Source: an optimization exercise on an open RTL-to-GDS flow (aim: small area, a short achievable clock period and few clock cycles per item). Production flows keep margins and buffers that such runs may drop.
Where RTL was checked, it was by simulation tests only, not by an equivalence proof against the original.
Not every run is shown, and edits may drop behaviour that the tests do not exercise.
Only the layout flow was run in runs 4 to 7, 12 and 14 to 17; the RTL was not checked for function there.
Power and IR drop assume default switching activity.

$ cat flow/design.v
module multserial(input wire CLK,
                  input wire RST,
                  input wire MST,
                  input wire MSGN,
                  input wire [31:0] SRCA,
                  input wire [31:0] SRCB,
                  output wire [63:0] PROD,
                  output wire PRODV);
    wire [32:0] a = {MSGN & SRCA[31], SRCA};
    wire [34:0] b = {MSGN & SRCB[31], MSGN & SRCB[31], SRCB, 1'b0};   
    wire [16:0] neg, onen, twon;
    benc u_benc0 (.x2(b[2]), .x1(b[1]), .x0(b[0]), .neg(neg[0]), .onen(onen[0]), .twon(twon[0]));
    benc u_benc1 (.x2(b[4]), .x1(b[3]), .x0(b[2]), .neg(neg[1]), .onen(onen[1]), .twon(twon[1]));
    benc u_benc2 (.x2(b[6]), .x1(b[5]), .x0(b[4]), .neg(neg[2]), .onen(onen[2]), .twon(twon[2]));
    benc u_benc3 (.x2(b[8]), .x1(b[7]), .x0(b[6]), .neg(neg[3]), .onen(onen[3]), .twon(twon[3]));
    benc u_benc4 (.x2(b[10]), .x1(b[9]), .x0(b[8]), .neg(neg[4]), .onen(onen[4]), .twon(twon[4]));
    benc u_benc5 (.x2(b[12]), .x1(b[11]), .x0(b[10]), .neg(neg[5]), .onen(onen[5]), .twon(twon[5]));
    benc u_benc6 (.x2(b[14]), .x1(b[13]), .x0(b[12]), .neg(neg[6]), .onen(onen[6]), .twon(twon[6]));
    benc u_benc7 (.x2(b[16]), .x1(b[15]), .x0(b[14]), .neg(neg[7]), .onen(onen[7]), .twon(twon[7]));
    benc u_benc8 (.x2(b[18]), .x1(b[17]), .x0(b[16]), .neg(neg[8]), .onen(onen[8]), .twon(twon[8]));
    benc u_benc9 (.x2(b[20]), .x1(b[19]), .x0(b[18]), .neg(neg[9]), .onen(onen[9]), .twon(twon[9]));
    benc u_benc10 (.x2(b[22]), .x1(b[21]), .x0(b[20]), .neg(neg[10]), .onen(onen[10]), .twon(twon[10]));
    benc u_benc11 (.x2(b[24]), .x1(b[23]), .x0(b[22]), .neg(neg[11]), .onen(onen[11]), .twon(twon[11]));
    benc u_benc12 (.x2(b[26]), .x1(b[25]), .x0(b[24]), .neg(neg[12]), .onen(onen[12]), .twon(twon[12]));
    benc u_benc13 (.x2(b[28]), .x1(b[27]), .x0(b[26]), .neg(neg[13]), .onen(onen[13]), .twon(twon[13]));
    benc u_benc14 (.x2(b[30]), .x1(b[29]), .x0(b[28]), .neg(neg[14]), .onen(onen[14]), .twon(twon[14]));
    benc u_benc15 (.x2(b[32]), .x1(b[31]), .x0(b[30]), .neg(neg[15]), .onen(onen[15]), .twon(twon[15]));
    benc u_benc16 (.x2(b[34]), .x1(b[33]), .x0(b[32]), .neg(neg[16]), .onen(onen[16]), .twon(twon[16]));
    wire [34:0] av = {a[32], a, 1'b0};    
    wire [34:0] xn0;
    xnr u_xn0 [34:0] (.a(av), .b(neg[0]), .y(xn0));
    wire [33:0] pp0;
    bsel u_bs0 [33:0] (.onen(onen[0]), .twon(twon[0]), .xn1(xn0[34:1]), .xn2(xn0[33:0]), .pp(pp0));
    wire ppn0_33;
    bseln u_bsn0 (.onen(onen[0]), .twon(twon[0]), .xn1(xn0[34]), .xn2(xn0[33]), .ppn(ppn0_33));
    wire [34:0] xn1;
    xnr u_xn1 [34:0] (.a(av), .b(neg[1]), .y(xn1));
    wire [33:0] pp1;
    bsel u_bs1 [33:0] (.onen(onen[1]), .twon(twon[1]), .xn1(xn1[34:1]), .xn2(xn1[33:0]), .pp(pp1));
    wire ppn1_33;
    bseln u_bsn1 (.onen(onen[1]), .twon(twon[1]), .xn1(xn1[34]), .xn2(xn1[33]), .ppn(ppn1_33));
    wire [34:0] xn2;
    xnr u_xn2 [34:0] (.a(av), .b(neg[2]), .y(xn2));
    wire [33:0] pp2;
    bsel u_bs2 [33:0] (.onen(onen[2]), .twon(twon[2]), .xn1(xn2[34:1]), .xn2(xn2[33:0]), .pp(pp2));
    wire ppn2_33;
    bseln u_bsn2 (.onen(onen[2]), .twon(twon[2]), .xn1(xn2[34]), .xn2(xn2[33]), .ppn(ppn2_33));
    wire [34:0] xn3;
    xnr u_xn3 [34:0] (.a(av), .b(neg[3]), .y(xn3));
    wire [33:0] pp3;
    bsel u_bs3 [33:0] (.onen(onen[3]), .twon(twon[3]), .xn1(xn3[34:1]), .xn2(xn3[33:0]), .pp(pp3));
    wire ppn3_33;
    bseln u_bsn3 (.onen(onen[3]), .twon(twon[3]), .xn1(xn3[34]), .xn2(xn3[33]), .ppn(ppn3_33));
    wire [34:0] xn4;
    xnr u_xn4 [34:0] (.a(av), .b(neg[4]), .y(xn4));
    wire [33:0] pp4;
    bsel u_bs4 [33:0] (.onen(onen[4]), .twon(twon[4]), .xn1(xn4[34:1]), .xn2(xn4[33:0]), .pp(pp4));
    wire ppn4_33;
    bseln u_bsn4 (.onen(onen[4]), .twon(twon[4]), .xn1(xn4[34]), .xn2(xn4[33]), .ppn(ppn4_33));
    wire [34:0] xn5;
    xnr u_xn5 [34:0] (.a(av), .b(neg[5]), .y(xn5));
    wire [33:0] pp5;
    bsel u_bs5 [33:0] (.onen(onen[5]), .twon(twon[5]), .xn1(xn5[34:1]), .xn2(xn5[33:0]), .pp(pp5));
    wire ppn5_33;
    bseln u_bsn5 (.onen(onen[5]), .twon(twon[5]), .xn1(xn5[34]), .xn2(xn5[33]), .ppn(ppn5_33));
    wire [34:0] xn6;
    xnr u_xn6 [34:0] (.a(av), .b(neg[6]), .y(xn6));
    wire [33:0] pp6;
    bsel u_bs6 [33:0] (.onen(onen[6]), .twon(twon[6]), .xn1(xn6[34:1]), .xn2(xn6[33:0]), .pp(pp6));
    wire ppn6_33;
    bseln u_bsn6 (.onen(onen[6]), .twon(twon[6]), .xn1(xn6[34]), .xn2(xn6[33]), .ppn(ppn6_33));
    wire [34:0] xn7;
    xnr u_xn7 [34:0] (.a(av), .b(neg[7]), .y(xn7));
    wire [33:0] pp7;
    bsel u_bs7 [33:0] (.onen(onen[7]), .twon(twon[7]), .xn1(xn7[34:1]), .xn2(xn7[33:0]), .pp(pp7));
    wire ppn7_33;
    bseln u_bsn7 (.onen(onen[7]), .twon(twon[7]), .xn1(xn7[34]), .xn2(xn7[33]), .ppn(ppn7_33));
    wire [34:0] xn8;
    xnr u_xn8 [34:0] (.a(av), .b(neg[8]), .y(xn8));
    wire [33:0] pp8;
    bsel u_bs8 [33:0] (.onen(onen[8]), .twon(twon[8]), .xn1(xn8[34:1]), .xn2(xn8[33:0]), .pp(pp8));
    wire ppn8_33;
    bseln u_bsn8 (.onen(onen[8]), .twon(twon[8]), .xn1(xn8[34]), .xn2(xn8[33]), .ppn(ppn8_33));
    wire [34:0] xn9;
    xnr u_xn9 [34:0] (.a(av), .b(neg[9]), .y(xn9));
    wire [33:0] pp9;
    bsel u_bs9 [33:0] (.onen(onen[9]), .twon(twon[9]), .xn1(xn9[34:1]), .xn2(xn9[33:0]), .pp(pp9));
    wire ppn9_33;
    bseln u_bsn9 (.onen(onen[9]), .twon(twon[9]), .xn1(xn9[34]), .xn2(xn9[33]), .ppn(ppn9_33));
    wire [34:0] xn10;
    xnr u_xn10 [34:0] (.a(av), .b(neg[10]), .y(xn10));
    wire [33:0] pp10;
    bsel u_bs10 [33:0] (.onen(onen[10]), .twon(twon[10]), .xn1(xn10[34:1]), .xn2(xn10[33:0]), .pp(pp10));
    wire ppn10_33;
    bseln u_bsn10 (.onen(onen[10]), .twon(twon[10]), .xn1(xn10[34]), .xn2(xn10[33]), .ppn(ppn10_33));
    wire [34:0] xn11;
    xnr u_xn11 [34:0] (.a(av), .b(neg[11]), .y(xn11));
    wire [33:0] pp11;
    bsel u_bs11 [33:0] (.onen(onen[11]), .twon(twon[11]), .xn1(xn11[34:1]), .xn2(xn11[33:0]), .pp(pp11));
    wire ppn11_33;
    bseln u_bsn11 (.onen(onen[11]), .twon(twon[11]), .xn1(xn11[34]), .xn2(xn11[33]), .ppn(ppn11_33));
    wire [34:0] xn12;
    xnr u_xn12 [34:0] (.a(av), .b(neg[12]), .y(xn12));
    wire [33:0] pp12;
    bsel u_bs12 [33:0] (.onen(onen[12]), .twon(twon[12]), .xn1(xn12[34:1]), .xn2(xn12[33:0]), .pp(pp12));
    wire ppn12_33;
    bseln u_bsn12 (.onen(onen[12]), .twon(twon[12]), .xn1(xn12[34]), .xn2(xn12[33]), .ppn(ppn12_33));
    wire [34:0] xn13;
    xnr u_xn13 [34:0] (.a(av), .b(neg[13]), .y(xn13));
    wire [33:0] pp13;
    bsel u_bs13 [33:0] (.onen(onen[13]), .twon(twon[13]), .xn1(xn13[34:1]), .xn2(xn13[33:0]), .pp(pp13));
    wire ppn13_33;
    bseln u_bsn13 (.onen(onen[13]), .twon(twon[13]), .xn1(xn13[34]), .xn2(xn13[33]), .ppn(ppn13_33));
    wire [34:0] xn14;
    xnr u_xn14 [34:0] (.a(av), .b(neg[14]), .y(xn14));
    wire [33:0] pp14;
    bsel u_bs14 [33:0] (.onen(onen[14]), .twon(twon[14]), .xn1(xn14[34:1]), .xn2(xn14[33:0]), .pp(pp14));
    wire ppn14_33;
    bseln u_bsn14 (.onen(onen[14]), .twon(twon[14]), .xn1(xn14[34]), .xn2(xn14[33]), .ppn(ppn14_33));
    wire [34:0] xn15;
    xnr u_xn15 [34:0] (.a(av), .b(neg[15]), .y(xn15));
    wire [33:0] pp15;
    bsel u_bs15 [33:0] (.onen(onen[15]), .twon(twon[15]), .xn1(xn15[34:1]), .xn2(xn15[33:0]), .pp(pp15));
    wire ppn15_33;
    bseln u_bsn15 (.onen(onen[15]), .twon(twon[15]), .xn1(xn15[34]), .xn2(xn15[33]), .ppn(ppn15_33));
    wire [34:0] xn16;
    xnr u_xn16 [34:0] (.a(av), .b(neg[16]), .y(xn16));
    wire [33:0] pp16;
    bsel u_bs16 [33:0] (.onen(onen[16]), .twon(twon[16]), .xn1(xn16[34:1]), .xn2(xn16[33:0]), .pp(pp16));
    wire ppn16_33;
    bseln u_bsn16 (.onen(onen[16]), .twon(twon[16]), .xn1(xn16[34]), .xn2(xn16[33]), .ppn(ppn16_33));
    wire hs_0, hc_0;
    ha u_ha0 (.a(neg[12]), .b(pp0[24]), .s(hs_0), .co(hc_0));
    wire hs_1, hc_1;
    ha u_ha1 (.a(pp0[25]), .b(pp10[5]), .s(hs_1), .co(hc_1));
    wire fs_0, fc_0;
    fa u_fa0 (.a(neg[13]), .b(pp0[26]), .c(pp10[6]), .s(fs_0), .co(fc_0));
    wire hs_2, hc_2;
    ha u_ha2 (.a(pp11[4]), .b(pp12[2]), .s(hs_2), .co(hc_2));
    wire fs_1, fc_1;
    fa u_fa1 (.a(pp0[27]), .b(pp10[7]), .c(pp11[5]), .s(fs_1), .co(fc_1));
    wire hs_3, hc_3;
    ha u_ha3 (.a(pp12[3]), .b(pp13[1]), .s(hs_3), .co(hc_3));
    wire fs_2, fc_2;
    fa u_fa2 (.a(neg[14]), .b(pp0[28]), .c(pp10[8]), .s(fs_2), .co(fc_2));
    wire fs_3, fc_3;
    fa u_fa3 (.a(pp11[6]), .b(pp12[4]), .c(pp13[2]), .s(fs_3), .co(fc_3));
    wire hs_4, hc_4;
    ha u_ha4 (.a(pp14[0]), .b(pp1[26]), .s(hs_4), .co(hc_4));
    wire fs_4, fc_4;
    fa u_fa4 (.a(pp0[29]), .b(pp10[9]), .c(pp11[7]), .s(fs_4), .co(fc_4));
    wire fs_5, fc_5;
    fa u_fa5 (.a(pp12[5]), .b(pp13[3]), .c(pp14[1]), .s(fs_5), .co(fc_5));
    wire hs_5, hc_5;
    ha u_ha5 (.a(pp1[27]), .b(pp2[25]), .s(hs_5), .co(hc_5));
    wire fs_6, fc_6;
    fa u_fa6 (.a(neg[15]), .b(pp0[30]), .c(pp10[10]), .s(fs_6), .co(fc_6));
    wire fs_7, fc_7;
    fa u_fa7 (.a(pp11[8]), .b(pp12[6]), .c(pp13[4]), .s(fs_7), .co(fc_7));
    wire fs_8, fc_8;
    fa u_fa8 (.a(pp14[2]), .b(pp15[0]), .c(pp1[28]), .s(fs_8), .co(fc_8));
    wire hs_6, hc_6;
    ha u_ha6 (.a(pp2[26]), .b(pp3[24]), .s(hs_6), .co(hc_6));
    wire fs_9, fc_9;
    fa u_fa9 (.a(pp0[31]), .b(pp10[11]), .c(pp11[9]), .s(fs_9), .co(fc_9));
    wire fs_10, fc_10;
    fa u_fa10 (.a(pp12[7]), .b(pp13[5]), .c(pp14[3]), .s(fs_10), .co(fc_10));
    wire fs_11, fc_11;
    fa u_fa11 (.a(pp15[1]), .b(pp1[29]), .c(pp2[27]), .s(fs_11), .co(fc_11));
    wire hs_7, hc_7;
    ha u_ha7 (.a(pp3[25]), .b(pp4[23]), .s(hs_7), .co(hc_7));
    wire fs_12, fc_12;
    fa u_fa12 (.a(neg[16]), .b(pp0[32]), .c(pp10[12]), .s(fs_12), .co(fc_12));
    wire fs_13, fc_13;
    fa u_fa13 (.a(pp11[10]), .b(pp12[8]), .c(pp13[6]), .s(fs_13), .co(fc_13));
    wire fs_14, fc_14;
    fa u_fa14 (.a(pp14[4]), .b(pp15[2]), .c(pp16[0]), .s(fs_14), .co(fc_14));
    wire fs_15, fc_15;
    fa u_fa15 (.a(pp1[30]), .b(pp2[28]), .c(pp3[26]), .s(fs_15), .co(fc_15));
    wire hs_8, hc_8;
    ha u_ha8 (.a(pp4[24]), .b(pp5[22]), .s(hs_8), .co(hc_8));
    wire fs_16, fc_16;
    fa u_fa16 (.a(1'b1), .b(pp10[13]), .c(pp11[11]), .s(fs_16), .co(fc_16));
    wire fs_17, fc_17;
    fa u_fa17 (.a(pp12[9]), .b(pp13[7]), .c(pp14[5]), .s(fs_17), .co(fc_17));
    wire fs_18, fc_18;
    fa u_fa18 (.a(pp15[3]), .b(pp16[1]), .c(pp1[31]), .s(fs_18), .co(fc_18));
    wire fs_19, fc_19;
    fa u_fa19 (.a(pp2[29]), .b(pp3[27]), .c(pp4[25]), .s(fs_19), .co(fc_19));
    wire fs_20, fc_20;
    fa u_fa20 (.a(pp5[23]), .b(pp6[21]), .c(pp7[19]), .s(fs_20), .co(fc_20));
    wire fs_21, fc_21;
    fa u_fa21 (.a(1'b1), .b(pp10[14]), .c(pp11[12]), .s(fs_21), .co(fc_21));
    wire fs_22, fc_22;
    fa u_fa22 (.a(pp12[10]), .b(pp13[8]), .c(pp14[6]), .s(fs_22), .co(fc_22));
    wire fs_23, fc_23;
    fa u_fa23 (.a(pp15[4]), .b(pp16[2]), .c(pp1[32]), .s(fs_23), .co(fc_23));
    wire fs_24, fc_24;
    fa u_fa24 (.a(pp2[30]), .b(pp3[28]), .c(pp4[26]), .s(fs_24), .co(fc_24));
    wire hs_9, hc_9;
    ha u_ha9 (.a(pp5[24]), .b(pp6[22]), .s(hs_9), .co(hc_9));
    wire fs_25, fc_25;
    fa u_fa25 (.a(pp10[15]), .b(pp11[13]), .c(pp12[11]), .s(fs_25), .co(fc_25));
    wire fs_26, fc_26;
    fa u_fa26 (.a(pp13[9]), .b(pp14[7]), .c(pp15[5]), .s(fs_26), .co(fc_26));
    wire fs_27, fc_27;
    fa u_fa27 (.a(pp16[3]), .b(pp2[31]), .c(pp3[29]), .s(fs_27), .co(fc_27));
    wire fs_28, fc_28;
    fa u_fa28 (.a(pp4[27]), .b(pp5[25]), .c(pp6[23]), .s(fs_28), .co(fc_28));
    wire fs_29, fc_29;
    fa u_fa29 (.a(1'b1), .b(pp10[16]), .c(pp11[14]), .s(fs_29), .co(fc_29));
    wire fs_30, fc_30;
    fa u_fa30 (.a(pp12[12]), .b(pp13[10]), .c(pp14[8]), .s(fs_30), .co(fc_30));
    wire fs_31, fc_31;
    fa u_fa31 (.a(pp15[6]), .b(pp16[4]), .c(pp2[32]), .s(fs_31), .co(fc_31));
    wire hs_10, hc_10;
    ha u_ha10 (.a(pp3[30]), .b(pp4[28]), .s(hs_10), .co(hc_10));
    wire fs_32, fc_32;
    fa u_fa32 (.a(pp10[17]), .b(pp11[15]), .c(pp12[13]), .s(fs_32), .co(fc_32));
    wire fs_33, fc_33;
    fa u_fa33 (.a(pp13[11]), .b(pp14[9]), .c(pp15[7]), .s(fs_33), .co(fc_33));
    wire fs_34, fc_34;
    fa u_fa34 (.a(pp16[5]), .b(pp3[31]), .c(pp4[29]), .s(fs_34), .co(fc_34));
    wire fs_35, fc_35;
    fa u_fa35 (.a(1'b1), .b(pp10[18]), .c(pp11[16]), .s(fs_35), .co(fc_35));
    wire fs_36, fc_36;
    fa u_fa36 (.a(pp12[14]), .b(pp13[12]), .c(pp14[10]), .s(fs_36), .co(fc_36));
    wire hs_11, hc_11;
    ha u_ha11 (.a(pp15[8]), .b(pp16[6]), .s(hs_11), .co(hc_11));
    wire fs_37, fc_37;
    fa u_fa37 (.a(pp10[19]), .b(pp11[17]), .c(pp12[15]), .s(fs_37), .co(fc_37));
    wire fs_38, fc_38;
    fa u_fa38 (.a(pp13[13]), .b(pp14[11]), .c(pp15[9]), .s(fs_38), .co(fc_38));
    wire fs_39, fc_39;
    fa u_fa39 (.a(1'b1), .b(pp10[20]), .c(pp11[18]), .s(fs_39), .co(fc_39));
    wire hs_12, hc_12;
    ha u_ha12 (.a(pp12[16]), .b(pp13[14]), .s(hs_12), .co(hc_12));
    wire fs_40, fc_40;
    fa u_fa40 (.a(pp10[21]), .b(pp11[19]), .c(pp12[17]), .s(fs_40), .co(fc_40));
    wire hs_13, hc_13;
    ha u_ha13 (.a(1'b1), .b(pp10[22]), .s(hs_13), .co(hc_13));
    wire hs_14, hc_14;
    ha u_ha14 (.a(neg[8]), .b(pp0[16]), .s(hs_14), .co(hc_14));
    wire hs_15, hc_15;
    ha u_ha15 (.a(pp0[17]), .b(pp1[15]), .s(hs_15), .co(hc_15));
    wire fs_41, fc_41;
    fa u_fa41 (.a(neg[9]), .b(pp0[18]), .c(pp1[16]), .s(fs_41), .co(fc_41));
    wire hs_16, hc_16;
    ha u_ha16 (.a(pp2[14]), .b(pp3[12]), .s(hs_16), .co(hc_16));
    wire fs_42, fc_42;
    fa u_fa42 (.a(pp0[19]), .b(pp1[17]), .c(pp2[15]), .s(fs_42), .co(fc_42));
    wire hs_17, hc_17;
    ha u_ha17 (.a(pp3[13]), .b(pp4[11]), .s(hs_17), .co(hc_17));
    wire fs_43, fc_43;
    fa u_fa43 (.a(neg[10]), .b(pp0[20]), .c(pp10[0]), .s(fs_43), .co(fc_43));
    wire fs_44, fc_44;
    fa u_fa44 (.a(pp1[18]), .b(pp2[16]), .c(pp3[14]), .s(fs_44), .co(fc_44));
    wire hs_18, hc_18;
    ha u_ha18 (.a(pp4[12]), .b(pp5[10]), .s(hs_18), .co(hc_18));
    wire fs_45, fc_45;
    fa u_fa45 (.a(pp0[21]), .b(pp10[1]), .c(pp1[19]), .s(fs_45), .co(fc_45));
    wire fs_46, fc_46;
    fa u_fa46 (.a(pp2[17]), .b(pp3[15]), .c(pp4[13]), .s(fs_46), .co(fc_46));
    wire hs_19, hc_19;
    ha u_ha19 (.a(pp5[11]), .b(pp6[9]), .s(hs_19), .co(hc_19));
    wire fs_47, fc_47;
    fa u_fa47 (.a(neg[11]), .b(pp0[22]), .c(pp10[2]), .s(fs_47), .co(fc_47));
    wire fs_48, fc_48;
    fa u_fa48 (.a(pp11[0]), .b(pp1[20]), .c(pp2[18]), .s(fs_48), .co(fc_48));
    wire fs_49, fc_49;
    fa u_fa49 (.a(pp3[16]), .b(pp4[14]), .c(pp5[12]), .s(fs_49), .co(fc_49));
    wire hs_20, hc_20;
    ha u_ha20 (.a(pp6[10]), .b(pp7[8]), .s(hs_20), .co(hc_20));
    wire fs_50, fc_50;
    fa u_fa50 (.a(pp0[23]), .b(pp10[3]), .c(pp11[1]), .s(fs_50), .co(fc_50));
    wire fs_51, fc_51;
    fa u_fa51 (.a(pp1[21]), .b(pp2[19]), .c(pp3[17]), .s(fs_51), .co(fc_51));
    wire fs_52, fc_52;
    fa u_fa52 (.a(pp4[15]), .b(pp5[13]), .c(pp6[11]), .s(fs_52), .co(fc_52));
    wire hs_21, hc_21;
    ha u_ha21 (.a(pp7[9]), .b(pp8[7]), .s(hs_21), .co(hc_21));
    wire fs_53, fc_53;
    fa u_fa53 (.a(pp10[4]), .b(pp11[2]), .c(pp12[0]), .s(fs_53), .co(fc_53));
    wire fs_54, fc_54;
    fa u_fa54 (.a(pp1[22]), .b(pp2[20]), .c(pp3[18]), .s(fs_54), .co(fc_54));
    wire fs_55, fc_55;
    fa u_fa55 (.a(pp4[16]), .b(pp5[14]), .c(pp6[12]), .s(fs_55), .co(fc_55));
    wire fs_56, fc_56;
    fa u_fa56 (.a(pp7[10]), .b(pp8[8]), .c(pp9[6]), .s(fs_56), .co(fc_56));
    wire fs_57, fc_57;
    fa u_fa57 (.a(pp11[3]), .b(pp12[1]), .c(pp1[23]), .s(fs_57), .co(fc_57));
    wire fs_58, fc_58;
    fa u_fa58 (.a(pp2[21]), .b(pp3[19]), .c(pp4[17]), .s(fs_58), .co(fc_58));
    wire fs_59, fc_59;
    fa u_fa59 (.a(pp5[15]), .b(pp6[13]), .c(pp7[11]), .s(fs_59), .co(fc_59));
    wire fs_60, fc_60;
    fa u_fa60 (.a(pp8[9]), .b(pp9[7]), .c(hc_0), .s(fs_60), .co(fc_60));
    wire fs_61, fc_61;
    fa u_fa61 (.a(pp13[0]), .b(pp1[24]), .c(pp2[22]), .s(fs_61), .co(fc_61));
    wire fs_62, fc_62;
    fa u_fa62 (.a(pp3[20]), .b(pp4[18]), .c(pp5[16]), .s(fs_62), .co(fc_62));
    wire fs_63, fc_63;
    fa u_fa63 (.a(pp6[14]), .b(pp7[12]), .c(pp8[10]), .s(fs_63), .co(fc_63));
    wire fs_64, fc_64;
    fa u_fa64 (.a(pp9[8]), .b(hc_1), .c(hs_2), .s(fs_64), .co(fc_64));
    wire fs_65, fc_65;
    fa u_fa65 (.a(pp1[25]), .b(pp2[23]), .c(pp3[21]), .s(fs_65), .co(fc_65));
    wire fs_66, fc_66;
    fa u_fa66 (.a(pp4[19]), .b(pp5[17]), .c(pp6[15]), .s(fs_66), .co(fc_66));
    wire fs_67, fc_67;
    fa u_fa67 (.a(pp7[13]), .b(pp8[11]), .c(pp9[9]), .s(fs_67), .co(fc_67));
    wire fs_68, fc_68;
    fa u_fa68 (.a(hc_2), .b(hs_3), .c(fc_0), .s(fs_68), .co(fc_68));
    wire fs_69, fc_69;
    fa u_fa69 (.a(pp2[24]), .b(pp3[22]), .c(pp4[20]), .s(fs_69), .co(fc_69));
    wire fs_70, fc_70;
    fa u_fa70 (.a(pp5[18]), .b(pp6[16]), .c(pp7[14]), .s(fs_70), .co(fc_70));
    wire fs_71, fc_71;
    fa u_fa71 (.a(pp8[12]), .b(pp9[10]), .c(hc_3), .s(fs_71), .co(fc_71));
    wire fs_72, fc_72;
    fa u_fa72 (.a(hs_4), .b(fc_1), .c(fs_2), .s(fs_72), .co(fc_72));
    wire fs_73, fc_73;
    fa u_fa73 (.a(pp3[23]), .b(pp4[21]), .c(pp5[19]), .s(fs_73), .co(fc_73));
    wire fs_74, fc_74;
    fa u_fa74 (.a(pp6[17]), .b(pp7[15]), .c(pp8[13]), .s(fs_74), .co(fc_74));
    wire fs_75, fc_75;
    fa u_fa75 (.a(pp9[11]), .b(hc_4), .c(hs_5), .s(fs_75), .co(fc_75));
    wire fs_76, fc_76;
    fa u_fa76 (.a(fc_2), .b(fc_3), .c(fs_4), .s(fs_76), .co(fc_76));
    wire fs_77, fc_77;
    fa u_fa77 (.a(pp4[22]), .b(pp5[20]), .c(pp6[18]), .s(fs_77), .co(fc_77));
    wire fs_78, fc_78;
    fa u_fa78 (.a(pp7[16]), .b(pp8[14]), .c(pp9[12]), .s(fs_78), .co(fc_78));
    wire fs_79, fc_79;
    fa u_fa79 (.a(hc_5), .b(hs_6), .c(fc_4), .s(fs_79), .co(fc_79));
    wire fs_80, fc_80;
    fa u_fa80 (.a(fc_5), .b(fs_6), .c(fs_7), .s(fs_80), .co(fc_80));
    wire fs_81, fc_81;
    fa u_fa81 (.a(pp5[21]), .b(pp6[19]), .c(pp7[17]), .s(fs_81), .co(fc_81));
    wire fs_82, fc_82;
    fa u_fa82 (.a(pp8[15]), .b(pp9[13]), .c(hc_6), .s(fs_82), .co(fc_82));
    wire fs_83, fc_83;
    fa u_fa83 (.a(hs_7), .b(fc_6), .c(fc_7), .s(fs_83), .co(fc_83));
    wire fs_84, fc_84;
    fa u_fa84 (.a(fc_8), .b(fs_10), .c(fs_11), .s(fs_84), .co(fc_84));
    wire fs_85, fc_85;
    fa u_fa85 (.a(pp6[20]), .b(pp7[18]), .c(pp8[16]), .s(fs_85), .co(fc_85));
    wire fs_86, fc_86;
    fa u_fa86 (.a(pp9[14]), .b(hc_7), .c(hs_8), .s(fs_86), .co(fc_86));
    wire fs_87, fc_87;
    fa u_fa87 (.a(fc_10), .b(fc_11), .c(fc_9), .s(fs_87), .co(fc_87));
    wire fs_88, fc_88;
    fa u_fa88 (.a(fs_12), .b(fs_13), .c(fs_14), .s(fs_88), .co(fc_88));
    wire fs_89, fc_89;
    fa u_fa89 (.a(pp8[17]), .b(pp9[15]), .c(ppn0_33), .s(fs_89), .co(fc_89));
    wire fs_90, fc_90;
    fa u_fa90 (.a(hc_8), .b(fc_12), .c(fc_13), .s(fs_90), .co(fc_90));
    wire fs_91, fc_91;
    fa u_fa91 (.a(fc_14), .b(fc_15), .c(fs_16), .s(fs_91), .co(fc_91));
    wire fs_92, fc_92;
    fa u_fa92 (.a(fs_17), .b(fs_18), .c(fs_19), .s(fs_92), .co(fc_92));
    wire fs_93, fc_93;
    fa u_fa93 (.a(pp7[20]), .b(pp8[18]), .c(pp9[16]), .s(fs_93), .co(fc_93));
    wire fs_94, fc_94;
    fa u_fa94 (.a(hs_9), .b(fc_16), .c(fc_17), .s(fs_94), .co(fc_94));
    wire fs_95, fc_95;
    fa u_fa95 (.a(fc_18), .b(fc_19), .c(fc_20), .s(fs_95), .co(fc_95));
    wire fs_96, fc_96;
    fa u_fa96 (.a(fs_21), .b(fs_22), .c(fs_23), .s(fs_96), .co(fc_96));
    wire fs_97, fc_97;
    fa u_fa97 (.a(pp7[21]), .b(pp8[19]), .c(pp9[17]), .s(fs_97), .co(fc_97));
    wire fs_98, fc_98;
    fa u_fa98 (.a(ppn1_33), .b(hc_9), .c(fc_21), .s(fs_98), .co(fc_98));
    wire fs_99, fc_99;
    fa u_fa99 (.a(fc_22), .b(fc_23), .c(fc_24), .s(fs_99), .co(fc_99));
    wire fs_100, fc_100;
    fa u_fa100 (.a(fs_25), .b(fs_26), .c(fs_27), .s(fs_100), .co(fc_100));
    wire fs_101, fc_101;
    fa u_fa101 (.a(pp5[26]), .b(pp6[24]), .c(pp7[22]), .s(fs_101), .co(fc_101));
    wire fs_102, fc_102;
    fa u_fa102 (.a(pp8[20]), .b(pp9[18]), .c(hs_10), .s(fs_102), .co(fc_102));
    wire fs_103, fc_103;
    fa u_fa103 (.a(fc_25), .b(fc_26), .c(fc_27), .s(fs_103), .co(fc_103));
    wire fs_104, fc_104;
    fa u_fa104 (.a(fc_28), .b(fs_29), .c(fs_30), .s(fs_104), .co(fc_104));
    wire fs_105, fc_105;
    fa u_fa105 (.a(pp5[27]), .b(pp6[25]), .c(pp7[23]), .s(fs_105), .co(fc_105));
    wire fs_106, fc_106;
    fa u_fa106 (.a(pp8[21]), .b(pp9[19]), .c(ppn2_33), .s(fs_106), .co(fc_106));
    wire fs_107, fc_107;
    fa u_fa107 (.a(hc_10), .b(fc_29), .c(fc_30), .s(fs_107), .co(fc_107));
    wire fs_108, fc_108;
    fa u_fa108 (.a(fc_31), .b(fs_32), .c(fs_33), .s(fs_108), .co(fc_108));
    wire fs_109, fc_109;
    fa u_fa109 (.a(pp3[32]), .b(pp4[30]), .c(pp5[28]), .s(fs_109), .co(fc_109));
    wire fs_110, fc_110;
    fa u_fa110 (.a(pp6[26]), .b(pp7[24]), .c(pp8[22]), .s(fs_110), .co(fc_110));
    wire fs_111, fc_111;
    fa u_fa111 (.a(pp9[20]), .b(hs_11), .c(fc_32), .s(fs_111), .co(fc_111));
    wire fs_112, fc_112;
    fa u_fa112 (.a(fc_33), .b(fc_34), .c(fs_35), .s(fs_112), .co(fc_112));
    wire fs_113, fc_113;
    fa u_fa113 (.a(pp16[7]), .b(pp4[31]), .c(pp5[29]), .s(fs_113), .co(fc_113));
    wire fs_114, fc_114;
    fa u_fa114 (.a(pp6[27]), .b(pp7[25]), .c(pp8[23]), .s(fs_114), .co(fc_114));
    wire fs_115, fc_115;
    fa u_fa115 (.a(pp9[21]), .b(ppn3_33), .c(hc_11), .s(fs_115), .co(fc_115));
    wire fs_116, fc_116;
    fa u_fa116 (.a(fc_35), .b(fc_36), .c(fs_37), .s(fs_116), .co(fc_116));
    wire fs_117, fc_117;
    fa u_fa117 (.a(pp14[12]), .b(pp15[10]), .c(pp16[8]), .s(fs_117), .co(fc_117));
    wire fs_118, fc_118;
    fa u_fa118 (.a(pp4[32]), .b(pp5[30]), .c(pp6[28]), .s(fs_118), .co(fc_118));
    wire fs_119, fc_119;
    fa u_fa119 (.a(pp7[26]), .b(pp8[24]), .c(pp9[22]), .s(fs_119), .co(fc_119));
    wire fs_120, fc_120;
    fa u_fa120 (.a(hs_12), .b(fc_37), .c(fc_38), .s(fs_120), .co(fc_120));
    wire fs_121, fc_121;
    fa u_fa121 (.a(pp13[15]), .b(pp14[13]), .c(pp15[11]), .s(fs_121), .co(fc_121));
    wire fs_122, fc_122;
    fa u_fa122 (.a(pp16[9]), .b(pp5[31]), .c(pp6[29]), .s(fs_122), .co(fc_122));
    wire fs_123, fc_123;
    fa u_fa123 (.a(pp7[27]), .b(pp8[25]), .c(pp9[23]), .s(fs_123), .co(fc_123));
    wire fs_124, fc_124;
    fa u_fa124 (.a(ppn4_33), .b(hc_12), .c(fc_39), .s(fs_124), .co(fc_124));
    wire fs_125, fc_125;
    fa u_fa125 (.a(pp11[20]), .b(pp12[18]), .c(pp13[16]), .s(fs_125), .co(fc_125));
    wire fs_126, fc_126;
    fa u_fa126 (.a(pp14[14]), .b(pp15[12]), .c(pp16[10]), .s(fs_126), .co(fc_126));
    wire fs_127, fc_127;
    fa u_fa127 (.a(pp5[32]), .b(pp6[30]), .c(pp7[28]), .s(fs_127), .co(fc_127));
    wire fs_128, fc_128;
    fa u_fa128 (.a(pp8[26]), .b(pp9[24]), .c(hs_13), .s(fs_128), .co(fc_128));
    wire fs_129, fc_129;
    fa u_fa129 (.a(pp10[23]), .b(pp11[21]), .c(pp12[19]), .s(fs_129), .co(fc_129));
    wire fs_130, fc_130;
    fa u_fa130 (.a(pp13[17]), .b(pp14[15]), .c(pp15[13]), .s(fs_130), .co(fc_130));
    wire fs_131, fc_131;
    fa u_fa131 (.a(pp16[11]), .b(pp6[31]), .c(pp7[29]), .s(fs_131), .co(fc_131));
    wire fs_132, fc_132;
    fa u_fa132 (.a(pp8[27]), .b(pp9[25]), .c(ppn5_33), .s(fs_132), .co(fc_132));
    wire fs_133, fc_133;
    fa u_fa133 (.a(1'b1), .b(pp10[24]), .c(pp11[22]), .s(fs_133), .co(fc_133));
    wire fs_134, fc_134;
    fa u_fa134 (.a(pp12[20]), .b(pp13[18]), .c(pp14[16]), .s(fs_134), .co(fc_134));
    wire fs_135, fc_135;
    fa u_fa135 (.a(pp15[14]), .b(pp16[12]), .c(pp6[32]), .s(fs_135), .co(fc_135));
    wire hs_22, hc_22;
    ha u_ha22 (.a(pp7[30]), .b(pp8[28]), .s(hs_22), .co(hc_22));
    wire fs_136, fc_136;
    fa u_fa136 (.a(pp10[25]), .b(pp11[23]), .c(pp12[21]), .s(fs_136), .co(fc_136));
    wire fs_137, fc_137;
    fa u_fa137 (.a(pp13[19]), .b(pp14[17]), .c(pp15[15]), .s(fs_137), .co(fc_137));
    wire fs_138, fc_138;
    fa u_fa138 (.a(pp16[13]), .b(pp7[31]), .c(pp8[29]), .s(fs_138), .co(fc_138));
    wire fs_139, fc_139;
    fa u_fa139 (.a(1'b1), .b(pp10[26]), .c(pp11[24]), .s(fs_139), .co(fc_139));
    wire fs_140, fc_140;
    fa u_fa140 (.a(pp12[22]), .b(pp13[20]), .c(pp14[18]), .s(fs_140), .co(fc_140));
    wire hs_23, hc_23;
    ha u_ha23 (.a(pp15[16]), .b(pp16[14]), .s(hs_23), .co(hc_23));
    wire fs_141, fc_141;
    fa u_fa141 (.a(pp10[27]), .b(pp11[25]), .c(pp12[23]), .s(fs_141), .co(fc_141));
    wire fs_142, fc_142;
    fa u_fa142 (.a(pp13[21]), .b(pp14[19]), .c(pp15[17]), .s(fs_142), .co(fc_142));
    wire fs_143, fc_143;
    fa u_fa143 (.a(1'b1), .b(pp10[28]), .c(pp11[26]), .s(fs_143), .co(fc_143));
    wire hs_24, hc_24;
    ha u_ha24 (.a(pp12[24]), .b(pp13[22]), .s(hs_24), .co(hc_24));
    wire fs_144, fc_144;
    fa u_fa144 (.a(pp10[29]), .b(pp11[27]), .c(pp12[25]), .s(fs_144), .co(fc_144));
    wire hs_25, hc_25;
    ha u_ha25 (.a(1'b1), .b(pp10[30]), .s(hs_25), .co(hc_25));
    wire hs_26, hc_26;
    ha u_ha26 (.a(neg[5]), .b(pp0[10]), .s(hs_26), .co(hc_26));
    wire hs_27, hc_27;
    ha u_ha27 (.a(pp0[11]), .b(pp1[9]), .s(hs_27), .co(hc_27));
    wire fs_145, fc_145;
    fa u_fa145 (.a(neg[6]), .b(pp0[12]), .c(pp1[10]), .s(fs_145), .co(fc_145));
    wire hs_28, hc_28;
    ha u_ha28 (.a(pp2[8]), .b(pp3[6]), .s(hs_28), .co(hc_28));
    wire fs_146, fc_146;
    fa u_fa146 (.a(pp0[13]), .b(pp1[11]), .c(pp2[9]), .s(fs_146), .co(fc_146));
    wire hs_29, hc_29;
    ha u_ha29 (.a(pp3[7]), .b(pp4[5]), .s(hs_29), .co(hc_29));
    wire fs_147, fc_147;
    fa u_fa147 (.a(neg[7]), .b(pp0[14]), .c(pp1[12]), .s(fs_147), .co(fc_147));
    wire fs_148, fc_148;
    fa u_fa148 (.a(pp2[10]), .b(pp3[8]), .c(pp4[6]), .s(fs_148), .co(fc_148));
    wire hs_30, hc_30;
    ha u_ha30 (.a(pp5[4]), .b(pp6[2]), .s(hs_30), .co(hc_30));
    wire fs_149, fc_149;
    fa u_fa149 (.a(pp0[15]), .b(pp1[13]), .c(pp2[11]), .s(fs_149), .co(fc_149));
    wire fs_150, fc_150;
    fa u_fa150 (.a(pp3[9]), .b(pp4[7]), .c(pp5[5]), .s(fs_150), .co(fc_150));
    wire hs_31, hc_31;
    ha u_ha31 (.a(pp6[3]), .b(pp7[1]), .s(hs_31), .co(hc_31));
    wire fs_151, fc_151;
    fa u_fa151 (.a(pp1[14]), .b(pp2[12]), .c(pp3[10]), .s(fs_151), .co(fc_151));
    wire fs_152, fc_152;
    fa u_fa152 (.a(pp4[8]), .b(pp5[6]), .c(pp6[4]), .s(fs_152), .co(fc_152));
    wire fs_153, fc_153;
    fa u_fa153 (.a(pp7[2]), .b(pp8[0]), .c(hs_14), .s(fs_153), .co(fc_153));
    wire fs_154, fc_154;
    fa u_fa154 (.a(pp2[13]), .b(pp3[11]), .c(pp4[9]), .s(fs_154), .co(fc_154));
    wire fs_155, fc_155;
    fa u_fa155 (.a(pp5[7]), .b(pp6[5]), .c(pp7[3]), .s(fs_155), .co(fc_155));
    wire fs_156, fc_156;
    fa u_fa156 (.a(pp8[1]), .b(hc_14), .c(hs_15), .s(fs_156), .co(fc_156));
    wire fs_157, fc_157;
    fa u_fa157 (.a(pp4[10]), .b(pp5[8]), .c(pp6[6]), .s(fs_157), .co(fc_157));
    wire fs_158, fc_158;
    fa u_fa158 (.a(pp7[4]), .b(pp8[2]), .c(pp9[0]), .s(fs_158), .co(fc_158));
    wire fs_159, fc_159;
    fa u_fa159 (.a(hc_15), .b(hs_16), .c(fs_41), .s(fs_159), .co(fc_159));
    wire fs_160, fc_160;
    fa u_fa160 (.a(pp5[9]), .b(pp6[7]), .c(pp7[5]), .s(fs_160), .co(fc_160));
    wire fs_161, fc_161;
    fa u_fa161 (.a(pp8[3]), .b(pp9[1]), .c(hc_16), .s(fs_161), .co(fc_161));
    wire fs_162, fc_162;
    fa u_fa162 (.a(hs_17), .b(fc_41), .c(fs_42), .s(fs_162), .co(fc_162));
    wire fs_163, fc_163;
    fa u_fa163 (.a(pp6[8]), .b(pp7[6]), .c(pp8[4]), .s(fs_163), .co(fc_163));
    wire fs_164, fc_164;
    fa u_fa164 (.a(pp9[2]), .b(hc_17), .c(hs_18), .s(fs_164), .co(fc_164));
    wire fs_165, fc_165;
    fa u_fa165 (.a(fc_42), .b(fs_43), .c(fs_44), .s(fs_165), .co(fc_165));
    wire fs_166, fc_166;
    fa u_fa166 (.a(pp7[7]), .b(pp8[5]), .c(pp9[3]), .s(fs_166), .co(fc_166));
    wire fs_167, fc_167;
    fa u_fa167 (.a(hc_18), .b(hs_19), .c(fc_43), .s(fs_167), .co(fc_167));
    wire fs_168, fc_168;
    fa u_fa168 (.a(fc_44), .b(fs_45), .c(fs_46), .s(fs_168), .co(fc_168));
    wire fs_169, fc_169;
    fa u_fa169 (.a(pp8[6]), .b(pp9[4]), .c(hc_19), .s(fs_169), .co(fc_169));
    wire fs_170, fc_170;
    fa u_fa170 (.a(hs_20), .b(fc_45), .c(fc_46), .s(fs_170), .co(fc_170));
    wire fs_171, fc_171;
    fa u_fa171 (.a(fs_47), .b(fs_48), .c(fs_49), .s(fs_171), .co(fc_171));
    wire fs_172, fc_172;
    fa u_fa172 (.a(pp9[5]), .b(hc_20), .c(hs_21), .s(fs_172), .co(fc_172));
    wire fs_173, fc_173;
    fa u_fa173 (.a(fc_47), .b(fc_48), .c(fc_49), .s(fs_173), .co(fc_173));
    wire fs_174, fc_174;
    fa u_fa174 (.a(fs_50), .b(fs_51), .c(fs_52), .s(fs_174), .co(fc_174));
    wire fs_175, fc_175;
    fa u_fa175 (.a(hc_21), .b(hs_0), .c(fc_50), .s(fs_175), .co(fc_175));
    wire fs_176, fc_176;
    fa u_fa176 (.a(fc_51), .b(fc_52), .c(fs_53), .s(fs_176), .co(fc_176));
    wire fs_177, fc_177;
    fa u_fa177 (.a(fs_54), .b(fs_55), .c(fs_56), .s(fs_177), .co(fc_177));
    wire fs_178, fc_178;
    fa u_fa178 (.a(hs_1), .b(fc_53), .c(fc_54), .s(fs_178), .co(fc_178));
    wire fs_179, fc_179;
    fa u_fa179 (.a(fc_55), .b(fc_56), .c(fs_57), .s(fs_179), .co(fc_179));
    wire fs_180, fc_180;
    fa u_fa180 (.a(fs_58), .b(fs_59), .c(fs_60), .s(fs_180), .co(fc_180));
    wire fs_181, fc_181;
    fa u_fa181 (.a(fc_57), .b(fc_58), .c(fc_59), .s(fs_181), .co(fc_181));
    wire fs_182, fc_182;
    fa u_fa182 (.a(fs_0), .b(fs_61), .c(fs_62), .s(fs_182), .co(fc_182));
    wire fs_183, fc_183;
    fa u_fa183 (.a(fs_63), .b(fc_60), .c(fs_64), .s(fs_183), .co(fc_183));
    wire fs_184, fc_184;
    fa u_fa184 (.a(fc_61), .b(fc_62), .c(fc_63), .s(fs_184), .co(fc_184));
    wire fs_185, fc_185;
    fa u_fa185 (.a(fs_1), .b(fs_65), .c(fs_66), .s(fs_185), .co(fc_185));
    wire fs_186, fc_186;
    fa u_fa186 (.a(fs_67), .b(fc_64), .c(fs_68), .s(fs_186), .co(fc_186));
    wire fs_187, fc_187;
    fa u_fa187 (.a(fc_65), .b(fc_66), .c(fc_67), .s(fs_187), .co(fc_187));
    wire fs_188, fc_188;
    fa u_fa188 (.a(fs_3), .b(fs_69), .c(fs_70), .s(fs_188), .co(fc_188));
    wire fs_189, fc_189;
    fa u_fa189 (.a(fs_71), .b(fc_68), .c(fs_72), .s(fs_189), .co(fc_189));
    wire fs_190, fc_190;
    fa u_fa190 (.a(fc_69), .b(fc_70), .c(fs_5), .s(fs_190), .co(fc_190));
    wire fs_191, fc_191;
    fa u_fa191 (.a(fs_73), .b(fs_74), .c(fc_71), .s(fs_191), .co(fc_191));
    wire fs_192, fc_192;
    fa u_fa192 (.a(fs_75), .b(fc_72), .c(fs_76), .s(fs_192), .co(fc_192));
    wire fs_193, fc_193;
    fa u_fa193 (.a(fc_73), .b(fc_74), .c(fs_77), .s(fs_193), .co(fc_193));
    wire fs_194, fc_194;
    fa u_fa194 (.a(fs_78), .b(fs_8), .c(fc_75), .s(fs_194), .co(fc_194));
    wire fs_195, fc_195;
    fa u_fa195 (.a(fc_76), .b(fs_79), .c(fs_80), .s(fs_195), .co(fc_195));
    wire fs_196, fc_196;
    fa u_fa196 (.a(fc_77), .b(fc_78), .c(fs_81), .s(fs_196), .co(fc_196));
    wire fs_197, fc_197;
    fa u_fa197 (.a(fs_9), .b(fs_82), .c(fc_79), .s(fs_197), .co(fc_197));
    wire fs_198, fc_198;
    fa u_fa198 (.a(fc_80), .b(fs_83), .c(fs_84), .s(fs_198), .co(fc_198));
    wire fs_199, fc_199;
    fa u_fa199 (.a(fc_81), .b(fs_15), .c(fs_85), .s(fs_199), .co(fc_199));
    wire fs_200, fc_200;
    fa u_fa200 (.a(fc_82), .b(fc_83), .c(fs_86), .s(fs_200), .co(fc_200));
    wire fs_201, fc_201;
    fa u_fa201 (.a(fc_84), .b(fs_87), .c(fs_88), .s(fs_201), .co(fc_201));
    wire fs_202, fc_202;
    fa u_fa202 (.a(fc_85), .b(fs_20), .c(fs_89), .s(fs_202), .co(fc_202));
    wire fs_203, fc_203;
    fa u_fa203 (.a(fc_86), .b(fc_87), .c(fc_88), .s(fs_203), .co(fc_203));
    wire fs_204, fc_204;
    fa u_fa204 (.a(fs_90), .b(fs_91), .c(fs_92), .s(fs_204), .co(fc_204));
    wire fs_205, fc_205;
    fa u_fa205 (.a(fc_89), .b(fs_24), .c(fs_93), .s(fs_205), .co(fc_205));
    wire fs_206, fc_206;
    fa u_fa206 (.a(fc_90), .b(fc_91), .c(fc_92), .s(fs_206), .co(fc_206));
    wire fs_207, fc_207;
    fa u_fa207 (.a(fs_94), .b(fs_95), .c(fs_96), .s(fs_207), .co(fc_207));
    wire fs_208, fc_208;
    fa u_fa208 (.a(fc_93), .b(fs_28), .c(fs_97), .s(fs_208), .co(fc_208));
    wire fs_209, fc_209;
    fa u_fa209 (.a(fc_94), .b(fc_95), .c(fc_96), .s(fs_209), .co(fc_209));
    wire fs_210, fc_210;
    fa u_fa210 (.a(fs_98), .b(fs_99), .c(fs_100), .s(fs_210), .co(fc_210));
    wire fs_211, fc_211;
    fa u_fa211 (.a(fc_97), .b(fs_101), .c(fs_31), .s(fs_211), .co(fc_211));
    wire fs_212, fc_212;
    fa u_fa212 (.a(fc_98), .b(fc_99), .c(fs_102), .s(fs_212), .co(fc_212));
    wire fs_213, fc_213;
    fa u_fa213 (.a(fc_100), .b(fs_103), .c(fs_104), .s(fs_213), .co(fc_213));
    wire fs_214, fc_214;
    fa u_fa214 (.a(fc_101), .b(fs_105), .c(fs_106), .s(fs_214), .co(fc_214));
    wire fs_215, fc_215;
    fa u_fa215 (.a(fs_34), .b(fc_102), .c(fc_103), .s(fs_215), .co(fc_215));
    wire fs_216, fc_216;
    fa u_fa216 (.a(fc_104), .b(fs_107), .c(fs_108), .s(fs_216), .co(fc_216));
    wire fs_217, fc_217;
    fa u_fa217 (.a(fc_105), .b(fc_106), .c(fs_109), .s(fs_217), .co(fc_217));
    wire fs_218, fc_218;
    fa u_fa218 (.a(fs_110), .b(fs_36), .c(fc_107), .s(fs_218), .co(fc_218));
    wire fs_219, fc_219;
    fa u_fa219 (.a(fc_108), .b(fs_111), .c(fs_112), .s(fs_219), .co(fc_219));
    wire fs_220, fc_220;
    fa u_fa220 (.a(fc_109), .b(fc_110), .c(fs_113), .s(fs_220), .co(fc_220));
    wire fs_221, fc_221;
    fa u_fa221 (.a(fs_114), .b(fs_38), .c(fs_115), .s(fs_221), .co(fc_221));
    wire fs_222, fc_222;
    fa u_fa222 (.a(fc_111), .b(fc_112), .c(fs_116), .s(fs_222), .co(fc_222));
    wire fs_223, fc_223;
    fa u_fa223 (.a(fc_113), .b(fc_114), .c(fs_117), .s(fs_223), .co(fc_223));
    wire fs_224, fc_224;
    fa u_fa224 (.a(fs_118), .b(fs_119), .c(fs_39), .s(fs_224), .co(fc_224));
    wire fs_225, fc_225;
    fa u_fa225 (.a(fc_115), .b(fc_116), .c(fs_120), .s(fs_225), .co(fc_225));
    wire fs_226, fc_226;
    fa u_fa226 (.a(fc_117), .b(fc_118), .c(fc_119), .s(fs_226), .co(fc_226));
    wire fs_227, fc_227;
    fa u_fa227 (.a(fs_121), .b(fs_122), .c(fs_123), .s(fs_227), .co(fc_227));
    wire fs_228, fc_228;
    fa u_fa228 (.a(fs_40), .b(fc_120), .c(fs_124), .s(fs_228), .co(fc_228));
    wire fs_229, fc_229;
    fa u_fa229 (.a(fc_121), .b(fc_122), .c(fc_123), .s(fs_229), .co(fc_229));
    wire fs_230, fc_230;
    fa u_fa230 (.a(fc_40), .b(fs_125), .c(fs_126), .s(fs_230), .co(fc_230));
    wire fs_231, fc_231;
    fa u_fa231 (.a(fs_127), .b(fc_124), .c(fs_128), .s(fs_231), .co(fc_231));
    wire fs_232, fc_232;
    fa u_fa232 (.a(hc_13), .b(fc_125), .c(fc_126), .s(fs_232), .co(fc_232));
    wire fs_233, fc_233;
    fa u_fa233 (.a(fc_127), .b(fs_129), .c(fs_130), .s(fs_233), .co(fc_233));
    wire fs_234, fc_234;
    fa u_fa234 (.a(fs_131), .b(fs_132), .c(fc_128), .s(fs_234), .co(fc_234));
    wire fs_235, fc_235;
    fa u_fa235 (.a(pp9[26]), .b(hs_22), .c(fc_129), .s(fs_235), .co(fc_235));
    wire fs_236, fc_236;
    fa u_fa236 (.a(fc_130), .b(fc_131), .c(fc_132), .s(fs_236), .co(fc_236));
    wire fs_237, fc_237;
    fa u_fa237 (.a(fs_133), .b(fs_134), .c(fs_135), .s(fs_237), .co(fc_237));
    wire fs_238, fc_238;
    fa u_fa238 (.a(pp9[27]), .b(ppn6_33), .c(hc_22), .s(fs_238), .co(fc_238));
    wire fs_239, fc_239;
    fa u_fa239 (.a(fc_133), .b(fc_134), .c(fc_135), .s(fs_239), .co(fc_239));
    wire fs_240, fc_240;
    fa u_fa240 (.a(fs_136), .b(fs_137), .c(fs_138), .s(fs_240), .co(fc_240));
    wire fs_241, fc_241;
    fa u_fa241 (.a(pp7[32]), .b(pp8[30]), .c(pp9[28]), .s(fs_241), .co(fc_241));
    wire fs_242, fc_242;
    fa u_fa242 (.a(hs_23), .b(fc_136), .c(fc_137), .s(fs_242), .co(fc_242));
    wire fs_243, fc_243;
    fa u_fa243 (.a(fc_138), .b(fs_139), .c(fs_140), .s(fs_243), .co(fc_243));
    wire fs_244, fc_244;
    fa u_fa244 (.a(pp16[15]), .b(pp8[31]), .c(pp9[29]), .s(fs_244), .co(fc_244));
    wire fs_245, fc_245;
    fa u_fa245 (.a(ppn7_33), .b(hc_23), .c(fc_139), .s(fs_245), .co(fc_245));
    wire fs_246, fc_246;
    fa u_fa246 (.a(fc_140), .b(fs_141), .c(fs_142), .s(fs_246), .co(fc_246));
    wire fs_247, fc_247;
    fa u_fa247 (.a(pp14[20]), .b(pp15[18]), .c(pp16[16]), .s(fs_247), .co(fc_247));
    wire fs_248, fc_248;
    fa u_fa248 (.a(pp8[32]), .b(pp9[30]), .c(hs_24), .s(fs_248), .co(fc_248));
    wire fs_249, fc_249;
    fa u_fa249 (.a(fc_141), .b(fc_142), .c(fs_143), .s(fs_249), .co(fc_249));
    wire fs_250, fc_250;
    fa u_fa250 (.a(pp13[23]), .b(pp14[21]), .c(pp15[19]), .s(fs_250), .co(fc_250));
    wire fs_251, fc_251;
    fa u_fa251 (.a(pp16[17]), .b(pp9[31]), .c(ppn8_33), .s(fs_251), .co(fc_251));
    wire fs_252, fc_252;
    fa u_fa252 (.a(hc_24), .b(fc_143), .c(fs_144), .s(fs_252), .co(fc_252));
    wire fs_253, fc_253;
    fa u_fa253 (.a(pp11[28]), .b(pp12[26]), .c(pp13[24]), .s(fs_253), .co(fc_253));
    wire fs_254, fc_254;
    fa u_fa254 (.a(pp14[22]), .b(pp15[20]), .c(pp16[18]), .s(fs_254), .co(fc_254));
    wire fs_255, fc_255;
    fa u_fa255 (.a(pp9[32]), .b(hs_25), .c(fc_144), .s(fs_255), .co(fc_255));
    wire fs_256, fc_256;
    fa u_fa256 (.a(pp10[31]), .b(pp11[29]), .c(pp12[27]), .s(fs_256), .co(fc_256));
    wire fs_257, fc_257;
    fa u_fa257 (.a(pp13[25]), .b(pp14[23]), .c(pp15[21]), .s(fs_257), .co(fc_257));
    wire fs_258, fc_258;
    fa u_fa258 (.a(pp16[19]), .b(ppn9_33), .c(hc_25), .s(fs_258), .co(fc_258));
    wire fs_259, fc_259;
    fa u_fa259 (.a(1'b1), .b(pp10[32]), .c(pp11[30]), .s(fs_259), .co(fc_259));
    wire fs_260, fc_260;
    fa u_fa260 (.a(pp12[28]), .b(pp13[26]), .c(pp14[24]), .s(fs_260), .co(fc_260));
    wire hs_32, hc_32;
    ha u_ha32 (.a(pp15[22]), .b(pp16[20]), .s(hs_32), .co(hc_32));
    wire fs_261, fc_261;
    fa u_fa261 (.a(pp11[31]), .b(pp12[29]), .c(pp13[27]), .s(fs_261), .co(fc_261));
    wire fs_262, fc_262;
    fa u_fa262 (.a(pp14[25]), .b(pp15[23]), .c(pp16[21]), .s(fs_262), .co(fc_262));
    wire fs_263, fc_263;
    fa u_fa263 (.a(1'b1), .b(pp11[32]), .c(pp12[30]), .s(fs_263), .co(fc_263));
    wire hs_33, hc_33;
    ha u_ha33 (.a(pp13[28]), .b(pp14[26]), .s(hs_33), .co(hc_33));
    wire fs_264, fc_264;
    fa u_fa264 (.a(pp12[31]), .b(pp13[29]), .c(pp14[27]), .s(fs_264), .co(fc_264));
    wire hs_34, hc_34;
    ha u_ha34 (.a(1'b1), .b(pp12[32]), .s(hs_34), .co(hc_34));
    wire hs_35, hc_35;
    ha u_ha35 (.a(neg[3]), .b(pp0[6]), .s(hs_35), .co(hc_35));
    wire hs_36, hc_36;
    ha u_ha36 (.a(pp0[7]), .b(pp1[5]), .s(hs_36), .co(hc_36));
    wire fs_265, fc_265;
    fa u_fa265 (.a(neg[4]), .b(pp0[8]), .c(pp1[6]), .s(fs_265), .co(fc_265));
    wire hs_37, hc_37;
    ha u_ha37 (.a(pp2[4]), .b(pp3[2]), .s(hs_37), .co(hc_37));
    wire fs_266, fc_266;
    fa u_fa266 (.a(pp0[9]), .b(pp1[7]), .c(pp2[5]), .s(fs_266), .co(fc_266));
    wire hs_38, hc_38;
    ha u_ha38 (.a(pp3[3]), .b(pp4[1]), .s(hs_38), .co(hc_38));
    wire fs_267, fc_267;
    fa u_fa267 (.a(pp1[8]), .b(pp2[6]), .c(pp3[4]), .s(fs_267), .co(fc_267));
    wire fs_268, fc_268;
    fa u_fa268 (.a(pp4[2]), .b(pp5[0]), .c(hs_26), .s(fs_268), .co(fc_268));
    wire fs_269, fc_269;
    fa u_fa269 (.a(pp2[7]), .b(pp3[5]), .c(pp4[3]), .s(fs_269), .co(fc_269));
    wire fs_270, fc_270;
    fa u_fa270 (.a(pp5[1]), .b(hc_26), .c(hs_27), .s(fs_270), .co(fc_270));
    wire fs_271, fc_271;
    fa u_fa271 (.a(pp4[4]), .b(pp5[2]), .c(pp6[0]), .s(fs_271), .co(fc_271));
    wire fs_272, fc_272;
    fa u_fa272 (.a(hc_27), .b(hs_28), .c(fs_145), .s(fs_272), .co(fc_272));
    wire fs_273, fc_273;
    fa u_fa273 (.a(pp5[3]), .b(pp6[1]), .c(hc_28), .s(fs_273), .co(fc_273));
    wire fs_274, fc_274;
    fa u_fa274 (.a(hs_29), .b(fc_145), .c(fs_146), .s(fs_274), .co(fc_274));
    wire fs_275, fc_275;
    fa u_fa275 (.a(pp7[0]), .b(hc_29), .c(hs_30), .s(fs_275), .co(fc_275));
    wire fs_276, fc_276;
    fa u_fa276 (.a(fc_146), .b(fs_147), .c(fs_148), .s(fs_276), .co(fc_276));
    wire fs_277, fc_277;
    fa u_fa277 (.a(hc_30), .b(hs_31), .c(fc_147), .s(fs_277), .co(fc_277));
    wire fs_278, fc_278;
    fa u_fa278 (.a(fc_148), .b(fs_149), .c(fs_150), .s(fs_278), .co(fc_278));
    wire fs_279, fc_279;
    fa u_fa279 (.a(hc_31), .b(fc_149), .c(fc_150), .s(fs_279), .co(fc_279));
    wire fs_280, fc_280;
    fa u_fa280 (.a(fs_151), .b(fs_152), .c(fs_153), .s(fs_280), .co(fc_280));
    wire fs_281, fc_281;
    fa u_fa281 (.a(fc_151), .b(fc_152), .c(fs_154), .s(fs_281), .co(fc_281));
    wire fs_282, fc_282;
    fa u_fa282 (.a(fs_155), .b(fc_153), .c(fs_156), .s(fs_282), .co(fc_282));
    wire fs_283, fc_283;
    fa u_fa283 (.a(fc_154), .b(fc_155), .c(fs_157), .s(fs_283), .co(fc_283));
    wire fs_284, fc_284;
    fa u_fa284 (.a(fs_158), .b(fc_156), .c(fs_159), .s(fs_284), .co(fc_284));
    wire fs_285, fc_285;
    fa u_fa285 (.a(fc_157), .b(fc_158), .c(fs_160), .s(fs_285), .co(fc_285));
    wire fs_286, fc_286;
    fa u_fa286 (.a(fs_161), .b(fc_159), .c(fs_162), .s(fs_286), .co(fc_286));
    wire fs_287, fc_287;
    fa u_fa287 (.a(fc_160), .b(fs_163), .c(fc_161), .s(fs_287), .co(fc_287));
    wire fs_288, fc_288;
    fa u_fa288 (.a(fs_164), .b(fc_162), .c(fs_165), .s(fs_288), .co(fc_288));
    wire fs_289, fc_289;
    fa u_fa289 (.a(fc_163), .b(fs_166), .c(fc_164), .s(fs_289), .co(fc_289));
    wire fs_290, fc_290;
    fa u_fa290 (.a(fc_165), .b(fs_167), .c(fs_168), .s(fs_290), .co(fc_290));
    wire fs_291, fc_291;
    fa u_fa291 (.a(fc_166), .b(fs_169), .c(fc_167), .s(fs_291), .co(fc_291));
    wire fs_292, fc_292;
    fa u_fa292 (.a(fc_168), .b(fs_170), .c(fs_171), .s(fs_292), .co(fc_292));
    wire fs_293, fc_293;
    fa u_fa293 (.a(fc_169), .b(fc_170), .c(fs_172), .s(fs_293), .co(fc_293));
    wire fs_294, fc_294;
    fa u_fa294 (.a(fc_171), .b(fs_173), .c(fs_174), .s(fs_294), .co(fc_294));
    wire fs_295, fc_295;
    fa u_fa295 (.a(fc_172), .b(fc_173), .c(fc_174), .s(fs_295), .co(fc_295));
    wire fs_296, fc_296;
    fa u_fa296 (.a(fs_175), .b(fs_176), .c(fs_177), .s(fs_296), .co(fc_296));
    wire fs_297, fc_297;
    fa u_fa297 (.a(fc_175), .b(fc_176), .c(fc_177), .s(fs_297), .co(fc_297));
    wire fs_298, fc_298;
    fa u_fa298 (.a(fs_178), .b(fs_179), .c(fs_180), .s(fs_298), .co(fc_298));
    wire fs_299, fc_299;
    fa u_fa299 (.a(fc_178), .b(fc_179), .c(fs_181), .s(fs_299), .co(fc_299));
    wire fs_300, fc_300;
    fa u_fa300 (.a(fs_182), .b(fc_180), .c(fs_183), .s(fs_300), .co(fc_300));
    wire fs_301, fc_301;
    fa u_fa301 (.a(fc_181), .b(fc_182), .c(fs_184), .s(fs_301), .co(fc_301));
    wire fs_302, fc_302;
    fa u_fa302 (.a(fs_185), .b(fc_183), .c(fs_186), .s(fs_302), .co(fc_302));
    wire fs_303, fc_303;
    fa u_fa303 (.a(fc_184), .b(fc_185), .c(fs_187), .s(fs_303), .co(fc_303));
    wire fs_304, fc_304;
    fa u_fa304 (.a(fs_188), .b(fc_186), .c(fs_189), .s(fs_304), .co(fc_304));
    wire fs_305, fc_305;
    fa u_fa305 (.a(fc_187), .b(fc_188), .c(fs_190), .s(fs_305), .co(fc_305));
    wire fs_306, fc_306;
    fa u_fa306 (.a(fs_191), .b(fc_189), .c(fs_192), .s(fs_306), .co(fc_306));
    wire fs_307, fc_307;
    fa u_fa307 (.a(fc_190), .b(fc_191), .c(fs_193), .s(fs_307), .co(fc_307));
    wire fs_308, fc_308;
    fa u_fa308 (.a(fs_194), .b(fc_192), .c(fs_195), .s(fs_308), .co(fc_308));
    wire fs_309, fc_309;
    fa u_fa309 (.a(fc_193), .b(fs_196), .c(fc_194), .s(fs_309), .co(fc_309));
    wire fs_310, fc_310;
    fa u_fa310 (.a(fs_197), .b(fc_195), .c(fs_198), .s(fs_310), .co(fc_310));
    wire fs_311, fc_311;
    fa u_fa311 (.a(fc_196), .b(fs_199), .c(fc_197), .s(fs_311), .co(fc_311));
    wire fs_312, fc_312;
    fa u_fa312 (.a(fs_200), .b(fc_198), .c(fs_201), .s(fs_312), .co(fc_312));
    wire fs_313, fc_313;
    fa u_fa313 (.a(fc_199), .b(fs_202), .c(fc_200), .s(fs_313), .co(fc_313));
    wire fs_314, fc_314;
    fa u_fa314 (.a(fc_201), .b(fs_203), .c(fs_204), .s(fs_314), .co(fc_314));
    wire fs_315, fc_315;
    fa u_fa315 (.a(fc_202), .b(fs_205), .c(fc_203), .s(fs_315), .co(fc_315));
    wire fs_316, fc_316;
    fa u_fa316 (.a(fc_204), .b(fs_206), .c(fs_207), .s(fs_316), .co(fc_316));
    wire fs_317, fc_317;
    fa u_fa317 (.a(fc_205), .b(fs_208), .c(fc_206), .s(fs_317), .co(fc_317));
    wire fs_318, fc_318;
    fa u_fa318 (.a(fc_207), .b(fs_209), .c(fs_210), .s(fs_318), .co(fc_318));
    wire fs_319, fc_319;
    fa u_fa319 (.a(fc_208), .b(fs_211), .c(fc_209), .s(fs_319), .co(fc_319));
    wire fs_320, fc_320;
    fa u_fa320 (.a(fs_212), .b(fc_210), .c(fs_213), .s(fs_320), .co(fc_320));
    wire fs_321, fc_321;
    fa u_fa321 (.a(fc_211), .b(fs_214), .c(fc_212), .s(fs_321), .co(fc_321));
    wire fs_322, fc_322;
    fa u_fa322 (.a(fs_215), .b(fc_213), .c(fs_216), .s(fs_322), .co(fc_322));
    wire fs_323, fc_323;
    fa u_fa323 (.a(fc_214), .b(fs_217), .c(fc_215), .s(fs_323), .co(fc_323));
    wire fs_324, fc_324;
    fa u_fa324 (.a(fs_218), .b(fc_216), .c(fs_219), .s(fs_324), .co(fc_324));
    wire fs_325, fc_325;
    fa u_fa325 (.a(fc_217), .b(fs_220), .c(fc_218), .s(fs_325), .co(fc_325));
    wire fs_326, fc_326;
    fa u_fa326 (.a(fs_221), .b(fc_219), .c(fs_222), .s(fs_326), .co(fc_326));
    wire fs_327, fc_327;
    fa u_fa327 (.a(fc_220), .b(fs_223), .c(fs_224), .s(fs_327), .co(fc_327));
    wire fs_328, fc_328;
    fa u_fa328 (.a(fc_221), .b(fc_222), .c(fs_225), .s(fs_328), .co(fc_328));
    wire fs_329, fc_329;
    fa u_fa329 (.a(fc_223), .b(fc_224), .c(fs_226), .s(fs_329), .co(fc_329));
    wire fs_330, fc_330;
    fa u_fa330 (.a(fs_227), .b(fc_225), .c(fs_228), .s(fs_330), .co(fc_330));
    wire fs_331, fc_331;
    fa u_fa331 (.a(fc_226), .b(fc_227), .c(fs_229), .s(fs_331), .co(fc_331));
    wire fs_332, fc_332;
    fa u_fa332 (.a(fs_230), .b(fc_228), .c(fs_231), .s(fs_332), .co(fc_332));
    wire fs_333, fc_333;
    fa u_fa333 (.a(fc_229), .b(fc_230), .c(fs_232), .s(fs_333), .co(fc_333));
    wire fs_334, fc_334;
    fa u_fa334 (.a(fs_233), .b(fs_234), .c(fc_231), .s(fs_334), .co(fc_334));
    wire fs_335, fc_335;
    fa u_fa335 (.a(fc_232), .b(fc_233), .c(fs_235), .s(fs_335), .co(fc_335));
    wire fs_336, fc_336;
    fa u_fa336 (.a(fs_236), .b(fs_237), .c(fc_234), .s(fs_336), .co(fc_336));
    wire fs_337, fc_337;
    fa u_fa337 (.a(fs_238), .b(fc_235), .c(fc_236), .s(fs_337), .co(fc_337));
    wire fs_338, fc_338;
    fa u_fa338 (.a(fc_237), .b(fs_239), .c(fs_240), .s(fs_338), .co(fc_338));
    wire fs_339, fc_339;
    fa u_fa339 (.a(fs_241), .b(fc_238), .c(fc_239), .s(fs_339), .co(fc_339));
    wire fs_340, fc_340;
    fa u_fa340 (.a(fc_240), .b(fs_242), .c(fs_243), .s(fs_340), .co(fc_340));
    wire fs_341, fc_341;
    fa u_fa341 (.a(fc_241), .b(fs_244), .c(fc_242), .s(fs_341), .co(fc_341));
    wire fs_342, fc_342;
    fa u_fa342 (.a(fc_243), .b(fs_245), .c(fs_246), .s(fs_342), .co(fc_342));
    wire fs_343, fc_343;
    fa u_fa343 (.a(fc_244), .b(fs_247), .c(fc_245), .s(fs_343), .co(fc_343));
    wire fs_344, fc_344;
    fa u_fa344 (.a(fs_248), .b(fc_246), .c(fs_249), .s(fs_344), .co(fc_344));
    wire fs_345, fc_345;
    fa u_fa345 (.a(fc_247), .b(fs_250), .c(fs_251), .s(fs_345), .co(fc_345));
    wire fs_346, fc_346;
    fa u_fa346 (.a(fc_248), .b(fc_249), .c(fs_252), .s(fs_346), .co(fc_346));
    wire fs_347, fc_347;
    fa u_fa347 (.a(fc_250), .b(fc_251), .c(fs_253), .s(fs_347), .co(fc_347));
    wire fs_348, fc_348;
    fa u_fa348 (.a(fs_254), .b(fc_252), .c(fs_255), .s(fs_348), .co(fc_348));
    wire fs_349, fc_349;
    fa u_fa349 (.a(fc_253), .b(fc_254), .c(fs_256), .s(fs_349), .co(fc_349));
    wire fs_350, fc_350;
    fa u_fa350 (.a(fs_257), .b(fs_258), .c(fc_255), .s(fs_350), .co(fc_350));
    wire fs_351, fc_351;
    fa u_fa351 (.a(hs_32), .b(fc_256), .c(fc_257), .s(fs_351), .co(fc_351));
    wire fs_352, fc_352;
    fa u_fa352 (.a(fs_259), .b(fs_260), .c(fc_258), .s(fs_352), .co(fc_352));
    wire fs_353, fc_353;
    fa u_fa353 (.a(ppn10_33), .b(hc_32), .c(fc_259), .s(fs_353), .co(fc_353));
    wire fs_354, fc_354;
    fa u_fa354 (.a(fc_260), .b(fs_261), .c(fs_262), .s(fs_354), .co(fc_354));
    wire fs_355, fc_355;
    fa u_fa355 (.a(pp15[24]), .b(pp16[22]), .c(hs_33), .s(fs_355), .co(fc_355));
    wire fs_356, fc_356;
    fa u_fa356 (.a(fc_261), .b(fc_262), .c(fs_263), .s(fs_356), .co(fc_356));
    wire fs_357, fc_357;
    fa u_fa357 (.a(pp15[25]), .b(pp16[23]), .c(ppn11_33), .s(fs_357), .co(fc_357));
    wire fs_358, fc_358;
    fa u_fa358 (.a(hc_33), .b(fc_263), .c(fs_264), .s(fs_358), .co(fc_358));
    wire fs_359, fc_359;
    fa u_fa359 (.a(pp13[30]), .b(pp14[28]), .c(pp15[26]), .s(fs_359), .co(fc_359));
    wire fs_360, fc_360;
    fa u_fa360 (.a(pp16[24]), .b(hs_34), .c(fc_264), .s(fs_360), .co(fc_360));
    wire fs_361, fc_361;
    fa u_fa361 (.a(pp13[31]), .b(pp14[29]), .c(pp15[27]), .s(fs_361), .co(fc_361));
    wire fs_362, fc_362;
    fa u_fa362 (.a(pp16[25]), .b(ppn12_33), .c(hc_34), .s(fs_362), .co(fc_362));
    wire fs_363, fc_363;
    fa u_fa363 (.a(1'b1), .b(pp13[32]), .c(pp14[30]), .s(fs_363), .co(fc_363));
    wire hs_39, hc_39;
    ha u_ha39 (.a(pp15[28]), .b(pp16[26]), .s(hs_39), .co(hc_39));
    wire fs_364, fc_364;
    fa u_fa364 (.a(pp14[31]), .b(pp15[29]), .c(pp16[27]), .s(fs_364), .co(fc_364));
    wire hs_40, hc_40;
    ha u_ha40 (.a(1'b1), .b(pp14[32]), .s(hs_40), .co(hc_40));
    wire hs_41, hc_41;
    ha u_ha41 (.a(neg[2]), .b(pp0[4]), .s(hs_41), .co(hc_41));
    wire hs_42, hc_42;
    ha u_ha42 (.a(pp0[5]), .b(pp1[3]), .s(hs_42), .co(hc_42));
    wire fs_365, fc_365;
    fa u_fa365 (.a(pp1[4]), .b(pp2[2]), .c(pp3[0]), .s(fs_365), .co(fc_365));
    wire fs_366, fc_366;
    fa u_fa366 (.a(pp2[3]), .b(pp3[1]), .c(hc_35), .s(fs_366), .co(fc_366));
    wire fs_367, fc_367;
    fa u_fa367 (.a(pp4[0]), .b(hc_36), .c(hs_37), .s(fs_367), .co(fc_367));
    wire fs_368, fc_368;
    fa u_fa368 (.a(hc_37), .b(hs_38), .c(fc_265), .s(fs_368), .co(fc_368));
    wire fs_369, fc_369;
    fa u_fa369 (.a(hc_38), .b(fc_266), .c(fs_267), .s(fs_369), .co(fc_369));
    wire fs_370, fc_370;
    fa u_fa370 (.a(fc_267), .b(fs_269), .c(fc_268), .s(fs_370), .co(fc_370));
    wire fs_371, fc_371;
    fa u_fa371 (.a(fc_269), .b(fs_271), .c(fc_270), .s(fs_371), .co(fc_371));
    wire fs_372, fc_372;
    fa u_fa372 (.a(fc_271), .b(fs_273), .c(fc_272), .s(fs_372), .co(fc_372));
    wire fs_373, fc_373;
    fa u_fa373 (.a(fc_273), .b(fs_275), .c(fc_274), .s(fs_373), .co(fc_373));
    wire fs_374, fc_374;
    fa u_fa374 (.a(fc_275), .b(fc_276), .c(fs_277), .s(fs_374), .co(fc_374));
    wire fs_375, fc_375;
    fa u_fa375 (.a(fc_277), .b(fc_278), .c(fs_279), .s(fs_375), .co(fc_375));
    wire fs_376, fc_376;
    fa u_fa376 (.a(fc_279), .b(fs_281), .c(fc_280), .s(fs_376), .co(fc_376));
    wire fs_377, fc_377;
    fa u_fa377 (.a(fc_281), .b(fs_283), .c(fc_282), .s(fs_377), .co(fc_377));
    wire fs_378, fc_378;
    fa u_fa378 (.a(fc_283), .b(fs_285), .c(fc_284), .s(fs_378), .co(fc_378));
    wire fs_379, fc_379;
    fa u_fa379 (.a(fc_285), .b(fs_287), .c(fc_286), .s(fs_379), .co(fc_379));
    wire fs_380, fc_380;
    fa u_fa380 (.a(fc_287), .b(fs_289), .c(fc_288), .s(fs_380), .co(fc_380));
    wire fs_381, fc_381;
    fa u_fa381 (.a(fc_289), .b(fs_291), .c(fc_290), .s(fs_381), .co(fc_381));
    wire fs_382, fc_382;
    fa u_fa382 (.a(fc_291), .b(fs_293), .c(fc_292), .s(fs_382), .co(fc_382));
    wire fs_383, fc_383;
    fa u_fa383 (.a(fc_293), .b(fc_294), .c(fs_295), .s(fs_383), .co(fc_383));
    wire fs_384, fc_384;
    fa u_fa384 (.a(fc_295), .b(fc_296), .c(fs_297), .s(fs_384), .co(fc_384));
    wire fs_385, fc_385;
    fa u_fa385 (.a(fc_297), .b(fs_299), .c(fc_298), .s(fs_385), .co(fc_385));
    wire fs_386, fc_386;
    fa u_fa386 (.a(fc_299), .b(fs_301), .c(fc_300), .s(fs_386), .co(fc_386));
    wire fs_387, fc_387;
    fa u_fa387 (.a(fc_301), .b(fs_303), .c(fc_302), .s(fs_387), .co(fc_387));
    wire fs_388, fc_388;
    fa u_fa388 (.a(fc_303), .b(fs_305), .c(fc_304), .s(fs_388), .co(fc_388));
    wire fs_389, fc_389;
    fa u_fa389 (.a(fc_305), .b(fs_307), .c(fc_306), .s(fs_389), .co(fc_389));
    wire fs_390, fc_390;
    fa u_fa390 (.a(fc_307), .b(fs_309), .c(fc_308), .s(fs_390), .co(fc_390));
    wire fs_391, fc_391;
    fa u_fa391 (.a(fc_309), .b(fs_311), .c(fc_310), .s(fs_391), .co(fc_391));
    wire fs_392, fc_392;
    fa u_fa392 (.a(fc_311), .b(fs_313), .c(fc_312), .s(fs_392), .co(fc_392));
    wire fs_393, fc_393;
    fa u_fa393 (.a(fc_313), .b(fs_315), .c(fc_314), .s(fs_393), .co(fc_393));
    wire fs_394, fc_394;
    fa u_fa394 (.a(fc_315), .b(fs_317), .c(fc_316), .s(fs_394), .co(fc_394));
    wire fs_395, fc_395;
    fa u_fa395 (.a(fc_317), .b(fs_319), .c(fc_318), .s(fs_395), .co(fc_395));
    wire fs_396, fc_396;
    fa u_fa396 (.a(fc_319), .b(fs_321), .c(fc_320), .s(fs_396), .co(fc_396));
    wire fs_397, fc_397;
    fa u_fa397 (.a(fc_321), .b(fs_323), .c(fc_322), .s(fs_397), .co(fc_397));
    wire fs_398, fc_398;
    fa u_fa398 (.a(fc_323), .b(fs_325), .c(fc_324), .s(fs_398), .co(fc_398));
    wire fs_399, fc_399;
    fa u_fa399 (.a(fs_327), .b(fc_325), .c(fc_326), .s(fs_399), .co(fc_399));
    wire fs_400, fc_400;
    fa u_fa400 (.a(fc_327), .b(fs_329), .c(fc_328), .s(fs_400), .co(fc_400));
    wire fs_401, fc_401;
    fa u_fa401 (.a(fc_329), .b(fs_331), .c(fc_330), .s(fs_401), .co(fc_401));
    wire fs_402, fc_402;
    fa u_fa402 (.a(fc_331), .b(fs_333), .c(fc_332), .s(fs_402), .co(fc_402));
    wire fs_403, fc_403;
    fa u_fa403 (.a(fc_333), .b(fs_335), .c(fc_334), .s(fs_403), .co(fc_403));
    wire fs_404, fc_404;
    fa u_fa404 (.a(fc_335), .b(fs_337), .c(fc_336), .s(fs_404), .co(fc_404));
    wire fs_405, fc_405;
    fa u_fa405 (.a(fc_337), .b(fs_339), .c(fc_338), .s(fs_405), .co(fc_405));
    wire fs_406, fc_406;
    fa u_fa406 (.a(fc_339), .b(fs_341), .c(fc_340), .s(fs_406), .co(fc_406));
    wire fs_407, fc_407;
    fa u_fa407 (.a(fc_341), .b(fs_343), .c(fc_342), .s(fs_407), .co(fc_407));
    wire fs_408, fc_408;
    fa u_fa408 (.a(fs_345), .b(fc_343), .c(fc_344), .s(fs_408), .co(fc_408));
    wire fs_409, fc_409;
    fa u_fa409 (.a(fc_345), .b(fs_347), .c(fc_346), .s(fs_409), .co(fc_409));
    wire fs_410, fc_410;
    fa u_fa410 (.a(fc_347), .b(fs_349), .c(fc_348), .s(fs_410), .co(fc_410));
    wire fs_411, fc_411;
    fa u_fa411 (.a(fc_349), .b(fs_351), .c(fs_352), .s(fs_411), .co(fc_411));
    wire fs_412, fc_412;
    fa u_fa412 (.a(fc_351), .b(fs_353), .c(fc_352), .s(fs_412), .co(fc_412));
    wire fs_413, fc_413;
    fa u_fa413 (.a(fc_353), .b(fs_355), .c(fc_354), .s(fs_413), .co(fc_413));
    wire fs_414, fc_414;
    fa u_fa414 (.a(fs_357), .b(fc_355), .c(fc_356), .s(fs_414), .co(fc_414));
    wire fs_415, fc_415;
    fa u_fa415 (.a(fc_357), .b(fs_359), .c(fc_358), .s(fs_415), .co(fc_415));
    wire fs_416, fc_416;
    fa u_fa416 (.a(fc_359), .b(fs_361), .c(fs_362), .s(fs_416), .co(fc_416));
    wire fs_417, fc_417;
    fa u_fa417 (.a(hs_39), .b(fc_361), .c(fs_363), .s(fs_417), .co(fc_417));
    wire fs_418, fc_418;
    fa u_fa418 (.a(ppn13_33), .b(hc_39), .c(fc_363), .s(fs_418), .co(fc_418));
    wire fs_419, fc_419;
    fa u_fa419 (.a(pp15[30]), .b(pp16[28]), .c(hs_40), .s(fs_419), .co(fc_419));
    wire fs_420, fc_420;
    fa u_fa420 (.a(pp15[31]), .b(pp16[29]), .c(ppn14_33), .s(fs_420), .co(fc_420));
    wire hs_43, hc_43;
    ha u_ha43 (.a(1'b1), .b(pp15[32]), .s(hs_43), .co(hc_43));
    wire hs_44, hc_44;
    ha u_ha44 (.a(neg[1]), .b(pp0[2]), .s(hs_44), .co(hc_44));
    wire hs_45, hc_45;
    ha u_ha45 (.a(pp0[3]), .b(pp1[1]), .s(hs_45), .co(hc_45));
    wire fs_421, fc_421;
    fa u_fa421 (.a(pp1[2]), .b(pp2[0]), .c(hs_41), .s(fs_421), .co(fc_421));
    wire fs_422, fc_422;
    fa u_fa422 (.a(pp2[1]), .b(hc_41), .c(hs_42), .s(fs_422), .co(fc_422));
    wire fs_423, fc_423;
    fa u_fa423 (.a(hc_42), .b(hs_35), .c(fs_365), .s(fs_423), .co(fc_423));
    wire fs_424, fc_424;
    fa u_fa424 (.a(hs_36), .b(fc_365), .c(fs_366), .s(fs_424), .co(fc_424));
    wire fs_425, fc_425;
    fa u_fa425 (.a(fs_265), .b(fc_366), .c(fs_367), .s(fs_425), .co(fc_425));
    wire fs_426, fc_426;
    fa u_fa426 (.a(fs_266), .b(fc_367), .c(fs_368), .s(fs_426), .co(fc_426));
    wire fs_427, fc_427;
    fa u_fa427 (.a(fc_368), .b(fs_268), .c(fs_369), .s(fs_427), .co(fc_427));
    wire fs_428, fc_428;
    fa u_fa428 (.a(fs_270), .b(fc_369), .c(fs_370), .s(fs_428), .co(fc_428));
    wire fs_429, fc_429;
    fa u_fa429 (.a(fs_272), .b(fc_370), .c(fs_371), .s(fs_429), .co(fc_429));
    wire fs_430, fc_430;
    fa u_fa430 (.a(fs_274), .b(fc_371), .c(fs_372), .s(fs_430), .co(fc_430));
    wire fs_431, fc_431;
    fa u_fa431 (.a(fs_276), .b(fc_372), .c(fs_373), .s(fs_431), .co(fc_431));
    wire fs_432, fc_432;
    fa u_fa432 (.a(fs_278), .b(fc_373), .c(fs_374), .s(fs_432), .co(fc_432));
    wire fs_433, fc_433;
    fa u_fa433 (.a(fc_374), .b(fs_280), .c(fs_375), .s(fs_433), .co(fc_433));
    wire fs_434, fc_434;
    fa u_fa434 (.a(fc_375), .b(fs_282), .c(fs_376), .s(fs_434), .co(fc_434));
    wire fs_435, fc_435;
    fa u_fa435 (.a(fs_284), .b(fc_376), .c(fs_377), .s(fs_435), .co(fc_435));
    wire fs_436, fc_436;
    fa u_fa436 (.a(fs_286), .b(fc_377), .c(fs_378), .s(fs_436), .co(fc_436));
    wire fs_437, fc_437;
    fa u_fa437 (.a(fs_288), .b(fc_378), .c(fs_379), .s(fs_437), .co(fc_437));
    wire fs_438, fc_438;
    fa u_fa438 (.a(fs_290), .b(fc_379), .c(fs_380), .s(fs_438), .co(fc_438));
    wire fs_439, fc_439;
    fa u_fa439 (.a(fs_292), .b(fc_380), .c(fs_381), .s(fs_439), .co(fc_439));
    wire fs_440, fc_440;
    fa u_fa440 (.a(fs_294), .b(fc_381), .c(fs_382), .s(fs_440), .co(fc_440));
    wire fs_441, fc_441;
    fa u_fa441 (.a(fs_296), .b(fc_382), .c(fs_383), .s(fs_441), .co(fc_441));
    wire fs_442, fc_442;
    fa u_fa442 (.a(fs_298), .b(fc_383), .c(fs_384), .s(fs_442), .co(fc_442));
    wire fs_443, fc_443;
    fa u_fa443 (.a(fc_384), .b(fs_300), .c(fs_385), .s(fs_443), .co(fc_443));
    wire fs_444, fc_444;
    fa u_fa444 (.a(fs_302), .b(fc_385), .c(fs_386), .s(fs_444), .co(fc_444));
    wire fs_445, fc_445;
    fa u_fa445 (.a(fs_304), .b(fc_386), .c(fs_387), .s(fs_445), .co(fc_445));
    wire fs_446, fc_446;
    fa u_fa446 (.a(fs_306), .b(fc_387), .c(fs_388), .s(fs_446), .co(fc_446));
    wire fs_447, fc_447;
    fa u_fa447 (.a(fs_308), .b(fc_388), .c(fs_389), .s(fs_447), .co(fc_447));
    wire fs_448, fc_448;
    fa u_fa448 (.a(fs_310), .b(fc_389), .c(fs_390), .s(fs_448), .co(fc_448));
    wire fs_449, fc_449;
    fa u_fa449 (.a(fs_312), .b(fc_390), .c(fs_391), .s(fs_449), .co(fc_449));
    wire fs_450, fc_450;
    fa u_fa450 (.a(fs_314), .b(fc_391), .c(fs_392), .s(fs_450), .co(fc_450));
    wire fs_451, fc_451;
    fa u_fa451 (.a(fs_316), .b(fc_392), .c(fs_393), .s(fs_451), .co(fc_451));
    wire fs_452, fc_452;
    fa u_fa452 (.a(fs_318), .b(fc_393), .c(fs_394), .s(fs_452), .co(fc_452));
    wire fs_453, fc_453;
    fa u_fa453 (.a(fs_320), .b(fc_394), .c(fs_395), .s(fs_453), .co(fc_453));
    wire fs_454, fc_454;
    fa u_fa454 (.a(fs_322), .b(fc_395), .c(fs_396), .s(fs_454), .co(fc_454));
    wire fs_455, fc_455;
    fa u_fa455 (.a(fs_324), .b(fc_396), .c(fs_397), .s(fs_455), .co(fc_455));
    wire fs_456, fc_456;
    fa u_fa456 (.a(fs_326), .b(fc_397), .c(fs_398), .s(fs_456), .co(fc_456));
    wire fs_457, fc_457;
    fa u_fa457 (.a(fs_328), .b(fc_398), .c(fs_399), .s(fs_457), .co(fc_457));
    wire fs_458, fc_458;
    fa u_fa458 (.a(fs_330), .b(fc_399), .c(fs_400), .s(fs_458), .co(fc_458));
    wire fs_459, fc_459;
    fa u_fa459 (.a(fs_332), .b(fc_400), .c(fs_401), .s(fs_459), .co(fc_459));
    wire fs_460, fc_460;
    fa u_fa460 (.a(fs_334), .b(fc_401), .c(fs_402), .s(fs_460), .co(fc_460));
    wire fs_461, fc_461;
    fa u_fa461 (.a(fs_336), .b(fc_402), .c(fs_403), .s(fs_461), .co(fc_461));
    wire fs_462, fc_462;
    fa u_fa462 (.a(fs_338), .b(fc_403), .c(fs_404), .s(fs_462), .co(fc_462));
    wire fs_463, fc_463;
    fa u_fa463 (.a(fs_340), .b(fc_404), .c(fs_405), .s(fs_463), .co(fc_463));
    wire fs_464, fc_464;
    fa u_fa464 (.a(fs_342), .b(fc_405), .c(fs_406), .s(fs_464), .co(fc_464));
    wire fs_465, fc_465;
    fa u_fa465 (.a(fs_344), .b(fc_406), .c(fs_407), .s(fs_465), .co(fc_465));
    wire fs_466, fc_466;
    fa u_fa466 (.a(fs_346), .b(fc_407), .c(fs_408), .s(fs_466), .co(fc_466));
    wire fs_467, fc_467;
    fa u_fa467 (.a(fs_348), .b(fc_408), .c(fs_409), .s(fs_467), .co(fc_467));
    wire fs_468, fc_468;
    fa u_fa468 (.a(fs_350), .b(fc_409), .c(fs_410), .s(fs_468), .co(fc_468));
    wire fs_469, fc_469;
    fa u_fa469 (.a(fc_350), .b(fs_411), .c(fc_410), .s(fs_469), .co(fc_469));
    wire fs_470, fc_470;
    fa u_fa470 (.a(fs_354), .b(fc_411), .c(fs_412), .s(fs_470), .co(fc_470));
    wire fs_471, fc_471;
    fa u_fa471 (.a(fs_356), .b(fc_412), .c(fs_413), .s(fs_471), .co(fc_471));
    wire fs_472, fc_472;
    fa u_fa472 (.a(fs_358), .b(fc_413), .c(fs_414), .s(fs_472), .co(fc_472));
    wire fs_473, fc_473;
    fa u_fa473 (.a(fs_360), .b(fc_414), .c(fs_415), .s(fs_473), .co(fc_473));
    wire fs_474, fc_474;
    fa u_fa474 (.a(fc_360), .b(fs_416), .c(fc_415), .s(fs_474), .co(fc_474));
    wire fs_475, fc_475;
    fa u_fa475 (.a(fc_362), .b(fs_417), .c(fc_416), .s(fs_475), .co(fc_475));
    wire fs_476, fc_476;
    fa u_fa476 (.a(fs_364), .b(fc_417), .c(fs_418), .s(fs_476), .co(fc_476));
    wire fs_477, fc_477;
    fa u_fa477 (.a(fc_364), .b(fc_418), .c(fs_419), .s(fs_477), .co(fc_477));
    wire fs_478, fc_478;
    fa u_fa478 (.a(hc_40), .b(fs_420), .c(fc_419), .s(fs_478), .co(fc_478));
    wire fs_479, fc_479;
    fa u_fa479 (.a(pp16[30]), .b(hs_43), .c(fc_420), .s(fs_479), .co(fc_479));
    wire fs_480, fc_480;
    fa u_fa480 (.a(pp16[31]), .b(ppn15_33), .c(hc_43), .s(fs_480), .co(fc_480));
    wire [63:0] s_d, c_d;
    assign s_d[0] = neg[0];
    assign c_d[0] = pp0[0];
    assign s_d[1] = pp0[1];
    assign c_d[1] = 1'b0;
    assign s_d[2] = pp1[0];
    assign c_d[2] = hs_44;
    assign s_d[3] = hc_44;
    assign c_d[3] = hs_45;
    assign s_d[4] = hc_45;
    assign c_d[4] = fs_421;
    assign s_d[5] = fc_421;
    assign c_d[5] = fs_422;
    assign s_d[6] = fc_422;
    assign c_d[6] = fs_423;
    assign s_d[7] = fc_423;
    assign c_d[7] = fs_424;
    assign s_d[8] = fc_424;
    assign c_d[8] = fs_425;
    assign s_d[9] = fc_425;
    assign c_d[9] = fs_426;
    assign s_d[10] = fc_426;
    assign c_d[10] = fs_427;
    assign s_d[11] = fc_427;
    assign c_d[11] = fs_428;
    assign s_d[12] = fc_428;
    assign c_d[12] = fs_429;
    assign s_d[13] = fc_429;
    assign c_d[13] = fs_430;
    assign s_d[14] = fc_430;
    assign c_d[14] = fs_431;
    assign s_d[15] = fc_431;
    assign c_d[15] = fs_432;
    assign s_d[16] = fc_432;
    assign c_d[16] = fs_433;
    assign s_d[17] = fc_433;
    assign c_d[17] = fs_434;
    assign s_d[18] = fc_434;
    assign c_d[18] = fs_435;
    assign s_d[19] = fc_435;
    assign c_d[19] = fs_436;
    assign s_d[20] = fc_436;
    assign c_d[20] = fs_437;
    assign s_d[21] = fc_437;
    assign c_d[21] = fs_438;
    assign s_d[22] = fc_438;
    assign c_d[22] = fs_439;
    assign s_d[23] = fc_439;
    assign c_d[23] = fs_440;
    assign s_d[24] = fc_440;
    assign c_d[24] = fs_441;
    assign s_d[25] = fc_441;
    assign c_d[25] = fs_442;
    assign s_d[26] = fc_442;
    assign c_d[26] = fs_443;
    assign s_d[27] = fc_443;
    assign c_d[27] = fs_444;
    assign s_d[28] = fc_444;
    assign c_d[28] = fs_445;
    assign s_d[29] = fc_445;
    assign c_d[29] = fs_446;
    assign s_d[30] = fc_446;
    assign c_d[30] = fs_447;
    assign s_d[31] = fc_447;
    assign c_d[31] = fs_448;
    assign s_d[32] = fc_448;
    assign c_d[32] = fs_449;
    assign s_d[33] = fc_449;
    assign c_d[33] = fs_450;
    assign s_d[34] = fc_450;
    assign c_d[34] = fs_451;
    assign s_d[35] = fc_451;
    assign c_d[35] = fs_452;
    assign s_d[36] = fc_452;
    assign c_d[36] = fs_453;
    assign s_d[37] = fc_453;
    assign c_d[37] = fs_454;
    assign s_d[38] = fc_454;
    assign c_d[38] = fs_455;
    assign s_d[39] = fc_455;
    assign c_d[39] = fs_456;
    assign s_d[40] = fc_456;
    assign c_d[40] = fs_457;
    assign s_d[41] = fc_457;
    assign c_d[41] = fs_458;
    assign s_d[42] = fc_458;
    assign c_d[42] = fs_459;
    assign s_d[43] = fc_459;
    assign c_d[43] = fs_460;
    assign s_d[44] = fc_460;
    assign c_d[44] = fs_461;
    assign s_d[45] = fc_461;
    assign c_d[45] = fs_462;
    assign s_d[46] = fc_462;
    assign c_d[46] = fs_463;
    assign s_d[47] = fc_463;
    assign c_d[47] = fs_464;
    assign s_d[48] = fc_464;
    assign c_d[48] = fs_465;
    assign s_d[49] = fc_465;
    assign c_d[49] = fs_466;
    assign s_d[50] = fc_466;
    assign c_d[50] = fs_467;
    assign s_d[51] = fc_467;
    assign c_d[51] = fs_468;
    assign s_d[52] = fc_468;
    assign c_d[52] = fs_469;
    assign s_d[53] = fs_470;
    assign c_d[53] = fc_469;
    assign s_d[54] = fc_470;
    assign c_d[54] = fs_471;
    assign s_d[55] = fc_471;
    assign c_d[55] = fs_472;
    assign s_d[56] = fc_472;
    assign c_d[56] = fs_473;
    assign s_d[57] = fc_473;
    assign c_d[57] = fs_474;
    assign s_d[58] = fs_475;
    assign c_d[58] = fc_474;
    assign s_d[59] = fs_476;
    assign c_d[59] = fc_475;
    assign s_d[60] = fc_476;
    assign c_d[60] = fs_477;
    assign s_d[61] = fs_478;
    assign c_d[61] = fc_477;
    assign s_d[62] = fs_479;
    assign c_d[62] = fc_478;
    assign s_d[63] = fs_480;
    assign c_d[63] = fc_479;
    reg [63:0] s_q, c_q;
    reg prodv;
    always @(posedge CLK) begin
        if (RST) prodv <= 1'b0;
        else if (MST) prodv <= 1'b1;
        if (MST) begin
            s_q <= s_d;
            c_q <= c_d;
        end
    end
    cpa u_cpa (.x(s_q), .y(c_q), .s(PROD));
    assign PRODV = prodv;
endmodule
module benc(input wire x2, input wire x1, input wire x0, output wire neg, output wire onen, output wire twon);
    assign neg = x2 & ~(x1 & x0);
    assign onen = ~(x1 ^ x0);
    assign twon = ~((x2 & ~x1 & ~x0) | (~x2 & x1 & x0));
endmodule
module xnr(input wire a, input wire b, output wire y);
    assign y = ~(a ^ b);
endmodule
module bsel(input wire onen, input wire twon, input wire xn1, input wire xn2, output wire pp);
    assign pp = ~((onen | xn1) & (twon | xn2));
endmodule
module bseln(input wire onen, input wire twon, input wire xn1, input wire xn2, output wire ppn);
    assign ppn = (onen | xn1) & (twon | xn2);
endmodule
module fa(input wire a, input wire b, input wire c, output wire s, output wire co);
    assign s = a ^ b ^ c;
    assign co = (a & b) | (a & c) | (b & c);
endmodule
module ha(input wire a, input wire b, output wire s, output wire co);
    assign s = a ^ b;
    assign co = a & b;
endmodule
module pnode(input wire gh, input wire ph, input wire gl, input wire pl, output wire g, output wire p);
    assign g = gh | (ph & gl);
    assign p = ph & pl;
endmodule
module gnode(input wire gh, input wire ph, input wire gl, output wire g);
    assign g = gh | (ph & gl);
endmodule
module cpa(input wire [63:0] x, input wire [63:0] y, output wire [63:0] s);
    wire [63:0] p, g;
    ha u_pg [63:0] (.a(x), .b(y), .s(p), .co(g));
    wire u1_1_g;
    gnode n_u1_1 (.gh(g[1]), .ph(p[1]), .gl(g[0]), .g(u1_1_g));
    wire u1_3_g, u1_3_p;
    pnode n_u1_3 (.gh(g[3]), .ph(p[3]), .gl(g[2]), .pl(p[2]), .g(u1_3_g), .p(u1_3_p));
    wire u1_5_g, u1_5_p;
    pnode n_u1_5 (.gh(g[5]), .ph(p[5]), .gl(g[4]), .pl(p[4]), .g(u1_5_g), .p(u1_5_p));
    wire u1_7_g, u1_7_p;
    pnode n_u1_7 (.gh(g[7]), .ph(p[7]), .gl(g[6]), .pl(p[6]), .g(u1_7_g), .p(u1_7_p));
    wire u1_9_g, u1_9_p;
    pnode n_u1_9 (.gh(g[9]), .ph(p[9]), .gl(g[8]), .pl(p[8]), .g(u1_9_g), .p(u1_9_p));
    wire u1_11_g, u1_11_p;
    pnode n_u1_11 (.gh(g[11]), .ph(p[11]), .gl(g[10]), .pl(p[10]), .g(u1_11_g), .p(u1_11_p));
    wire u1_13_g, u1_13_p;
    pnode n_u1_13 (.gh(g[13]), .ph(p[13]), .gl(g[12]), .pl(p[12]), .g(u1_13_g), .p(u1_13_p));
    wire u1_15_g, u1_15_p;
    pnode n_u1_15 (.gh(g[15]), .ph(p[15]), .gl(g[14]), .pl(p[14]), .g(u1_15_g), .p(u1_15_p));
    wire u1_17_g, u1_17_p;
    pnode n_u1_17 (.gh(g[17]), .ph(p[17]), .gl(g[16]), .pl(p[16]), .g(u1_17_g), .p(u1_17_p));
    wire u1_19_g, u1_19_p;
    pnode n_u1_19 (.gh(g[19]), .ph(p[19]), .gl(g[18]), .pl(p[18]), .g(u1_19_g), .p(u1_19_p));
    wire u1_21_g, u1_21_p;
    pnode n_u1_21 (.gh(g[21]), .ph(p[21]), .gl(g[20]), .pl(p[20]), .g(u1_21_g), .p(u1_21_p));
    wire u1_23_g, u1_23_p;
    pnode n_u1_23 (.gh(g[23]), .ph(p[23]), .gl(g[22]), .pl(p[22]), .g(u1_23_g), .p(u1_23_p));
    wire u1_25_g, u1_25_p;
    pnode n_u1_25 (.gh(g[25]), .ph(p[25]), .gl(g[24]), .pl(p[24]), .g(u1_25_g), .p(u1_25_p));
    wire u1_27_g, u1_27_p;
    pnode n_u1_27 (.gh(g[27]), .ph(p[27]), .gl(g[26]), .pl(p[26]), .g(u1_27_g), .p(u1_27_p));
    wire u1_29_g, u1_29_p;
    pnode n_u1_29 (.gh(g[29]), .ph(p[29]), .gl(g[28]), .pl(p[28]), .g(u1_29_g), .p(u1_29_p));
    wire u1_31_g, u1_31_p;
    pnode n_u1_31 (.gh(g[31]), .ph(p[31]), .gl(g[30]), .pl(p[30]), .g(u1_31_g), .p(u1_31_p));
    wire u1_33_g, u1_33_p;
    pnode n_u1_33 (.gh(g[33]), .ph(p[33]), .gl(g[32]), .pl(p[32]), .g(u1_33_g), .p(u1_33_p));
    wire u1_35_g, u1_35_p;
    pnode n_u1_35 (.gh(g[35]), .ph(p[35]), .gl(g[34]), .pl(p[34]), .g(u1_35_g), .p(u1_35_p));
    wire u1_37_g, u1_37_p;
    pnode n_u1_37 (.gh(g[37]), .ph(p[37]), .gl(g[36]), .pl(p[36]), .g(u1_37_g), .p(u1_37_p));
    wire u1_39_g, u1_39_p;
    pnode n_u1_39 (.gh(g[39]), .ph(p[39]), .gl(g[38]), .pl(p[38]), .g(u1_39_g), .p(u1_39_p));
    wire u1_41_g, u1_41_p;
    pnode n_u1_41 (.gh(g[41]), .ph(p[41]), .gl(g[40]), .pl(p[40]), .g(u1_41_g), .p(u1_41_p));
    wire u1_43_g, u1_43_p;
    pnode n_u1_43 (.gh(g[43]), .ph(p[43]), .gl(g[42]), .pl(p[42]), .g(u1_43_g), .p(u1_43_p));
    wire u1_45_g, u1_45_p;
    pnode n_u1_45 (.gh(g[45]), .ph(p[45]), .gl(g[44]), .pl(p[44]), .g(u1_45_g), .p(u1_45_p));
    wire u1_47_g, u1_47_p;
    pnode n_u1_47 (.gh(g[47]), .ph(p[47]), .gl(g[46]), .pl(p[46]), .g(u1_47_g), .p(u1_47_p));
    wire u1_49_g, u1_49_p;
    pnode n_u1_49 (.gh(g[49]), .ph(p[49]), .gl(g[48]), .pl(p[48]), .g(u1_49_g), .p(u1_49_p));
    wire u1_51_g, u1_51_p;
    pnode n_u1_51 (.gh(g[51]), .ph(p[51]), .gl(g[50]), .pl(p[50]), .g(u1_51_g), .p(u1_51_p));
    wire u1_53_g, u1_53_p;
    pnode n_u1_53 (.gh(g[53]), .ph(p[53]), .gl(g[52]), .pl(p[52]), .g(u1_53_g), .p(u1_53_p));
    wire u1_55_g, u1_55_p;
    pnode n_u1_55 (.gh(g[55]), .ph(p[55]), .gl(g[54]), .pl(p[54]), .g(u1_55_g), .p(u1_55_p));
    wire u1_57_g, u1_57_p;
    pnode n_u1_57 (.gh(g[57]), .ph(p[57]), .gl(g[56]), .pl(p[56]), .g(u1_57_g), .p(u1_57_p));
    wire u1_59_g, u1_59_p;
    pnode n_u1_59 (.gh(g[59]), .ph(p[59]), .gl(g[58]), .pl(p[58]), .g(u1_59_g), .p(u1_59_p));
    wire u1_61_g, u1_61_p;
    pnode n_u1_61 (.gh(g[61]), .ph(p[61]), .gl(g[60]), .pl(p[60]), .g(u1_61_g), .p(u1_61_p));
    wire u1_63_g, u1_63_p;
    pnode n_u1_63 (.gh(g[63]), .ph(p[63]), .gl(g[62]), .pl(p[62]), .g(u1_63_g), .p(u1_63_p));
    wire u2_3_g;
    gnode n_u2_3 (.gh(u1_3_g), .ph(u1_3_p), .gl(u1_1_g), .g(u2_3_g));
    wire u2_7_g, u2_7_p;
    pnode n_u2_7 (.gh(u1_7_g), .ph(u1_7_p), .gl(u1_5_g), .pl(u1_5_p), .g(u2_7_g), .p(u2_7_p));
    wire u2_11_g, u2_11_p;
    pnode n_u2_11 (.gh(u1_11_g), .ph(u1_11_p), .gl(u1_9_g), .pl(u1_9_p), .g(u2_11_g), .p(u2_11_p));
    wire u2_15_g, u2_15_p;
    pnode n_u2_15 (.gh(u1_15_g), .ph(u1_15_p), .gl(u1_13_g), .pl(u1_13_p), .g(u2_15_g), .p(u2_15_p));
    wire u2_19_g, u2_19_p;
    pnode n_u2_19 (.gh(u1_19_g), .ph(u1_19_p), .gl(u1_17_g), .pl(u1_17_p), .g(u2_19_g), .p(u2_19_p));
    wire u2_23_g, u2_23_p;
    pnode n_u2_23 (.gh(u1_23_g), .ph(u1_23_p), .gl(u1_21_g), .pl(u1_21_p), .g(u2_23_g), .p(u2_23_p));
    wire u2_27_g, u2_27_p;
    pnode n_u2_27 (.gh(u1_27_g), .ph(u1_27_p), .gl(u1_25_g), .pl(u1_25_p), .g(u2_27_g), .p(u2_27_p));
    wire u2_31_g, u2_31_p;
    pnode n_u2_31 (.gh(u1_31_g), .ph(u1_31_p), .gl(u1_29_g), .pl(u1_29_p), .g(u2_31_g), .p(u2_31_p));
    wire u2_35_g, u2_35_p;
    pnode n_u2_35 (.gh(u1_35_g), .ph(u1_35_p), .gl(u1_33_g), .pl(u1_33_p), .g(u2_35_g), .p(u2_35_p));
    wire u2_39_g, u2_39_p;
    pnode n_u2_39 (.gh(u1_39_g), .ph(u1_39_p), .gl(u1_37_g), .pl(u1_37_p), .g(u2_39_g), .p(u2_39_p));
    wire u2_43_g, u2_43_p;
    pnode n_u2_43 (.gh(u1_43_g), .ph(u1_43_p), .gl(u1_41_g), .pl(u1_41_p), .g(u2_43_g), .p(u2_43_p));
    wire u2_47_g, u2_47_p;
    pnode n_u2_47 (.gh(u1_47_g), .ph(u1_47_p), .gl(u1_45_g), .pl(u1_45_p), .g(u2_47_g), .p(u2_47_p));
    wire u2_51_g, u2_51_p;
    pnode n_u2_51 (.gh(u1_51_g), .ph(u1_51_p), .gl(u1_49_g), .pl(u1_49_p), .g(u2_51_g), .p(u2_51_p));
    wire u2_55_g, u2_55_p;
    pnode n_u2_55 (.gh(u1_55_g), .ph(u1_55_p), .gl(u1_53_g), .pl(u1_53_p), .g(u2_55_g), .p(u2_55_p));
    wire u2_59_g, u2_59_p;
    pnode n_u2_59 (.gh(u1_59_g), .ph(u1_59_p), .gl(u1_57_g), .pl(u1_57_p), .g(u2_59_g), .p(u2_59_p));
    wire u2_63_g, u2_63_p;
    pnode n_u2_63 (.gh(u1_63_g), .ph(u1_63_p), .gl(u1_61_g), .pl(u1_61_p), .g(u2_63_g), .p(u2_63_p));
    wire u4_7_g;
    gnode n_u4_7 (.gh(u2_7_g), .ph(u2_7_p), .gl(u2_3_g), .g(u4_7_g));
    wire u4_15_g, u4_15_p;
    pnode n_u4_15 (.gh(u2_15_g), .ph(u2_15_p), .gl(u2_11_g), .pl(u2_11_p), .g(u4_15_g), .p(u4_15_p));
    wire u4_23_g, u4_23_p;
    pnode n_u4_23 (.gh(u2_23_g), .ph(u2_23_p), .gl(u2_19_g), .pl(u2_19_p), .g(u4_23_g), .p(u4_23_p));
    wire u4_31_g, u4_31_p;
    pnode n_u4_31 (.gh(u2_31_g), .ph(u2_31_p), .gl(u2_27_g), .pl(u2_27_p), .g(u4_31_g), .p(u4_31_p));
    wire u4_39_g, u4_39_p;
    pnode n_u4_39 (.gh(u2_39_g), .ph(u2_39_p), .gl(u2_35_g), .pl(u2_35_p), .g(u4_39_g), .p(u4_39_p));
    wire u4_47_g, u4_47_p;
    pnode n_u4_47 (.gh(u2_47_g), .ph(u2_47_p), .gl(u2_43_g), .pl(u2_43_p), .g(u4_47_g), .p(u4_47_p));
    wire u4_55_g, u4_55_p;
    pnode n_u4_55 (.gh(u2_55_g), .ph(u2_55_p), .gl(u2_51_g), .pl(u2_51_p), .g(u4_55_g), .p(u4_55_p));
    wire u4_63_g, u4_63_p;
    pnode n_u4_63 (.gh(u2_63_g), .ph(u2_63_p), .gl(u2_59_g), .pl(u2_59_p), .g(u4_63_g), .p(u4_63_p));
    wire u8_15_g;
    gnode n_u8_15 (.gh(u4_15_g), .ph(u4_15_p), .gl(u4_7_g), .g(u8_15_g));
    wire u8_31_g, u8_31_p;
    pnode n_u8_31 (.gh(u4_31_g), .ph(u4_31_p), .gl(u4_23_g), .pl(u4_23_p), .g(u8_31_g), .p(u8_31_p));
    wire u8_47_g, u8_47_p;
    pnode n_u8_47 (.gh(u4_47_g), .ph(u4_47_p), .gl(u4_39_g), .pl(u4_39_p), .g(u8_47_g), .p(u8_47_p));
    wire u8_63_g, u8_63_p;
    pnode n_u8_63 (.gh(u4_63_g), .ph(u4_63_p), .gl(u4_55_g), .pl(u4_55_p), .g(u8_63_g), .p(u8_63_p));
    wire u16_31_g;
    gnode n_u16_31 (.gh(u8_31_g), .ph(u8_31_p), .gl(u8_15_g), .g(u16_31_g));
    wire u16_63_g, u16_63_p;
    pnode n_u16_63 (.gh(u8_63_g), .ph(u8_63_p), .gl(u8_47_g), .pl(u8_47_p), .g(u16_63_g), .p(u16_63_p));
    wire u32_63_g;
    gnode n_u32_63 (.gh(u16_63_g), .ph(u16_63_p), .gl(u16_31_g), .g(u32_63_g));
    wire d16_47_g;
    gnode n_d16_47 (.gh(u8_47_g), .ph(u8_47_p), .gl(u16_31_g), .g(d16_47_g));
    wire d8_23_g;
    gnode n_d8_23 (.gh(u4_23_g), .ph(u4_23_p), .gl(u8_15_g), .g(d8_23_g));
    wire d8_39_g;
    gnode n_d8_39 (.gh(u4_39_g), .ph(u4_39_p), .gl(u16_31_g), .g(d8_39_g));
    wire d8_55_g;
    gnode n_d8_55 (.gh(u4_55_g), .ph(u4_55_p), .gl(d16_47_g), .g(d8_55_g));
    wire d4_11_g;
    gnode n_d4_11 (.gh(u2_11_g), .ph(u2_11_p), .gl(u4_7_g), .g(d4_11_g));
    wire d4_19_g;
    gnode n_d4_19 (.gh(u2_19_g), .ph(u2_19_p), .gl(u8_15_g), .g(d4_19_g));
    wire d4_27_g;
    gnode n_d4_27 (.gh(u2_27_g), .ph(u2_27_p), .gl(d8_23_g), .g(d4_27_g));
    wire d4_35_g;
    gnode n_d4_35 (.gh(u2_35_g), .ph(u2_35_p), .gl(u16_31_g), .g(d4_35_g));
    wire d4_43_g;
    gnode n_d4_43 (.gh(u2_43_g), .ph(u2_43_p), .gl(d8_39_g), .g(d4_43_g));
    wire d4_51_g;
    gnode n_d4_51 (.gh(u2_51_g), .ph(u2_51_p), .gl(d16_47_g), .g(d4_51_g));
    wire d4_59_g;
    gnode n_d4_59 (.gh(u2_59_g), .ph(u2_59_p), .gl(d8_55_g), .g(d4_59_g));
    wire d2_5_g;
    gnode n_d2_5 (.gh(u1_5_g), .ph(u1_5_p), .gl(u2_3_g), .g(d2_5_g));
    wire d2_9_g;
    gnode n_d2_9 (.gh(u1_9_g), .ph(u1_9_p), .gl(u4_7_g), .g(d2_9_g));
    wire d2_13_g;
    gnode n_d2_13 (.gh(u1_13_g), .ph(u1_13_p), .gl(d4_11_g), .g(d2_13_g));
    wire d2_17_g;
    gnode n_d2_17 (.gh(u1_17_g), .ph(u1_17_p), .gl(u8_15_g), .g(d2_17_g));
    wire d2_21_g;
    gnode n_d2_21 (.gh(u1_21_g), .ph(u1_21_p), .gl(d4_19_g), .g(d2_21_g));
    wire d2_25_g;
    gnode n_d2_25 (.gh(u1_25_g), .ph(u1_25_p), .gl(d8_23_g), .g(d2_25_g));
    wire d2_29_g;
    gnode n_d2_29 (.gh(u1_29_g), .ph(u1_29_p), .gl(d4_27_g), .g(d2_29_g));
    wire d2_33_g;
    gnode n_d2_33 (.gh(u1_33_g), .ph(u1_33_p), .gl(u16_31_g), .g(d2_33_g));
    wire d2_37_g;
    gnode n_d2_37 (.gh(u1_37_g), .ph(u1_37_p), .gl(d4_35_g), .g(d2_37_g));
    wire d2_41_g;
    gnode n_d2_41 (.gh(u1_41_g), .ph(u1_41_p), .gl(d8_39_g), .g(d2_41_g));
    wire d2_45_g;
    gnode n_d2_45 (.gh(u1_45_g), .ph(u1_45_p), .gl(d4_43_g), .g(d2_45_g));
    wire d2_49_g;
    gnode n_d2_49 (.gh(u1_49_g), .ph(u1_49_p), .gl(d16_47_g), .g(d2_49_g));
    wire d2_53_g;
    gnode n_d2_53 (.gh(u1_53_g), .ph(u1_53_p), .gl(d4_51_g), .g(d2_53_g));
    wire d2_57_g;
    gnode n_d2_57 (.gh(u1_57_g), .ph(u1_57_p), .gl(d8_55_g), .g(d2_57_g));
    wire d2_61_g;
    gnode n_d2_61 (.gh(u1_61_g), .ph(u1_61_p), .gl(d4_59_g), .g(d2_61_g));
    wire d1_2_g;
    gnode n_d1_2 (.gh(g[2]), .ph(p[2]), .gl(u1_1_g), .g(d1_2_g));
    wire d1_4_g;
    gnode n_d1_4 (.gh(g[4]), .ph(p[4]), .gl(u2_3_g), .g(d1_4_g));
    wire d1_6_g;
    gnode n_d1_6 (.gh(g[6]), .ph(p[6]), .gl(d2_5_g), .g(d1_6_g));
    wire d1_8_g;
    gnode n_d1_8 (.gh(g[8]), .ph(p[8]), .gl(u4_7_g), .g(d1_8_g));
    wire d1_10_g;
    gnode n_d1_10 (.gh(g[10]), .ph(p[10]), .gl(d2_9_g), .g(d1_10_g));
    wire d1_12_g;
    gnode n_d1_12 (.gh(g[12]), .ph(p[12]), .gl(d4_11_g), .g(d1_12_g));
    wire d1_14_g;
    gnode n_d1_14 (.gh(g[14]), .ph(p[14]), .gl(d2_13_g), .g(d1_14_g));
    wire d1_16_g;
    gnode n_d1_16 (.gh(g[16]), .ph(p[16]), .gl(u8_15_g), .g(d1_16_g));
    wire d1_18_g;
    gnode n_d1_18 (.gh(g[18]), .ph(p[18]), .gl(d2_17_g), .g(d1_18_g));
    wire d1_20_g;
    gnode n_d1_20 (.gh(g[20]), .ph(p[20]), .gl(d4_19_g), .g(d1_20_g));
    wire d1_22_g;
    gnode n_d1_22 (.gh(g[22]), .ph(p[22]), .gl(d2_21_g), .g(d1_22_g));
    wire d1_24_g;
    gnode n_d1_24 (.gh(g[24]), .ph(p[24]), .gl(d8_23_g), .g(d1_24_g));
    wire d1_26_g;
    gnode n_d1_26 (.gh(g[26]), .ph(p[26]), .gl(d2_25_g), .g(d1_26_g));
    wire d1_28_g;
    gnode n_d1_28 (.gh(g[28]), .ph(p[28]), .gl(d4_27_g), .g(d1_28_g));
    wire d1_30_g;
    gnode n_d1_30 (.gh(g[30]), .ph(p[30]), .gl(d2_29_g), .g(d1_30_g));
    wire d1_32_g;
    gnode n_d1_32 (.gh(g[32]), .ph(p[32]), .gl(u16_31_g), .g(d1_32_g));
    wire d1_34_g;
    gnode n_d1_34 (.gh(g[34]), .ph(p[34]), .gl(d2_33_g), .g(d1_34_g));
    wire d1_36_g;
    gnode n_d1_36 (.gh(g[36]), .ph(p[36]), .gl(d4_35_g), .g(d1_36_g));
    wire d1_38_g;
    gnode n_d1_38 (.gh(g[38]), .ph(p[38]), .gl(d2_37_g), .g(d1_38_g));
    wire d1_40_g;
    gnode n_d1_40 (.gh(g[40]), .ph(p[40]), .gl(d8_39_g), .g(d1_40_g));
    wire d1_42_g;
    gnode n_d1_42 (.gh(g[42]), .ph(p[42]), .gl(d2_41_g), .g(d1_42_g));
    wire d1_44_g;
    gnode n_d1_44 (.gh(g[44]), .ph(p[44]), .gl(d4_43_g), .g(d1_44_g));
    wire d1_46_g;
    gnode n_d1_46 (.gh(g[46]), .ph(p[46]), .gl(d2_45_g), .g(d1_46_g));
    wire d1_48_g;
    gnode n_d1_48 (.gh(g[48]), .ph(p[48]), .gl(d16_47_g), .g(d1_48_g));
    wire d1_50_g;
    gnode n_d1_50 (.gh(g[50]), .ph(p[50]), .gl(d2_49_g), .g(d1_50_g));
    wire d1_52_g;
    gnode n_d1_52 (.gh(g[52]), .ph(p[52]), .gl(d4_51_g), .g(d1_52_g));
    wire d1_54_g;
    gnode n_d1_54 (.gh(g[54]), .ph(p[54]), .gl(d2_53_g), .g(d1_54_g));
    wire d1_56_g;
    gnode n_d1_56 (.gh(g[56]), .ph(p[56]), .gl(d8_55_g), .g(d1_56_g));
    wire d1_58_g;
    gnode n_d1_58 (.gh(g[58]), .ph(p[58]), .gl(d2_57_g), .g(d1_58_g));
    wire d1_60_g;
    gnode n_d1_60 (.gh(g[60]), .ph(p[60]), .gl(d4_59_g), .g(d1_60_g));
    wire d1_62_g;
    gnode n_d1_62 (.gh(g[62]), .ph(p[62]), .gl(d2_61_g), .g(d1_62_g));
    assign s[0] = p[0];
    assign s[1] = p[1] ^ g[0];
    assign s[2] = p[2] ^ u1_1_g;
    assign s[3] = p[3] ^ d1_2_g;
    assign s[4] = p[4] ^ u2_3_g;
    assign s[5] = p[5] ^ d1_4_g;
    assign s[6] = p[6] ^ d2_5_g;
    assign s[7] = p[7] ^ d1_6_g;
    assign s[8] = p[8] ^ u4_7_g;
    assign s[9] = p[9] ^ d1_8_g;
    assign s[10] = p[10] ^ d2_9_g;
    assign s[11] = p[11] ^ d1_10_g;
    assign s[12] = p[12] ^ d4_11_g;
    assign s[13] = p[13] ^ d1_12_g;
    assign s[14] = p[14] ^ d2_13_g;
    assign s[15] = p[15] ^ d1_14_g;
    assign s[16] = p[16] ^ u8_15_g;
    assign s[17] = p[17] ^ d1_16_g;
    assign s[18] = p[18] ^ d2_17_g;
    assign s[19] = p[19] ^ d1_18_g;
    assign s[20] = p[20] ^ d4_19_g;
    assign s[21] = p[21] ^ d1_20_g;
    assign s[22] = p[22] ^ d2_21_g;
    assign s[23] = p[23] ^ d1_22_g;
    assign s[24] = p[24] ^ d8_23_g;
    assign s[25] = p[25] ^ d1_24_g;
    assign s[26] = p[26] ^ d2_25_g;
    assign s[27] = p[27] ^ d1_26_g;
    assign s[28] = p[28] ^ d4_27_g;
    assign s[29] = p[29] ^ d1_28_g;
    assign s[30] = p[30] ^ d2_29_g;
    assign s[31] = p[31] ^ d1_30_g;
    assign s[32] = p[32] ^ u16_31_g;
    assign s[33] = p[33] ^ d1_32_g;
    assign s[34] = p[34] ^ d2_33_g;
    assign s[35] = p[35] ^ d1_34_g;
    assign s[36] = p[36] ^ d4_35_g;
    assign s[37] = p[37] ^ d1_36_g;
    assign s[38] = p[38] ^ d2_37_g;
    assign s[39] = p[39] ^ d1_38_g;
    assign s[40] = p[40] ^ d8_39_g;
    assign s[41] = p[41] ^ d1_40_g;
    assign s[42] = p[42] ^ d2_41_g;
    assign s[43] = p[43] ^ d1_42_g;
    assign s[44] = p[44] ^ d4_43_g;
    assign s[45] = p[45] ^ d1_44_g;
    assign s[46] = p[46] ^ d2_45_g;
    assign s[47] = p[47] ^ d1_46_g;
    assign s[48] = p[48] ^ d16_47_g;
    assign s[49] = p[49] ^ d1_48_g;
    assign s[50] = p[50] ^ d2_49_g;
    assign s[51] = p[51] ^ d1_50_g;
    assign s[52] = p[52] ^ d4_51_g;
    assign s[53] = p[53] ^ d1_52_g;
    assign s[54] = p[54] ^ d2_53_g;
    assign s[55] = p[55] ^ d1_54_g;
    assign s[56] = p[56] ^ d8_55_g;
    assign s[57] = p[57] ^ d1_56_g;
    assign s[58] = p[58] ^ d2_57_g;
    assign s[59] = p[59] ^ d1_58_g;
    assign s[60] = p[60] ^ d4_59_g;
    assign s[61] = p[61] ^ d1_60_g;
    assign s[62] = p[62] ^ d2_61_g;
    assign s[63] = p[63] ^ d1_62_g;
endmodule
$ cat flow/run.sh
#!/bin/bash
# synth_recipe.tcl (not shown) runs the flow's synth.tcl, then flattens the netlist and writes it again
# the make line also repeats each setting of config.mk as NAME=value (left out here)
make -C /OpenROAD-flow-scripts/flow DESIGN_CONFIG=/design/flow/config.mk WORK_HOME=/design/flow/orfs CLKGATE_MAP_FILE= SYNTH_SCRIPT=/design/flow/synth_recipe.tcl finish
$ cat flow/config.mk
export PLATFORM = sky130hd
export DESIGN_NAME = multserial
export DESIGN_NICKNAME = multserial
export VERILOG_FILES = /design/flow/design.v
export SDC_FILE = /design/flow/constraint.sdc
export NUM_CORES = 4
export LEC_CHECK = 0
export CAP_MARGIN = 20
export CORE_MARGIN = 2
export CORE_UTILIZATION = 40
export PLACE_DENSITY = 0.6
export SLEW_MARGIN = 20
export SYNTH_HIERARCHICAL = 1
$ cat flow/constraint.sdc
create_clock -name core_clock -period 5.0 [get_ports {CLK}]
set_input_delay 1.0000 -clock core_clock [delete_from_list [all_inputs] [get_ports {CLK}]]
set_output_delay 1.0000 -clock core_clock [all_outputs]
set_load 0.01 [all_outputs]
run_1/metal_stack.png
The bar under the picture is 100 um long. Only two layers are drawn.
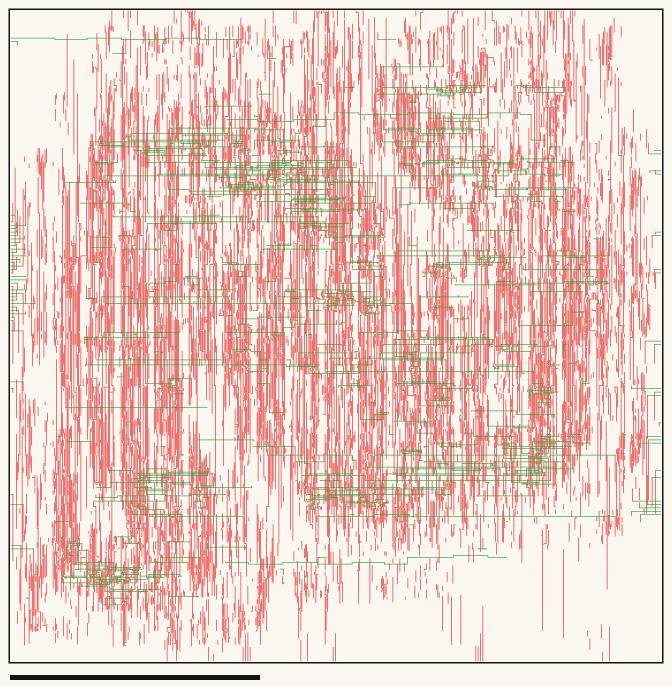
[met2] red | wire length: 52.0 mm
[met3] green | wire length: 7380 um
total wire length: 104000 um
WL/cell: 27.3 um
GR Util All Layers: 31.1%
total number of vias: 23000

run_1/drive_strength.png
The bar under the picture is 100 um long.
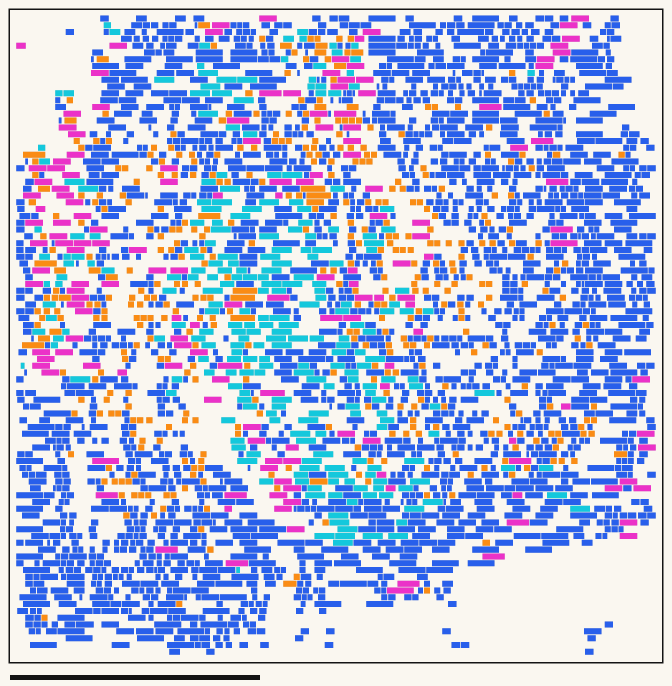
[drive 2] cyan | cells: 251 | share: 8.5%
[drive 6 and up] magenta | cells: 157 | share: 5.3%
[drive 3 to 4] orange | cells: 437 | share: 15%
[drive 1 or less] blue | cells: 2111 | share: 71%

run_1/gate_families.png
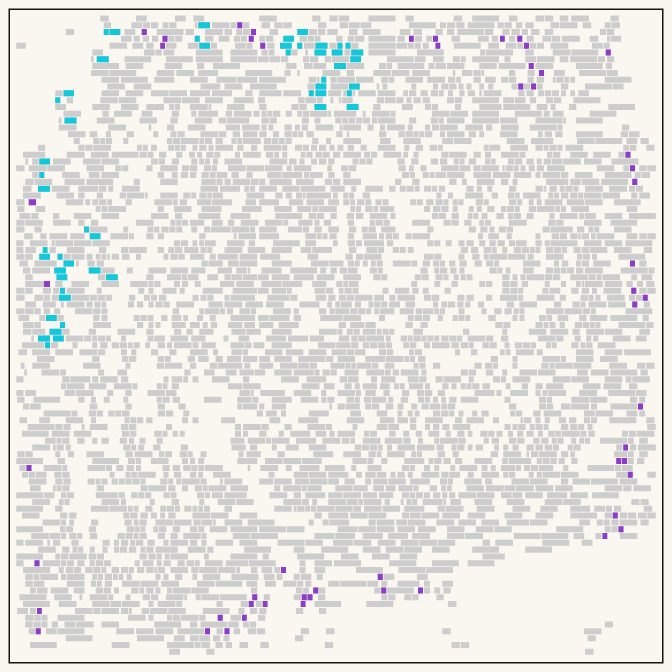
[NOR gates] cyan | cells: 51
[AND and OR gates] purple | cells: 54 | where: spread over the die

run_1/pdn.png
Pins as bars on the die edge.
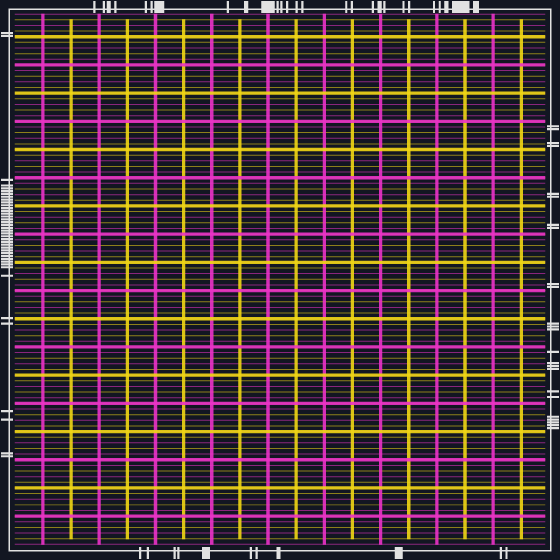
[VDD] yellow
[VSS] magenta
rows: 94
signal pins: 133
met4 straps: 18
met1 rails: 95
met5 straps: 18

==> run 1: timing repair <==
item	4_1_cts	5_1_grt
setup endpoints to repair	44	46
pin swaps	18	38
cloned	2	1
hold buffers	0	0
resized for setup	63	123
buffers inserted	9	20
==> run 1: placed cells by master, fill, tap and decap left out, drive strengths merged <==
cell / synthesis / final
xnor2: 593 / 593
o22ai: 560 / 560
buf: 1 / 533
fa: 481 / 481
edfxtp: 127 / 127
ha: 127 / 127
a21o: 114 / 114
clkdlybuf4s50: 0 / 99
xor2: 63 / 63
and2: 54 / 54
conb: 2 / 37
nor2b: 34 / 34
inv: 17 / 21
clkbuf: 0 / 19
nor3b: 17 / 17
a21oi: 17 / 17
dlymetal6s2s: 0 / 17
o22a: 16 / 16
dlygate4sd2: 0 / 14
clkinv: 0 / 7
bufinv: 0 / 3
diode: 0 / 1
o21ba: 1 / 1
clkinvlp: 0 / 1
dfxtp: 1 / 1
==> run 1: power groups by stage <==
stage	sequential, mW	combinational, mW	clock, mW
6_report	3.10	18.5	1.37
2_1_floorplan	3.03	11.3	0
4_1_cts	3.11	18.8	1.40
3_3_place_gp	3.12	18.2	0
5_1_grt	3.15	20.8	1.44
3_5_place_dp	3.13	18.7	0
==> run_results.csv, run 1 <==
group,metric,value,unit
global_routing,antenna_found_initial,1,
global_routing,grt_max_degree,73,
synth,ys_top_cells_by_area,"fa_1 (37%), xnor2_1 (20%), edfxtp_1 (15%)",
clock_network,cts_buffers,17,
placed_design,io_buffers,132,
worst_setup_path,end_kind,"flip-flop",
floorplan,die-area,67800,sq um
floorplan,rows,94,
clock_network,path_clk_slew,0.06,ns
worst_setup_path,max_stage_delay,0.54,ns
worst_setup_path,crit_chain,"clkdlybuf4s50_1, ha_2, nor2b_4, buf_4, xnor2_1, buf_4, o22ai_1, fa_2, fa_1, fa_1, fa_2, fa_1, fa_2",
synth,muxShareOfSynthArea,0,%
synth,ys_seq_elements,128,
job,cap_violations,0,
timing,fmax,199,MHz
worst_setup_path,start_kind,"input port",
synth,synth_compound_area_share,17.7,%
timing,rsz0062_at_grt,"true",
cells_and_area,multi_input_area_share,65.8,%
timing,slew_headroom,44.0,%
pwr,seqPwrFrac,13.5,%
worst_setup_path,path_buf_inv,3,
worst_setup_path,crit_slowest_cell,"fa_1",
hold_path,min_path_type,"flip-flop to flip-flop",
timing,fin_crit_sh,100,%
global_routing,met2_usage,53.9,%
timing,worst_slew_pin_slew,0.839,ns
cells_and_area,final_cell_area,36400,sq um
synth,synth_cells,2225,
synth,synth-simple-area-share,2.90,%
placed_design,dp_hpwl,86000,um
pwr,switchingPower,10.1,mW
cells_and_area,num-multi-input-gates,2114,
timing,setup_viol,3,
pwr,p_int,12.9,mW
timing,min_period,5.01,ns
floorplan,io_pins,133,
floorplan,die_w,260,um
clock_network,cts_tree,"yes",
synth,synth-seq-area-share,14.6,%
timing,final-hold-violation-count,0,
cells_and_area,design.seq.count,128,
cells_and_area,syn2layout_area_growth,38.6,%
synth,yosysTopAreaCellShare,36.6,%
worst_setup_path,critical_path_depth,13,
outcome,check.faults,"negative setup slack",
worst_setup_path,startpoint,"SRCB[6]",
timing,fin_ws,-0.0141,ns
drt,drt_iter0_drc,2125,
worst_setup_path,ff2ff_path_depth,1,
outcome,status,"complete, but fails checks",
clock_network,htree_levels,4,
Testbench counts for the RTL of run 1, summed over its fixed seeds: cycles 2,000, items 2,000.
==> run 1 -> run 2 <==
--- a/flow/config.mk
+++ b/flow/config.mk
@@ -8,6 +8,6 @@
 export CAP_MARGIN = 20
 export CORE_MARGIN = 2
-export CORE_UTILIZATION = 40
-export PLACE_DENSITY = 0.6
+export CORE_UTILIZATION = 65
+export PLACE_DENSITY = 0.75
 export SLEW_MARGIN = 20
 export SYNTH_HIERARCHICAL = 1
run_2/gate_families.png
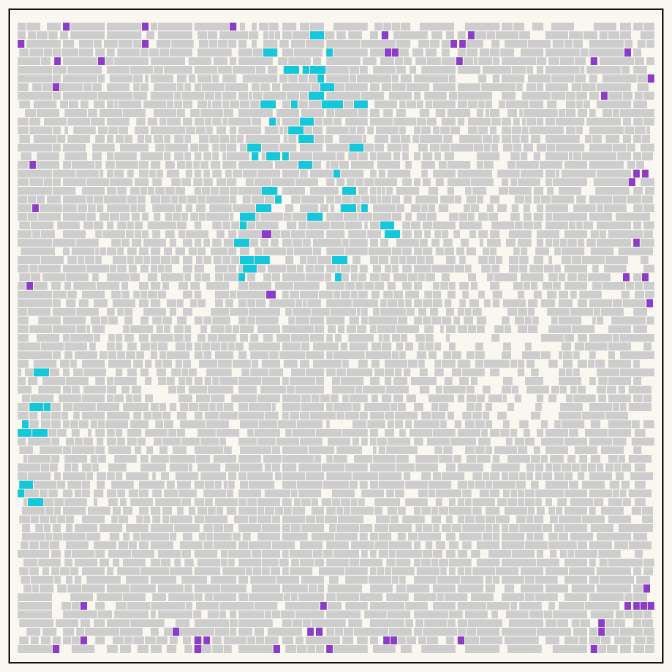
[NOR gates] cyan | cells: 51
[AND and OR gates] purple | cells: 54 | where: spread over the die
leading cell type in the layout, fill and taps excluded: xnor2_1
fraction of area in multi-input gates: 68.1%
Final Non-Filler Cells: 3407

==> run 2 against run 1 <==
- still fails the layout checks on negative setup slack
- area after synthesis is the same
- sequential cell count is the same
- synthesized cell count is the same
- clock power is essentially flat
- first-iteration DRC count grew 110%
- clock skew is the same
- sequential power is essentially flat
- final cell count shrank 11%
- critical path type unchanged
- largest cell class unchanged
==> run_results.csv, run 2 <==
group,metric,value,unit
outcome,status,"complete, but fails checks",
outcome,check.faults,"negative setup slack",
timing,final-hold-violation-count,0,
global_routing,grt_pass1_wl,158000,um
clock_network,cts-root-buf,"clkbuf_16",
cells_and_area,final_core_util,87.8,%
timing,fmax,194,MHz
clock_network,cts_resized,88,
global_routing,antenna_found_initial,4,
cells_and_area,fillerInstances,1837,
floorplan,io_pins,133,
drt,wirelength,111000,um
cells_and_area,syn2layout_area_growth,33.0,%
worst_setup_path,startpoint,"SRCB[19]",
clock_network,cts_tree,"yes",
clock_network,cts_hold_buf,0,
synth,ys_top_cells_by_area,"fa_1 (37%), xnor2_1 (20%), edfxtp_1 (15%)",
worst_setup_path,end_kind,"flip-flop",
drt,drt_iter0_drc,4553,
timing,setup-tns-final,-0.905,ns
worst_setup_path,crit_slowest_cell,"fa_2",
pwr,vdd_ir_drop_max,0.000863,V
timing,min_period,5.15,ns
floorplan,die-area,42100,sq um
timing,setup_viol,17,
synth,synth_commonest_cells,"xnor2_1 (593), o22ai_1 (560), fa_1 (481)",
synth,synth-seq-area-share,14.6,%
synth,muxShareOfSynthArea,0,%
placed_design,pre_cts_slack,-0.765,ns
synth,synth_cells,2225,
timing,fin_ws,-0.154,ns
cells_and_area,final_cell_area,35000,sq um
drt,wl_per_cell,32.5,um
timing,slew_headroom,38.7,%
global_routing,met2_usage,81.4,%
timing,worst_slew_pin_slew,0.919,ns
placed_design,dp_hpwl,79200,um
worst_setup_path,crit_chain,"dlygate4sd2_1, ha_4, nor2b_4, clkbuf_16, xnor2_2, o22ai_1, fa_2, fa_2, fa_2, fa_2, fa_2, fa_1",
synth,ys_seq_elements,128,
global_routing,grt_max_degree,68,
job,cap_violations,0,
cells_and_area,final_cell_mix,"xnor2_1 (523), o22ai_1 (517), fa_1 (408)",
synth,syn_area,26300,sq um
clock_network,htree_levels,4,
worst_setup_path,worst_path_most_repeated_cell,"fa_2",
synth,synth_edf_count,127,
floorplan,rows,73,
clock_network,cts_setup_buffers,13,
hold_path,min_path_type,"flip-flop to flip-flop",
pwr,power.leakage,14.0,nW
timing,fin_crit_sh,103,%
synth,yosysTopAreaCellShare,36.6,%
clock_network,path_clk_slew,0.07,ns
worst_setup_path,ff2ff_path_depth,1,
clock_network,cts_buffer_depth,2,
clock_network,cts_buffers,17,
hold_path,min_from,"prodv",
global_routing,gr-usage-met1,53.9,%
worst_setup_path,worstSetupPathType,"input port to flip-flop",
placed_design,placedCellCount,3343,
worst_setup_path,max_stage_delay,0.60,ns
worst_setup_path,start_kind,"input port",
timing,rsz0062_at_grt,"true",
synth,synth_compound_area_share,17.7,%
synth,synth-simple-area-share,2.90,%
floorplan,die_w,205,um
floorplan,start_util,66.0,%
drt,wl_met1,32300,um
global_routing,grt_util_all_layers,51.9,%
drt,vias,25600,
placed_design,io_buffers,132,
run_2/pdn.png
Pins as bars on the die edge.
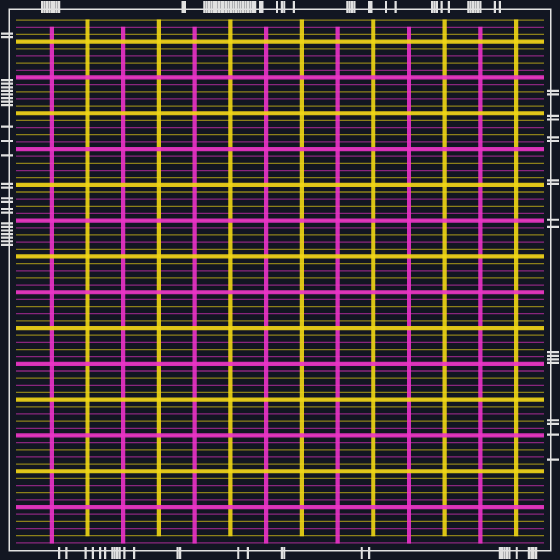
[VSS] magenta
[VDD] yellow
signal pins: 133
met4 straps: 14
met5 straps: 14
rows: 73

-- run 2: power by group --
| group | total [mW] | internal (mW) | leakage (nW) | switching (mW) |
|---|---|---|---|---|
| clock network | 1.35 | 0.782 | 0.281 | 0.563 |
| logic | 19.3 | 9.33 | 12.4 | 10.0 |
| registers | 3.10 | 2.91 | 1.25 | 0.185 |
-- run 2: cell type report --
| class | count | area, sq um | area share [%] |
|---|---|---|---|
| multi-input cells | 2114 | 23800 | 68.1 |
| repair buffers | 588 | 5980 | 17.1 |
| flip-flops and latches | 128 | 3830 | 11.0 |
| well taps | 525 | 657 | 1.88 |
| clock buffers | 19 | 433 | 1.24 |
| clock inverters | 13 | 161 | 0.461 |
| inverters | 17 | 71.3 | 0.204 |
| diodes | 3 | 7.51 | 0.0215 |
-- run 2: worst max-delay path, delay by kind of cell --
| family | cells | cell delay [ns] |
|---|---|---|
| fa+ha+maj | 7 | 3.12 |
| buf+inv | 2 | 0.55 |
| simple gates | 1 | 0.31 |
| compound gates | 1 | 0.27 |
| xor+xnor | 1 | 0.11 |
==> run 2 -> run 3 <==
==> flow/flow/run.sh (new file) <==
#!/bin/bash
set -e
export BUFFER_PORTS_ARGS="-buffer_cell sky130_fd_sc_hd__buf_2"
bash standard.sh finish > standard.log 2>&1
==> flow/standard.sh (new file) <==
#!/bin/bash
# synth_recipe.tcl (not shown) runs the flow's synth.tcl, then flattens the netlist and writes it again
# the make line also repeats each setting of config.mk as NAME=value (left out here)
make -C /OpenROAD-flow-scripts/flow DESIGN_CONFIG=/design/flow/config.mk WORK_HOME=/design/flow/orfs CLKGATE_MAP_FILE= SYNTH_SCRIPT=/design/flow/synth_recipe.tcl "${@:-finish}"
--- a/flow/config.mk
+++ b/flow/config.mk
@@ -8,6 +8,6 @@
 export CAP_MARGIN = 20
 export CORE_MARGIN = 2
-export CORE_UTILIZATION = 65
-export PLACE_DENSITY = 0.75
+export CORE_UTILIZATION = 40
+export PLACE_DENSITY = 0.6
 export SLEW_MARGIN = 20
 export SYNTH_HIERARCHICAL = 1
removed: flow/run.sh
run_3/metal_stack.png
The bar under the picture is 100 um long. Only two layers are drawn.
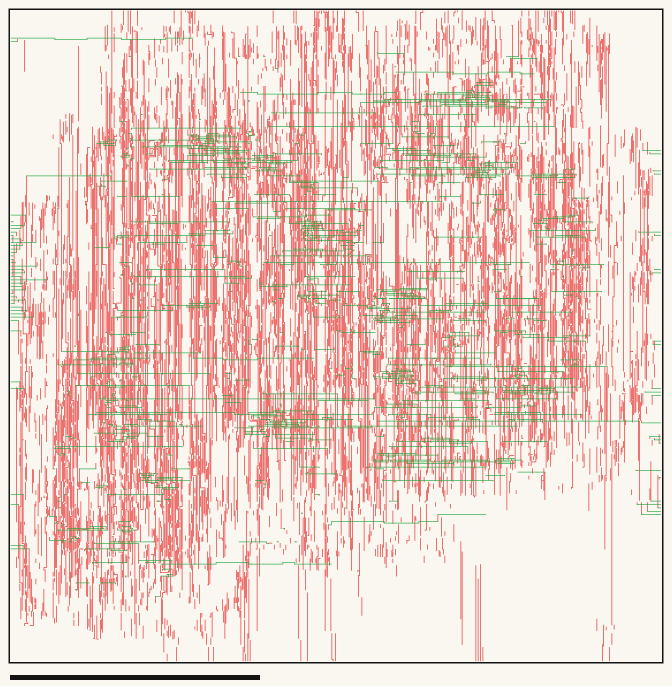
[met2] red | wire length: 46.4 mm
[met3] green | wire length: 7140 um
GR Util All Layers: 28.7%
total number of vias: 21800
WL/cell: 26.4 um

==> run 3 against run 2 <==
- the run now finishes clean
- clock power down 6%
- critical path depth rose by 1
- synthesized cell count is the same
- sequential share of layout area is 0.74 points higher
- non-clock buffer count shrank 125
- final area fell by 6.3%
- global-route usage is 23 points lower
- register-to-register slack about the same
- core utilization fell by 38 points
- count of clock-buffer cells in the layout fell by 2
- worst hold slack lost 0.020 ns
- die area is 61% higher
- critical path type is now flip-flop to output port
- critical endpoint is now PROD[63]
==> run_results.csv, run 3 <==
group,metric,value,unit
pwr,powerComb,16.8,mW
clock_network,cts_setup_buffers,0,
synth,ys_seq_elements,128,
pwr,seqPwrFrac,14.6,%
clock_network,cts_resized,3,
worst_setup_path,cpLargestDelayFamily,"compound AO/OA/AOI/OAI gates",
pwr,clock_net_power,1.27,mW
clock_network,cts_hold_buf,0,
synth,muxShareOfSynthArea,0,%
floorplan,io_pins,133,
clock_network,cts-root-buf,"clkbuf_16",
clock_network,cts_buffer_depth,2,
worst_setup_path,crit_chain,"ha_1, a21o_1, a21o_1, a21o_2, a21o_4, a21o_4, a21o_4, a21o_4, a21o_1, a21o_1, a21o_1, xor2_1, buf_2",
pwr,vdd_ir_drop_max,0.000420,V
pwr,power.leakage,12.9,nW
drt,drt_iter0_drc,2243,
drt,wirelength,95500,um
worst_setup_path,worstSetupPathType,"flip-flop to output port",
timing,fin_crit_sh,96.0,%
pwr,p_seq,3.08,mW
worst_setup_path,path_buf_inv,1,
outcome,status,"timing/DRC/antenna clean",
worst_setup_path,ff2ff_path_depth,1,
synth,synth_compound_area_share,17.7,%
synth,synth-seq-area-share,14.6,%
pwr,power.group.top,"combinational logic",
floorplan,start_util,40.2,%
placed_design,io_buffers,132,
worst_setup_path,max_stage_delay,0.39,ns
synth,synth_cells,2225,
pwr,switchingPower,9.72,mW
cells_and_area,final_cells,3617,
timing,worst_slew_pin_slew,0.692,ns
clock_network,cts_buffers,17,
placed_design,placedCellCount,3586,
clock_network,htree_levels,4,
timing,fin_ws,0.201,ns
global_routing,grt_pass1_wl,143000,um
placed_design,dp_hpwl,78800,um
synth,synth_commonest_cells,"xnor2_1 (593), o22ai_1 (560), fa_1 (481)",
timing,slew_headroom,53.9,%
run_3/final_routing.png
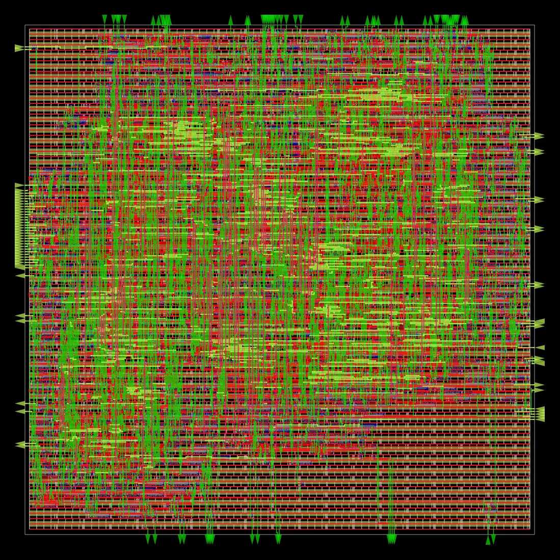
WL met1: 36500 um
met2 WL: 46400 um
met3 WL: 7140 um
top sig layer: met4

## run 3: cell counts after synthesis
Identical to the previous run, type by type.
## run 3: per-layer routing
metal / up-vias / GRT usage [%] / wire length, um
met5: - / 0 / 0
met4: 0 / 15.6 / 5410
met3: 253 / 4.71 / 7140
met2: 1172 / 48.4 / 46400
met1: 11000 / 35.4 / 36500
li1: 9357 / - / -
## run 3: kinds of logic after synthesis
logic type                 after synthesis
AOI/OAI and AO/OA                      708
xor gates and xnor gates               656
adders and majority gates              608
buffers and inverters                   18
DFF                                    128
other                                    2
and+or+nand+nor                        105
## run 3: worst max path at each step
stage	startpoint	to	slack [ns]	cells past startpoint
final	s_q[1]	PROD[63]	0.20	13
after global routing	s_q[1]	PROD[63]	0.02	13
after CTS	s_q[1]	PROD[63]	0.02	13
after detailed placement	MSGN	c_q[36]	-0.21	13
after global placement	MSGN	c_q[36]	-0.18	13
after floorplan	MSGN	c_q[33]	-0.49	11
## run 3: cell type report
cell class / count / area, sq um
fill: 5884 / 32600
multi-input combinational: 2114 / 23300
timing repair buffer: 463 / 3970
sequential: 128 / 3830
tap: 864 / 1080
clock buffer: 17 / 425
clock inverter: 14 / 130
inverter: 17 / 63.8
--- run 4: outline of the changes from run 3 ---
flow/design.v: 1664 -> 1642 lines; modules unchanged: 8
  multserial: edited, 1327 -> 1341 lines
  fa1: new, 4 lines
  cpa: edited, 308 -> 268 lines
==> module fa1 as of run 4 <==
module fa1(input wire a, input wire b, output wire s, output wire co);
    assign s = ~(a ^ b);
    assign co = a | b;
endmodule
run_4/metal_stack.png
The bar under the picture is 100 um long. Only two layers are drawn.
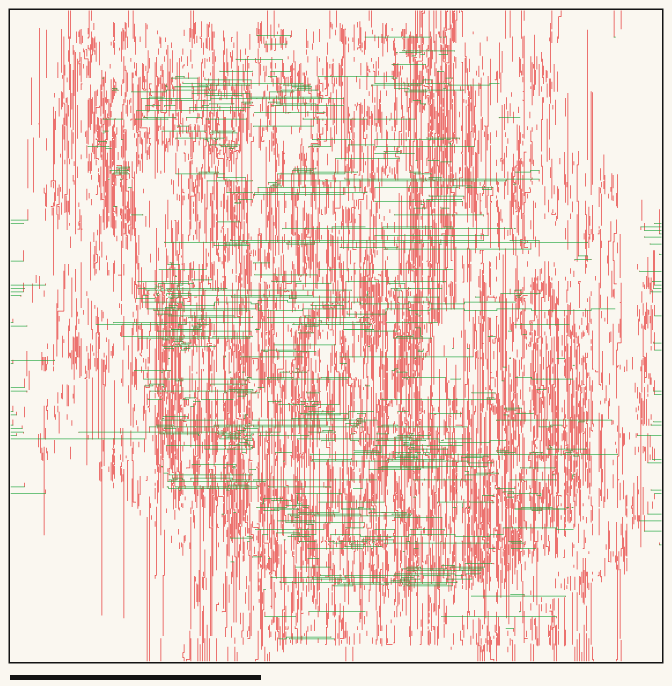
[met2] red | wire length: 41.1 mm
[met3] green | wire length: 7890 um

==> run 4 against run 3 <==
- die area shrank 0.81%
- setup slack lost 0.10 ns
- area after synthesis shrank 0.82%
- via count shrank 0.37%
- still clean
- first-iteration DRC count shrank 7.0%
- power grew 1.0%
- critical endpoint is now c_q[29]
- combinational power is essentially flat
- non-clock buffer count grew 43
- largest cell class unchanged
- highest routed layer unchanged
- final cell count grew 0.97%
- count of clock-buffer cells in the layout is the same
- sequential power shrank 1%
- global-route usage shrank 0.32 points
==> run_results.csv, run 4 <==
group,metric,value,unit
clock_network,cts_hold_buf,0,
placed_design,placedCellCount,3613,
clock_network,htree_levels,4,
worst_setup_path,crit_slowest_cell,"fa_1",
timing,rsz0062_at_grt,"false",
synth,synth-simple-area-share,2.83,%
worst_setup_path,crit_chain,"buf_2, ha_4, nor2b_4, buf_4, xnor2_1, o22ai_1, fa_1, fa_1, fa_1, fa_1, fa_1, fa_1",
synth,synth_cells,2247,
worst_setup_path,startpoint,"SRCB[29]",
pwr,clockPowerShare,6.2,%
pwr,p_seq,3.04,mW
clock_network,cts_setup_buffers,0,
global_routing,grt_max_degree,68,
pwr,combPwrFrac,79.6,%
synth,synth-seq-area-share,14.0,%
worst_setup_path,ff2ff_path_depth,1,
placed_design,dp_hpwl,78100,um
drt,drt_iter0_drc,2086,
cells_and_area,multiInputGateArea,22800,sq um
floorplan,start_util,40.5,%
cells_and_area,final_common_cell,"xnor2_1",
synth,synth_commonest_cells,"xnor2_1 (593), o22ai_1 (560), fa_1 (476)",
global_routing,grt_pass1_wl,142000,um
synth,ys_seq_elements,122,
cells_and_area,final_cell_mix,"xnor2_1 (561), o22ai_1 (552), fa_1 (451)",
cells_and_area,syn2layout_area_growth,24.6,%
synth,synth_xor_area_share,21.8,%
worst_setup_path,worstSetupPathType,"input port to flip-flop",
timing,worst_slew_pin_slew,0.839,ns
synth,yosysTopAreaCellShare,36.5,%
hold_path,min_path_type,"flip-flop to flip-flop",
placed_design,pre_cts_slack,-0.325,ns
clock_network,cts_buffers,17,
job,cap_violations,0,
synth,muxShareOfSynthArea,0,%
cells_and_area,final_core_util,50.4,%
pwr,power.group.top,"combinational logic",
timing,slew_headroom,44.1,%
worst_setup_path,crit_path_end,"c_q[29]",
floorplan,rows,93,
pwr,seqPwrFrac,14.2,%
timing,worst_hold_slack,0.467,ns
drt,vias,21700,
timing,min_period,4.90,ns
clock_network,cts_resized,0,
placed_design,place_area,31800,sq um
cells_and_area,regArea,3650,sq um
synth,syn_area,26100,sq um
clock_network,cts-root-buf,"clkbuf_16",
floorplan,die_w,259,um
cells_and_area,final_cell_area,32500,sq um
cells_and_area,final_cells,3652,
global_routing,antenna_found_initial,1,
pwr,powerComb,17.0,mW
pwr,power.leakage,12.9,nW
pwr,vdd_ir_drop_max,0.000403,V
cells_and_area,fillerInstances,5841,
clock_network,path_clk_slew,0.06,ns
pwr,switchingPower,9.89,mW
hold_path,min_from,"prodv",
worst_setup_path,end_kind,"flip-flop",
drt,wl_per_cell,25.4,um
timing,fin_ws,0.101,ns
placed_design,io_buffers,132,
timing,setup_viol,0,
worst_setup_path,max_stage_delay,0.66,ns
synth,synth_compound_area_share,17.5,%
pwr,switching_share,46.3,%
outcome,status,"timing/DRC/antenna clean",
worst_setup_path,worst_path_most_repeated_cell,"fa_1",
global_routing,grt_pass1_vias,22900,
timing,fmax,204,MHz
timing,final-hold-violation-count,0,
clock_network,cts_buffer_depth,2,
hold_path,min_to,"prodv",
synth,ys_top_cells_by_area,"fa_1 (37%), xnor2_1 (20%), edfxtp_1 (14%)",
timing,fin_crit_sh,98.0,%
hold_path,hold_path_depth,1,
pwr,clock_net_power,1.32,mW
timing,setup-tns-final,0,ns
synth,synth_flop_cell,"edfxtp_1",
clock_network,cts_tree,"yes",
placed_design,finalWeightedCongestion,0.974,
pwr,p_int,11.5,mW
worst_setup_path,start_kind,"input port",
floorplan,die-area,67300,sq um
synth,synth_edf_count,121,
run_4/final_routing.png
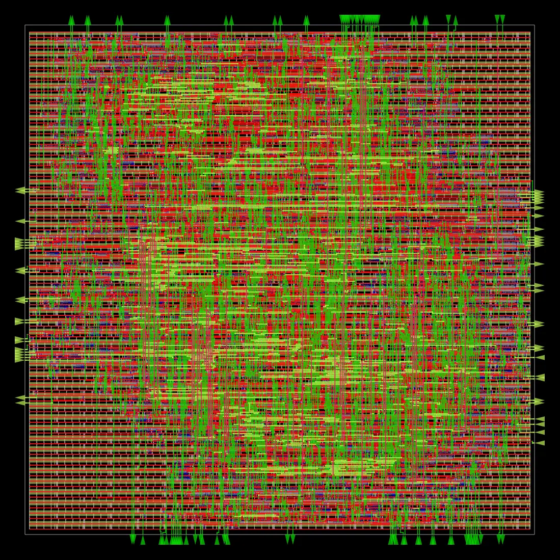
total wire length: 92900 um
met2 WL: 41100 um
GR Util All Layers: 28.4%

==> run 4: changes by cell type after synthesis, sizes merged <==
| cell | previous run | this run |
|---|---|---|
| xor2 | 63 | 56 |
| edfxtp | 127 | 121 |
| inv | 17 | 66 |
| a21o | 114 | 103 |
| conb | 2 | 1 |
| and2 | 54 | 50 |
| buf | 1 | 8 |
| fa | 481 | 476 |
==> run 4: area by class of cell <==
cell class / count / share of cell area [%]
repair buffers: 506 / 12.8
clock buffers: 17 / 1.31
clock inverters: 15 / 0.543
diodes: 1 / 0.00770
inverters: 66 / 0.762
well taps: 855 / 3.29
flip-flops and latches: 122 / 11.2
multi-input cells: 2070 / 70.0
==> run 4: critical path, delay by kind of cell <==
family                     cells  cell delay (ns)
AOI/OAI and AO/OA              1             0.16
and+or+nand+nor                1             0.27
adders and majority gates      7             3.15
xor gates and xnor gates       1             0.17
buffers and inverters          2             0.38
==> run 4: routing by layer <==
| layer | part of all wire [%] | track usage [%] | vias to the layer above |
|---|---|---|---|
| met1 | 43 | 39.8 | 11100 |
| met3 | 8.5 | 6.06 | 194 |
| met4 | 3.9 | 10.8 | 0 |
| met5 | 0 | 0 | - |
| met2 | 44 | 43.3 | 1077 |
| li1 | - | - | 9399 |
==> run 4 -> run 5 <==
==> flow/flow/run.sh (replaced) <==
#!/bin/bash
set -e
export BUFFER_PORTS_ARGS="-buffer_cell sky130_fd_sc_hd__buf_2"
export RECOVER_POWER=100
bash standard.sh finish > standard.log 2>&1
run_5/pdn.png
Pins as bars on the die edge.
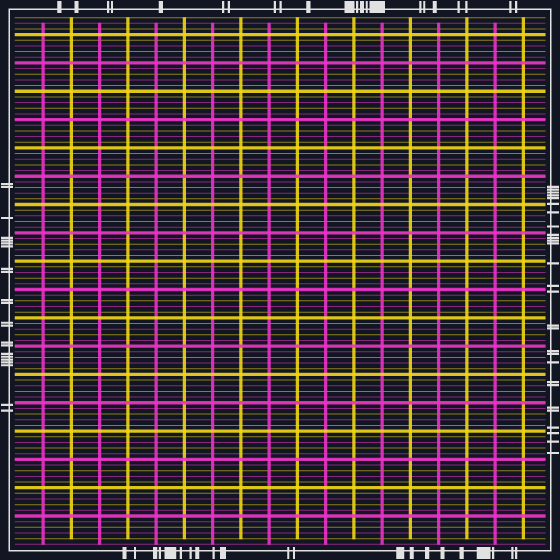
[VSS] magenta
[VDD] yellow
met1 rails: 94
met5 straps: 18
core area: 64500 sq um
Die Wd: 259 um
Die Ht: 259 um

==> run 5 against run 4 <==
- final cell count barely moved
- die area is the same
- power is 1.4% lower
- clock skew unchanged
- sequential share of layout area up 0.052 points
- setup slack better by 0.019 ns
- register-to-register slack lost 0.02 ns
- the layout now fails its checks (max-capacitance violations, max-slew violations)
- area after synthesis unchanged
- clock power barely moved
- core utilization fell by 0.23 points
- largest cell class unchanged
- maximum frequency grew 0.39%
- critical endpoint unchanged
- highest routed layer unchanged
- non-clock buffer count stayed put
==> run_results.csv, run 5 <==
group,metric,value,unit
synth,syn_area,26100,sq um
floorplan,io_pins,133,
drt,wirelength,93000,um
drt,topRoutingLayerUsed,"met4",
worst_setup_path,worstSetupPathType,"input port to flip-flop",
synth,muxShareOfSynthArea,0,%
worst_setup_path,start_kind,"input port",
global_routing,grt_util_all_layers,28.4,%
floorplan,rows,93,
synth,synth_flop_cell,"edfxtp_1",
worst_setup_path,end_kind,"flip-flop",
worst_setup_path,crit_chain,"buf_2, ha_4, nor2b_4, buf_4, xnor2_1, o22ai_1, fa_1, fa_1, fa_1, fa_1, fa_1, fa_1",
global_routing,grt_max_degree,68,
synth,ys_top_cells_by_area,"fa_1 (37%), xnor2_1 (20%), edfxtp_1 (14%)",
pwr,clock_net_power,1.32,mW
global_routing,busiest_layer,"met2",
synth,synth_compound_area_share,17.5,%
timing,drv_slew,57,
pwr,switchingPower,9.91,mW
cells_and_area,clkCellAreaFrac,1.86,%
synth,synth-simple-area-share,2.83,%
synth,synth-seq-area-share,14.0,%
worst_setup_path,worst_path_most_repeated_cell,"fa_1",
worst_setup_path,crit_path_end,"c_q[29]",
worst_setup_path,path_buf_inv,2,
pwr,seqPwrFrac,14.5,%
worst_setup_path,max_stage_delay,0.60,ns
worst_setup_path,crit_slowest_cell,"fa_1",
timing,final-hold-violation-count,0,
timing,setup_viol,0,
timing,fmax,205,MHz
clock_network,cts_tree,"yes",
synth,yosysTopAreaCellShare,36.5,%
pwr,switching_share,47.0,%
pwr,p_seq,3.05,mW
clock_network,path_clk_slew,0.06,ns
outcome,status,"complete, but fails checks",
cells_and_area,num-multi-input-gates,2070,
global_routing,antenna_found_initial,1,
clock_network,cts-root-buf,"clkbuf_16",
cells_and_area,num-clock-buffers,17,
synth,synth_commonest_cells,"xnor2_1 (593), o22ai_1 (560), fa_1 (476)",
cells_and_area,inv_count,66,
worst_setup_path,critical_path_depth,12,
cells_and_area,regArea,3650,sq um
global_routing,use_met3,6.06,%
synth,synth_xor_area_share,21.8,%
pwr,vdd_ir_drop_max,0.000362,V
job,cap_violations,1,
floorplan,start_util,40.5,%
cells_and_area,fillerInstances,5884,
cells_and_area,largest_cell_class,"multi-input gates",
global_routing,grt_pass1_wl,142000,um
clock_network,cts_buffers,17,
pwr,powerComb,16.7,mW
worst_setup_path,ff2ff_path_depth,1,
drt,vias,21700,
timing,rsz0062_at_grt,"false",
global_routing,grt_pass1_vias,22900,
outcome,check.faults,"max-capacitance violations, max-slew violations",
floorplan,nWellTaps,855,
synth,synth_cells,2247,
pwr,power.leakage,12.7,nW
cells_and_area,multi_input_area_share,70.3,%
cells_and_area,final_common_cell,"xnor2_1",
clock_network,cts_buffer_depth,2,
cells_and_area,final_cell_mix,"xnor2_1 (561), o22ai_1 (552), fa_1 (457)",
placed_design,finalWeightedCongestion,0.974,
drt,wl_met1,40300,um
synth,synth_edf_count,121,
timing,min_period,4.88,ns
drt,wl_per_cell,25.5,um
pwr,clockPowerShare,6.3,%
pwr,power.group.top,"combinational logic",
cells_and_area,seqAreaFraction,11.3,%
hold_path,min_path_type,"flip-flop to flip-flop",
timing,setup-tns-final,0,ns
pwr,p_int,11.2,mW
timing,worst_slew_pin_slew,3.35,ns
timing,fin_crit_sh,97.6,%
global_routing,met2_usage,43.3,%
drt,wl_met3,7960,um
clock_network,cts_hold_buf,0,
drt,wl_met2,41100,um
worst_setup_path,cpLargestDelayFamily,"adder cells",
cells_and_area,diodes,2,
drt,drt_iter0_drc,2175,
clock_network,htree_levels,4,
pwr,combPwrFrac,79.3,%
cells_and_area,multiInputGateArea,22700,sq um
synth,ys_seq_elements,122,
global_routing,gr-usage-met1,39.8,%
worst_setup_path,startpoint,"SRCB[29]",
floorplan,die-area,67300,sq um
run_5/drive_strength.png
The bar under the picture is 100 um long.
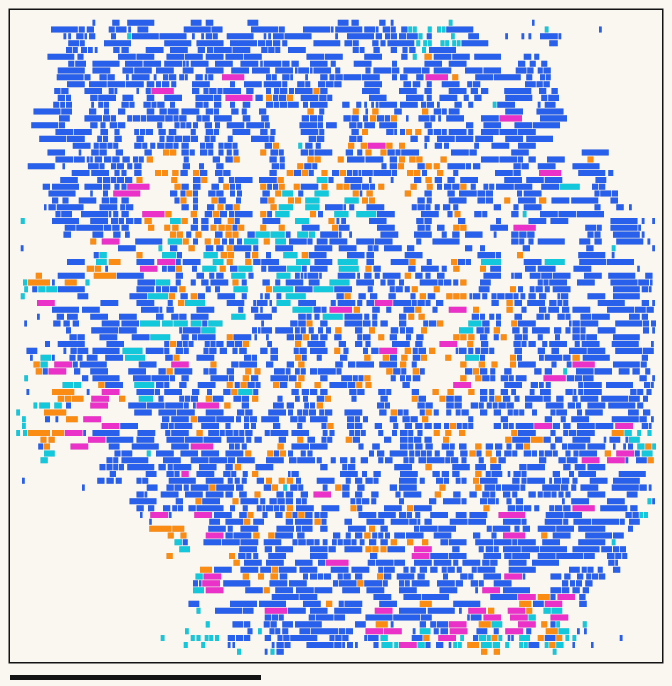
[drive 3 to 4] orange | cells: 343 | share: 12%
[drive 1 or less] blue | cells: 2208 | share: 79%
[drive 6 and up] magenta | cells: 75 | share: 2.7%
[drive 2] cyan | cells: 170 | share: 6.1%
design area: 32400 sq um
Area Growth Syn to Fin: 24.0%
PnR worst setup slack: 0.119 ns
nonclk buf count: 506

run 5: worst min-delay path by stage:
stage	startpoint	end	cells past startpoint	slack (ns)
after global placement	prodv	prodv	1	0.45
after global routing	prodv	prodv	1	0.51
after CTS	prodv	prodv	1	0.47
after floorplan	prodv	prodv	1	0.52
after detailed placement	prodv	prodv	1	0.46
final	prodv	prodv	1	0.47
run 5: through the flow:
| step | utilization, % | hold slack (ns) | instance area, sq um | instances | worst slack, ns |
|---|---|---|---|---|---|
| floorplan | - | 0.516 | 26700 | 2266 | -0.434 |
| global placement | 49.4 | 0.448 | 31800 | 3613 | -0.325 |
| detailed placement | 49.4 | 0.456 | 31800 | 3613 | -0.325 |
| global route | 50.2 | 0.510 | 32300 | 3651 | 0.0142 |
| finish | 50.2 | 0.471 | 32400 | 3653 | 0.119 |
| CTS | 50.3 | 0.471 | 32400 | 3645 | 0.0891 |
run 5: what timing repair did:
| item | 4_1_cts | 5_1_grt |
|---|---|---|
| hold endpoints to repair | 0 | 0 |
| resized for setup | 0 | 0 |
| setup endpoints to repair | 0 | 1 |
| buffers inserted | 0 | 6 |
==> run 5 -> run 6 <==
==> flow/flow/run.sh (replaced) <==
#!/bin/bash
set -e
export BUFFER_PORTS_ARGS="-buffer_cell sky130_fd_sc_hd__buf_2"
bash standard.sh finish > standard.log 2>&1
--- a/flow/config.mk
+++ b/flow/config.mk
@@ -6,8 +6,8 @@
 export NUM_CORES = 4
 export LEC_CHECK = 0
-export CAP_MARGIN = 20
+export CAP_MARGIN = 0
 export CORE_MARGIN = 2
 export CORE_UTILIZATION = 40
 export PLACE_DENSITY = 0.6
-export SLEW_MARGIN = 20
+export SLEW_MARGIN = 0
 export SYNTH_HIERARCHICAL = 1
run_6/gate_families.png
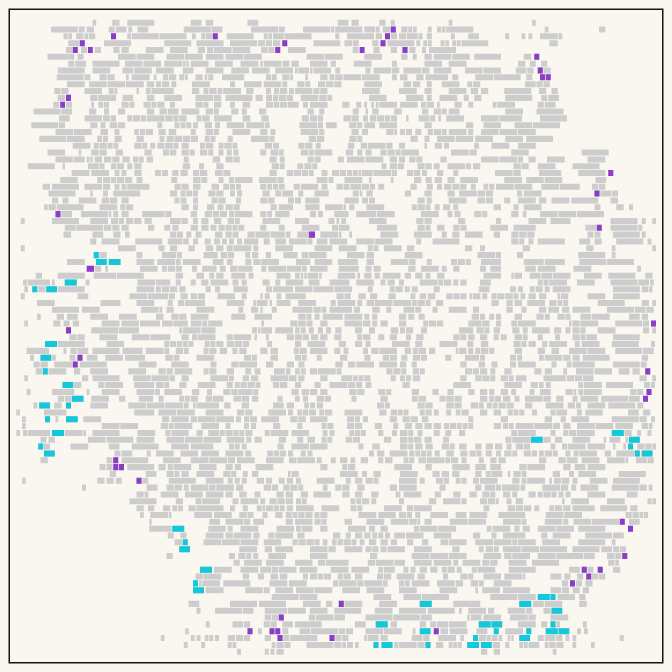
[AND and OR gates] purple | cells: 50 | where: spread over the die
[NOR gates] cyan | cells: 51
Final Non-Filler Cells: 3652
fraction of area in multi-input gates: 70.0%

==> run 6 against run 5 <==
- now clean on timing, DRC and antenna
- maximum frequency is 0.39% lower
- final cell count barely moved
- worst hold slack worse by 0.0041 ns
- largest cell class unchanged
==> run_results.csv, run 6 <==
group,metric,value,unit
global_routing,gr-usage-met1,39.8,%
synth,synth_edf_count,121,
pwr,p_int,11.5,mW
cells_and_area,final_common_cell,"xnor2_1",
hold_path,min_from,"prodv",
pwr,power.group.top,"combinational logic",
timing,rsz0062_at_grt,"false",
worst_setup_path,start_kind,"input port",
clock_network,cts_buffer_depth,2,
global_routing,busiest_layer,"met2",
clock_network,path_clk_slew,0.06,ns
pwr,clockPowerShare,6.2,%
placed_design,finalWeightedCongestion,0.974,
placed_design,pre_cts_slack,-0.325,ns
placed_design,placedCellCount,3613,
synth,syn_area,26100,sq um
cells_and_area,fillerInstances,5841,
synth,synth_xor_area_share,21.8,%
outcome,status,"timing/DRC/antenna clean",
clock_network,cts_buffers,17,
worst_setup_path,ff2ff_path_depth,1,
clock_network,cts_hold_buf,0,
global_routing,use_met3,6.06,%
placed_design,io_buffers,132,
synth,synth-simple-area-share,2.83,%
global_routing,met2_usage,43.3,%
pwr,seqPwrFrac,14.2,%
global_routing,grt_util_all_layers,28.4,%
hold_path,min_to,"prodv",
hold_path,hold_path_depth,1,
synth,muxShareOfSynthArea,0,%
cells_and_area,regArea,3650,sq um
hold_path,min_path_type,"flip-flop to flip-flop",
pwr,powerComb,17.0,mW
job,cap_violations,0,
clock_network,htree_levels,4,
timing,slew_headroom,44.1,%
cells_and_area,multiInputGateArea,22800,sq um
cells_and_area,final_core_util,50.4,%
timing,drv_slew,0,
timing,setup-tns-final,0,ns
drt,vias,21700,
floorplan,io_pins,133,
clock_network,cts_tree,"yes",
placed_design,place_area,31800,sq um
floorplan,start_util,40.5,%
floorplan,die_w,259,um
timing,worst_slew_pin_slew,0.839,ns
timing,min_period,4.90,ns
global_routing,grt_pass1_wl,142000,um
pwr,combPwrFrac,79.6,%
run_6/drive_strength.png
The bar under the picture is 100 um long.
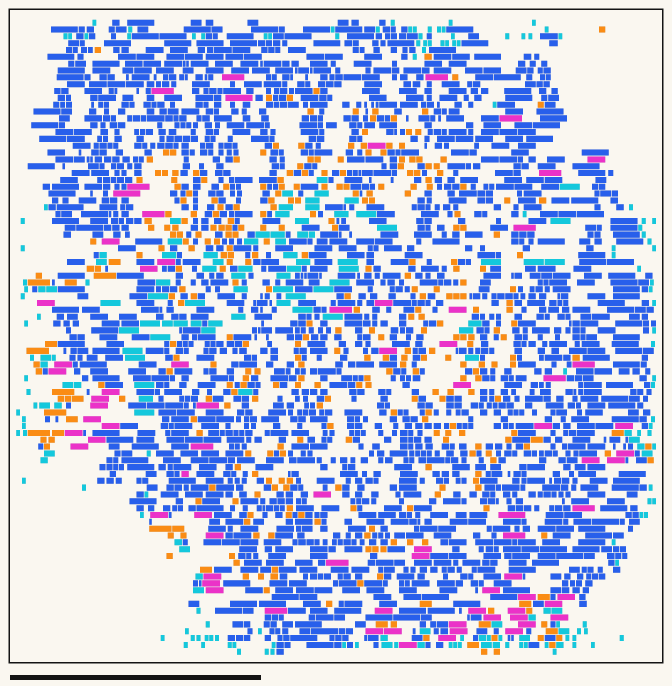
[drive 2] cyan | cells: 235 | share: 8.4%
[drive 3 to 4] orange | cells: 352 | share: 13%
[drive 6 and up] magenta | cells: 76 | share: 2.7%
[drive 1 or less] blue | cells: 2133 | share: 76%
PnR worst setup slack: 0.101 ns
design area: 32500 sq um
Area Growth Syn to Fin: 24.6%

-- run 6: worst max-delay path: stages --
cell and delay, ns:
buf_2 0.15, ha_4 0.17, nor2b_4 0.27, buf_4 0.23, xnor2_1 0.17, o22ai_1 0.16
fa_1 0.46, fa_1 0.44, fa_1 0.46, fa_1 0.66, fa_1 0.51, fa_1 0.45
-- run 6: per-module statistics from Yosys, one instance, submodules excluded --
module / cells inside / flip-flops and latches
cpa: 56 / 0
bseln: 1 / 0
ha: 1 / 0
fa1: 5 / 0
xnr: 1 / 0
pnode: 2 / 0
bsel: 1 / 0
gnode: 1 / 0
fa: 1 / 0
benc: 6 / 0
multserial: 139 / 122
-- run 6: per-layer routing --
| metal | routed length, um | vias up |
|---|---|---|
| li1 | - | 9399 |
| met1 | 40300 | 11100 |
| met2 | 41100 | 1077 |
| met3 | 7890 | 194 |
| met4 | 3660 | 0 |
| met5 | 0 | - |
-- run 6: final cells by class --
cell class | count | share of cell area, %
Inverter | 66 | 0.762
Clock buffer | 17 | 1.31
Sequential cell | 122 | 11.2
Clock inverter | 15 | 0.543
Antenna cell | 1 | 0.00770
Timing Repair Buffer | 506 | 12.8
Tap cell | 855 | 3.29
Multi-Input combinational cell | 2070 | 70.0
==> run 6 -> run 7 <==
--- a/flow/config.mk
+++ b/flow/config.mk
@@ -6,8 +6,8 @@
 export NUM_CORES = 4
 export LEC_CHECK = 0
-export CAP_MARGIN = 0
+export CAP_MARGIN = 20
 export CORE_MARGIN = 2
-export CORE_UTILIZATION = 40
-export PLACE_DENSITY = 0.6
-export SLEW_MARGIN = 0
+export CORE_UTILIZATION = 50
+export PLACE_DENSITY = 0.65
+export SLEW_MARGIN = 20
 export SYNTH_HIERARCHICAL = 1
run_7/final_routing.png
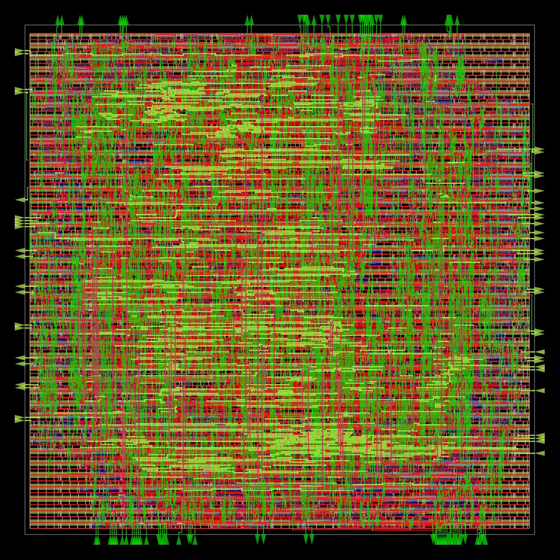
WL met1: 37600 um
GR Util All Layers: 35.3%

==> run 7 against run 6 <==
- setup slack improved by 0.050 ns
- sequential share of layout area about the same
- still clean
- synthesized cell count unchanged
- critical path type unchanged
==> run_results.csv, run 7 <==
group,metric,value,unit
synth,synth_edf_count,121,
global_routing,met2_usage,53.6,%
synth,synth_xor_area_share,21.8,%
cells_and_area,bufAreaShareNonClock,13.2,%
cells_and_area,diodes,0,
hold_path,hold_path_depth,1,
clock_network,cts-root-buf,"clkbuf_16",
floorplan,nWellTaps,680,
worst_setup_path,crit_path_end,"c_q[19]",
global_routing,busiest_layer,"met2",
clock_network,cts_tree,"yes",
placed_design,place_area,31800,sq um
global_routing,gr-usage-met1,48.4,%
clock_network,path_clk_slew,0.06,ns
placed_design,io_buffers,132,
timing,slew_headroom,28.1,%
cells_and_area,multi_input_area_share,70.3,%
cells_and_area,syn2layout_area_growth,24.1,%
timing,worst_hold_slack,0.480,ns
clock_network,cts_hold_buf,0,
synth,muxShareOfSynthArea,0,%
cells_and_area,inv_count,66,
hold_path,min_to,"prodv",
cells_and_area,final_cell_area,32400,sq um
placed_design,dp_hpwl,78200,um
cells_and_area,num-multi-input-gates,2070,
synth,syn_area,26100,sq um
synth,yosysTopAreaCellShare,36.5,%
timing,rsz0062_at_grt,"false",
synth,synth-simple-area-share,2.83,%
outcome,status,"timing/DRC/antenna clean",
worst_setup_path,crit_chain,"buf_2, buf_4, nor2b_4, buf_4, xnor2_1, o22ai_1, ha_1, fa_1, fa_1, fa_1, fa_1, fa_1",
clock_network,cts_buffers,17,
cells_and_area,multiInputGateArea,22800,sq um
timing,setup-tns-final,0,ns
global_routing,grt_pass1_vias,23000,
worst_setup_path,ff2ff_path_depth,1,
synth,synth-seq-area-share,14.0,%
synth,synth_flop_cell,"edfxtp_1",
timing,min_period,4.85,ns
worst_setup_path,max_stage_delay,0.51,ns
global_routing,grt_pass1_wl,140000,um
global_routing,use_met3,9.50,%
floorplan,core,51400,sq um
timing,fin_crit_sh,97.0,%
cells_and_area,clkCellAreaFrac,1.82,%
floorplan,die_y,232,um
worst_setup_path,end_kind,"flip-flop",
cells_and_area,final_cells,3489,
timing,fin_ws,0.151,ns
synth,ys_seq_elements,122,
placed_design,pre_cts_slack,-0.324,ns
timing,setup_viol,0,
worst_setup_path,start_kind,"input port",
worst_setup_path,path_buf_inv,3,
cells_and_area,fillerInstances,4172,
cells_and_area,buffers_excl_clock,519,
worst_setup_path,cpLargestDelayFamily,"adder cells",
cells_and_area,seqAreaFraction,11.3,%
job,cap_violations,0,
worst_setup_path,critical_path_depth,12,
timing,final-hold-violation-count,0,
floorplan,die-area,54000,sq um
cells_and_area,design.seq.count,122,
cells_and_area,final_core_util,63.0,%
clock_network,htree_levels,4,
hold_path,min_from,"prodv",
floorplan,die_w,232,um
timing,drv_slew,0,
synth,synth_cells,2247,
cells_and_area,regArea,3650,sq um
drt,drt_iter0_drc,2713,
synth,ys_top_cells_by_area,"fa_1 (37%), xnor2_1 (20%), edfxtp_1 (14%)",
run_7/metal_stack.png
The bar under the picture is 50 um long. Only two layers are drawn.
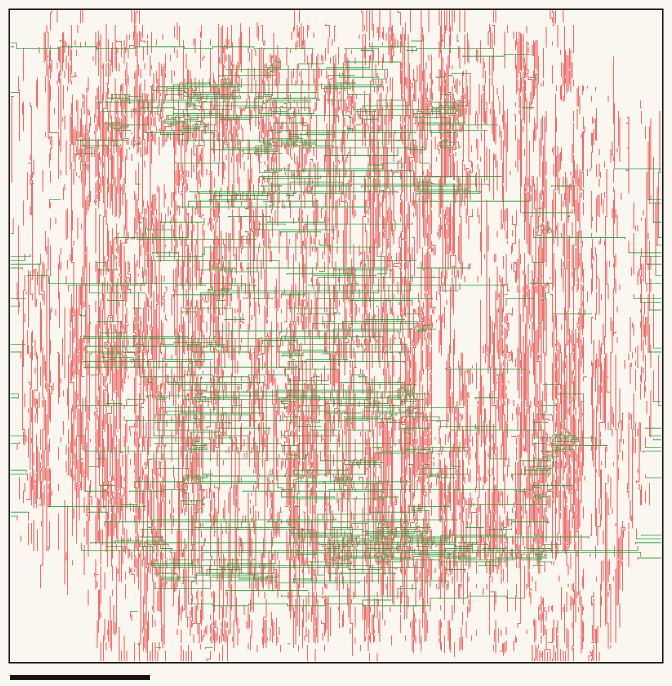
[met3] green | wire length: 9990 um
[met2] red | wire length: 41.4 mm
total number of vias: 22000
WL/cell: 26.5 um

[run 7: cell types whose count changed in the layout (fill, tap and decap cells not counted)]
cell       previous run  this run
clkinv_1              1         0
clkbuf_1              0         1
clkbuf_8              0         1
inv_6                 1         2
buf_4               320       333
bufinv_16             3         2
diode_2               1         0
clkinv_2              3         2
[run 7: modules after synthesis (local to each module, per instance), a selection]
| module | area (sq um) | flops+latches | cells inside |
|---|---|---|---|
| gnode | 7.51 | 0 | 1 |
| multserial | 3760 | 122 | 139 |
| fa1 | 27.5 | 0 | 5 |
| xnr | 8.76 | 0 | 1 |
| benc | 50.0 | 0 | 6 |
| pnode | 13.8 | 0 | 2 |
| fa | 20.0 | 0 | 1 |
| bsel | 6.26 | 0 | 1 |
| bseln | 8.76 | 0 | 1 |
[run 7: logic make-up (layout without fill, tap and decap cells)]
family,Yosys count,after routing
simple gates,101,101
buf+inv,74,617
other cells,1,20
xor+xnor,649,649
fa+ha+maj,603,603
flops,122,122
compound gates,697,697
[run 7: power breakdown]
group,leakage [nW],internal [mW],switching [mW],total (mW)
registers,1.19,2.87,0.180,3.05
logic,11.5,7.96,9.35,17.3
clock network,0.284,0.748,0.575,1.32
total,12.9,11.6,10.1,21.7
## Run 8: large edit since run 7, in outline
flow/design.v: 1642 -> 1667 lines; modules unchanged: 10
  multserial: edited, 1341 -> 1366 lines
--- a/flow/config.mk
+++ b/flow/config.mk
@@ -8,6 +8,6 @@
 export CAP_MARGIN = 20
 export CORE_MARGIN = 2
-export CORE_UTILIZATION = 50
-export PLACE_DENSITY = 0.65
+export CORE_UTILIZATION = 40
+export PLACE_DENSITY = 0.8
 export SLEW_MARGIN = 20
 export SYNTH_HIERARCHICAL = 1
run_8/pdn.png
Pins as bars on the die edge.
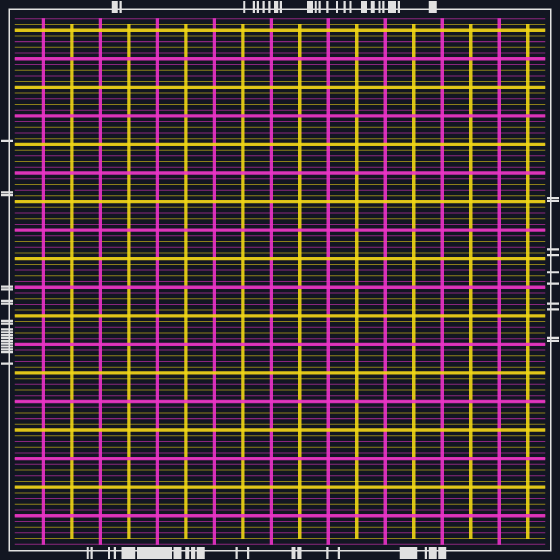
[VDD] yellow
[VSS] magenta
met1 rails: 93
rows: 92

==> run 8 against run 7 <==
- final cell count is 0.57% lower
- critical path depth decreased by 1
- largest cell class unchanged
- largest power group unchanged
- clock skew is the same
- wire length is 3.7% lower
==> run_results.csv, run 8 <==
group,metric,value,unit
outcome,status,"timing/DRC/antenna clean",
clock_network,path_clk_slew,0.07,ns
hold_path,hold_path_depth,1,
placed_design,finalWeightedCongestion,1.05,
worst_setup_path,crit_slowest_cell,"fa_1",
cells_and_area,final_common_cell,"o22ai_1",
placed_design,pre_cts_slack,-0.137,ns
worst_setup_path,worst_path_most_repeated_cell,"fa_1",
global_routing,busiest_layer,"met2",
timing,slew_headroom,42.8,%
pwr,power.group.top,"combinational logic",
timing,worst_hold_slack,0.511,ns
drt,topRoutingLayerUsed,"met5",
timing,fmax,212,MHz
hold_path,min_from,"prodv",
cells_and_area,final_cells,3469,
clock_network,cts_hold_buf,0,
hold_path,min_path_type,"flip-flop to flip-flop",
worst_setup_path,crit_chain,"buf_2, ha_1, nor2b_4, xnor2_1, o22ai_1, fa_1, fa_1, fa_1, fa_1, fa_1, fa_1",
worst_setup_path,start_kind,"input port",
pwr,combPwrFrac,79.5,%
timing,drv_slew,0,
pwr,powerComb,16.3,mW
worst_setup_path,cpLargestDelayFamily,"adder cells",
placed_design,placedCellCount,3431,
synth,ys_seq_elements,122,
clock_network,cts_buffer_depth,2,
floorplan,io_pins,133,
floorplan,die-area,66100,sq um
synth,synth_cells,2192,
global_routing,gr-usage-met1,35.3,%
worst_setup_path,max_stage_delay,0.52,ns
worst_setup_path,path_buf_inv,1,
cells_and_area,final_cell_mix,"o22ai_1 (523), xnor2_1 (509), fa_1 (465)",
worst_setup_path,end_kind,"flip-flop",
pwr,p_int,10.8,mW
clock_network,cts_buffers,17,
synth,synth_edf_count,121,
worst_setup_path,worstSetupPathType,"input port to flip-flop",
pwr,switching_share,47.1,%
global_routing,grt_pass1_wl,136000,um
floorplan,die_w,257,um
placed_design,place_area,30500,sq um
synth,syn_area,25600,sq um
drt,vias,21700,
pwr,clock_net_power,1.23,mW
synth,synth_commonest_cells,"o22ai_1 (528), xnor2_1 (528), fa_1 (475)",
pwr,seqPwrFrac,14.5,%
drt,wl_met2,38600,um
clock_network,cts_tree,"yes",
clock_network,cts_setup_buffers,0,
floorplan,core,63200,sq um
pwr,clockPowerShare,6.0,%
timing,rsz0062_at_grt,"false",
clock_network,cts_resized,0,
synth,yosysTopAreaCellShare,37.1,%
global_routing,met2_usage,40.8,%
pwr,power.leakage,12.4,nW
synth,ys_top_cells_by_area,"fa_1 (37%), xnor2_1 (18%), edfxtp_1 (14%)",
global_routing,grt_pass1_vias,22400,
cells_and_area,syn2layout_area_growth,21.2,%
floorplan,start_util,40.6,%
hold_path,min_to,"prodv",
timing,setup-tns-final,0,ns
job,cap_violations,0,
drt,wl_met1,32400,um
drt,wl_per_cell,25.6,um
clock_network,cts-root-buf,"clkbuf_16",
floorplan,rows,92,
synth,synth_flop_cell,"edfxtp_1",
timing,min_period,4.71,ns
timing,setup_viol,0,
global_routing,grt_util_all_layers,27.2,%
clock_network,htree_levels,4,
pwr,vdd_ir_drop_max,0.000358,V
drt,drt_iter0_drc,3274,
timing,final-hold-violation-count,0,
cells_and_area,final_cell_area,31100,sq um
drt,wl_met3,12800,um
synth,synth-seq-area-share,14.3,%
timing,fin_ws,0.293,ns
Testbench counts for the RTL of run 8, summed over its fixed seeds: cycles 2,000, items 2,000.
run_8/drive_strength.png
The bar under the picture is 100 um long.
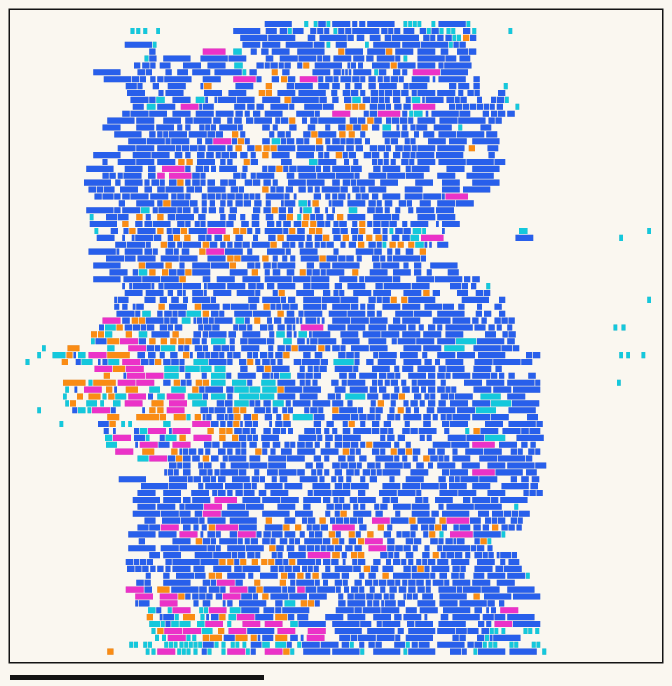
[drive 6 and up] magenta | cells: 86 | share: 3.3%
[drive 1 or less] blue | cells: 2067 | share: 79%
[drive 2] cyan | cells: 227 | share: 8.7%
[drive 3 to 4] orange | cells: 237 | share: 9.1%

==> run 8: worst max-delay path by stage <==
stage	end	from	slack [ns]	cells past startpoint
6_report	c_q[25]	SRCB[2]	0.29	11
5_1_grt	PROD[54]	s_q[8]	0.18	12
4_1_cts	PROD[54]	s_q[8]	0.29	12
3_5_place_dp	c_q[25]	SRCB[2]	-0.14	11
3_3_place_gp	c_q[25]	SRCB[2]	-0.15	11
2_1_floorplan	c_q[25]	SRCB[20]	-0.36	10
==> run 8: area by class of cell <==
| cell class | count | area [sq um] | share of cell area [%] |
|---|---|---|---|
| clock buffer | 17 | 425 | 1.37 |
| multi-input combinational | 1979 | 21900 | 70.6 |
| tap | 846 | 1060 | 3.41 |
| timing repair buffer | 408 | 3560 | 11.5 |
| antenna | 6 | 15.0 | 0.0483 |
| sequential | 122 | 3650 | 11.8 |
| inverter | 76 | 285 | 0.918 |
| clock inverter | 15 | 128 | 0.411 |
==> run 8: cell families after synthesis <==
logic type               synth area share [%]
AO/OA/AOI/OAI                            17.0
XOR/XNOR                                 20.0
adder cells (fa/ha/maj)                  43.2
buffers and inverters                    1.54
flip-flops                               14.3
AND/OR/NAND/NOR                          4.05
==> run 8 -> run 9 <==
--- a/flow/config.mk
+++ b/flow/config.mk
@@ -9,5 +9,5 @@
 export CORE_MARGIN = 2
 export CORE_UTILIZATION = 40
-export PLACE_DENSITY = 0.8
+export PLACE_DENSITY = 0.6
 export SLEW_MARGIN = 20
 export SYNTH_HIERARCHICAL = 1
run_9/pdn.png
Pins as bars on the die edge.
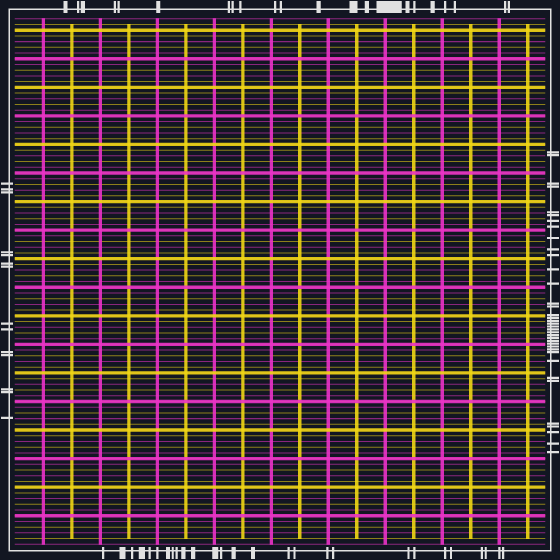
[VSS] magenta
[VDD] yellow
met1 rails: 93
rows: 92
signal pins: 133

==> run 9 against run 8 <==
- register-to-register slack about the same
- non-clock buffer count up 14
- critical path depth is the same
- synthesized cell count stayed put
- global-route usage increased by 0.79 points
- area after synthesis is the same
- sequential power barely moved
- worst hold slack got worse by 0.028 ns
==> run_results.csv, run 9 <==
group,metric,value,unit
pwr,combPwrFrac,78.8,%
hold_path,min_path_type,"flip-flop to flip-flop",
drt,wl_per_cell,26.1,um
timing,drv_slew,0,
synth,yosysTopAreaCellShare,37.1,%
floorplan,die_y,257,um
synth,ys_seq_elements,122,
pwr,power.group.top,"combinational logic",
cells_and_area,syn2layout_area_growth,21.2,%
worst_setup_path,r2r_slack,4.39,ns
synth,synth_flop_cell,"edfxtp_1",
timing,fin_ws,0.187,ns
worst_setup_path,ff2ff_path_depth,1,
placed_design,dp_hpwl,74400,um
timing,fmax,208,MHz
clock_network,cts_hold_buf,0,
pwr,power.leakage,12.4,nW
timing,setup_viol,0,
worst_setup_path,worstSetupPathType,"flip-flop to output port",
floorplan,io_pins,133,
synth,ys_top_cells_by_area,"fa_1 (37%), xnor2_1 (18%), edfxtp_1 (14%)",
drt,wl_met2,40200,um
pwr,seqPwrFrac,14.6,%
floorplan,start_util,40.6,%
synth,synth_commonest_cells,"o22ai_1 (528), xnor2_1 (528), fa_1 (475)",
pwr,vdd_ir_drop_max,0.000344,V
placed_design,placedCellCount,3445,
worst_setup_path,crit_chain,"ha_1, a21o_1, a21o_1, a21o_2, a21o_4, a21o_1, a21o_1, a21o_1, a21o_1, xor2_1, buf_2",
clock_network,cts_tree,"yes",
pwr,clock_net_power,1.34,mW
floorplan,rows,92,
worst_setup_path,crit_slowest_cell,"xor2_1",
cells_and_area,final_cell_mix,"o22ai_1 (523), xnor2_1 (509), fa_1 (465)",
drt,vias,21300,
placed_design,place_area,30500,sq um
timing,worst_slew_pin_slew,0.979,ns
synth,syn_area,25600,sq um
timing,setup-tns-final,0,ns
drt,wl_met3,10000,um
clock_network,path_clk_slew,0.08,ns
timing,fin_crit_sh,96.3,%
job,cap_violations,0,
drt,topRoutingLayerUsed,"met5",
synth,synth-seq-area-share,14.3,%
drt,wl_met1,37000,um
worst_setup_path,worst_path_most_repeated_cell,"a21o_1",
hold_path,min_from,"prodv",
cells_and_area,final_cell_area,31100,sq um
cells_and_area,diodes,0,
global_routing,grt_util_all_layers,28.0,%
worst_setup_path,end_kind,"output port",
global_routing,gr-usage-met1,38.0,%
placed_design,io_buffers,132,
hold_path,hold_path_depth,1,
clock_network,cts_buffer_depth,2,
pwr,p_int,10.9,mW
cells_and_area,final_common_cell,"o22ai_1",
worst_setup_path,cpLargestDelayFamily,"compound AO/OA/AOI/OAI gates",
worst_setup_path,start_kind,"flip-flop",
timing,min_period,4.81,ns
placed_design,pre_cts_slack,-0.193,ns
global_routing,antenna_found_initial,2,
floorplan,die_w,257,um
timing,worst_hold_slack,0.483,ns
global_routing,grt_pass1_vias,22500,
synth,async_reset_ff_share,0,%
pwr,powerComb,16.0,mW
pwr,switchingPower,9.39,mW
global_routing,use_met3,8.13,%
floorplan,core,63200,sq um
global_routing,met2_usage,42.2,%
global_routing,grt_max_degree,65,
hold_path,min_to,"prodv",
clock_network,cts_buffers,17,
clock_network,cts-root-buf,"clkbuf_16",
clock_network,htree_levels,4,
outcome,status,"timing/DRC/antenna clean",
worst_setup_path,max_stage_delay,0.42,ns
pwr,p_seq,2.96,mW
clock_network,clk_latency,0.48,ns
clock_network,cts_setup_buffers,0,
timing,rsz0062_at_grt,"false",
drt,wirelength,90900,um
timing,final-hold-violation-count,0,
worst_setup_path,path_buf_inv,1,
global_routing,busiest_layer,"met2",
floorplan,die-area,66100,sq um
synth,synth_cells,2192,
timing,slew_headroom,34.8,%
synth,synth_edf_count,121,
placed_design,finalWeightedCongestion,0.989,
pwr,clockPowerShare,6.6,%
cells_and_area,final_core_util,49.2,%
run_9/gate_families.png
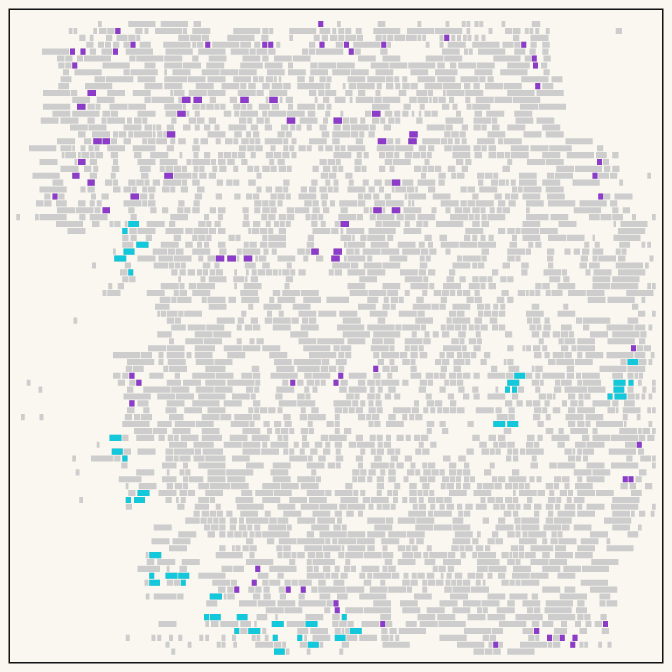
[NOR gates] cyan | cells: 45
[AND and OR gates] purple | cells: 81 | where: spread over the die
Final Non-Filler Cells: 3477
fraction of area in multi-input gates: 70.7%

## run 9: worst max path at each step
| stage | from | end | slack [ns] | cells past startpoint |
|---|---|---|---|---|
| final | s_q[8] | PROD[38] | 0.19 | 11 |
| after floorplan | SRCB[20] | c_q[25] | -0.36 | 10 |
| after global placement | SRCB[2] | c_q[26] | -0.15 | 11 |
| after CTS | s_q[8] | PROD[54] | 0.02 | 13 |
| after global routing | s_q[8] | PROD[54] | 0.01 | 13 |
| after detailed placement | SRCB[2] | c_q[25] | -0.19 | 11 |
## run 9: layout make-up
class	instances	area (sq um)
repair buffers	422	3520
fillers	5702	32100
multi-input cells	1979	22000
flip-flops and latches	122	3650
clock buffers	17	425
inverters	76	285
well taps	846	1060
clock inverters	15	175
## run 9: timing repair
action | CTS | global route
setup endpoints to repair | 1 | 2
gates resized for setup | 1 | 4
gates cloned | 0 | 0
## run 9: kinds of logic (layout without fill, tap and decap cells)
family | Yosys count | in the layout | share of synthesized area (%)
AOI/OAI and AO/OA | 663 | 663 | 17.0
adders and majority gates | 600 | 600 | 43.2
xor gates and xnor gates | 584 | 584 | 20.0
and+or+nand+nor | 132 | 132 | 4.05
DFF | 122 | 122 | 14.3
buffers and inverters | 91 | 530 | 1.54
==> run 9 -> run 10 <==
--- a/flow/config.mk
+++ b/flow/config.mk
@@ -9,5 +9,6 @@
 export CORE_MARGIN = 2
 export CORE_UTILIZATION = 40
-export PLACE_DENSITY = 0.6
+export GPL_ROUTABILITY_DRIVEN = 0
+export PLACE_DENSITY = 0.7
 export SLEW_MARGIN = 20
 export SYNTH_HIERARCHICAL = 1
run_10/final_routing.png
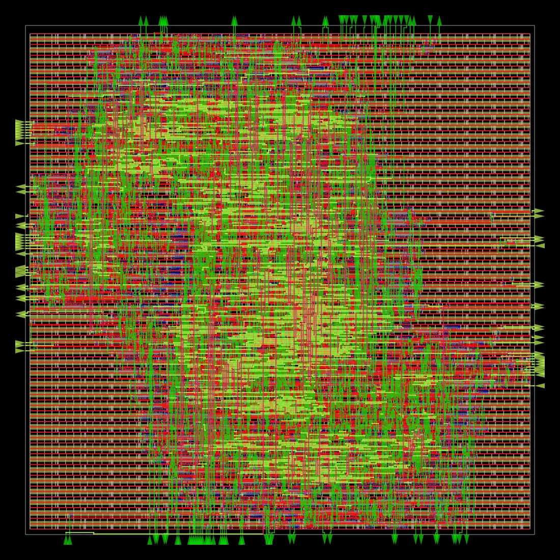
WL met1: 32600 um
WL/cell: 25.1 um
GR Util All Layers: 26.4%

==> run 10 against run 9 <==
- clock power is essentially flat
- global-route usage fell by 1.5 points
- maximum frequency up 0.40%
- sequential power is essentially flat
- wire length down 4.8%
- power increased by 0.52%
- worst hold slack about the same
- core utilization decreased by 0.38 points
- final area fell by 0.77%
- via count is 2.3% higher
- largest cell class unchanged
==> run_results.csv, run 10 <==
group,metric,value,unit
outcome,status,"timing/DRC/antenna clean",
cells_and_area,final_cell_area,30800,sq um
pwr,combPwrFrac,78.9,%
drt,topRoutingLayerUsed,"met4",
worst_setup_path,max_stage_delay,0.59,ns
global_routing,met2_usage,39.8,%
global_routing,antenna_found_initial,0,
worst_setup_path,end_kind,"flip-flop",
floorplan,core,63200,sq um
synth,muxShareOfSynthArea,0,%
drt,vias,21800,
timing,fin_ws,0.207,ns
clock_network,cts_buffers,17,
worst_setup_path,crit_chain,"buf_2, ha_2, nor2b_4, buf_4, xnor2_1, o22ai_1, fa_1, fa_1, fa_1, fa_1, fa_1, fa_1",
worst_setup_path,cpLargestDelayFamily,"adder cells",
timing,drv_slew,0,
clock_network,cts_tree,"yes",
timing,setup-tns-final,0,ns
synth,yosysTopAreaCellShare,37.1,%
floorplan,rows,92,
synth,synth_top_family_by_area,"adder cells",
placed_design,pre_cts_slack,-0.199,ns
placed_design,io_buffers,132,
synth,ys_seq_elements,122,
pwr,seqPwrFrac,14.5,%
synth,synth_cells,2192,
cells_and_area,final_cells,3449,
floorplan,start_util,40.6,%
placed_design,dp_hpwl,69200,um
clock_network,cts_resized,0,
synth,syn_area,25600,sq um
synth,synth-simple-area-share,4.05,%
floorplan,io_pins,133,
timing,final-hold-violation-count,0,
drt,wirelength,86500,um
drt,wl_met2,37800,um
clock_network,clk_latency,0.49,ns
floorplan,die_y,257,um
cells_and_area,final_cell_mix,"o22ai_1 (523), xnor2_1 (509), fa_1 (465)",
placed_design,place_area,30200,sq um
timing,worst_slew_pin_slew,1.03,ns
global_routing,grt_max_degree,67,
worst_setup_path,worstSetupPathType,"input port to flip-flop",
synth,synth_commonest_cells,"o22ai_1 (528), xnor2_1 (528), fa_1 (475)",
synth,synth_flop_cell,"edfxtp_1",
pwr,clock_net_power,1.34,mW
run_10/metal_stack.png
The bar under the picture is 100 um long. Only two layers are drawn.
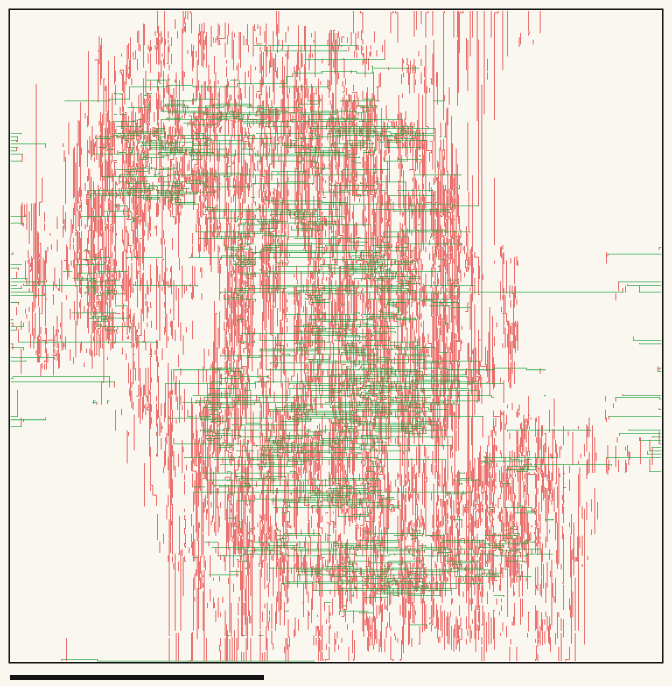
[met3] green | wire length: 11100 um
[met2] red | wire length: 37.8 mm

-- run 10: cell count changes in the layout (fill, tap and decap cells not counted), moves of 2 or more --
cell    previous run  this run
buf_4            237       211
a21o_1           100       103
inv_6              2         5
a21o_4             2         0
buf_12            54        52
-- run 10: layout make-up --
class | count | area, sq um
clock buffer | 17 | 425
clock inverter | 15 | 188
fill | 5540 | 32400
inverter | 76 | 285
multi-input combinational | 1979 | 21900
sequential | 122 | 3650
tap | 846 | 1060
timing repair buffer | 394 | 3280
-- run 10: final timing paths --
kind	from	slack [ns]	depth (start not counted)	endpoint
worst max-delay path	SRCB[27]	0.21	12	c_q[30]
worst min-delay path	prodv	0.48	1	prodv
worst max register to register	prodv	4.39	1	prodv
worst min register to register	prodv	0.48	1	prodv
-- run 10: Yosys stat by module (local to each module, per instance) --
module,cells,copies in the design,flops+latches,cell area [sq um]
fa,1,475,0,20.0
gnode,1,55,0,7.51
cpa,56,1,0,490
pnode,2,48,0,13.8
fa1,5,11,0,27.5
bsel,1,528,0,6.26
multserial,194,1,122,4200
xnr,1,528,0,8.76
benc,6,15,0,50.0
ha,1,99,0,12.5
bseln,1,16,0,8.76
==> run 10 -> run 11 <==
--- a/flow/config.mk
+++ b/flow/config.mk
@@ -9,5 +9,4 @@
 export CORE_MARGIN = 2
 export CORE_UTILIZATION = 40
-export GPL_ROUTABILITY_DRIVEN = 0
 export PLACE_DENSITY = 0.7
 export SLEW_MARGIN = 20
run_11/drive_strength.png
The bar under the picture is 100 um long.
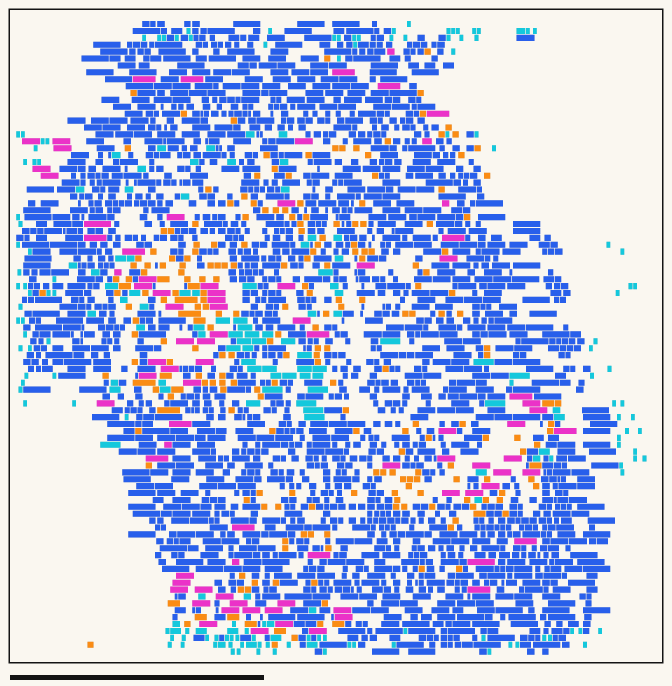
[drive 3 to 4] orange | cells: 235 | share: 9.0%
[drive 1 or less] blue | cells: 2066 | share: 79%
[drive 6 and up] magenta | cells: 84 | share: 3.2%
[drive 2] cyan | cells: 224 | share: 8.6%
PnR worst setup slack: 0.235 ns
design area: 31000 sq um
Area Growth Syn to Fin: 20.8%
nonclk buf count: 400

==> run 11 against run 10 <==
- critical path depth is the same
- highest routed layer is now met5
- global-route usage grew 1.3 points
- area after synthesis is the same
- register-to-register slack is essentially flat
- sequential share of layout area is essentially flat
- synthesized cell count is the same
- still clean on timing, DRC and antenna
- first-iteration DRC count shrank 20%
- die area is the same
- power shrank 0.87%
- largest cell class unchanged
==> run_results.csv, run 11 <==
group,metric,value,unit
outcome,status,"timing/DRC/antenna clean",
clock_network,cts_tree,"yes",
global_routing,grt_pass1_wl,139000,um
synth,ys_seq_elements,122,
hold_path,min_from,"prodv",
floorplan,die-area,66100,sq um
timing,setup_viol,0,
job,cap_violations,0,
pwr,power.leakage,12.3,nW
placed_design,io_buffers,132,
hold_path,min_path_type,"flip-flop to flip-flop",
hold_path,min_to,"prodv",
clock_network,cts_buffers,17,
global_routing,busiest_layer,"met2",
synth,ys_top_cells_by_area,"fa_1 (37%), xnor2_1 (18%), edfxtp_1 (14%)",
cells_and_area,multiInputGateArea,21900,sq um
hold_path,hold_path_depth,1,
global_routing,grt_util_all_layers,27.7,%
placed_design,pre_cts_slack,-0.205,ns
drt,wl_met2,39900,um
global_routing,antenna_found_initial,1,
worst_setup_path,cpLargestDelayFamily,"compound AO/OA/AOI/OAI gates",
floorplan,io_pins,133,
clock_network,cts_buffer_depth,2,
cells_and_area,final_cell_mix,"o22ai_1 (523), xnor2_1 (509), fa_1 (465)",
clock_network,htree_levels,4,
worst_setup_path,crit_path_end,"PROD[62]",
global_routing,grt_max_degree,66,
placed_design,dp_hpwl,72500,um
timing,min_period,4.77,ns
worst_setup_path,start_kind,"flip-flop",
synth,yosysTopAreaCellShare,37.1,%
worst_setup_path,reg2reg_to,"prodv",
timing,worst_slew_pin_slew,0.942,ns
timing,slew_headroom,37.2,%
clock_network,cts_hold_buf,0,
global_routing,use_met3,7.63,%
drt,vias,21600,
worst_setup_path,crit_chain,"ha_1, and2_1, and2_1, a21o_1, a21o_1, a21o_1, a21o_1, a21o_1, a21o_1, a21o_1, xor2_1, buf_2",
run_11/pdn.png
Pins as bars on the die edge.
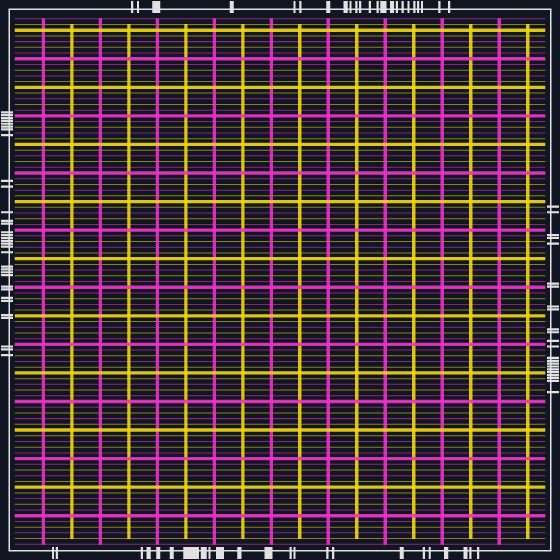
[VDD] yellow
[VSS] magenta
rows: 92
met5 straps: 18
Die Ht: 257 um
Die Wd: 257 um
core area: 63200 sq um
worst IR drop on VDD: 0.000453 V

## run 11: cell families after synthesis
logic type      Yosys count  share of synthesized area, %
xor+xnor                584                          20.0
buf+inv                  91                          1.54
simple gates            132                          4.05
fa+ha+maj               600                          43.2
flops                   122                          14.3
compound gates          663                          17.0
## run 11: power breakdown
| part | total (mW) | leakage [nW] | switching, mW | internal, mW |
|---|---|---|---|---|
| combinational | 15.9 | 10.9 | 8.65 | 7.29 |
| clock | 1.30 | 0.271 | 0.566 | 0.739 |
| sequential | 2.96 | 1.19 | 0.174 | 2.79 |
| total | 20.2 | 12.3 | 9.39 | 10.8 |
## run 11: per-module statistics from Yosys (local to each module, per instance)
module / flops+latches / cells
bsel: 0 / 1
xnr: 0 / 1
fa1: 0 / 5
gnode: 0 / 1
benc: 0 / 6
pnode: 0 / 2
fa: 0 / 1
cpa: 0 / 56
ha: 0 / 1
bseln: 0 / 1
multserial: 122 / 194
## run 11: cell type report
class                      instances  share of cell area [%]
inverter                          76                   0.922
clock buffer                      17                    1.37
antenna                            2                  0.0162
multi-input combinational       1979                    70.9
timing repair buffer             400                    11.0
sequential                       122                    11.8
tap                              846                    3.42
clock inverter                    15                   0.534
==> run 11 -> run 12 <==
--- a/flow/design.v
+++ b/flow/design.v
@@ -1366,7 +1366,8 @@
 endmodule
 module benc(input wire x2, input wire x1, input wire x0, output wire neg, output wire onen, output wire twon);
+    wire d = x1 ^ x0;
     assign neg = x2 & ~(x1 & x0);
-    assign onen = ~(x1 ^ x0);
-    assign twon = ~((x2 & ~x1 & ~x0) | (~x2 & x1 & x0));
+    assign onen = ~d;
+    assign twon = d | ~(x2 ^ x1);
 endmodule
 module xnr(input wire a, input wire b, output wire y);
run_12/gate_families.png
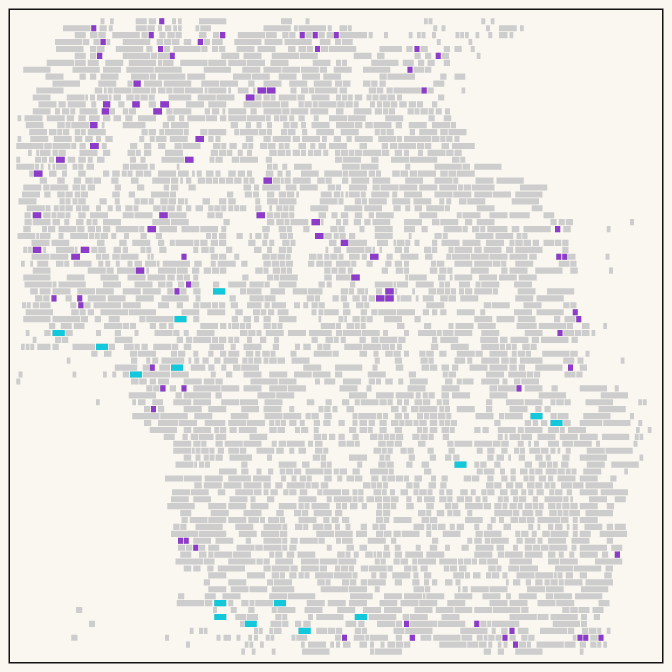
[AND and OR gates] purple | cells: 81 | where: spread over the die
[NOR gates] cyan | cells: 15
leading cell type in the layout, fill and taps excluded: o22ai_1
fraction of area in multi-input gates: 71.2%
Final Non-Filler Cells: 3437

==> run 12 against run 11 <==
- largest power group unchanged
- register-to-register slack is essentially flat
- critical path type is now input port to flip-flop
- via count decreased by 2.6%
- clock skew did not move
- critical path depth unchanged
- final cell count is 0.58% lower
- combinational power increased by 6%
- die area fell by 0.87%
- still clean on timing, DRC and antenna
==> run_results.csv, run 12 <==
group,metric,value,unit
pwr,switching_share,46.9,%
cells_and_area,final_cell_mix,"o22ai_1 (525), xnor2_1 (512), fa_1 (470)",
floorplan,io_pins,133,
drt,wl_per_cell,26.3,um
hold_path,min_to,"prodv",
drt,drt_iter0_drc,2716,
job,cap_violations,0,
timing,fin_crit_sh,96.4,%
pwr,combPwrFrac,79.5,%
pwr,p_int,11.2,mW
global_routing,grt_pass1_vias,22100,
synth,synth_commonest_cells,"o22ai_1 (528), xnor2_1 (528), fa_1 (475)",
synth,synth-seq-area-share,14.4,%
pwr,seqPwrFrac,14.5,%
synth,synth_edf_count,121,
clock_network,htree_levels,4,
clock_network,cts_resized,0,
cells_and_area,multiInputGateArea,21700,sq um
floorplan,die-area,65500,sq um
worst_setup_path,start_kind,"input port",
pwr,power.group.top,"combinational logic",
worst_setup_path,crit_chain,"buf_2, ha_1, nor2b_4, buf_4, xnor2_1, o22ai_1, fa_1, fa_1, fa_1, fa_1, fa_1, fa_1",
global_routing,grt_pass1_wl,137000,um
timing,worst_hold_slack,0.481,ns
cells_and_area,fillerInstances,5668,
worst_setup_path,crit_path_end,"c_q[29]",
worst_setup_path,critical_path_depth,12,
cells_and_area,final_core_util,48.4,%
global_routing,grt_util_all_layers,27.8,%
clock_network,cts_tree,"yes",
worst_setup_path,startpoint,"SRCB[28]",
worst_setup_path,path_buf_inv,2,
drt,wirelength,90200,um
placed_design,placedCellCount,3405,
outcome,status,"timing/DRC/antenna clean",
floorplan,rows,92,
timing,rsz0062_at_grt,"false",
floorplan,start_util,40.4,%
cells_and_area,regArea,3650,sq um
clock_network,clk_latency,0.49,ns
worst_setup_path,end_kind,"flip-flop",
global_routing,antenna_found_initial,3,
clock_network,cts-root-buf,"clkbuf_16",
timing,setup-tns-final,0,ns
run_12/pdn.png
Pins as bars on the die edge.
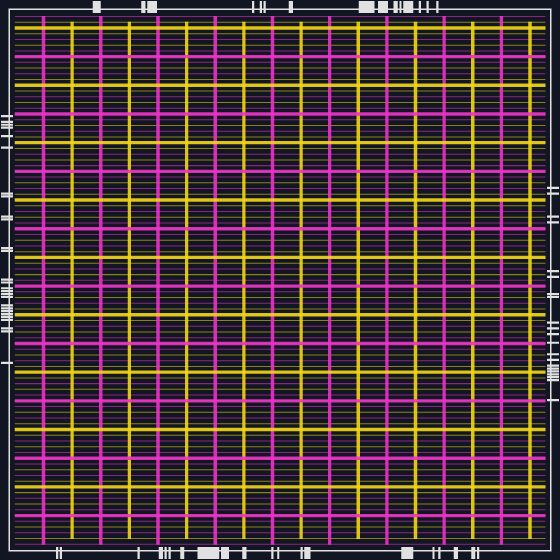
[VSS] magenta
[VDD] yellow
met5 straps: 18
rows: 92
met1 rails: 93
signal pins: 133
Die Ht: 256 um
core area: 63000 sq um
worst IR drop on VDD: 0.000571 V
Die Wd: 256 um

-- run 12: cell count changes after synthesis, sizes merged --
| cell | delta |
|---|---|
| nand2 | +15 |
| nor3b | -15 |
| a21oi | -15 |
| nor2b | -15 |
| xor2 | +15 |
-- run 12: layout make-up --
type	instances	share of cell area (%)
multi-input cells	1964	71.2
flip-flops and latches	122	12.0
repair buffers	397	10.4
well taps	846	3.47
clock buffers	18	1.41
inverters	76	1.12
clock inverters	14	0.443
-- run 12: per-module statistics from Yosys (local to each module, per instance), a selection --
module,flops+latches,area [sq um]
xnr,0,8.76
gnode,0,7.51
ha,0,12.5
fa,0,20.0
multserial,122,4200
benc,0,35.0
cpa,0,490
pnode,0,13.8
-- run 12: metal layers --
metal / global-route usage [%] / up-vias / wire length (um)
met5: 0 / - / 38
met4: 12.4 / 6 / 4400
met3: 6.56 / 262 / 9080
met2: 42.2 / 1343 / 39800
met1: 37.9 / 10600 / 36900
li1: - / 8829 / -
-- run 12: kinds of logic after synthesis --
family	Yosys count	share of synthesized area (%)
adders and majority gates	600	43.6
DFF	122	14.4
xor gates and xnor gates	599	20.6
AOI/OAI and AO/OA	648	16.6
buffers and inverters	91	1.55
and+or+nand+nor	117	3.20
==> run 12 -> run 13 <==
--- a/flow/design.v
+++ b/flow/design.v
@@ -1367,8 +1367,11 @@
 module benc(input wire x2, input wire x1, input wire x0, output wire neg, output wire onen, output wire twon);
     wire d = x1 ^ x0;
-    assign neg = x2 & ~(x1 & x0);
+    bneg u_neg (.x2(x2), .x1(x1), .x0(x0), .neg(neg));
     assign onen = ~d;
     assign twon = d | ~(x2 ^ x1);
 endmodule
+module bneg(input wire x2, input wire x1, input wire x0, output wire neg);
+    assign neg = x2 & ~(x1 & x0);
+endmodule
 module xnr(input wire a, input wire b, output wire y);
     assign y = ~(a ^ b);
run_13/metal_stack.png
The bar under the picture is 100 um long. Only two layers are drawn.
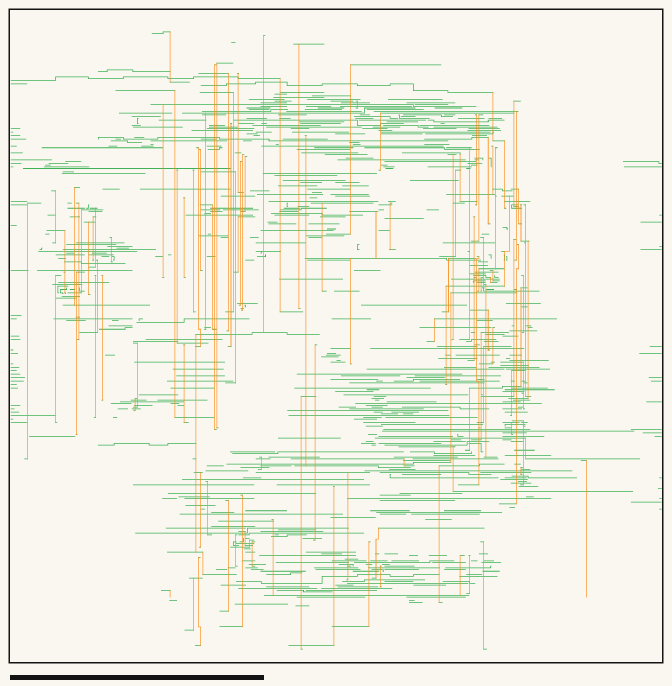
[met4] orange | wire length: 5270 um
[met3] green | wire length: 10200 um
GR Util All Layers: 28.8%
total number of vias: 21300
WL/cell: 27.2 um
total wire length: 93800 um

==> run 13 against run 12 <==
- register-to-register slack is essentially flat
- setup slack better by 0.080 ns
- clock power decreased by 6%
==> run_results.csv, run 13 <==
group,metric,value,unit
synth,synth_cell_type_count,24,
hold_path,hold_path_depth,1,
cells_and_area,multi_input_area_share,70.9,%
drt,drcViolationCount,0,
placed_design,place_area,30300,sq um
synth,synth_cells,2177,
cells_and_area,final_common_cell,"o22ai_1",
cells_and_area,final_cell_area,30800,sq um
clock_network,cts_buffer_depth,2,
worst_setup_path,end_kind,"output port",
worst_setup_path,ff2ff_path_depth,1,
worst_setup_path,worstSetupPathType,"flip-flop to output port",
cells_and_area,final_cells,3446,
pwr,powerComb,16.5,mW
timing,slew_headroom,41.3,%
cells_and_area,num-clock-buffers,17,
floorplan,start_util,40.4,%
synth,synth_commonest_cells,"xnor2_1 (543), o22ai_1 (528), fa_1 (475)",
timing,min_period,4.74,ns
timing,rsz0062_at_grt,"false",
pwr,clock_net_power,1.20,mW
cells_and_area,num-multi-input-gates,1979,
synth,syn_area,25500,sq um
clock_network,cts_setup_buffers,0,
pwr,switching_share,47.0,%
worst_setup_path,startpoint,"s_q[8]",
pwr,p_total,20.6,mW
cells_and_area,design.seq.count,122,
clock_network,cts_tree,"yes",
cells_and_area,buffers_excl_clock,405,
placed_design,pre_cts_slack,-0.0818,ns
synth,synth_largest_area_cell,"fa_1",
pwr,vdd_ir_drop_max,0.000579,V
pwr,combPwrFrac,79.9,%
timing,drv_slew,0,
drt,drt_iter0_drc,2448,
outcome,status,"timing/DRC/antenna clean",
global_routing,grt_max_degree,64,
timing,fmax,211,MHz
pwr,p_seq,2.95,mW
timing,finalClockSkew,0,ns
clock_network,htree_levels,4,
cells_and_area,diodes,1,
hold_path,min_path_type,"flip-flop to flip-flop",
global_routing,grt_pass1_wl,141000,um
floorplan,die_w,256,um
clock_network,path_clk_slew,0.06,ns
placed_design,dp_hpwl,75400,um
global_routing,grt_pass1_vias,22800,
floorplan,die_y,256,um
timing,fin_crit_sh,94.8,%
pwr,power.group.top,"combinational logic",
hold_path,min_to,"prodv",
synth,synth_edf_count,121,
synth,ys_seq_elements,122,
pwr,switchingPower,9.70,mW
job,cap_violations,0,
placed_design,placedCellCount,3413,
hold_path,min_from,"prodv",
pwr,p_int,10.9,mW
timing,final-hold-violation-count,0,
synth,synth_flop_cell,"edfxtp_1",
cells_and_area,largest_register,"s_q",
cells_and_area,final_cell_mix,"o22ai_1 (528), xnor2_1 (527), fa_1 (435)",
cells_and_area,bufAreaShareNonClock,11.4,%
clock_network,cts-root-buf,"clkbuf_16",
floorplan,nWellTaps,846,
global_routing,grt_overflow,0,
pwr,seqPwrFrac,14.3,%
clock_network,cts_hold_buf,0,
cells_and_area,syn2layout_area_growth,20.9,%
clock_network,clk_latency,0.49,ns
clock_network,cts_buffers,17,
worst_setup_path,worstReg2RegStart,"prodv",
placed_design,finalWeightedCongestion,1.00,
placed_design,io_buffers,132,
pwr,power.leakage,12.2,nW
synth,yosys.cell_count.top_type,"xnor2_1",
cells_and_area,final_core_util,48.9,%
synth,ys_top_cells_by_area,"fa_1 (37%), xnor2_1 (19%), edfxtp_1 (14%)",
timing,worst_hold_slack,0.475,ns
floorplan,die-area,65800,sq um
synth,yosysTopAreaCellShare,37.3,%
timing,fin_ws,0.259,ns
floorplan,rows,92,
cells_and_area,inv_count,61,
cells_and_area,clkCellAreaFrac,1.76,%
cells_and_area,multiInputGateArea,21800,sq um
timing,worst_slew_pin_slew,0.880,ns
cells_and_area,top_regs,"s_q x64, c_q x56",
floorplan,core,63100,sq um
timing,setup-tns-final,0,ns
cells_and_area,fillerInstances,5711,
synth,synth-warning-count,7,
pwr,clockPowerShare,5.8,%
global_routing,antenna_found_initial,0,
worst_setup_path,start_kind,"flip-flop",
worst_setup_path,reg2reg_to,"prodv",
timing,setup_viol,0,
worst_setup_path,crit_path_end,"PROD[62]",
cells_and_area,regArea,3650,sq um
clock_network,cts_resized,1,
worst_setup_path,r2r_slack,4.40,ns
floorplan,io_pins,133,
synth,async_reset_ff_share,0,%
synth,synth-seq-area-share,14.3,%
cells_and_area,largest_cell_class,"multi-input gates",
cells_and_area,seqAreaFraction,11.8,%
Testbench counts for the RTL of run 13, summed over its fixed seeds: cycles 2,000, items 2,000.
run_13/gate_families.png
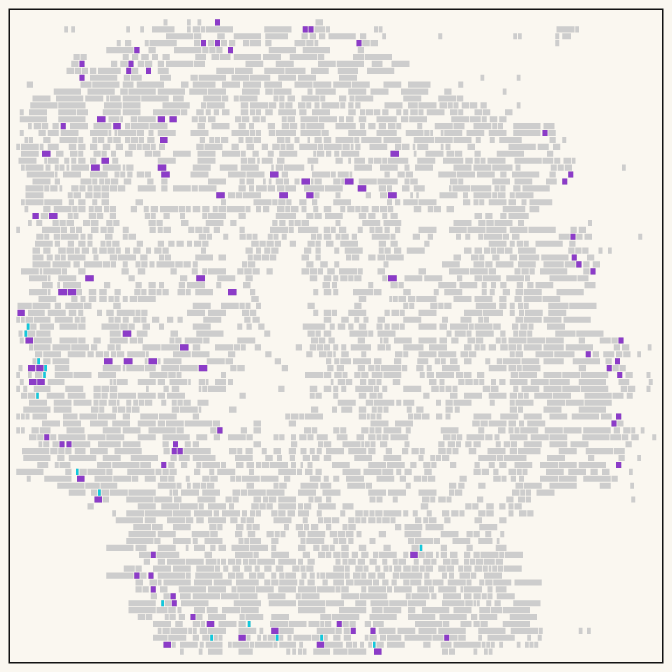
[NOR gates] cyan | cells: 15
[AND and OR gates] purple | cells: 96 | where: spread over the die

run 13: per-module statistics from Yosys, one instance, submodules excluded:
module / times used / cells inside
pnode: 48 / 2
bneg: 15 / 1
multserial: 1 / 194
benc: 15 / 4
cpa: 1 / 56
bseln: 16 / 1
gnode: 55 / 1
fa: 475 / 1
xnr: 528 / 1
bsel: 528 / 1
fa1: 11 / 5
ha: 99 / 1
run 13: layer usage:
layer / up-vias / GRT usage, % / part of all wire [%]
met1: 10700 / 36.1 / 38
met4: 2 / 14.6 / 5.6
met2: 1412 / 45.5 / 45
met3: 272 / 8.32 / 11
met5: - / 0 / 0.17
li1: 8906 / - / -
run 13: worst max-delay path: stages, from the launching register on:
cell	delay, ns
edfxtp_1	0.36
ha_1	0.33
a21o_1	0.22
a21o_1	0.23
a21o_1	0.27
a21o_2	0.32
a21o_2	0.30
a21o_2	0.32
a21o_1	0.23
a21o_1	0.19
a21o_1	0.17
xor2_1	0.15
buf_2	0.14
run 13: cell families after synthesis:
family	share of synthesized area [%]
compound gates	17.8
xor+xnor	20.6
fa+ha+maj	42.7
buf+inv	1.32
flops	14.3
simple gates	3.34
==> run 13 -> run 14 <==
--- a/flow/design.v
+++ b/flow/design.v
@@ -1225,4 +1225,82 @@
     wire fs_485, fc_485;
     fa u_fa485 (.a(fc_422), .b(fs_423), .c(fc_484), .s(fs_485), .co(fc_485));
+    wire hs_48, hc_48;
+    ha u_ha48 (.a(fc_423), .b(fs_424), .s(hs_48), .co(hc_48));
+    wire hs_49, hc_49;
+    ha u_ha49 (.a(fc_424), .b(fs_425), .s(hs_49), .co(hc_49));
+    wire hs_50, hc_50;
+    ha u_ha50 (.a(fc_425), .b(fs_426), .s(hs_50), .co(hc_50));
+    wire hs_51, hc_51;
+    ha u_ha51 (.a(fc_426), .b(fs_427), .s(hs_51), .co(hc_51));
+    wire hs_52, hc_52;
+    ha u_ha52 (.a(fc_427), .b(fs_428), .s(hs_52), .co(hc_52));
+    wire hs_53, hc_53;
+    ha u_ha53 (.a(fc_428), .b(fs_429), .s(hs_53), .co(hc_53));
+    wire hs_54, hc_54;
+    ha u_ha54 (.a(fc_429), .b(fs_430), .s(hs_54), .co(hc_54));
+    wire hs_55, hc_55;
+    ha u_ha55 (.a(fc_430), .b(fs_431), .s(hs_55), .co(hc_55));
+    wire hs_56, hc_56;
+    ha u_ha56 (.a(fc_431), .b(fs_432), .s(hs_56), .co(hc_56));
+    wire hs_57, hc_57;
+    ha u_ha57 (.a(fc_432), .b(fs_433), .s(hs_57), .co(hc_57));
+    wire hs_58, hc_58;
+    ha u_ha58 (.a(fc_433), .b(fs_434), .s(hs_58), .co(hc_58));
+    wire hs_59, hc_59;
+    ha u_ha59 (.a(fc_434), .b(fs_435), .s(hs_59), .co(hc_59));
+    wire hs_60, hc_60;
+    ha u_ha60 (.a(fc_435), .b(fs_436), .s(hs_60), .co(hc_60));
+    wire hs_61, hc_61;
+    ha u_ha61 (.a(fc_436), .b(fs_437), .s(hs_61), .co(hc_61));
+    wire hs_62, hc_62;
+    ha u_ha62 (.a(fc_437), .b(fs_438), .s(hs_62), .co(hc_62));
+    wire hs_63, hc_63;
+    ha u_ha63 (.a(fc_438), .b(fs_439), .s(hs_63), .co(hc_63));
+    wire hs_64, hc_64;
+    ha u_ha64 (.a(fc_439), .b(fs_440), .s(hs_64), .co(hc_64));
+    wire hs_65, hc_65;
+    ha u_ha65 (.a(fc_440), .b(fs_441), .s(hs_65), .co(hc_65));
+    wire hs_66, hc_66;
+    ha u_ha66 (.a(fc_458), .b(fs_459), .s(hs_66), .co(hc_66));
+    wire hs_67, hc_67;
+    ha u_ha67 (.a(fs_460), .b(fc_459), .s(hs_67), .co(hc_67));
+    wire hs_68, hc_68;
+    ha u_ha68 (.a(fc_460), .b(fs_461), .s(hs_68), .co(hc_68));
+    wire hs_69, hc_69;
+    ha u_ha69 (.a(fc_461), .b(fs_462), .s(hs_69), .co(hc_69));
+    wire hs_70, hc_70;
+    ha u_ha70 (.a(fc_462), .b(fs_463), .s(hs_70), .co(hc_70));
+    wire hs_71, hc_71;
+    ha u_ha71 (.a(fc_463), .b(fs_464), .s(hs_71), .co(hc_71));
+    wire hs_72, hc_72;
+    ha u_ha72 (.a(fc_464), .b(fs_465), .s(hs_72), .co(hc_72));
+    wire hs_73, hc_73;
+    ha u_ha73 (.a(fc_465), .b(fs_466), .s(hs_73), .co(hc_73));
+    wire hs_74, hc_74;
+    ha u_ha74 (.a(fc_466), .b(fs_467), .s(hs_74), .co(hc_74));
+    wire hs_75, hc_75;
+    ha u_ha75 (.a(fc_467), .b(fs_468), .s(hs_75), .co(hc_75));
+    wire hs_76, hc_76;
+    ha u_ha76 (.a(fs_469), .b(fc_468), .s(hs_76), .co(hc_76));
+    wire hs_77, hc_77;
+    ha u_ha77 (.a(fc_469), .b(fs_470), .s(hs_77), .co(hc_77));
+    wire hs_78, hc_78;
+    ha u_ha78 (.a(fc_470), .b(fs_471), .s(hs_78), .co(hc_78));
+    wire hs_79, hc_79;
+    ha u_ha79 (.a(fc_471), .b(fs_472), .s(hs_79), .co(hc_79));
+    wire hs_80, hc_80;
+    ha u_ha80 (.a(fc_472), .b(fs_473), .s(hs_80), .co(hc_80));
+    wire hs_81, hc_81;
+    ha u_ha81 (.a(fs_474), .b(fc_473), .s(hs_81), .co(hc_81));
+    wire hs_82, hc_82;
+    ha u_ha82 (.a(fc_474), .b(fs_475), .s(hs_82), .co(hc_82));
+    wire hs_83, hc_83;
+    ha u_ha83 (.a(fs_476), .b(fc_475), .s(hs_83), .co(hc_83));
+    wire hs_84, hc_84;
+    ha u_ha84 (.a(fc_476), .b(fs_477), .s(hs_84), .co(hc_84));
+    wire hs_85, hc_85;
+    ha u_ha85 (.a(fc_477), .b(fs_478), .s(hs_85), .co(hc_85));
+    wire hs_86, hc_86;
+    ha u_ha86 (.a(fs_479), .b(fc_478), .s(hs_86), .co(hc_86));
     wire [63:0] s_d;
     wire [55:0] c_d;
@@ -1236,22 +1314,22 @@
     assign s_d[6] = fs_484;
     assign s_d[7] = fs_485;
-    assign s_d[8] = fc_423;
-    assign s_d[9] = fc_424;
-    assign s_d[10] = fc_425;
-    assign s_d[11] = fc_426;
-    assign s_d[12] = fc_427;
-    assign s_d[13] = fc_428;
-    assign s_d[14] = fc_429;
-    assign s_d[15] = fc_430;
-    assign s_d[16] = fc_431;
-    assign s_d[17] = fc_432;
-    assign s_d[18] = fc_433;
-    assign s_d[19] = fc_434;
-    assign s_d[20] = fc_435;
-    assign s_d[21] = fc_436;
-    assign s_d[22] = fc_437;
-    assign s_d[23] = fc_438;
-    assign s_d[24] = fc_439;
-    assign s_d[25] = fc_440;
+    assign s_d[8] = hs_48;
+    assign s_d[9] = hs_49;
+    assign s_d[10] = hs_50;
+    assign s_d[11] = hs_51;
+    assign s_d[12] = hs_52;
+    assign s_d[13] = hs_53;
+    assign s_d[14] = hs_54;
+    assign s_d[15] = hs_55;
+    assign s_d[16] = hs_56;
+    assign s_d[17] = hs_57;
+    assign s_d[18] = hs_58;
+    assign s_d[19] = hs_59;
+    assign s_d[20] = hs_60;
+    assign s_d[21] = hs_61;
+    assign s_d[22] = hs_62;
+    assign s_d[23] = hs_63;
+    assign s_d[24] = hs_64;
+    assign s_d[25] = hs_65;
     assign s_d[26] = fc_441;
     assign s_d[27] = fc_442;
@@ -1271,43 +1349,43 @@
     assign s_d[41] = fc_456;
     assign s_d[42] = fc_457;
-    assign s_d[43] = fc_458;
-    assign s_d[44] = fs_460;
-    assign s_d[45] = fc_460;
-    assign s_d[46] = fc_461;
-    assign s_d[47] = fc_462;
-    assign s_d[48] = fc_463;
-    assign s_d[49] = fc_464;
-    assign s_d[50] = fc_465;
-    assign s_d[51] = fc_466;
-    assign s_d[52] = fc_467;
-    assign s_d[53] = fs_469;
-    assign s_d[54] = fc_469;
-    assign s_d[55] = fc_470;
-    assign s_d[56] = fc_471;
-    assign s_d[57] = fc_472;
-    assign s_d[58] = fs_474;
-    assign s_d[59] = fc_474;
-    assign s_d[60] = fs_476;
-    assign s_d[61] = fc_476;
-    assign s_d[62] = fc_477;
-    assign s_d[63] = fs_479;
-    assign c_d[0] = fs_424;
-    assign c_d[1] = fs_425;
-    assign c_d[2] = fs_426;
-    assign c_d[3] = fs_427;
-    assign c_d[4] = fs_428;
-    assign c_d[5] = fs_429;
-    assign c_d[6] = fs_430;
-    assign c_d[7] = fs_431;
-    assign c_d[8] = fs_432;
-    assign c_d[9] = fs_433;
-    assign c_d[10] = fs_434;
-    assign c_d[11] = fs_435;
-    assign c_d[12] = fs_436;
-    assign c_d[13] = fs_437;
-    assign c_d[14] = fs_438;
-    assign c_d[15] = fs_439;
-    assign c_d[16] = fs_440;
-    assign c_d[17] = fs_441;
+    assign s_d[43] = hs_66;
+    assign s_d[44] = hs_67;
+    assign s_d[45] = hs_68;
+    assign s_d[46] = hs_69;
+    assign s_d[47] = hs_70;
+    assign s_d[48] = hs_71;
+    assign s_d[49] = hs_72;
+    assign s_d[50] = hs_73;
+    assign s_d[51] = hs_74;
+    assign s_d[52] = hs_75;
+    assign s_d[53] = hs_76;
+    assign s_d[54] = hs_77;
+    assign s_d[55] = hs_78;
+    assign s_d[56] = hs_79;
+    assign s_d[57] = hs_80;
+    assign s_d[58] = hs_81;
+    assign s_d[59] = hs_82;
+    assign s_d[60] = hs_83;
+    assign s_d[61] = hs_84;
+    assign s_d[62] = hs_85;
+    assign s_d[63] = hs_86;
+    assign c_d[0] = hc_48;
+    assign c_d[1] = hc_49;
+    assign c_d[2] = hc_50;
+    assign c_d[3] = hc_51;
+    assign c_d[4] = hc_52;
+    assign c_d[5] = hc_53;
+    assign c_d[6] = hc_54;
+    assign c_d[7] = hc_55;
+    assign c_d[8] = hc_56;
+    assign c_d[9] = hc_57;
+    assign c_d[10] = hc_58;
+    assign c_d[11] = hc_59;
+    assign c_d[12] = hc_60;
+    assign c_d[13] = hc_61;
+    assign c_d[14] = hc_62;
+    assign c_d[15] = hc_63;
+    assign c_d[16] = hc_64;
+    assign c_d[17] = hc_65;
     assign c_d[18] = fs_442;
     assign c_d[19] = fs_443;
@@ -1327,25 +1405,25 @@
     assign c_d[33] = fs_457;
     assign c_d[34] = fs_458;
-    assign c_d[35] = fs_459;
-    assign c_d[36] = fc_459;
-    assign c_d[37] = fs_461;
-    assign c_d[38] = fs_462;
-    assign c_d[39] = fs_463;
-    assign c_d[40] = fs_464;
-    assign c_d[41] = fs_465;
-    assign c_d[42] = fs_466;
-    assign c_d[43] = fs_467;
-    assign c_d[44] = fs_468;
-    assign c_d[45] = fc_468;
-    assign c_d[46] = fs_470;
-    assign c_d[47] = fs_471;
-    assign c_d[48] = fs_472;
-    assign c_d[49] = fs_473;
-    assign c_d[50] = fc_473;
-    assign c_d[51] = fs_475;
-    assign c_d[52] = fc_475;
-    assign c_d[53] = fs_477;
-    assign c_d[54] = fs_478;
-    assign c_d[55] = fc_478;
+    assign c_d[35] = hc_66;
+    assign c_d[36] = hc_67;
+    assign c_d[37] = hc_68;
+    assign c_d[38] = hc_69;
+    assign c_d[39] = hc_70;
+    assign c_d[40] = hc_71;
+    assign c_d[41] = hc_72;
+    assign c_d[42] = hc_73;
+    assign c_d[43] = hc_74;
+    assign c_d[44] = hc_75;
+    assign c_d[45] = hc_76;
+    assign c_d[46] = hc_77;
+    assign c_d[47] = hc_78;
+    assign c_d[48] = hc_79;
+    assign c_d[49] = hc_80;
+    assign c_d[50] = hc_81;
+    assign c_d[51] = hc_82;
+    assign c_d[52] = hc_83;
+    assign c_d[53] = hc_84;
+    assign c_d[54] = hc_85;
+    assign c_d[55] = hc_86;
     reg [63:0] s_q;
     reg [55:0] c_q;
@@ -1404,5 +1482,99 @@
 module cpa(input wire [55:0] x, input wire [55:0] y, input wire ci, output wire [55:0] s);
     wire [55:0] p, g;
-    ha u_pg [55:0] (.a(x), .b(y), .s(p), .co(g));
+    assign p[0] = x[0];
+    assign g[0] = y[0];
+    assign p[1] = x[1];
+    assign g[1] = y[1];
+    assign p[2] = x[2];
+    assign g[2] = y[2];
+    assign p[3] = x[3];
+    assign g[3] = y[3];
+    assign p[4] = x[4];
+    assign g[4] = y[4];
+    assign p[5] = x[5];
+    assign g[5] = y[5];
+    assign p[6] = x[6];
+    assign g[6] = y[6];
+    assign p[7] = x[7];
+    assign g[7] = y[7];
+    assign p[8] = x[8];
+    assign g[8] = y[8];
+    assign p[9] = x[9];
+    assign g[9] = y[9];
+    assign p[10] = x[10];
+    assign g[10] = y[10];
+    assign p[11] = x[11];
+    assign g[11] = y[11];
+    assign p[12] = x[12];
+    assign g[12] = y[12];
+    assign p[13] = x[13];
+    assign g[13] = y[13];
+    assign p[14] = x[14];
+    assign g[14] = y[14];
+    assign p[15] = x[15];
+    assign g[15] = y[15];
+    assign p[16] = x[16];
+    assign g[16] = y[16];
+    assign p[17] = x[17];
+    assign g[17] = y[17];
+    ha u_pg18 (.a(x[18]), .b(y[18]), .s(p[18]), .co(g[18]));
+    ha u_pg19 (.a(x[19]), .b(y[19]), .s(p[19]), .co(g[19]));
+    ha u_pg20 (.a(x[20]), .b(y[20]), .s(p[20]), .co(g[20]));
+    ha u_pg21 (.a(x[21]), .b(y[21]), .s(p[21]), .co(g[21]));
+    ha u_pg22 (.a(x[22]), .b(y[22]), .s(p[22]), .co(g[22]));
+    ha u_pg23 (.a(x[23]), .b(y[23]), .s(p[23]), .co(g[23]));
+    ha u_pg24 (.a(x[24]), .b(y[24]), .s(p[24]), .co(g[24]));
+    ha u_pg25 (.a(x[25]), .b(y[25]), .s(p[25]), .co(g[25]));
+    ha u_pg26 (.a(x[26]), .b(y[26]), .s(p[26]), .co(g[26]));
+    ha u_pg27 (.a(x[27]), .b(y[27]), .s(p[27]), .co(g[27]));
+    ha u_pg28 (.a(x[28]), .b(y[28]), .s(p[28]), .co(g[28]));
+    ha u_pg29 (.a(x[29]), .b(y[29]), .s(p[29]), .co(g[29]));
+    ha u_pg30 (.a(x[30]), .b(y[30]), .s(p[30]), .co(g[30]));
+    ha u_pg31 (.a(x[31]), .b(y[31]), .s(p[31]), .co(g[31]));
+    ha u_pg32 (.a(x[32]), .b(y[32]), .s(p[32]), .co(g[32]));
+    ha u_pg33 (.a(x[33]), .b(y[33]), .s(p[33]), .co(g[33]));
+    ha u_pg34 (.a(x[34]), .b(y[34]), .s(p[34]), .co(g[34]));
+    assign p[35] = x[35];
+    assign g[35] = y[35];
+    assign p[36] = x[36];
+    assign g[36] = y[36];
+    assign p[37] = x[37];
+    assign g[37] = y[37];
+    assign p[38] = x[38];
+    assign g[38] = y[38];
+    assign p[39] = x[39];
+    assign g[39] = y[39];
+    assign p[40] = x[40];
+    assign g[40] = y[40];
+    assign p[41] = x[41];
+    assign g[41] = y[41];
+    assign p[42] = x[42];
+    assign g[42] = y[42];
+    assign p[43] = x[43];
+    assign g[43] = y[43];
+    assign p[44] = x[44];
+    assign g[44] = y[44];
+    assign p[45] = x[45];
+    assign g[45] = y[45];
+    assign p[46] = x[46];
+    assign g[46] = y[46];
+    assign p[47] = x[47];
+    assign g[47] = y[47];
+    assign p[48] = x[48];
+    assign g[48] = y[48];
+    assign p[49] = x[49];
+    assign g[49] = y[49];
+    assign p[50] = x[50];
+    assign g[50] = y[50];
+    assign p[51] = x[51];
+    assign g[51] = y[51];
+    assign p[52] = x[52];
+    assign g[52] = y[52];
+    assign p[53] = x[53];
+    assign g[53] = y[53];
+    assign p[54] = x[54];
+    assign g[54] = y[54];
+    assign p[55] = x[55];
+    assign g[55] = y[55];
     wire u1_1_g;
     gnode n_u1_1 (.gh(g[0]), .ph(p[0]), .gl(ci), .g(u1_1_g));
run_14/final_routing.png
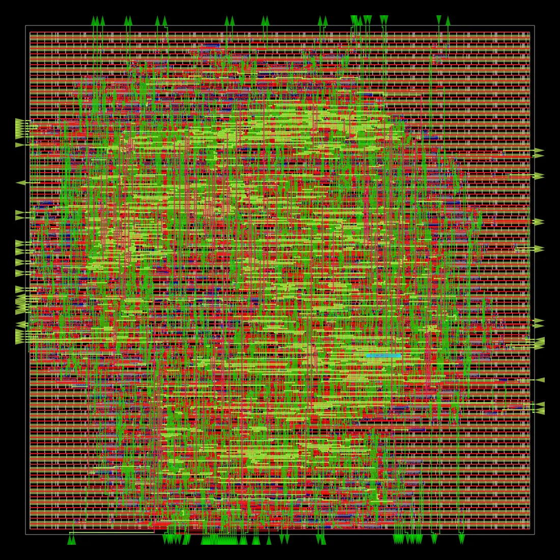
met3 WL: 9950 um
total wire length: 89500 um
WL/cell: 25.9 um

==> run 14 against run 13 <==
- area after synthesis is 0.12% lower
- core utilization increased by 0.38 points
- combinational power fell by 3%
- count of clock-buffer cells in the layout unchanged
- die area is 0.12% lower
- register-to-register slack is essentially flat
- power down 0.24%
- sequential share of layout area decreased by 0.17 points
- sequential cell count down 1
- critical path depth is 1 lower
- critical path type is now input port to flip-flop
- highest routed layer unchanged
==> run_results.csv, run 14 <==
group,metric,value,unit
placed_design,place_area,30400,sq um
timing,rsz0062_at_grt,"false",
timing,worst_hold_slack,0.484,ns
timing,drv_slew,0,
clock_network,cts_setup_buffers,0,
cells_and_area,top_regs,"s_q x64, c_q x55",
clock_network,cts-root-buf,"clkbuf_16",
outcome,status,"timing/DRC/antenna clean",
global_routing,antenna_found_initial,8,
timing,worst_slew_pin_slew,0.878,ns
synth,syn_area,25500,sq um
floorplan,die_w,256,um
worst_setup_path,worst_path_most_repeated_cell,"fa_1",
placed_design,io_buffers,132,
placed_design,pre_cts_slack,-0.265,ns
clock_network,cts_hold_buf,0,
placed_design,finalWeightedCongestion,1.02,
global_routing,grt_max_degree,62,
floorplan,io_pins,133,
worst_setup_path,ff2ff_path_depth,1,
worst_setup_path,r2r_slack,4.39,ns
job,cap_violations,0,
worst_setup_path,reg2reg_to,"prodv",
timing,fin_ws,0.208,ns
placed_design,dp_hpwl,72400,um
clock_network,cts_sinks,121,
cells_and_area,fillerInstances,5652,
floorplan,die_y,256,um
hold_path,min_path_type,"flip-flop to flip-flop",
clock_network,cts_resized,0,
clock_network,clk_latency,0.49,ns
worst_setup_path,max_stage_delay,0.53,ns
cells_and_area,syn2layout_area_growth,21.8,%
global_routing,grt_pass1_vias,22400,
hold_path,hold_path_depth,1,
clock_network,cts_buffers,17,
clock_network,path_clk_slew,0.06,ns
worst_setup_path,crit_slowest_cell,"fa_1",
worst_setup_path,worstSetupPathType,"input port to flip-flop",
clock_network,cts_buffer_depth,2,
timing,min_period,4.79,ns
floorplan,rows,92,
drt,vias_per_cell,6.20,
timing,fin_crit_sh,95.8,%
cells_and_area,largest_register,"s_q",
worst_setup_path,end_kind,"flip-flop",
cells_and_area,regArea,3620,sq um
timing,slew_headroom,41.4,%
clock_network,cts_tree,"yes",
synth,synth-warning-count,7,
pwr,vdd_ir_drop_max,0.000415,V
worst_setup_path,crit_path_end,"c_q[29]",
cells_and_area,multiInputGateArea,21900,sq um
hold_path,min_from,"prodv",
timing,final-hold-violation-count,0,
clock_network,htree_levels,4,
timing,setup-tns-final,0,ns
floorplan,core,63000,sq um
floorplan,die-area,65700,sq um
timing,fmax,209,MHz
pwr,p_total,20.6,mW
cells_and_area,final_cells,3453,
cells_and_area,final_common_cell,"o22ai_1",
worst_setup_path,crit_chain,"buf_2, a21boi_4, buf_12, xnor2_1, o22ai_1, fa_1, fa_1, fa_1, fa_1, fa_1, fa_1",
pwr,power.leakage,12.0,nW
worst_setup_path,worstReg2RegStart,"prodv",
run_14/metal_stack.png
The bar under the picture is 100 um long. Only two layers are drawn.
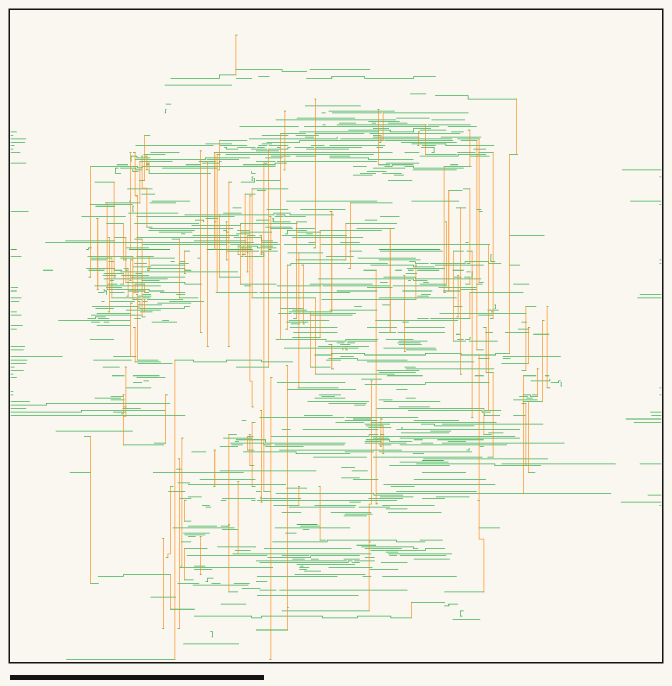
[met4] orange | wire length: 4180 um
[met3] green | wire length: 9950 um
GR Util All Layers: 27.6%
total number of vias: 21400

run 14: cell count changes in the layout (fill, tap and decap cells not counted), sizes merged:
| cell | change |
|---|---|
| clkinvlp | -3 |
| diode | +5 |
| bufinv | +1 |
| inv | +2 |
| edfxtp | -1 |
| buf | +3 |
run 14: critical path, delay by kind of cell:
family	cells	cell delay (ns)
xor gates and xnor gates	1	0.10
AOI/OAI and AO/OA	2	0.73
adders and majority gates	6	2.83
buffers and inverters	2	0.36
run 14: final cells by class:
cell class / count / share of cell area, %
clock inverters: 15 / 0.508
clock buffers: 17 / 1.37
repair buffers: 408 / 11.6
diodes: 6 / 0.0484
flip-flops and latches: 121 / 11.7
well taps: 846 / 3.41
multi-input cells: 1979 / 70.7
inverters: 61 / 0.738
run 14: power by group:
| group | total (mW) | switching, mW | internal, mW |
|---|---|---|---|
| clock | 1.26 | 0.563 | 0.700 |
| sequential | 3.28 | 0.263 | 3.02 |
| combinational | 16.0 | 8.52 | 7.52 |
| total | 20.6 | 9.34 | 11.2 |
run 14: layer usage:
metal / share of wire (%) / global-route usage, %
met5: 0.017 / 0
met4: 4.7 / 11.9
met3: 11 / 6.80
met2: 45 / 43.3
met1: 39 / 36.3
==> run 15: too many edits to list; what changed since run 14 <==
flow/design.v: 1843 -> 1717 lines; modules unchanged: 8
  multserial: edited, 1444 -> 1416 lines
  benc: edited, 6 -> 5 lines
  cpa: edited, 362 -> 268 lines
  removed: bneg
==> module benc as of run 15 <==
module benc(input wire x2, input wire x1, input wire x0, output wire neg, output wire onen, output wire twon);
    assign neg = x2 & ~(x1 & x0);
    assign onen = ~(x1 ^ x0);
    assign twon = ~((x2 & ~x1 & ~x0) | (~x2 & x1 & x0));
endmodule
run_15/drive_strength.png
The bar under the picture is 100 um long.
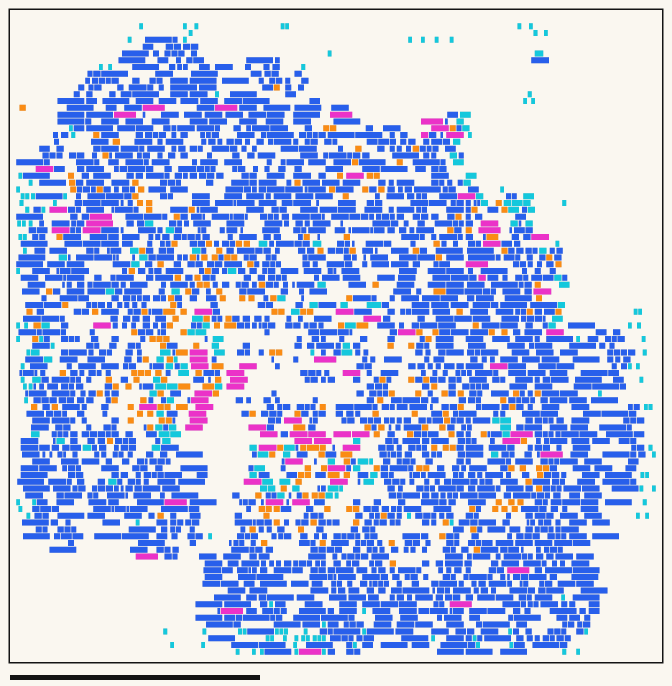
[drive 6 and up] magenta | cells: 72 | share: 2.7%
[drive 1 or less] blue | cells: 2154 | share: 79%
[drive 2] cyan | cells: 237 | share: 8.7%
[drive 3 to 4] orange | cells: 253 | share: 9.3%
PnR worst setup slack: 0.178 ns
design area: 31500 sq um
Area Growth Syn to Fin: 19.4%

==> run 15 against run 14 <==
- area after synthesis up 3.6%
- global-route usage down 0.099 points
- power down 3.0%
- die area up 3.5%
- combinational power barely moved
- clock power shrank 4%
- first-iteration DRC count is 21% lower
- count of clock-buffer cells in the layout increased by 3
- wire length is 2.0% higher
- highest routed layer unchanged
==> run_results.csv, run 15 <==
group,metric,value,unit
job,cap_violations,0,
floorplan,core,65500,sq um
worst_setup_path,crit_slowest_cell,"edfxtp_1",
synth,ys_seq_elements,122,
clock_network,cts_sinks,122,
global_routing,grt_max_degree,66,
hold_path,min_path_type,"flip-flop to flip-flop",
outcome,status,"timing/DRC/antenna clean",
cells_and_area,largest_register,"s_q",
drt,topRoutingLayerUsed,"met5",
timing,min_period,4.82,ns
pwr,p_total,20.0,mW
global_routing,busiest_layer,"met2",
timing,finalClockSkew,0,ns
timing,fin_crit_sh,96.4,%
floorplan,die-area,68000,sq um
drt,drt_iter0_drc,2382,
synth,synth-simple-area-share,5.36,%
drt,wl_per_cell,25.5,um
worst_setup_path,cpLargestDelayFamily,"compound AO/OA/AOI/OAI gates",
synth,yosysTopAreaCellShare,36.0,%
synth,synth_edf_count,121,
worst_setup_path,crit_chain,"ha_1, a21o_1, a21o_1, a21o_1, a21o_1, a21o_2, a21o_1, a21o_1, a21o_1, a21o_1, xor2_1, buf_2",
clock_network,cts_buffer_depth,2,
synth,synth_cells,2282,
placed_design,io_buffers,132,
synth,synth_cell_type_count,24,
synth,syn_area,26400,sq um
timing,final-hold-violation-count,0,
timing,drv_slew,0,
clock_network,cts_resized,0,
drt,wirelength,91300,um
clock_network,cts_setup_buffers,0,
global_routing,grt_util_all_layers,27.5,%
clock_network,path_clk_slew,0.06,ns
timing,worst_hold_slack,0.482,ns
timing,setup-tns-final,0,ns
cells_and_area,final_cells,3582,
drt,wl_met2,43000,um
drt,wl_met3,9190,um
synth,synth-warning-count,7,
drt,vias_per_cell,6.13,
worst_setup_path,crit_path_end,"PROD[62]",
synth,synth_xor_area_share,19.4,%
global_routing,grt_overflow,0,
worst_setup_path,reg2reg_to,"prodv",
worst_setup_path,r2r_slack,4.39,ns
worst_setup_path,max_stage_delay,0.37,ns
clock_network,htree_levels,4,
drt,vias,22000,
drt,drcViolationCount,0,
timing,fmax,207,MHz
timing,worst_slew_pin_slew,0.958,ns
global_routing,use_met3,6.62,%
pwr,vdd_ir_drop_max,0.000598,V
clock_network,cts_hold_buf,0,
pwr,power.leakage,12.6,nW
worst_setup_path,path_buf_inv,1,
clock_network,cts-root-buf,"clkbuf_16",
placed_design,place_area,31000,sq um
global_routing,antenna_found_initial,5,
placed_design,dp_hpwl,75900,um
floorplan,die_y,261,um
worst_setup_path,critical_path_depth,12,
drt,wl_met1,35400,um
placed_design,pre_cts_slack,-0.232,ns
worst_setup_path,worst_path_most_repeated_cell,"a21o_1",
cells_and_area,final_cell_mix,"o22ai_1 (528), xnor2_1 (527), fa_1 (475)",
worst_setup_path,end_kind,"output port",
timing,slew_headroom,36.2,%
run_15/pdn.png
Pins as bars on the die edge.
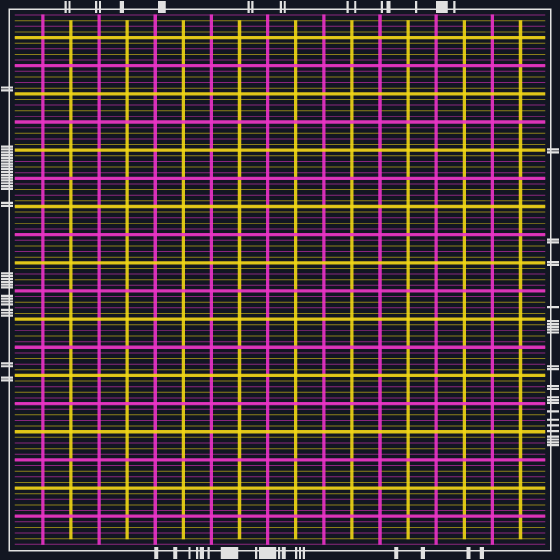
[VDD] yellow
[VSS] magenta
signal pins: 133
met5 straps: 18
rows: 94
met1 rails: 95

## run 15: modules after synthesis, one instance, submodules excluded, a selection
| module | flip-flops and latches | times used |
|---|---|---|
| ha | 0 | 99 |
| benc | 0 | 30 |
| cpa | 0 | 1 |
| bseln | 0 | 16 |
| bsel | 0 | 528 |
| gnode | 0 | 55 |
| fa1 | 0 | 11 |
| xnr | 0 | 528 |
## run 15: worst min-delay path by stage
stage               endpoint  slack, ns
detailed placement     prodv       0.48
floorplan              prodv       0.53
global placement       prodv       0.47
finish                 prodv       0.48
CTS                    prodv       0.49
global route           prodv       0.54
## run 15: layout make-up
type | count | area, sq um | area share, %
diodes | 2 | 5.00 | 0.0159
clock buffers | 20 | 437 | 1.39
clock inverters | 12 | 100 | 0.318
inverters | 91 | 342 | 1.08
multi-input cells | 2054 | 22400 | 71.2
flip-flops and latches | 122 | 3650 | 11.6
well taps | 864 | 1080 | 3.43
repair buffers | 417 | 3450 | 11.0
## run 15: report_power, final
part	internal (mW)	switching, mW	total [mW]
clock	0.675	0.530	1.21
combinational	7.26	8.55	15.8
sequential	2.79	0.161	2.95
total	10.7	9.24	20.0
--- run 16: outline of the changes from run 15 ---
flow/design.v: 1717 -> 1781 lines; modules unchanged: 8
  multserial: edited, 1416 -> 1366 lines
  benc: edited, 5 -> 6 lines
  bneg: new, 3 lines
  cpa: edited, 268 -> 378 lines
==> module benc as of run 16 <==
module benc(input wire x2, input wire x1, input wire x0, output wire neg, output wire onen, output wire twon);
    wire d = x1 ^ x0;
    bneg u_neg (.x2(x2), .x1(x1), .x0(x0), .neg(neg));
    assign onen = ~d;
    assign twon = d | ~(x2 ^ x1);
endmodule
==> module bneg as of run 16 <==
module bneg(input wire x2, input wire x1, input wire x0, output wire neg);
    assign neg = x2 & ~(x1 & x0);
endmodule
run_16/final_routing.png
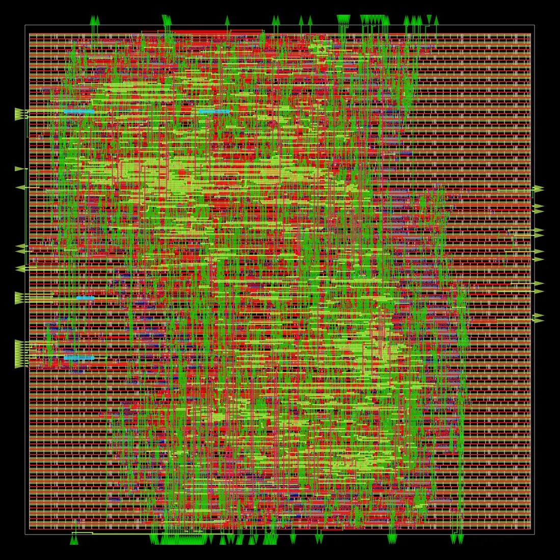
total wire length: 90600 um
top sig layer: met5

==> run 16 against run 15 <==
- clock power rose by 3%
- non-clock buffer count fell by 63
- first-iteration DRC count rose by 8.7%
- worst hold slack got worse by 0.0040 ns
- area after synthesis fell by 0.58%
- die area fell by 0.57%
- core utilization barely moved
- critical path depth fell by 2
- register-to-register slack barely moved
- sequential power barely moved
- combinational power rose by 9%
- largest power group unchanged
==> run_results.csv, run 16 <==
group,metric,value,unit
outcome,status,"timing/DRC/antenna clean",
clock_network,clk_latency,0.48,ns
cells_and_area,final_common_cell,"o22ai_1",
placed_design,io_buffers,132,
worst_setup_path,critical_path_depth,10,
cells_and_area,largest_register,"s_q",
cells_and_area,final_cell_mix,"o22ai_1 (528), xnor2_1 (527), fa_1 (435)",
placed_design,dp_hpwl,73300,um
synth,async_reset_ff_share,0,%
timing,setup-tns-final,0,ns
clock_network,cts_buffer_depth,2,
synth,synth-seq-area-share,13.9,%
synth,ys_seq_elements,122,
worst_setup_path,worst_path_most_repeated_cell,"fa_1",
synth,ys_top_cells_by_area,"fa_1 (36%), xnor2_1 (18%), edfxtp_1 (14%)",
drt,wl_met1,36500,um
clock_network,path_clk_slew,0.06,ns
global_routing,grt_pass1_vias,22600,
placed_design,finalWeightedCongestion,0.997,
worst_setup_path,start_kind,"input port",
clock_network,cts_buffers,17,
timing,setup_viol,0,
clock_network,cts_hold_buf,0,
timing,fmax,211,MHz
synth,synth_cell_type_count,24,
worst_setup_path,crit_chain,"buf_2, a21boi_4, buf_12, xnor2_1, o22ai_1, fa_1, fa_1, fa_1, fa_1, fa_1",
hold_path,min_path_type,"flip-flop to flip-flop",
worst_setup_path,ff2ff_path_depth,1,
floorplan,start_util,40.5,%
global_routing,grt_pass1_wl,139000,um
global_routing,grt_overflow,0,
timing,fin_crit_sh,94.9,%
synth,muxShareOfSynthArea,0,%
job,cap_violations,0,
pwr,power.leakage,12.5,nW
floorplan,die_y,260,um
hold_path,hold_path_depth,1,
floorplan,rows,93,
drt,drcViolationCount,0,
drt,vias_per_cell,6.22,
worst_setup_path,worstReg2RegStart,"prodv",
synth,synth-warning-count,7,
floorplan,die-area,67600,sq um
floorplan,io_pins,133,
synth,synth_cells,2283,
worst_setup_path,reg2reg_to,"prodv",
pwr,vdd_ir_drop_max,0.000463,V
hold_path,min_to,"prodv",
synth,synth-simple-area-share,4.51,%
clock_network,cts_tree,"yes",
synth,syn_area,26200,sq um
worst_setup_path,crit_slowest_cell,"xnor2_1",
synth,synth_edf_count,121,
cells_and_area,final_core_util,48.1,%
drt,drt_iter0_drc,2590,
worst_setup_path,r2r_slack,4.40,ns
drt,wl_met2,40300,um
clock_network,htree_levels,4,
cells_and_area,final_cell_area,31100,sq um
clock_network,cts_setup_buffers,0,
synth,yosys.cell_count.top_type,"xnor2_1",
worst_setup_path,max_stage_delay,0.62,ns
timing,rsz0062_at_grt,"false",
timing,min_period,4.74,ns
synth,synth_compound_area_share,18.8,%
hold_path,min_from,"prodv",
drt,wl_per_cell,25.8,um
synth,synth_top_family_by_area,"adder cells",
synth,synth_commonest_cells,"xnor2_1 (543), o22ai_1 (528), fa_1 (475)",
worst_setup_path,cpLargestDelayFamily,"adder cells",
synth,synth_largest_area_cell,"fa_1",
worst_setup_path,path_buf_inv,2,
global_routing,busiest_layer,"met2",
global_routing,antenna_found_initial,8,
worst_setup_path,end_kind,"flip-flop",
synth,synth-adder-area-share,41.5,%
global_routing,grt_max_degree,68,
synth,synth_flop_cell,"edfxtp_1",
floorplan,core,64700,sq um
worst_setup_path,crit_path_end,"s_q[39]",
run_16/metal_stack.png
The bar under the picture is 100 um long. Only two layers are drawn.
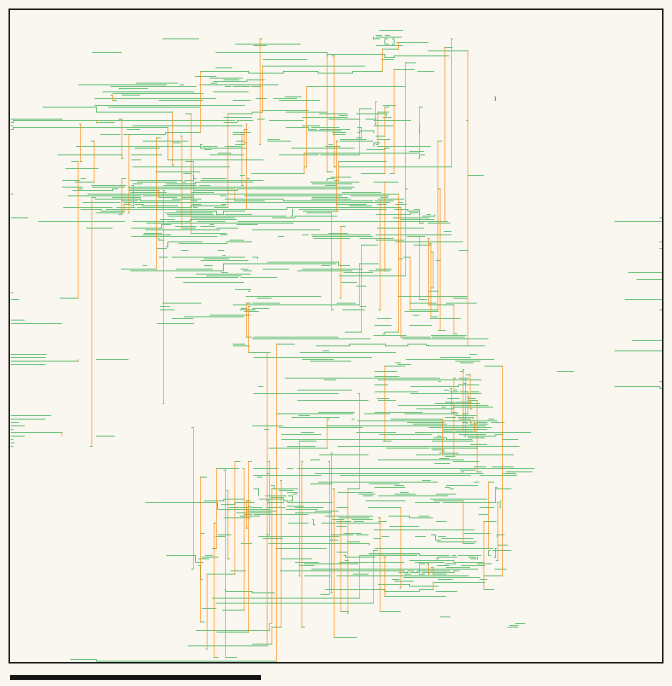
[met4] orange | wire length: 3790 um
[met3] green | wire length: 10000 um

## run 16: cell types whose count changed after synthesis
cell	change
and3b_1	+15
inv_1	-30
a21o_1	+53
ha_1	-30
xnor2_1	+15
a21boi_2	+15
nor2_1	+15
and2_1	+53
a21oi_2	-15
nor3b_2	-30
nor2b_1	-60
## run 16: power by group
group | switching [mW] | internal, mW
clock network | 0.526 | 0.727
registers | 0.162 | 2.79
logic | 9.32 | 7.84
total | 10.0 | 11.4
## run 16: area by class of cell
type | count | area [sq um]
antenna | 4 | 10.0
tap | 855 | 1070
timing repair buffer | 354 | 2980
sequential | 122 | 3650
clock inverter | 15 | 149
clock buffer | 17 | 425
fill | 5816 | 33600
inverter | 61 | 229
multi-input combinational | 2085 | 22600
## run 16: through the flow
step / power, mW / hold WS, ns / worst slack (ns) / instances
6_report: 21.4 / 0.478 / 0.255 / 3513
3_5_place_dp: 20.0 / 0.465 / -0.130 / 3477
3_3_place_gp: 19.5 / 0.459 / -0.105 / 3477
4_1_cts: 21.5 / 0.480 / 0.398 / 3509
2_1_floorplan: 14.2 / 0.525 / -0.255 / 2283
5_1_grt: 23.5 / 0.518 / 0.236 / 3513
--- run 17: outline of the changes from run 16 ---
flow/design.v: 1781 -> 2007 lines; modules unchanged: 8
  multserial: edited, 1366 -> 1587 lines
  benc: edited, 6 -> 5 lines
  cpa: edited, 378 -> 387 lines
  removed: bneg
==> module benc as of run 17 <==
module benc(input wire x2, input wire x1, input wire x0, output wire neg, output wire onen, output wire twon);
    assign neg = x2 & ~(x1 & x0);
    assign onen = ~(x1 ^ x0);
    assign twon = ~((x2 & ~x1 & ~x0) | (~x2 & x1 & x0));
endmodule
run_17/final_routing.png
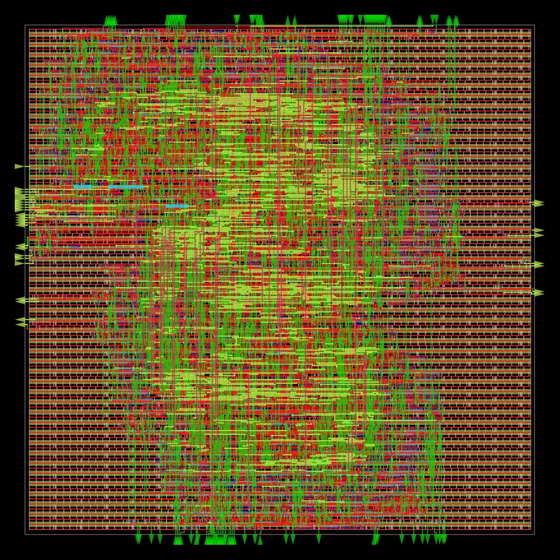
total number of vias: 22200
WL/cell: 24.9 um
met2 WL: 39400 um
met3 WL: 10200 um

==> run 17 against run 16 <==
- area after synthesis increased by 9.2%
- clock skew unchanged
- still clean on timing, DRC and antenna
- power increased by 21%
- critical path type is now flip-flop to output port
- setup slack got worse by 0.027 ns
==> run_results.csv, run 17 <==
group,metric,value,unit
cells_and_area,fillerInstances,6471,
timing,fmax,210,MHz
worst_setup_path,crit_slowest_cell,"fa_1",
drt,drcViolationCount,0,
global_routing,antenna_found_initial,3,
worst_setup_path,worstSetupPathType,"flip-flop to output port",
global_routing,grt_max_degree,116,
placed_design,dp_hpwl,72100,um
global_routing,busiest_layer,"met2",
global_routing,use_met3,6.53,%
timing,finalClockSkew,0,ns
global_routing,gr-usage-met1,35.0,%
synth,ys_top_cells_by_area,"fa_1 (33%), edfxtp_1 (18%), xnor2_1 (16%)",
pwr,switchingPower,12.5,mW
drt,topRoutingLayerUsed,"met5",
cells_and_area,multiInputGateArea,23300,sq um
pwr,powerComb,20.9,mW
synth,synth_largest_area_cell,"fa_1",
cells_and_area,final_cell_mix,"o22ai_1 (522), xnor2_1 (514), fa_1 (471)",
pwr,seqPwrFrac,14.0,%
worst_setup_path,crit_chain,"fa_1, ha_1, and2_1, a21o_1, a21o_1, a21o_1, a21o_1, buf_4, a21o_1, xor2_1, buf_2",
hold_path,min_path_type,"flip-flop to flip-flop",
global_routing,grt_overflow,0,
worst_setup_path,end_kind,"output port",
timing,worst_hold_slack,0.482,ns
synth,synth-seq-area-share,18.3,%
global_routing,grt_pass1_vias,22600,
cells_and_area,final_common_cell,"o22ai_1",
drt,wirelength,91600,um
timing,drv_slew,0,
synth,synth_cells,2409,
synth,yosysTopAreaCellShare,33.1,%
floorplan,die_w,272,um
worst_setup_path,startpoint,"s_q[17]",
worst_setup_path,start_kind,"flip-flop",
pwr,power.group.top,"combinational logic",
timing,final-hold-violation-count,0,
clock_network,cts-root-buf,"clkbuf_16",
placed_design,finalWeightedCongestion,0.986,
placed_design,pre_cts_slack,0.0167,ns
clock_network,cts_resized,0,
pwr,clock_net_power,1.39,mW
floorplan,core,71200,sq um
clock_network,clk_latency,0.50,ns
floorplan,rows,98,
cells_and_area,final_core_util,46.2,%
drt,vias_per_cell,6.04,
outcome,status,"timing/DRC/antenna clean",
pwr,clockPowerShare,5.4,%
placed_design,placedCellCount,3642,
pwr,switching_share,48.3,%
run_17/drive_strength.png
The bar under the picture is 100 um long.
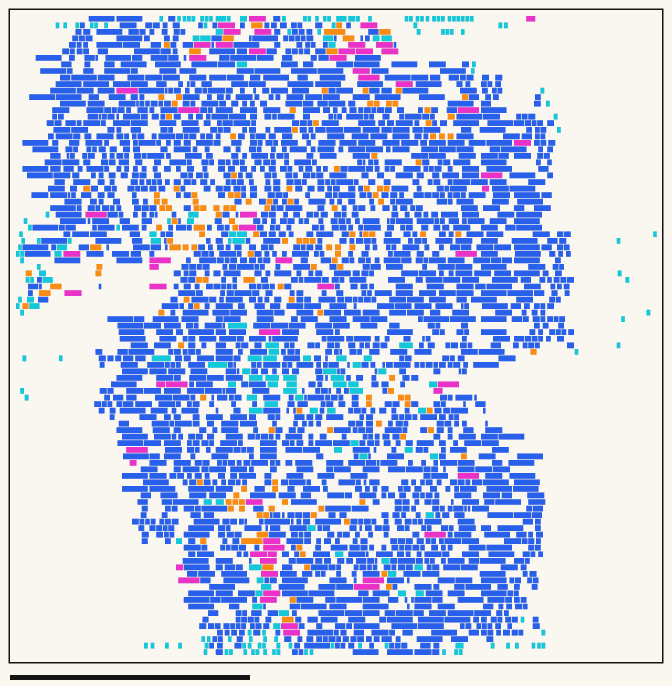
[drive 6 and up] magenta | cells: 60 | share: 2.2%
[drive 3 to 4] orange | cells: 154 | share: 5.7%
[drive 1 or less] blue | cells: 2296 | share: 84%
[drive 2] cyan | cells: 214 | share: 7.9%
Area Growth Syn to Fin: 15.0%
nonclk buf count: 297
design area: 32900 sq um
PnR worst setup slack: 0.229 ns

[run 17: cell type report]
cell class | instances | share of cell area, %
timing repair buffer | 297 | 7.08
inverter | 76 | 0.866
multi-input combinational | 2144 | 70.8
clock buffer | 18 | 1.30
clock inverter | 14 | 0.452
sequential | 175 | 15.9
tap | 950 | 3.61
[run 17: path summary, 6_finish.rpt]
kind | endpoint | slack [ns] | cells after the start
setup / recovery | PROD[45] | 0.23 | 11
hold / removal | prodv | 0.48 | 1
setup reg to reg | prodv | 4.39 | 1
hold reg to reg | prodv | 0.48 | 1
[run 17: cells by family (layout without fill, tap and decap cells)]
logic type	after synthesis	after routing	synth area share, %
buf+inv	90	405	1.35
flops	175	175	18.3
xor+xnor	585	585	17.9
fa+ha+maj	652	652	40.9
compound gates	719	719	16.7
simple gates	187	187	4.83
other cells	1	1	0.0131
[run 17: worst max-delay path, delay by kind of cell, from the launching register on]
kind | cells | cell delay (ns)
AOI/OAI and AO/OA | 5 | 1.13
adders and majority gates | 2 | 0.88
DFF | 1 | 0.42
xor gates and xnor gates | 1 | 0.21
buffers and inverters | 2 | 0.40
and+or+nand+nor | 1 | 0.18

==> notes/layouts.md <==
Pictures saved along the way, in no particular order.

Signal routing as the flow saved it.
Plate I
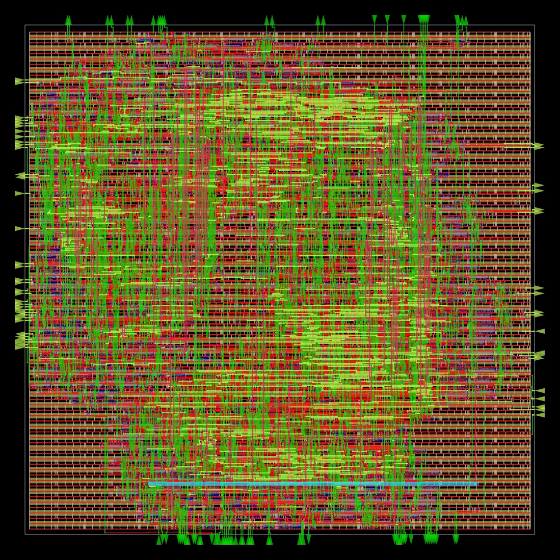
Plate II
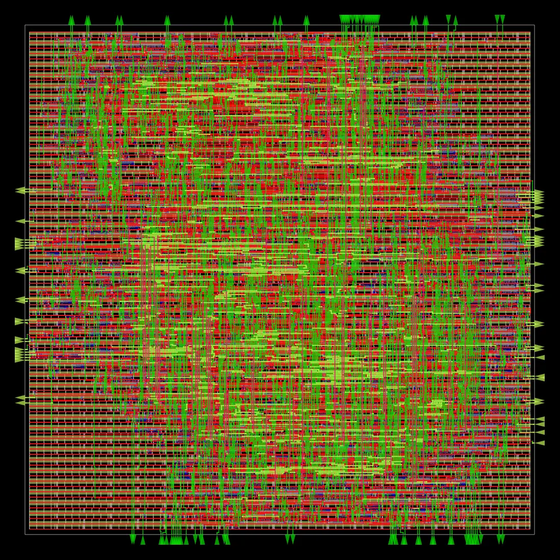
Plate III
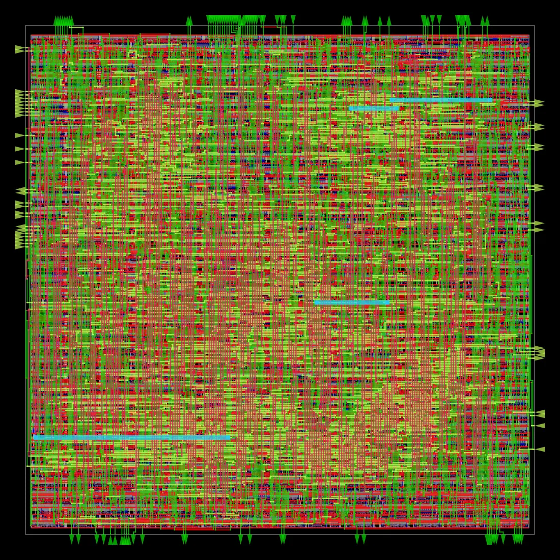
Plate IV
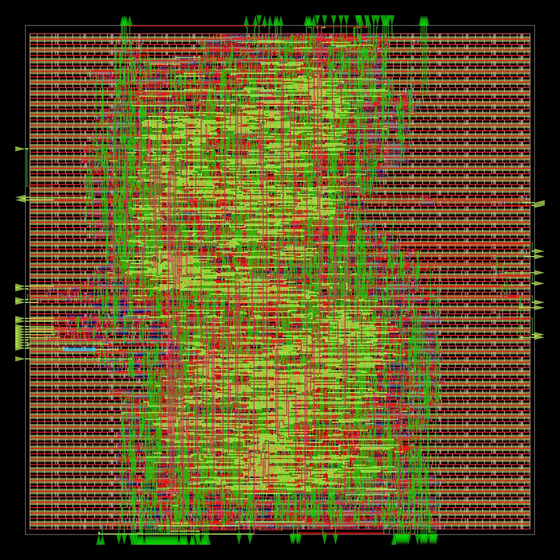
Plate V
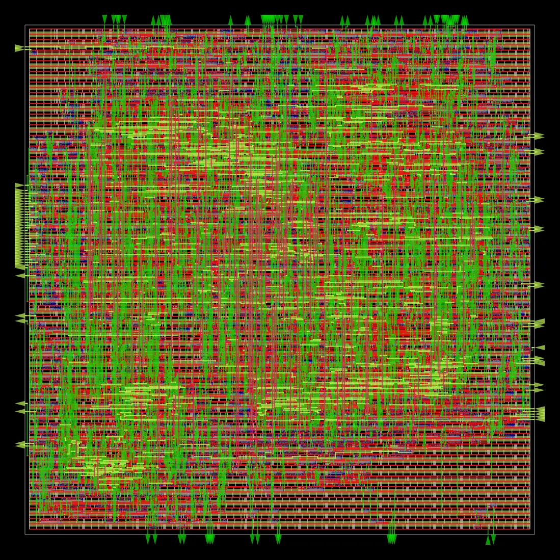
The one with the highest track usage is Plate III.
The one with the most wire per cell is Plate III.
Plate I is run 13.
Plate V is run 1.
Plate IV is run 8.
Plate II is run 5.
Plate III is run 2.


==> notes/layouts.md <==
Pictures saved along the way, in no particular order.

Drive-strength map.
panel A
The bar under the picture is 50 um long.
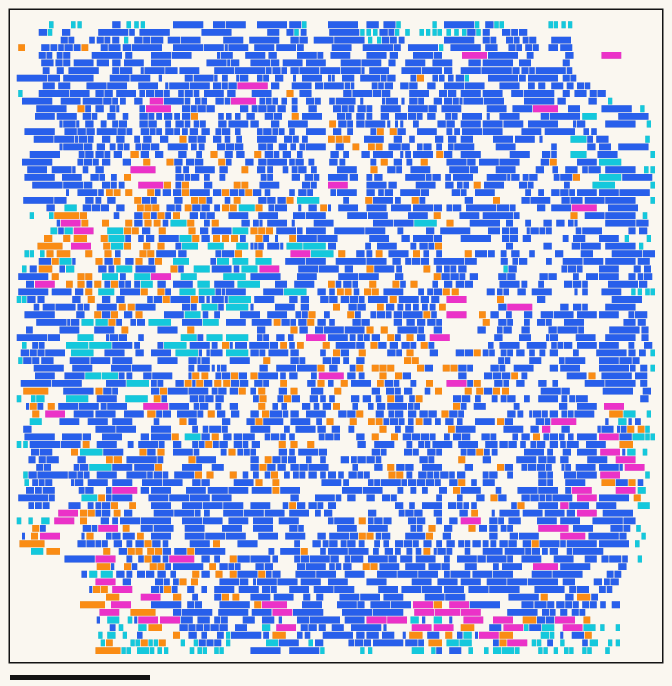
panel B
The bar under the picture is 100 um long.
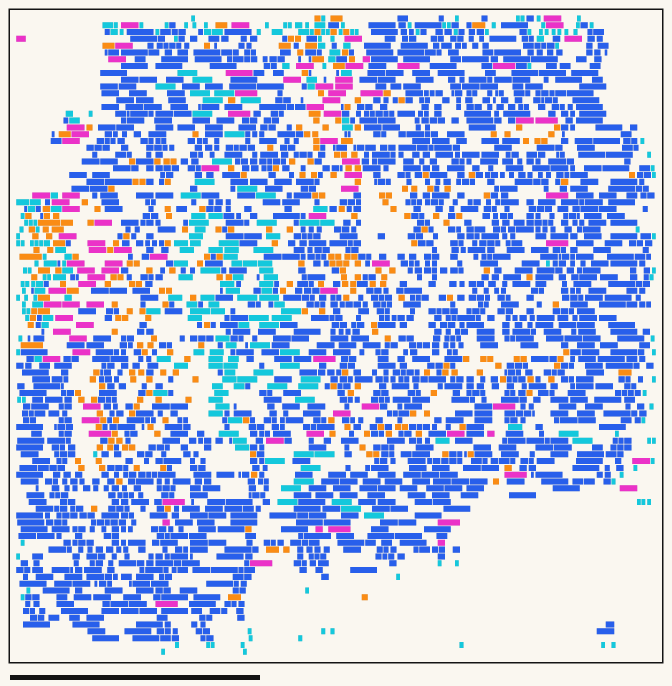
panel C
The bar under the picture is 100 um long.
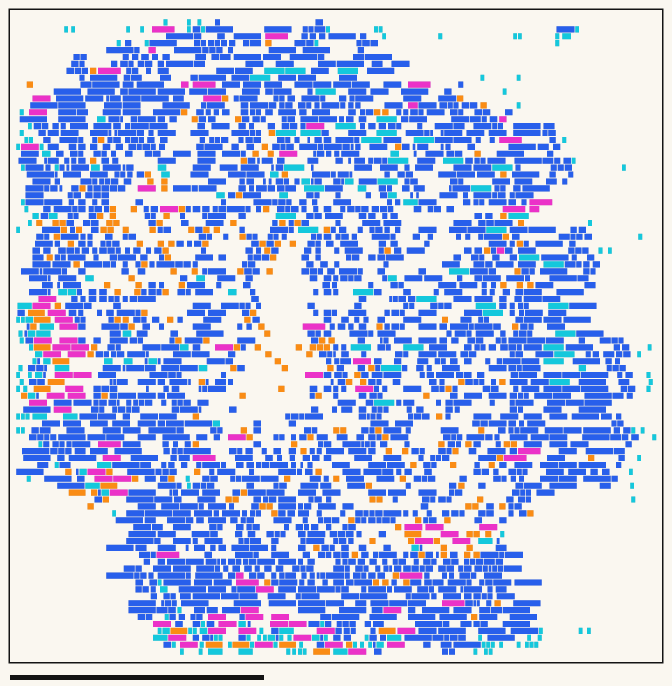
panel D
The bar under the picture is 50 um long.
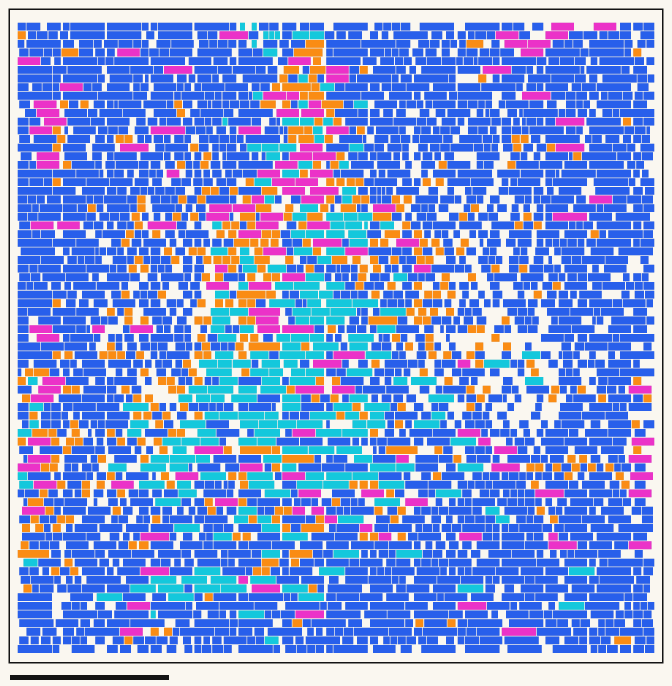
panel E
The bar under the picture is 100 um long.
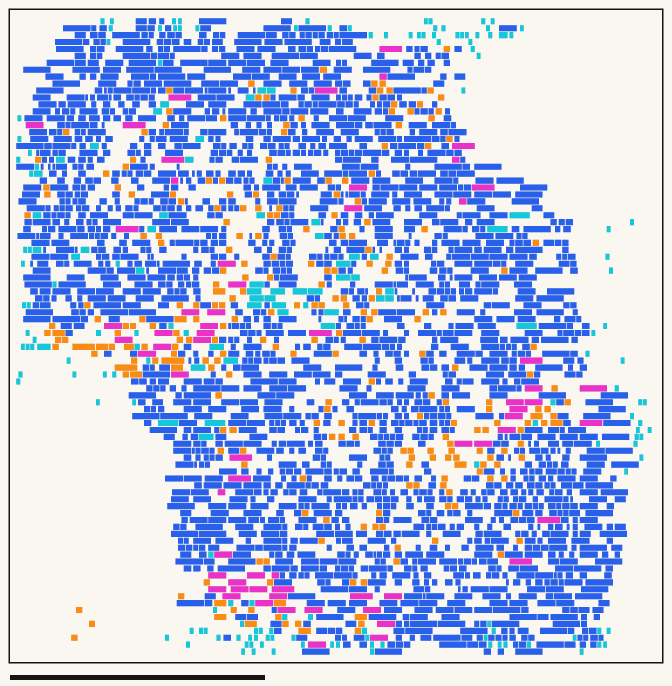
panel F
The bar under the picture is 100 um long.
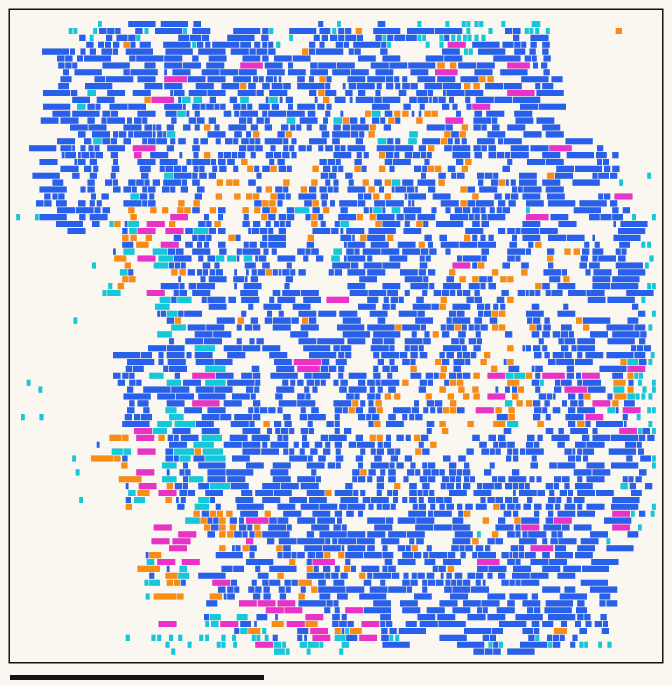
run 12: panel E
run 2: panel D
run 7: panel A
run 13: panel C
run 3: panel B
run 9: panel F

-- what the ideal ports hide --
The flow's constraints put no driver on any port. The routed layouts listed below were extracted and timed again, unchanged, in two steps.
Step 1, drivers: a clkbuf_16 drives CLK and a buf_2 each remaining input, both assumed.
Step 2 adds t to the input delays and takes it off the output delays; t is the mean of the earliest and latest rising clock arrival at the registers after step 1. Input paths then give back, and output paths get back, about the clock's delay inside the block.
Three values: ideal ports, drivers, drivers and shift; two values: the first two.
| run | shift t [ns] | setup slack, ns | pins driven straight from the clock port |
|---|---|---|---|
| run 1 | 0.542 | -0.014 / 0.016 / -0.526 | 1 |
| run 2 | 0.540 | -0.154 / -0.122 / -0.661 | 1 |
| run 3 | 0.548 | 0.201 / 0.133 / -0.246 | 1 |
| run 4 | 0.555 | 0.101 / 0.134 / -0.413 | 1 |
| run 5 | 0.557 | 0.119 / 0.135 / -0.396 | 1 |
| run 6 | 0.555 | 0.101 / 0.134 / -0.413 | 1 |
| run 7 | 0.559 | 0.151 / 0.191 / -0.369 | 1 |
| run 8 | 0.519 | 0.293 / 0.257 / -0.211 | 1 |
| run 9 | 0.546 | 0.187 / 0.127 / -0.268 | 1 |
| run 10 | 0.546 | 0.207 / 0.233 / -0.313 | 1 |
| run 11 | 0.550 | 0.235 / 0.177 / -0.236 | 1 |
| run 12 | 0.552 | 0.178 / 0.137 / -0.335 | 1 |
| run 13 | 0.554 | 0.259 / 0.201 / -0.132 | 1 |
| run 14 | 0.544 | 0.208 / 0.241 / -0.302 | 1 |
| run 15 | 0.548 | 0.178 / 0.117 / -0.294 | 1 |
| run 16 | 0.534 | 0.255 / 0.288 / -0.245 | 1 |
| run 17 | 0.563 | 0.229 / 0.167 / -0.056 | 1 |
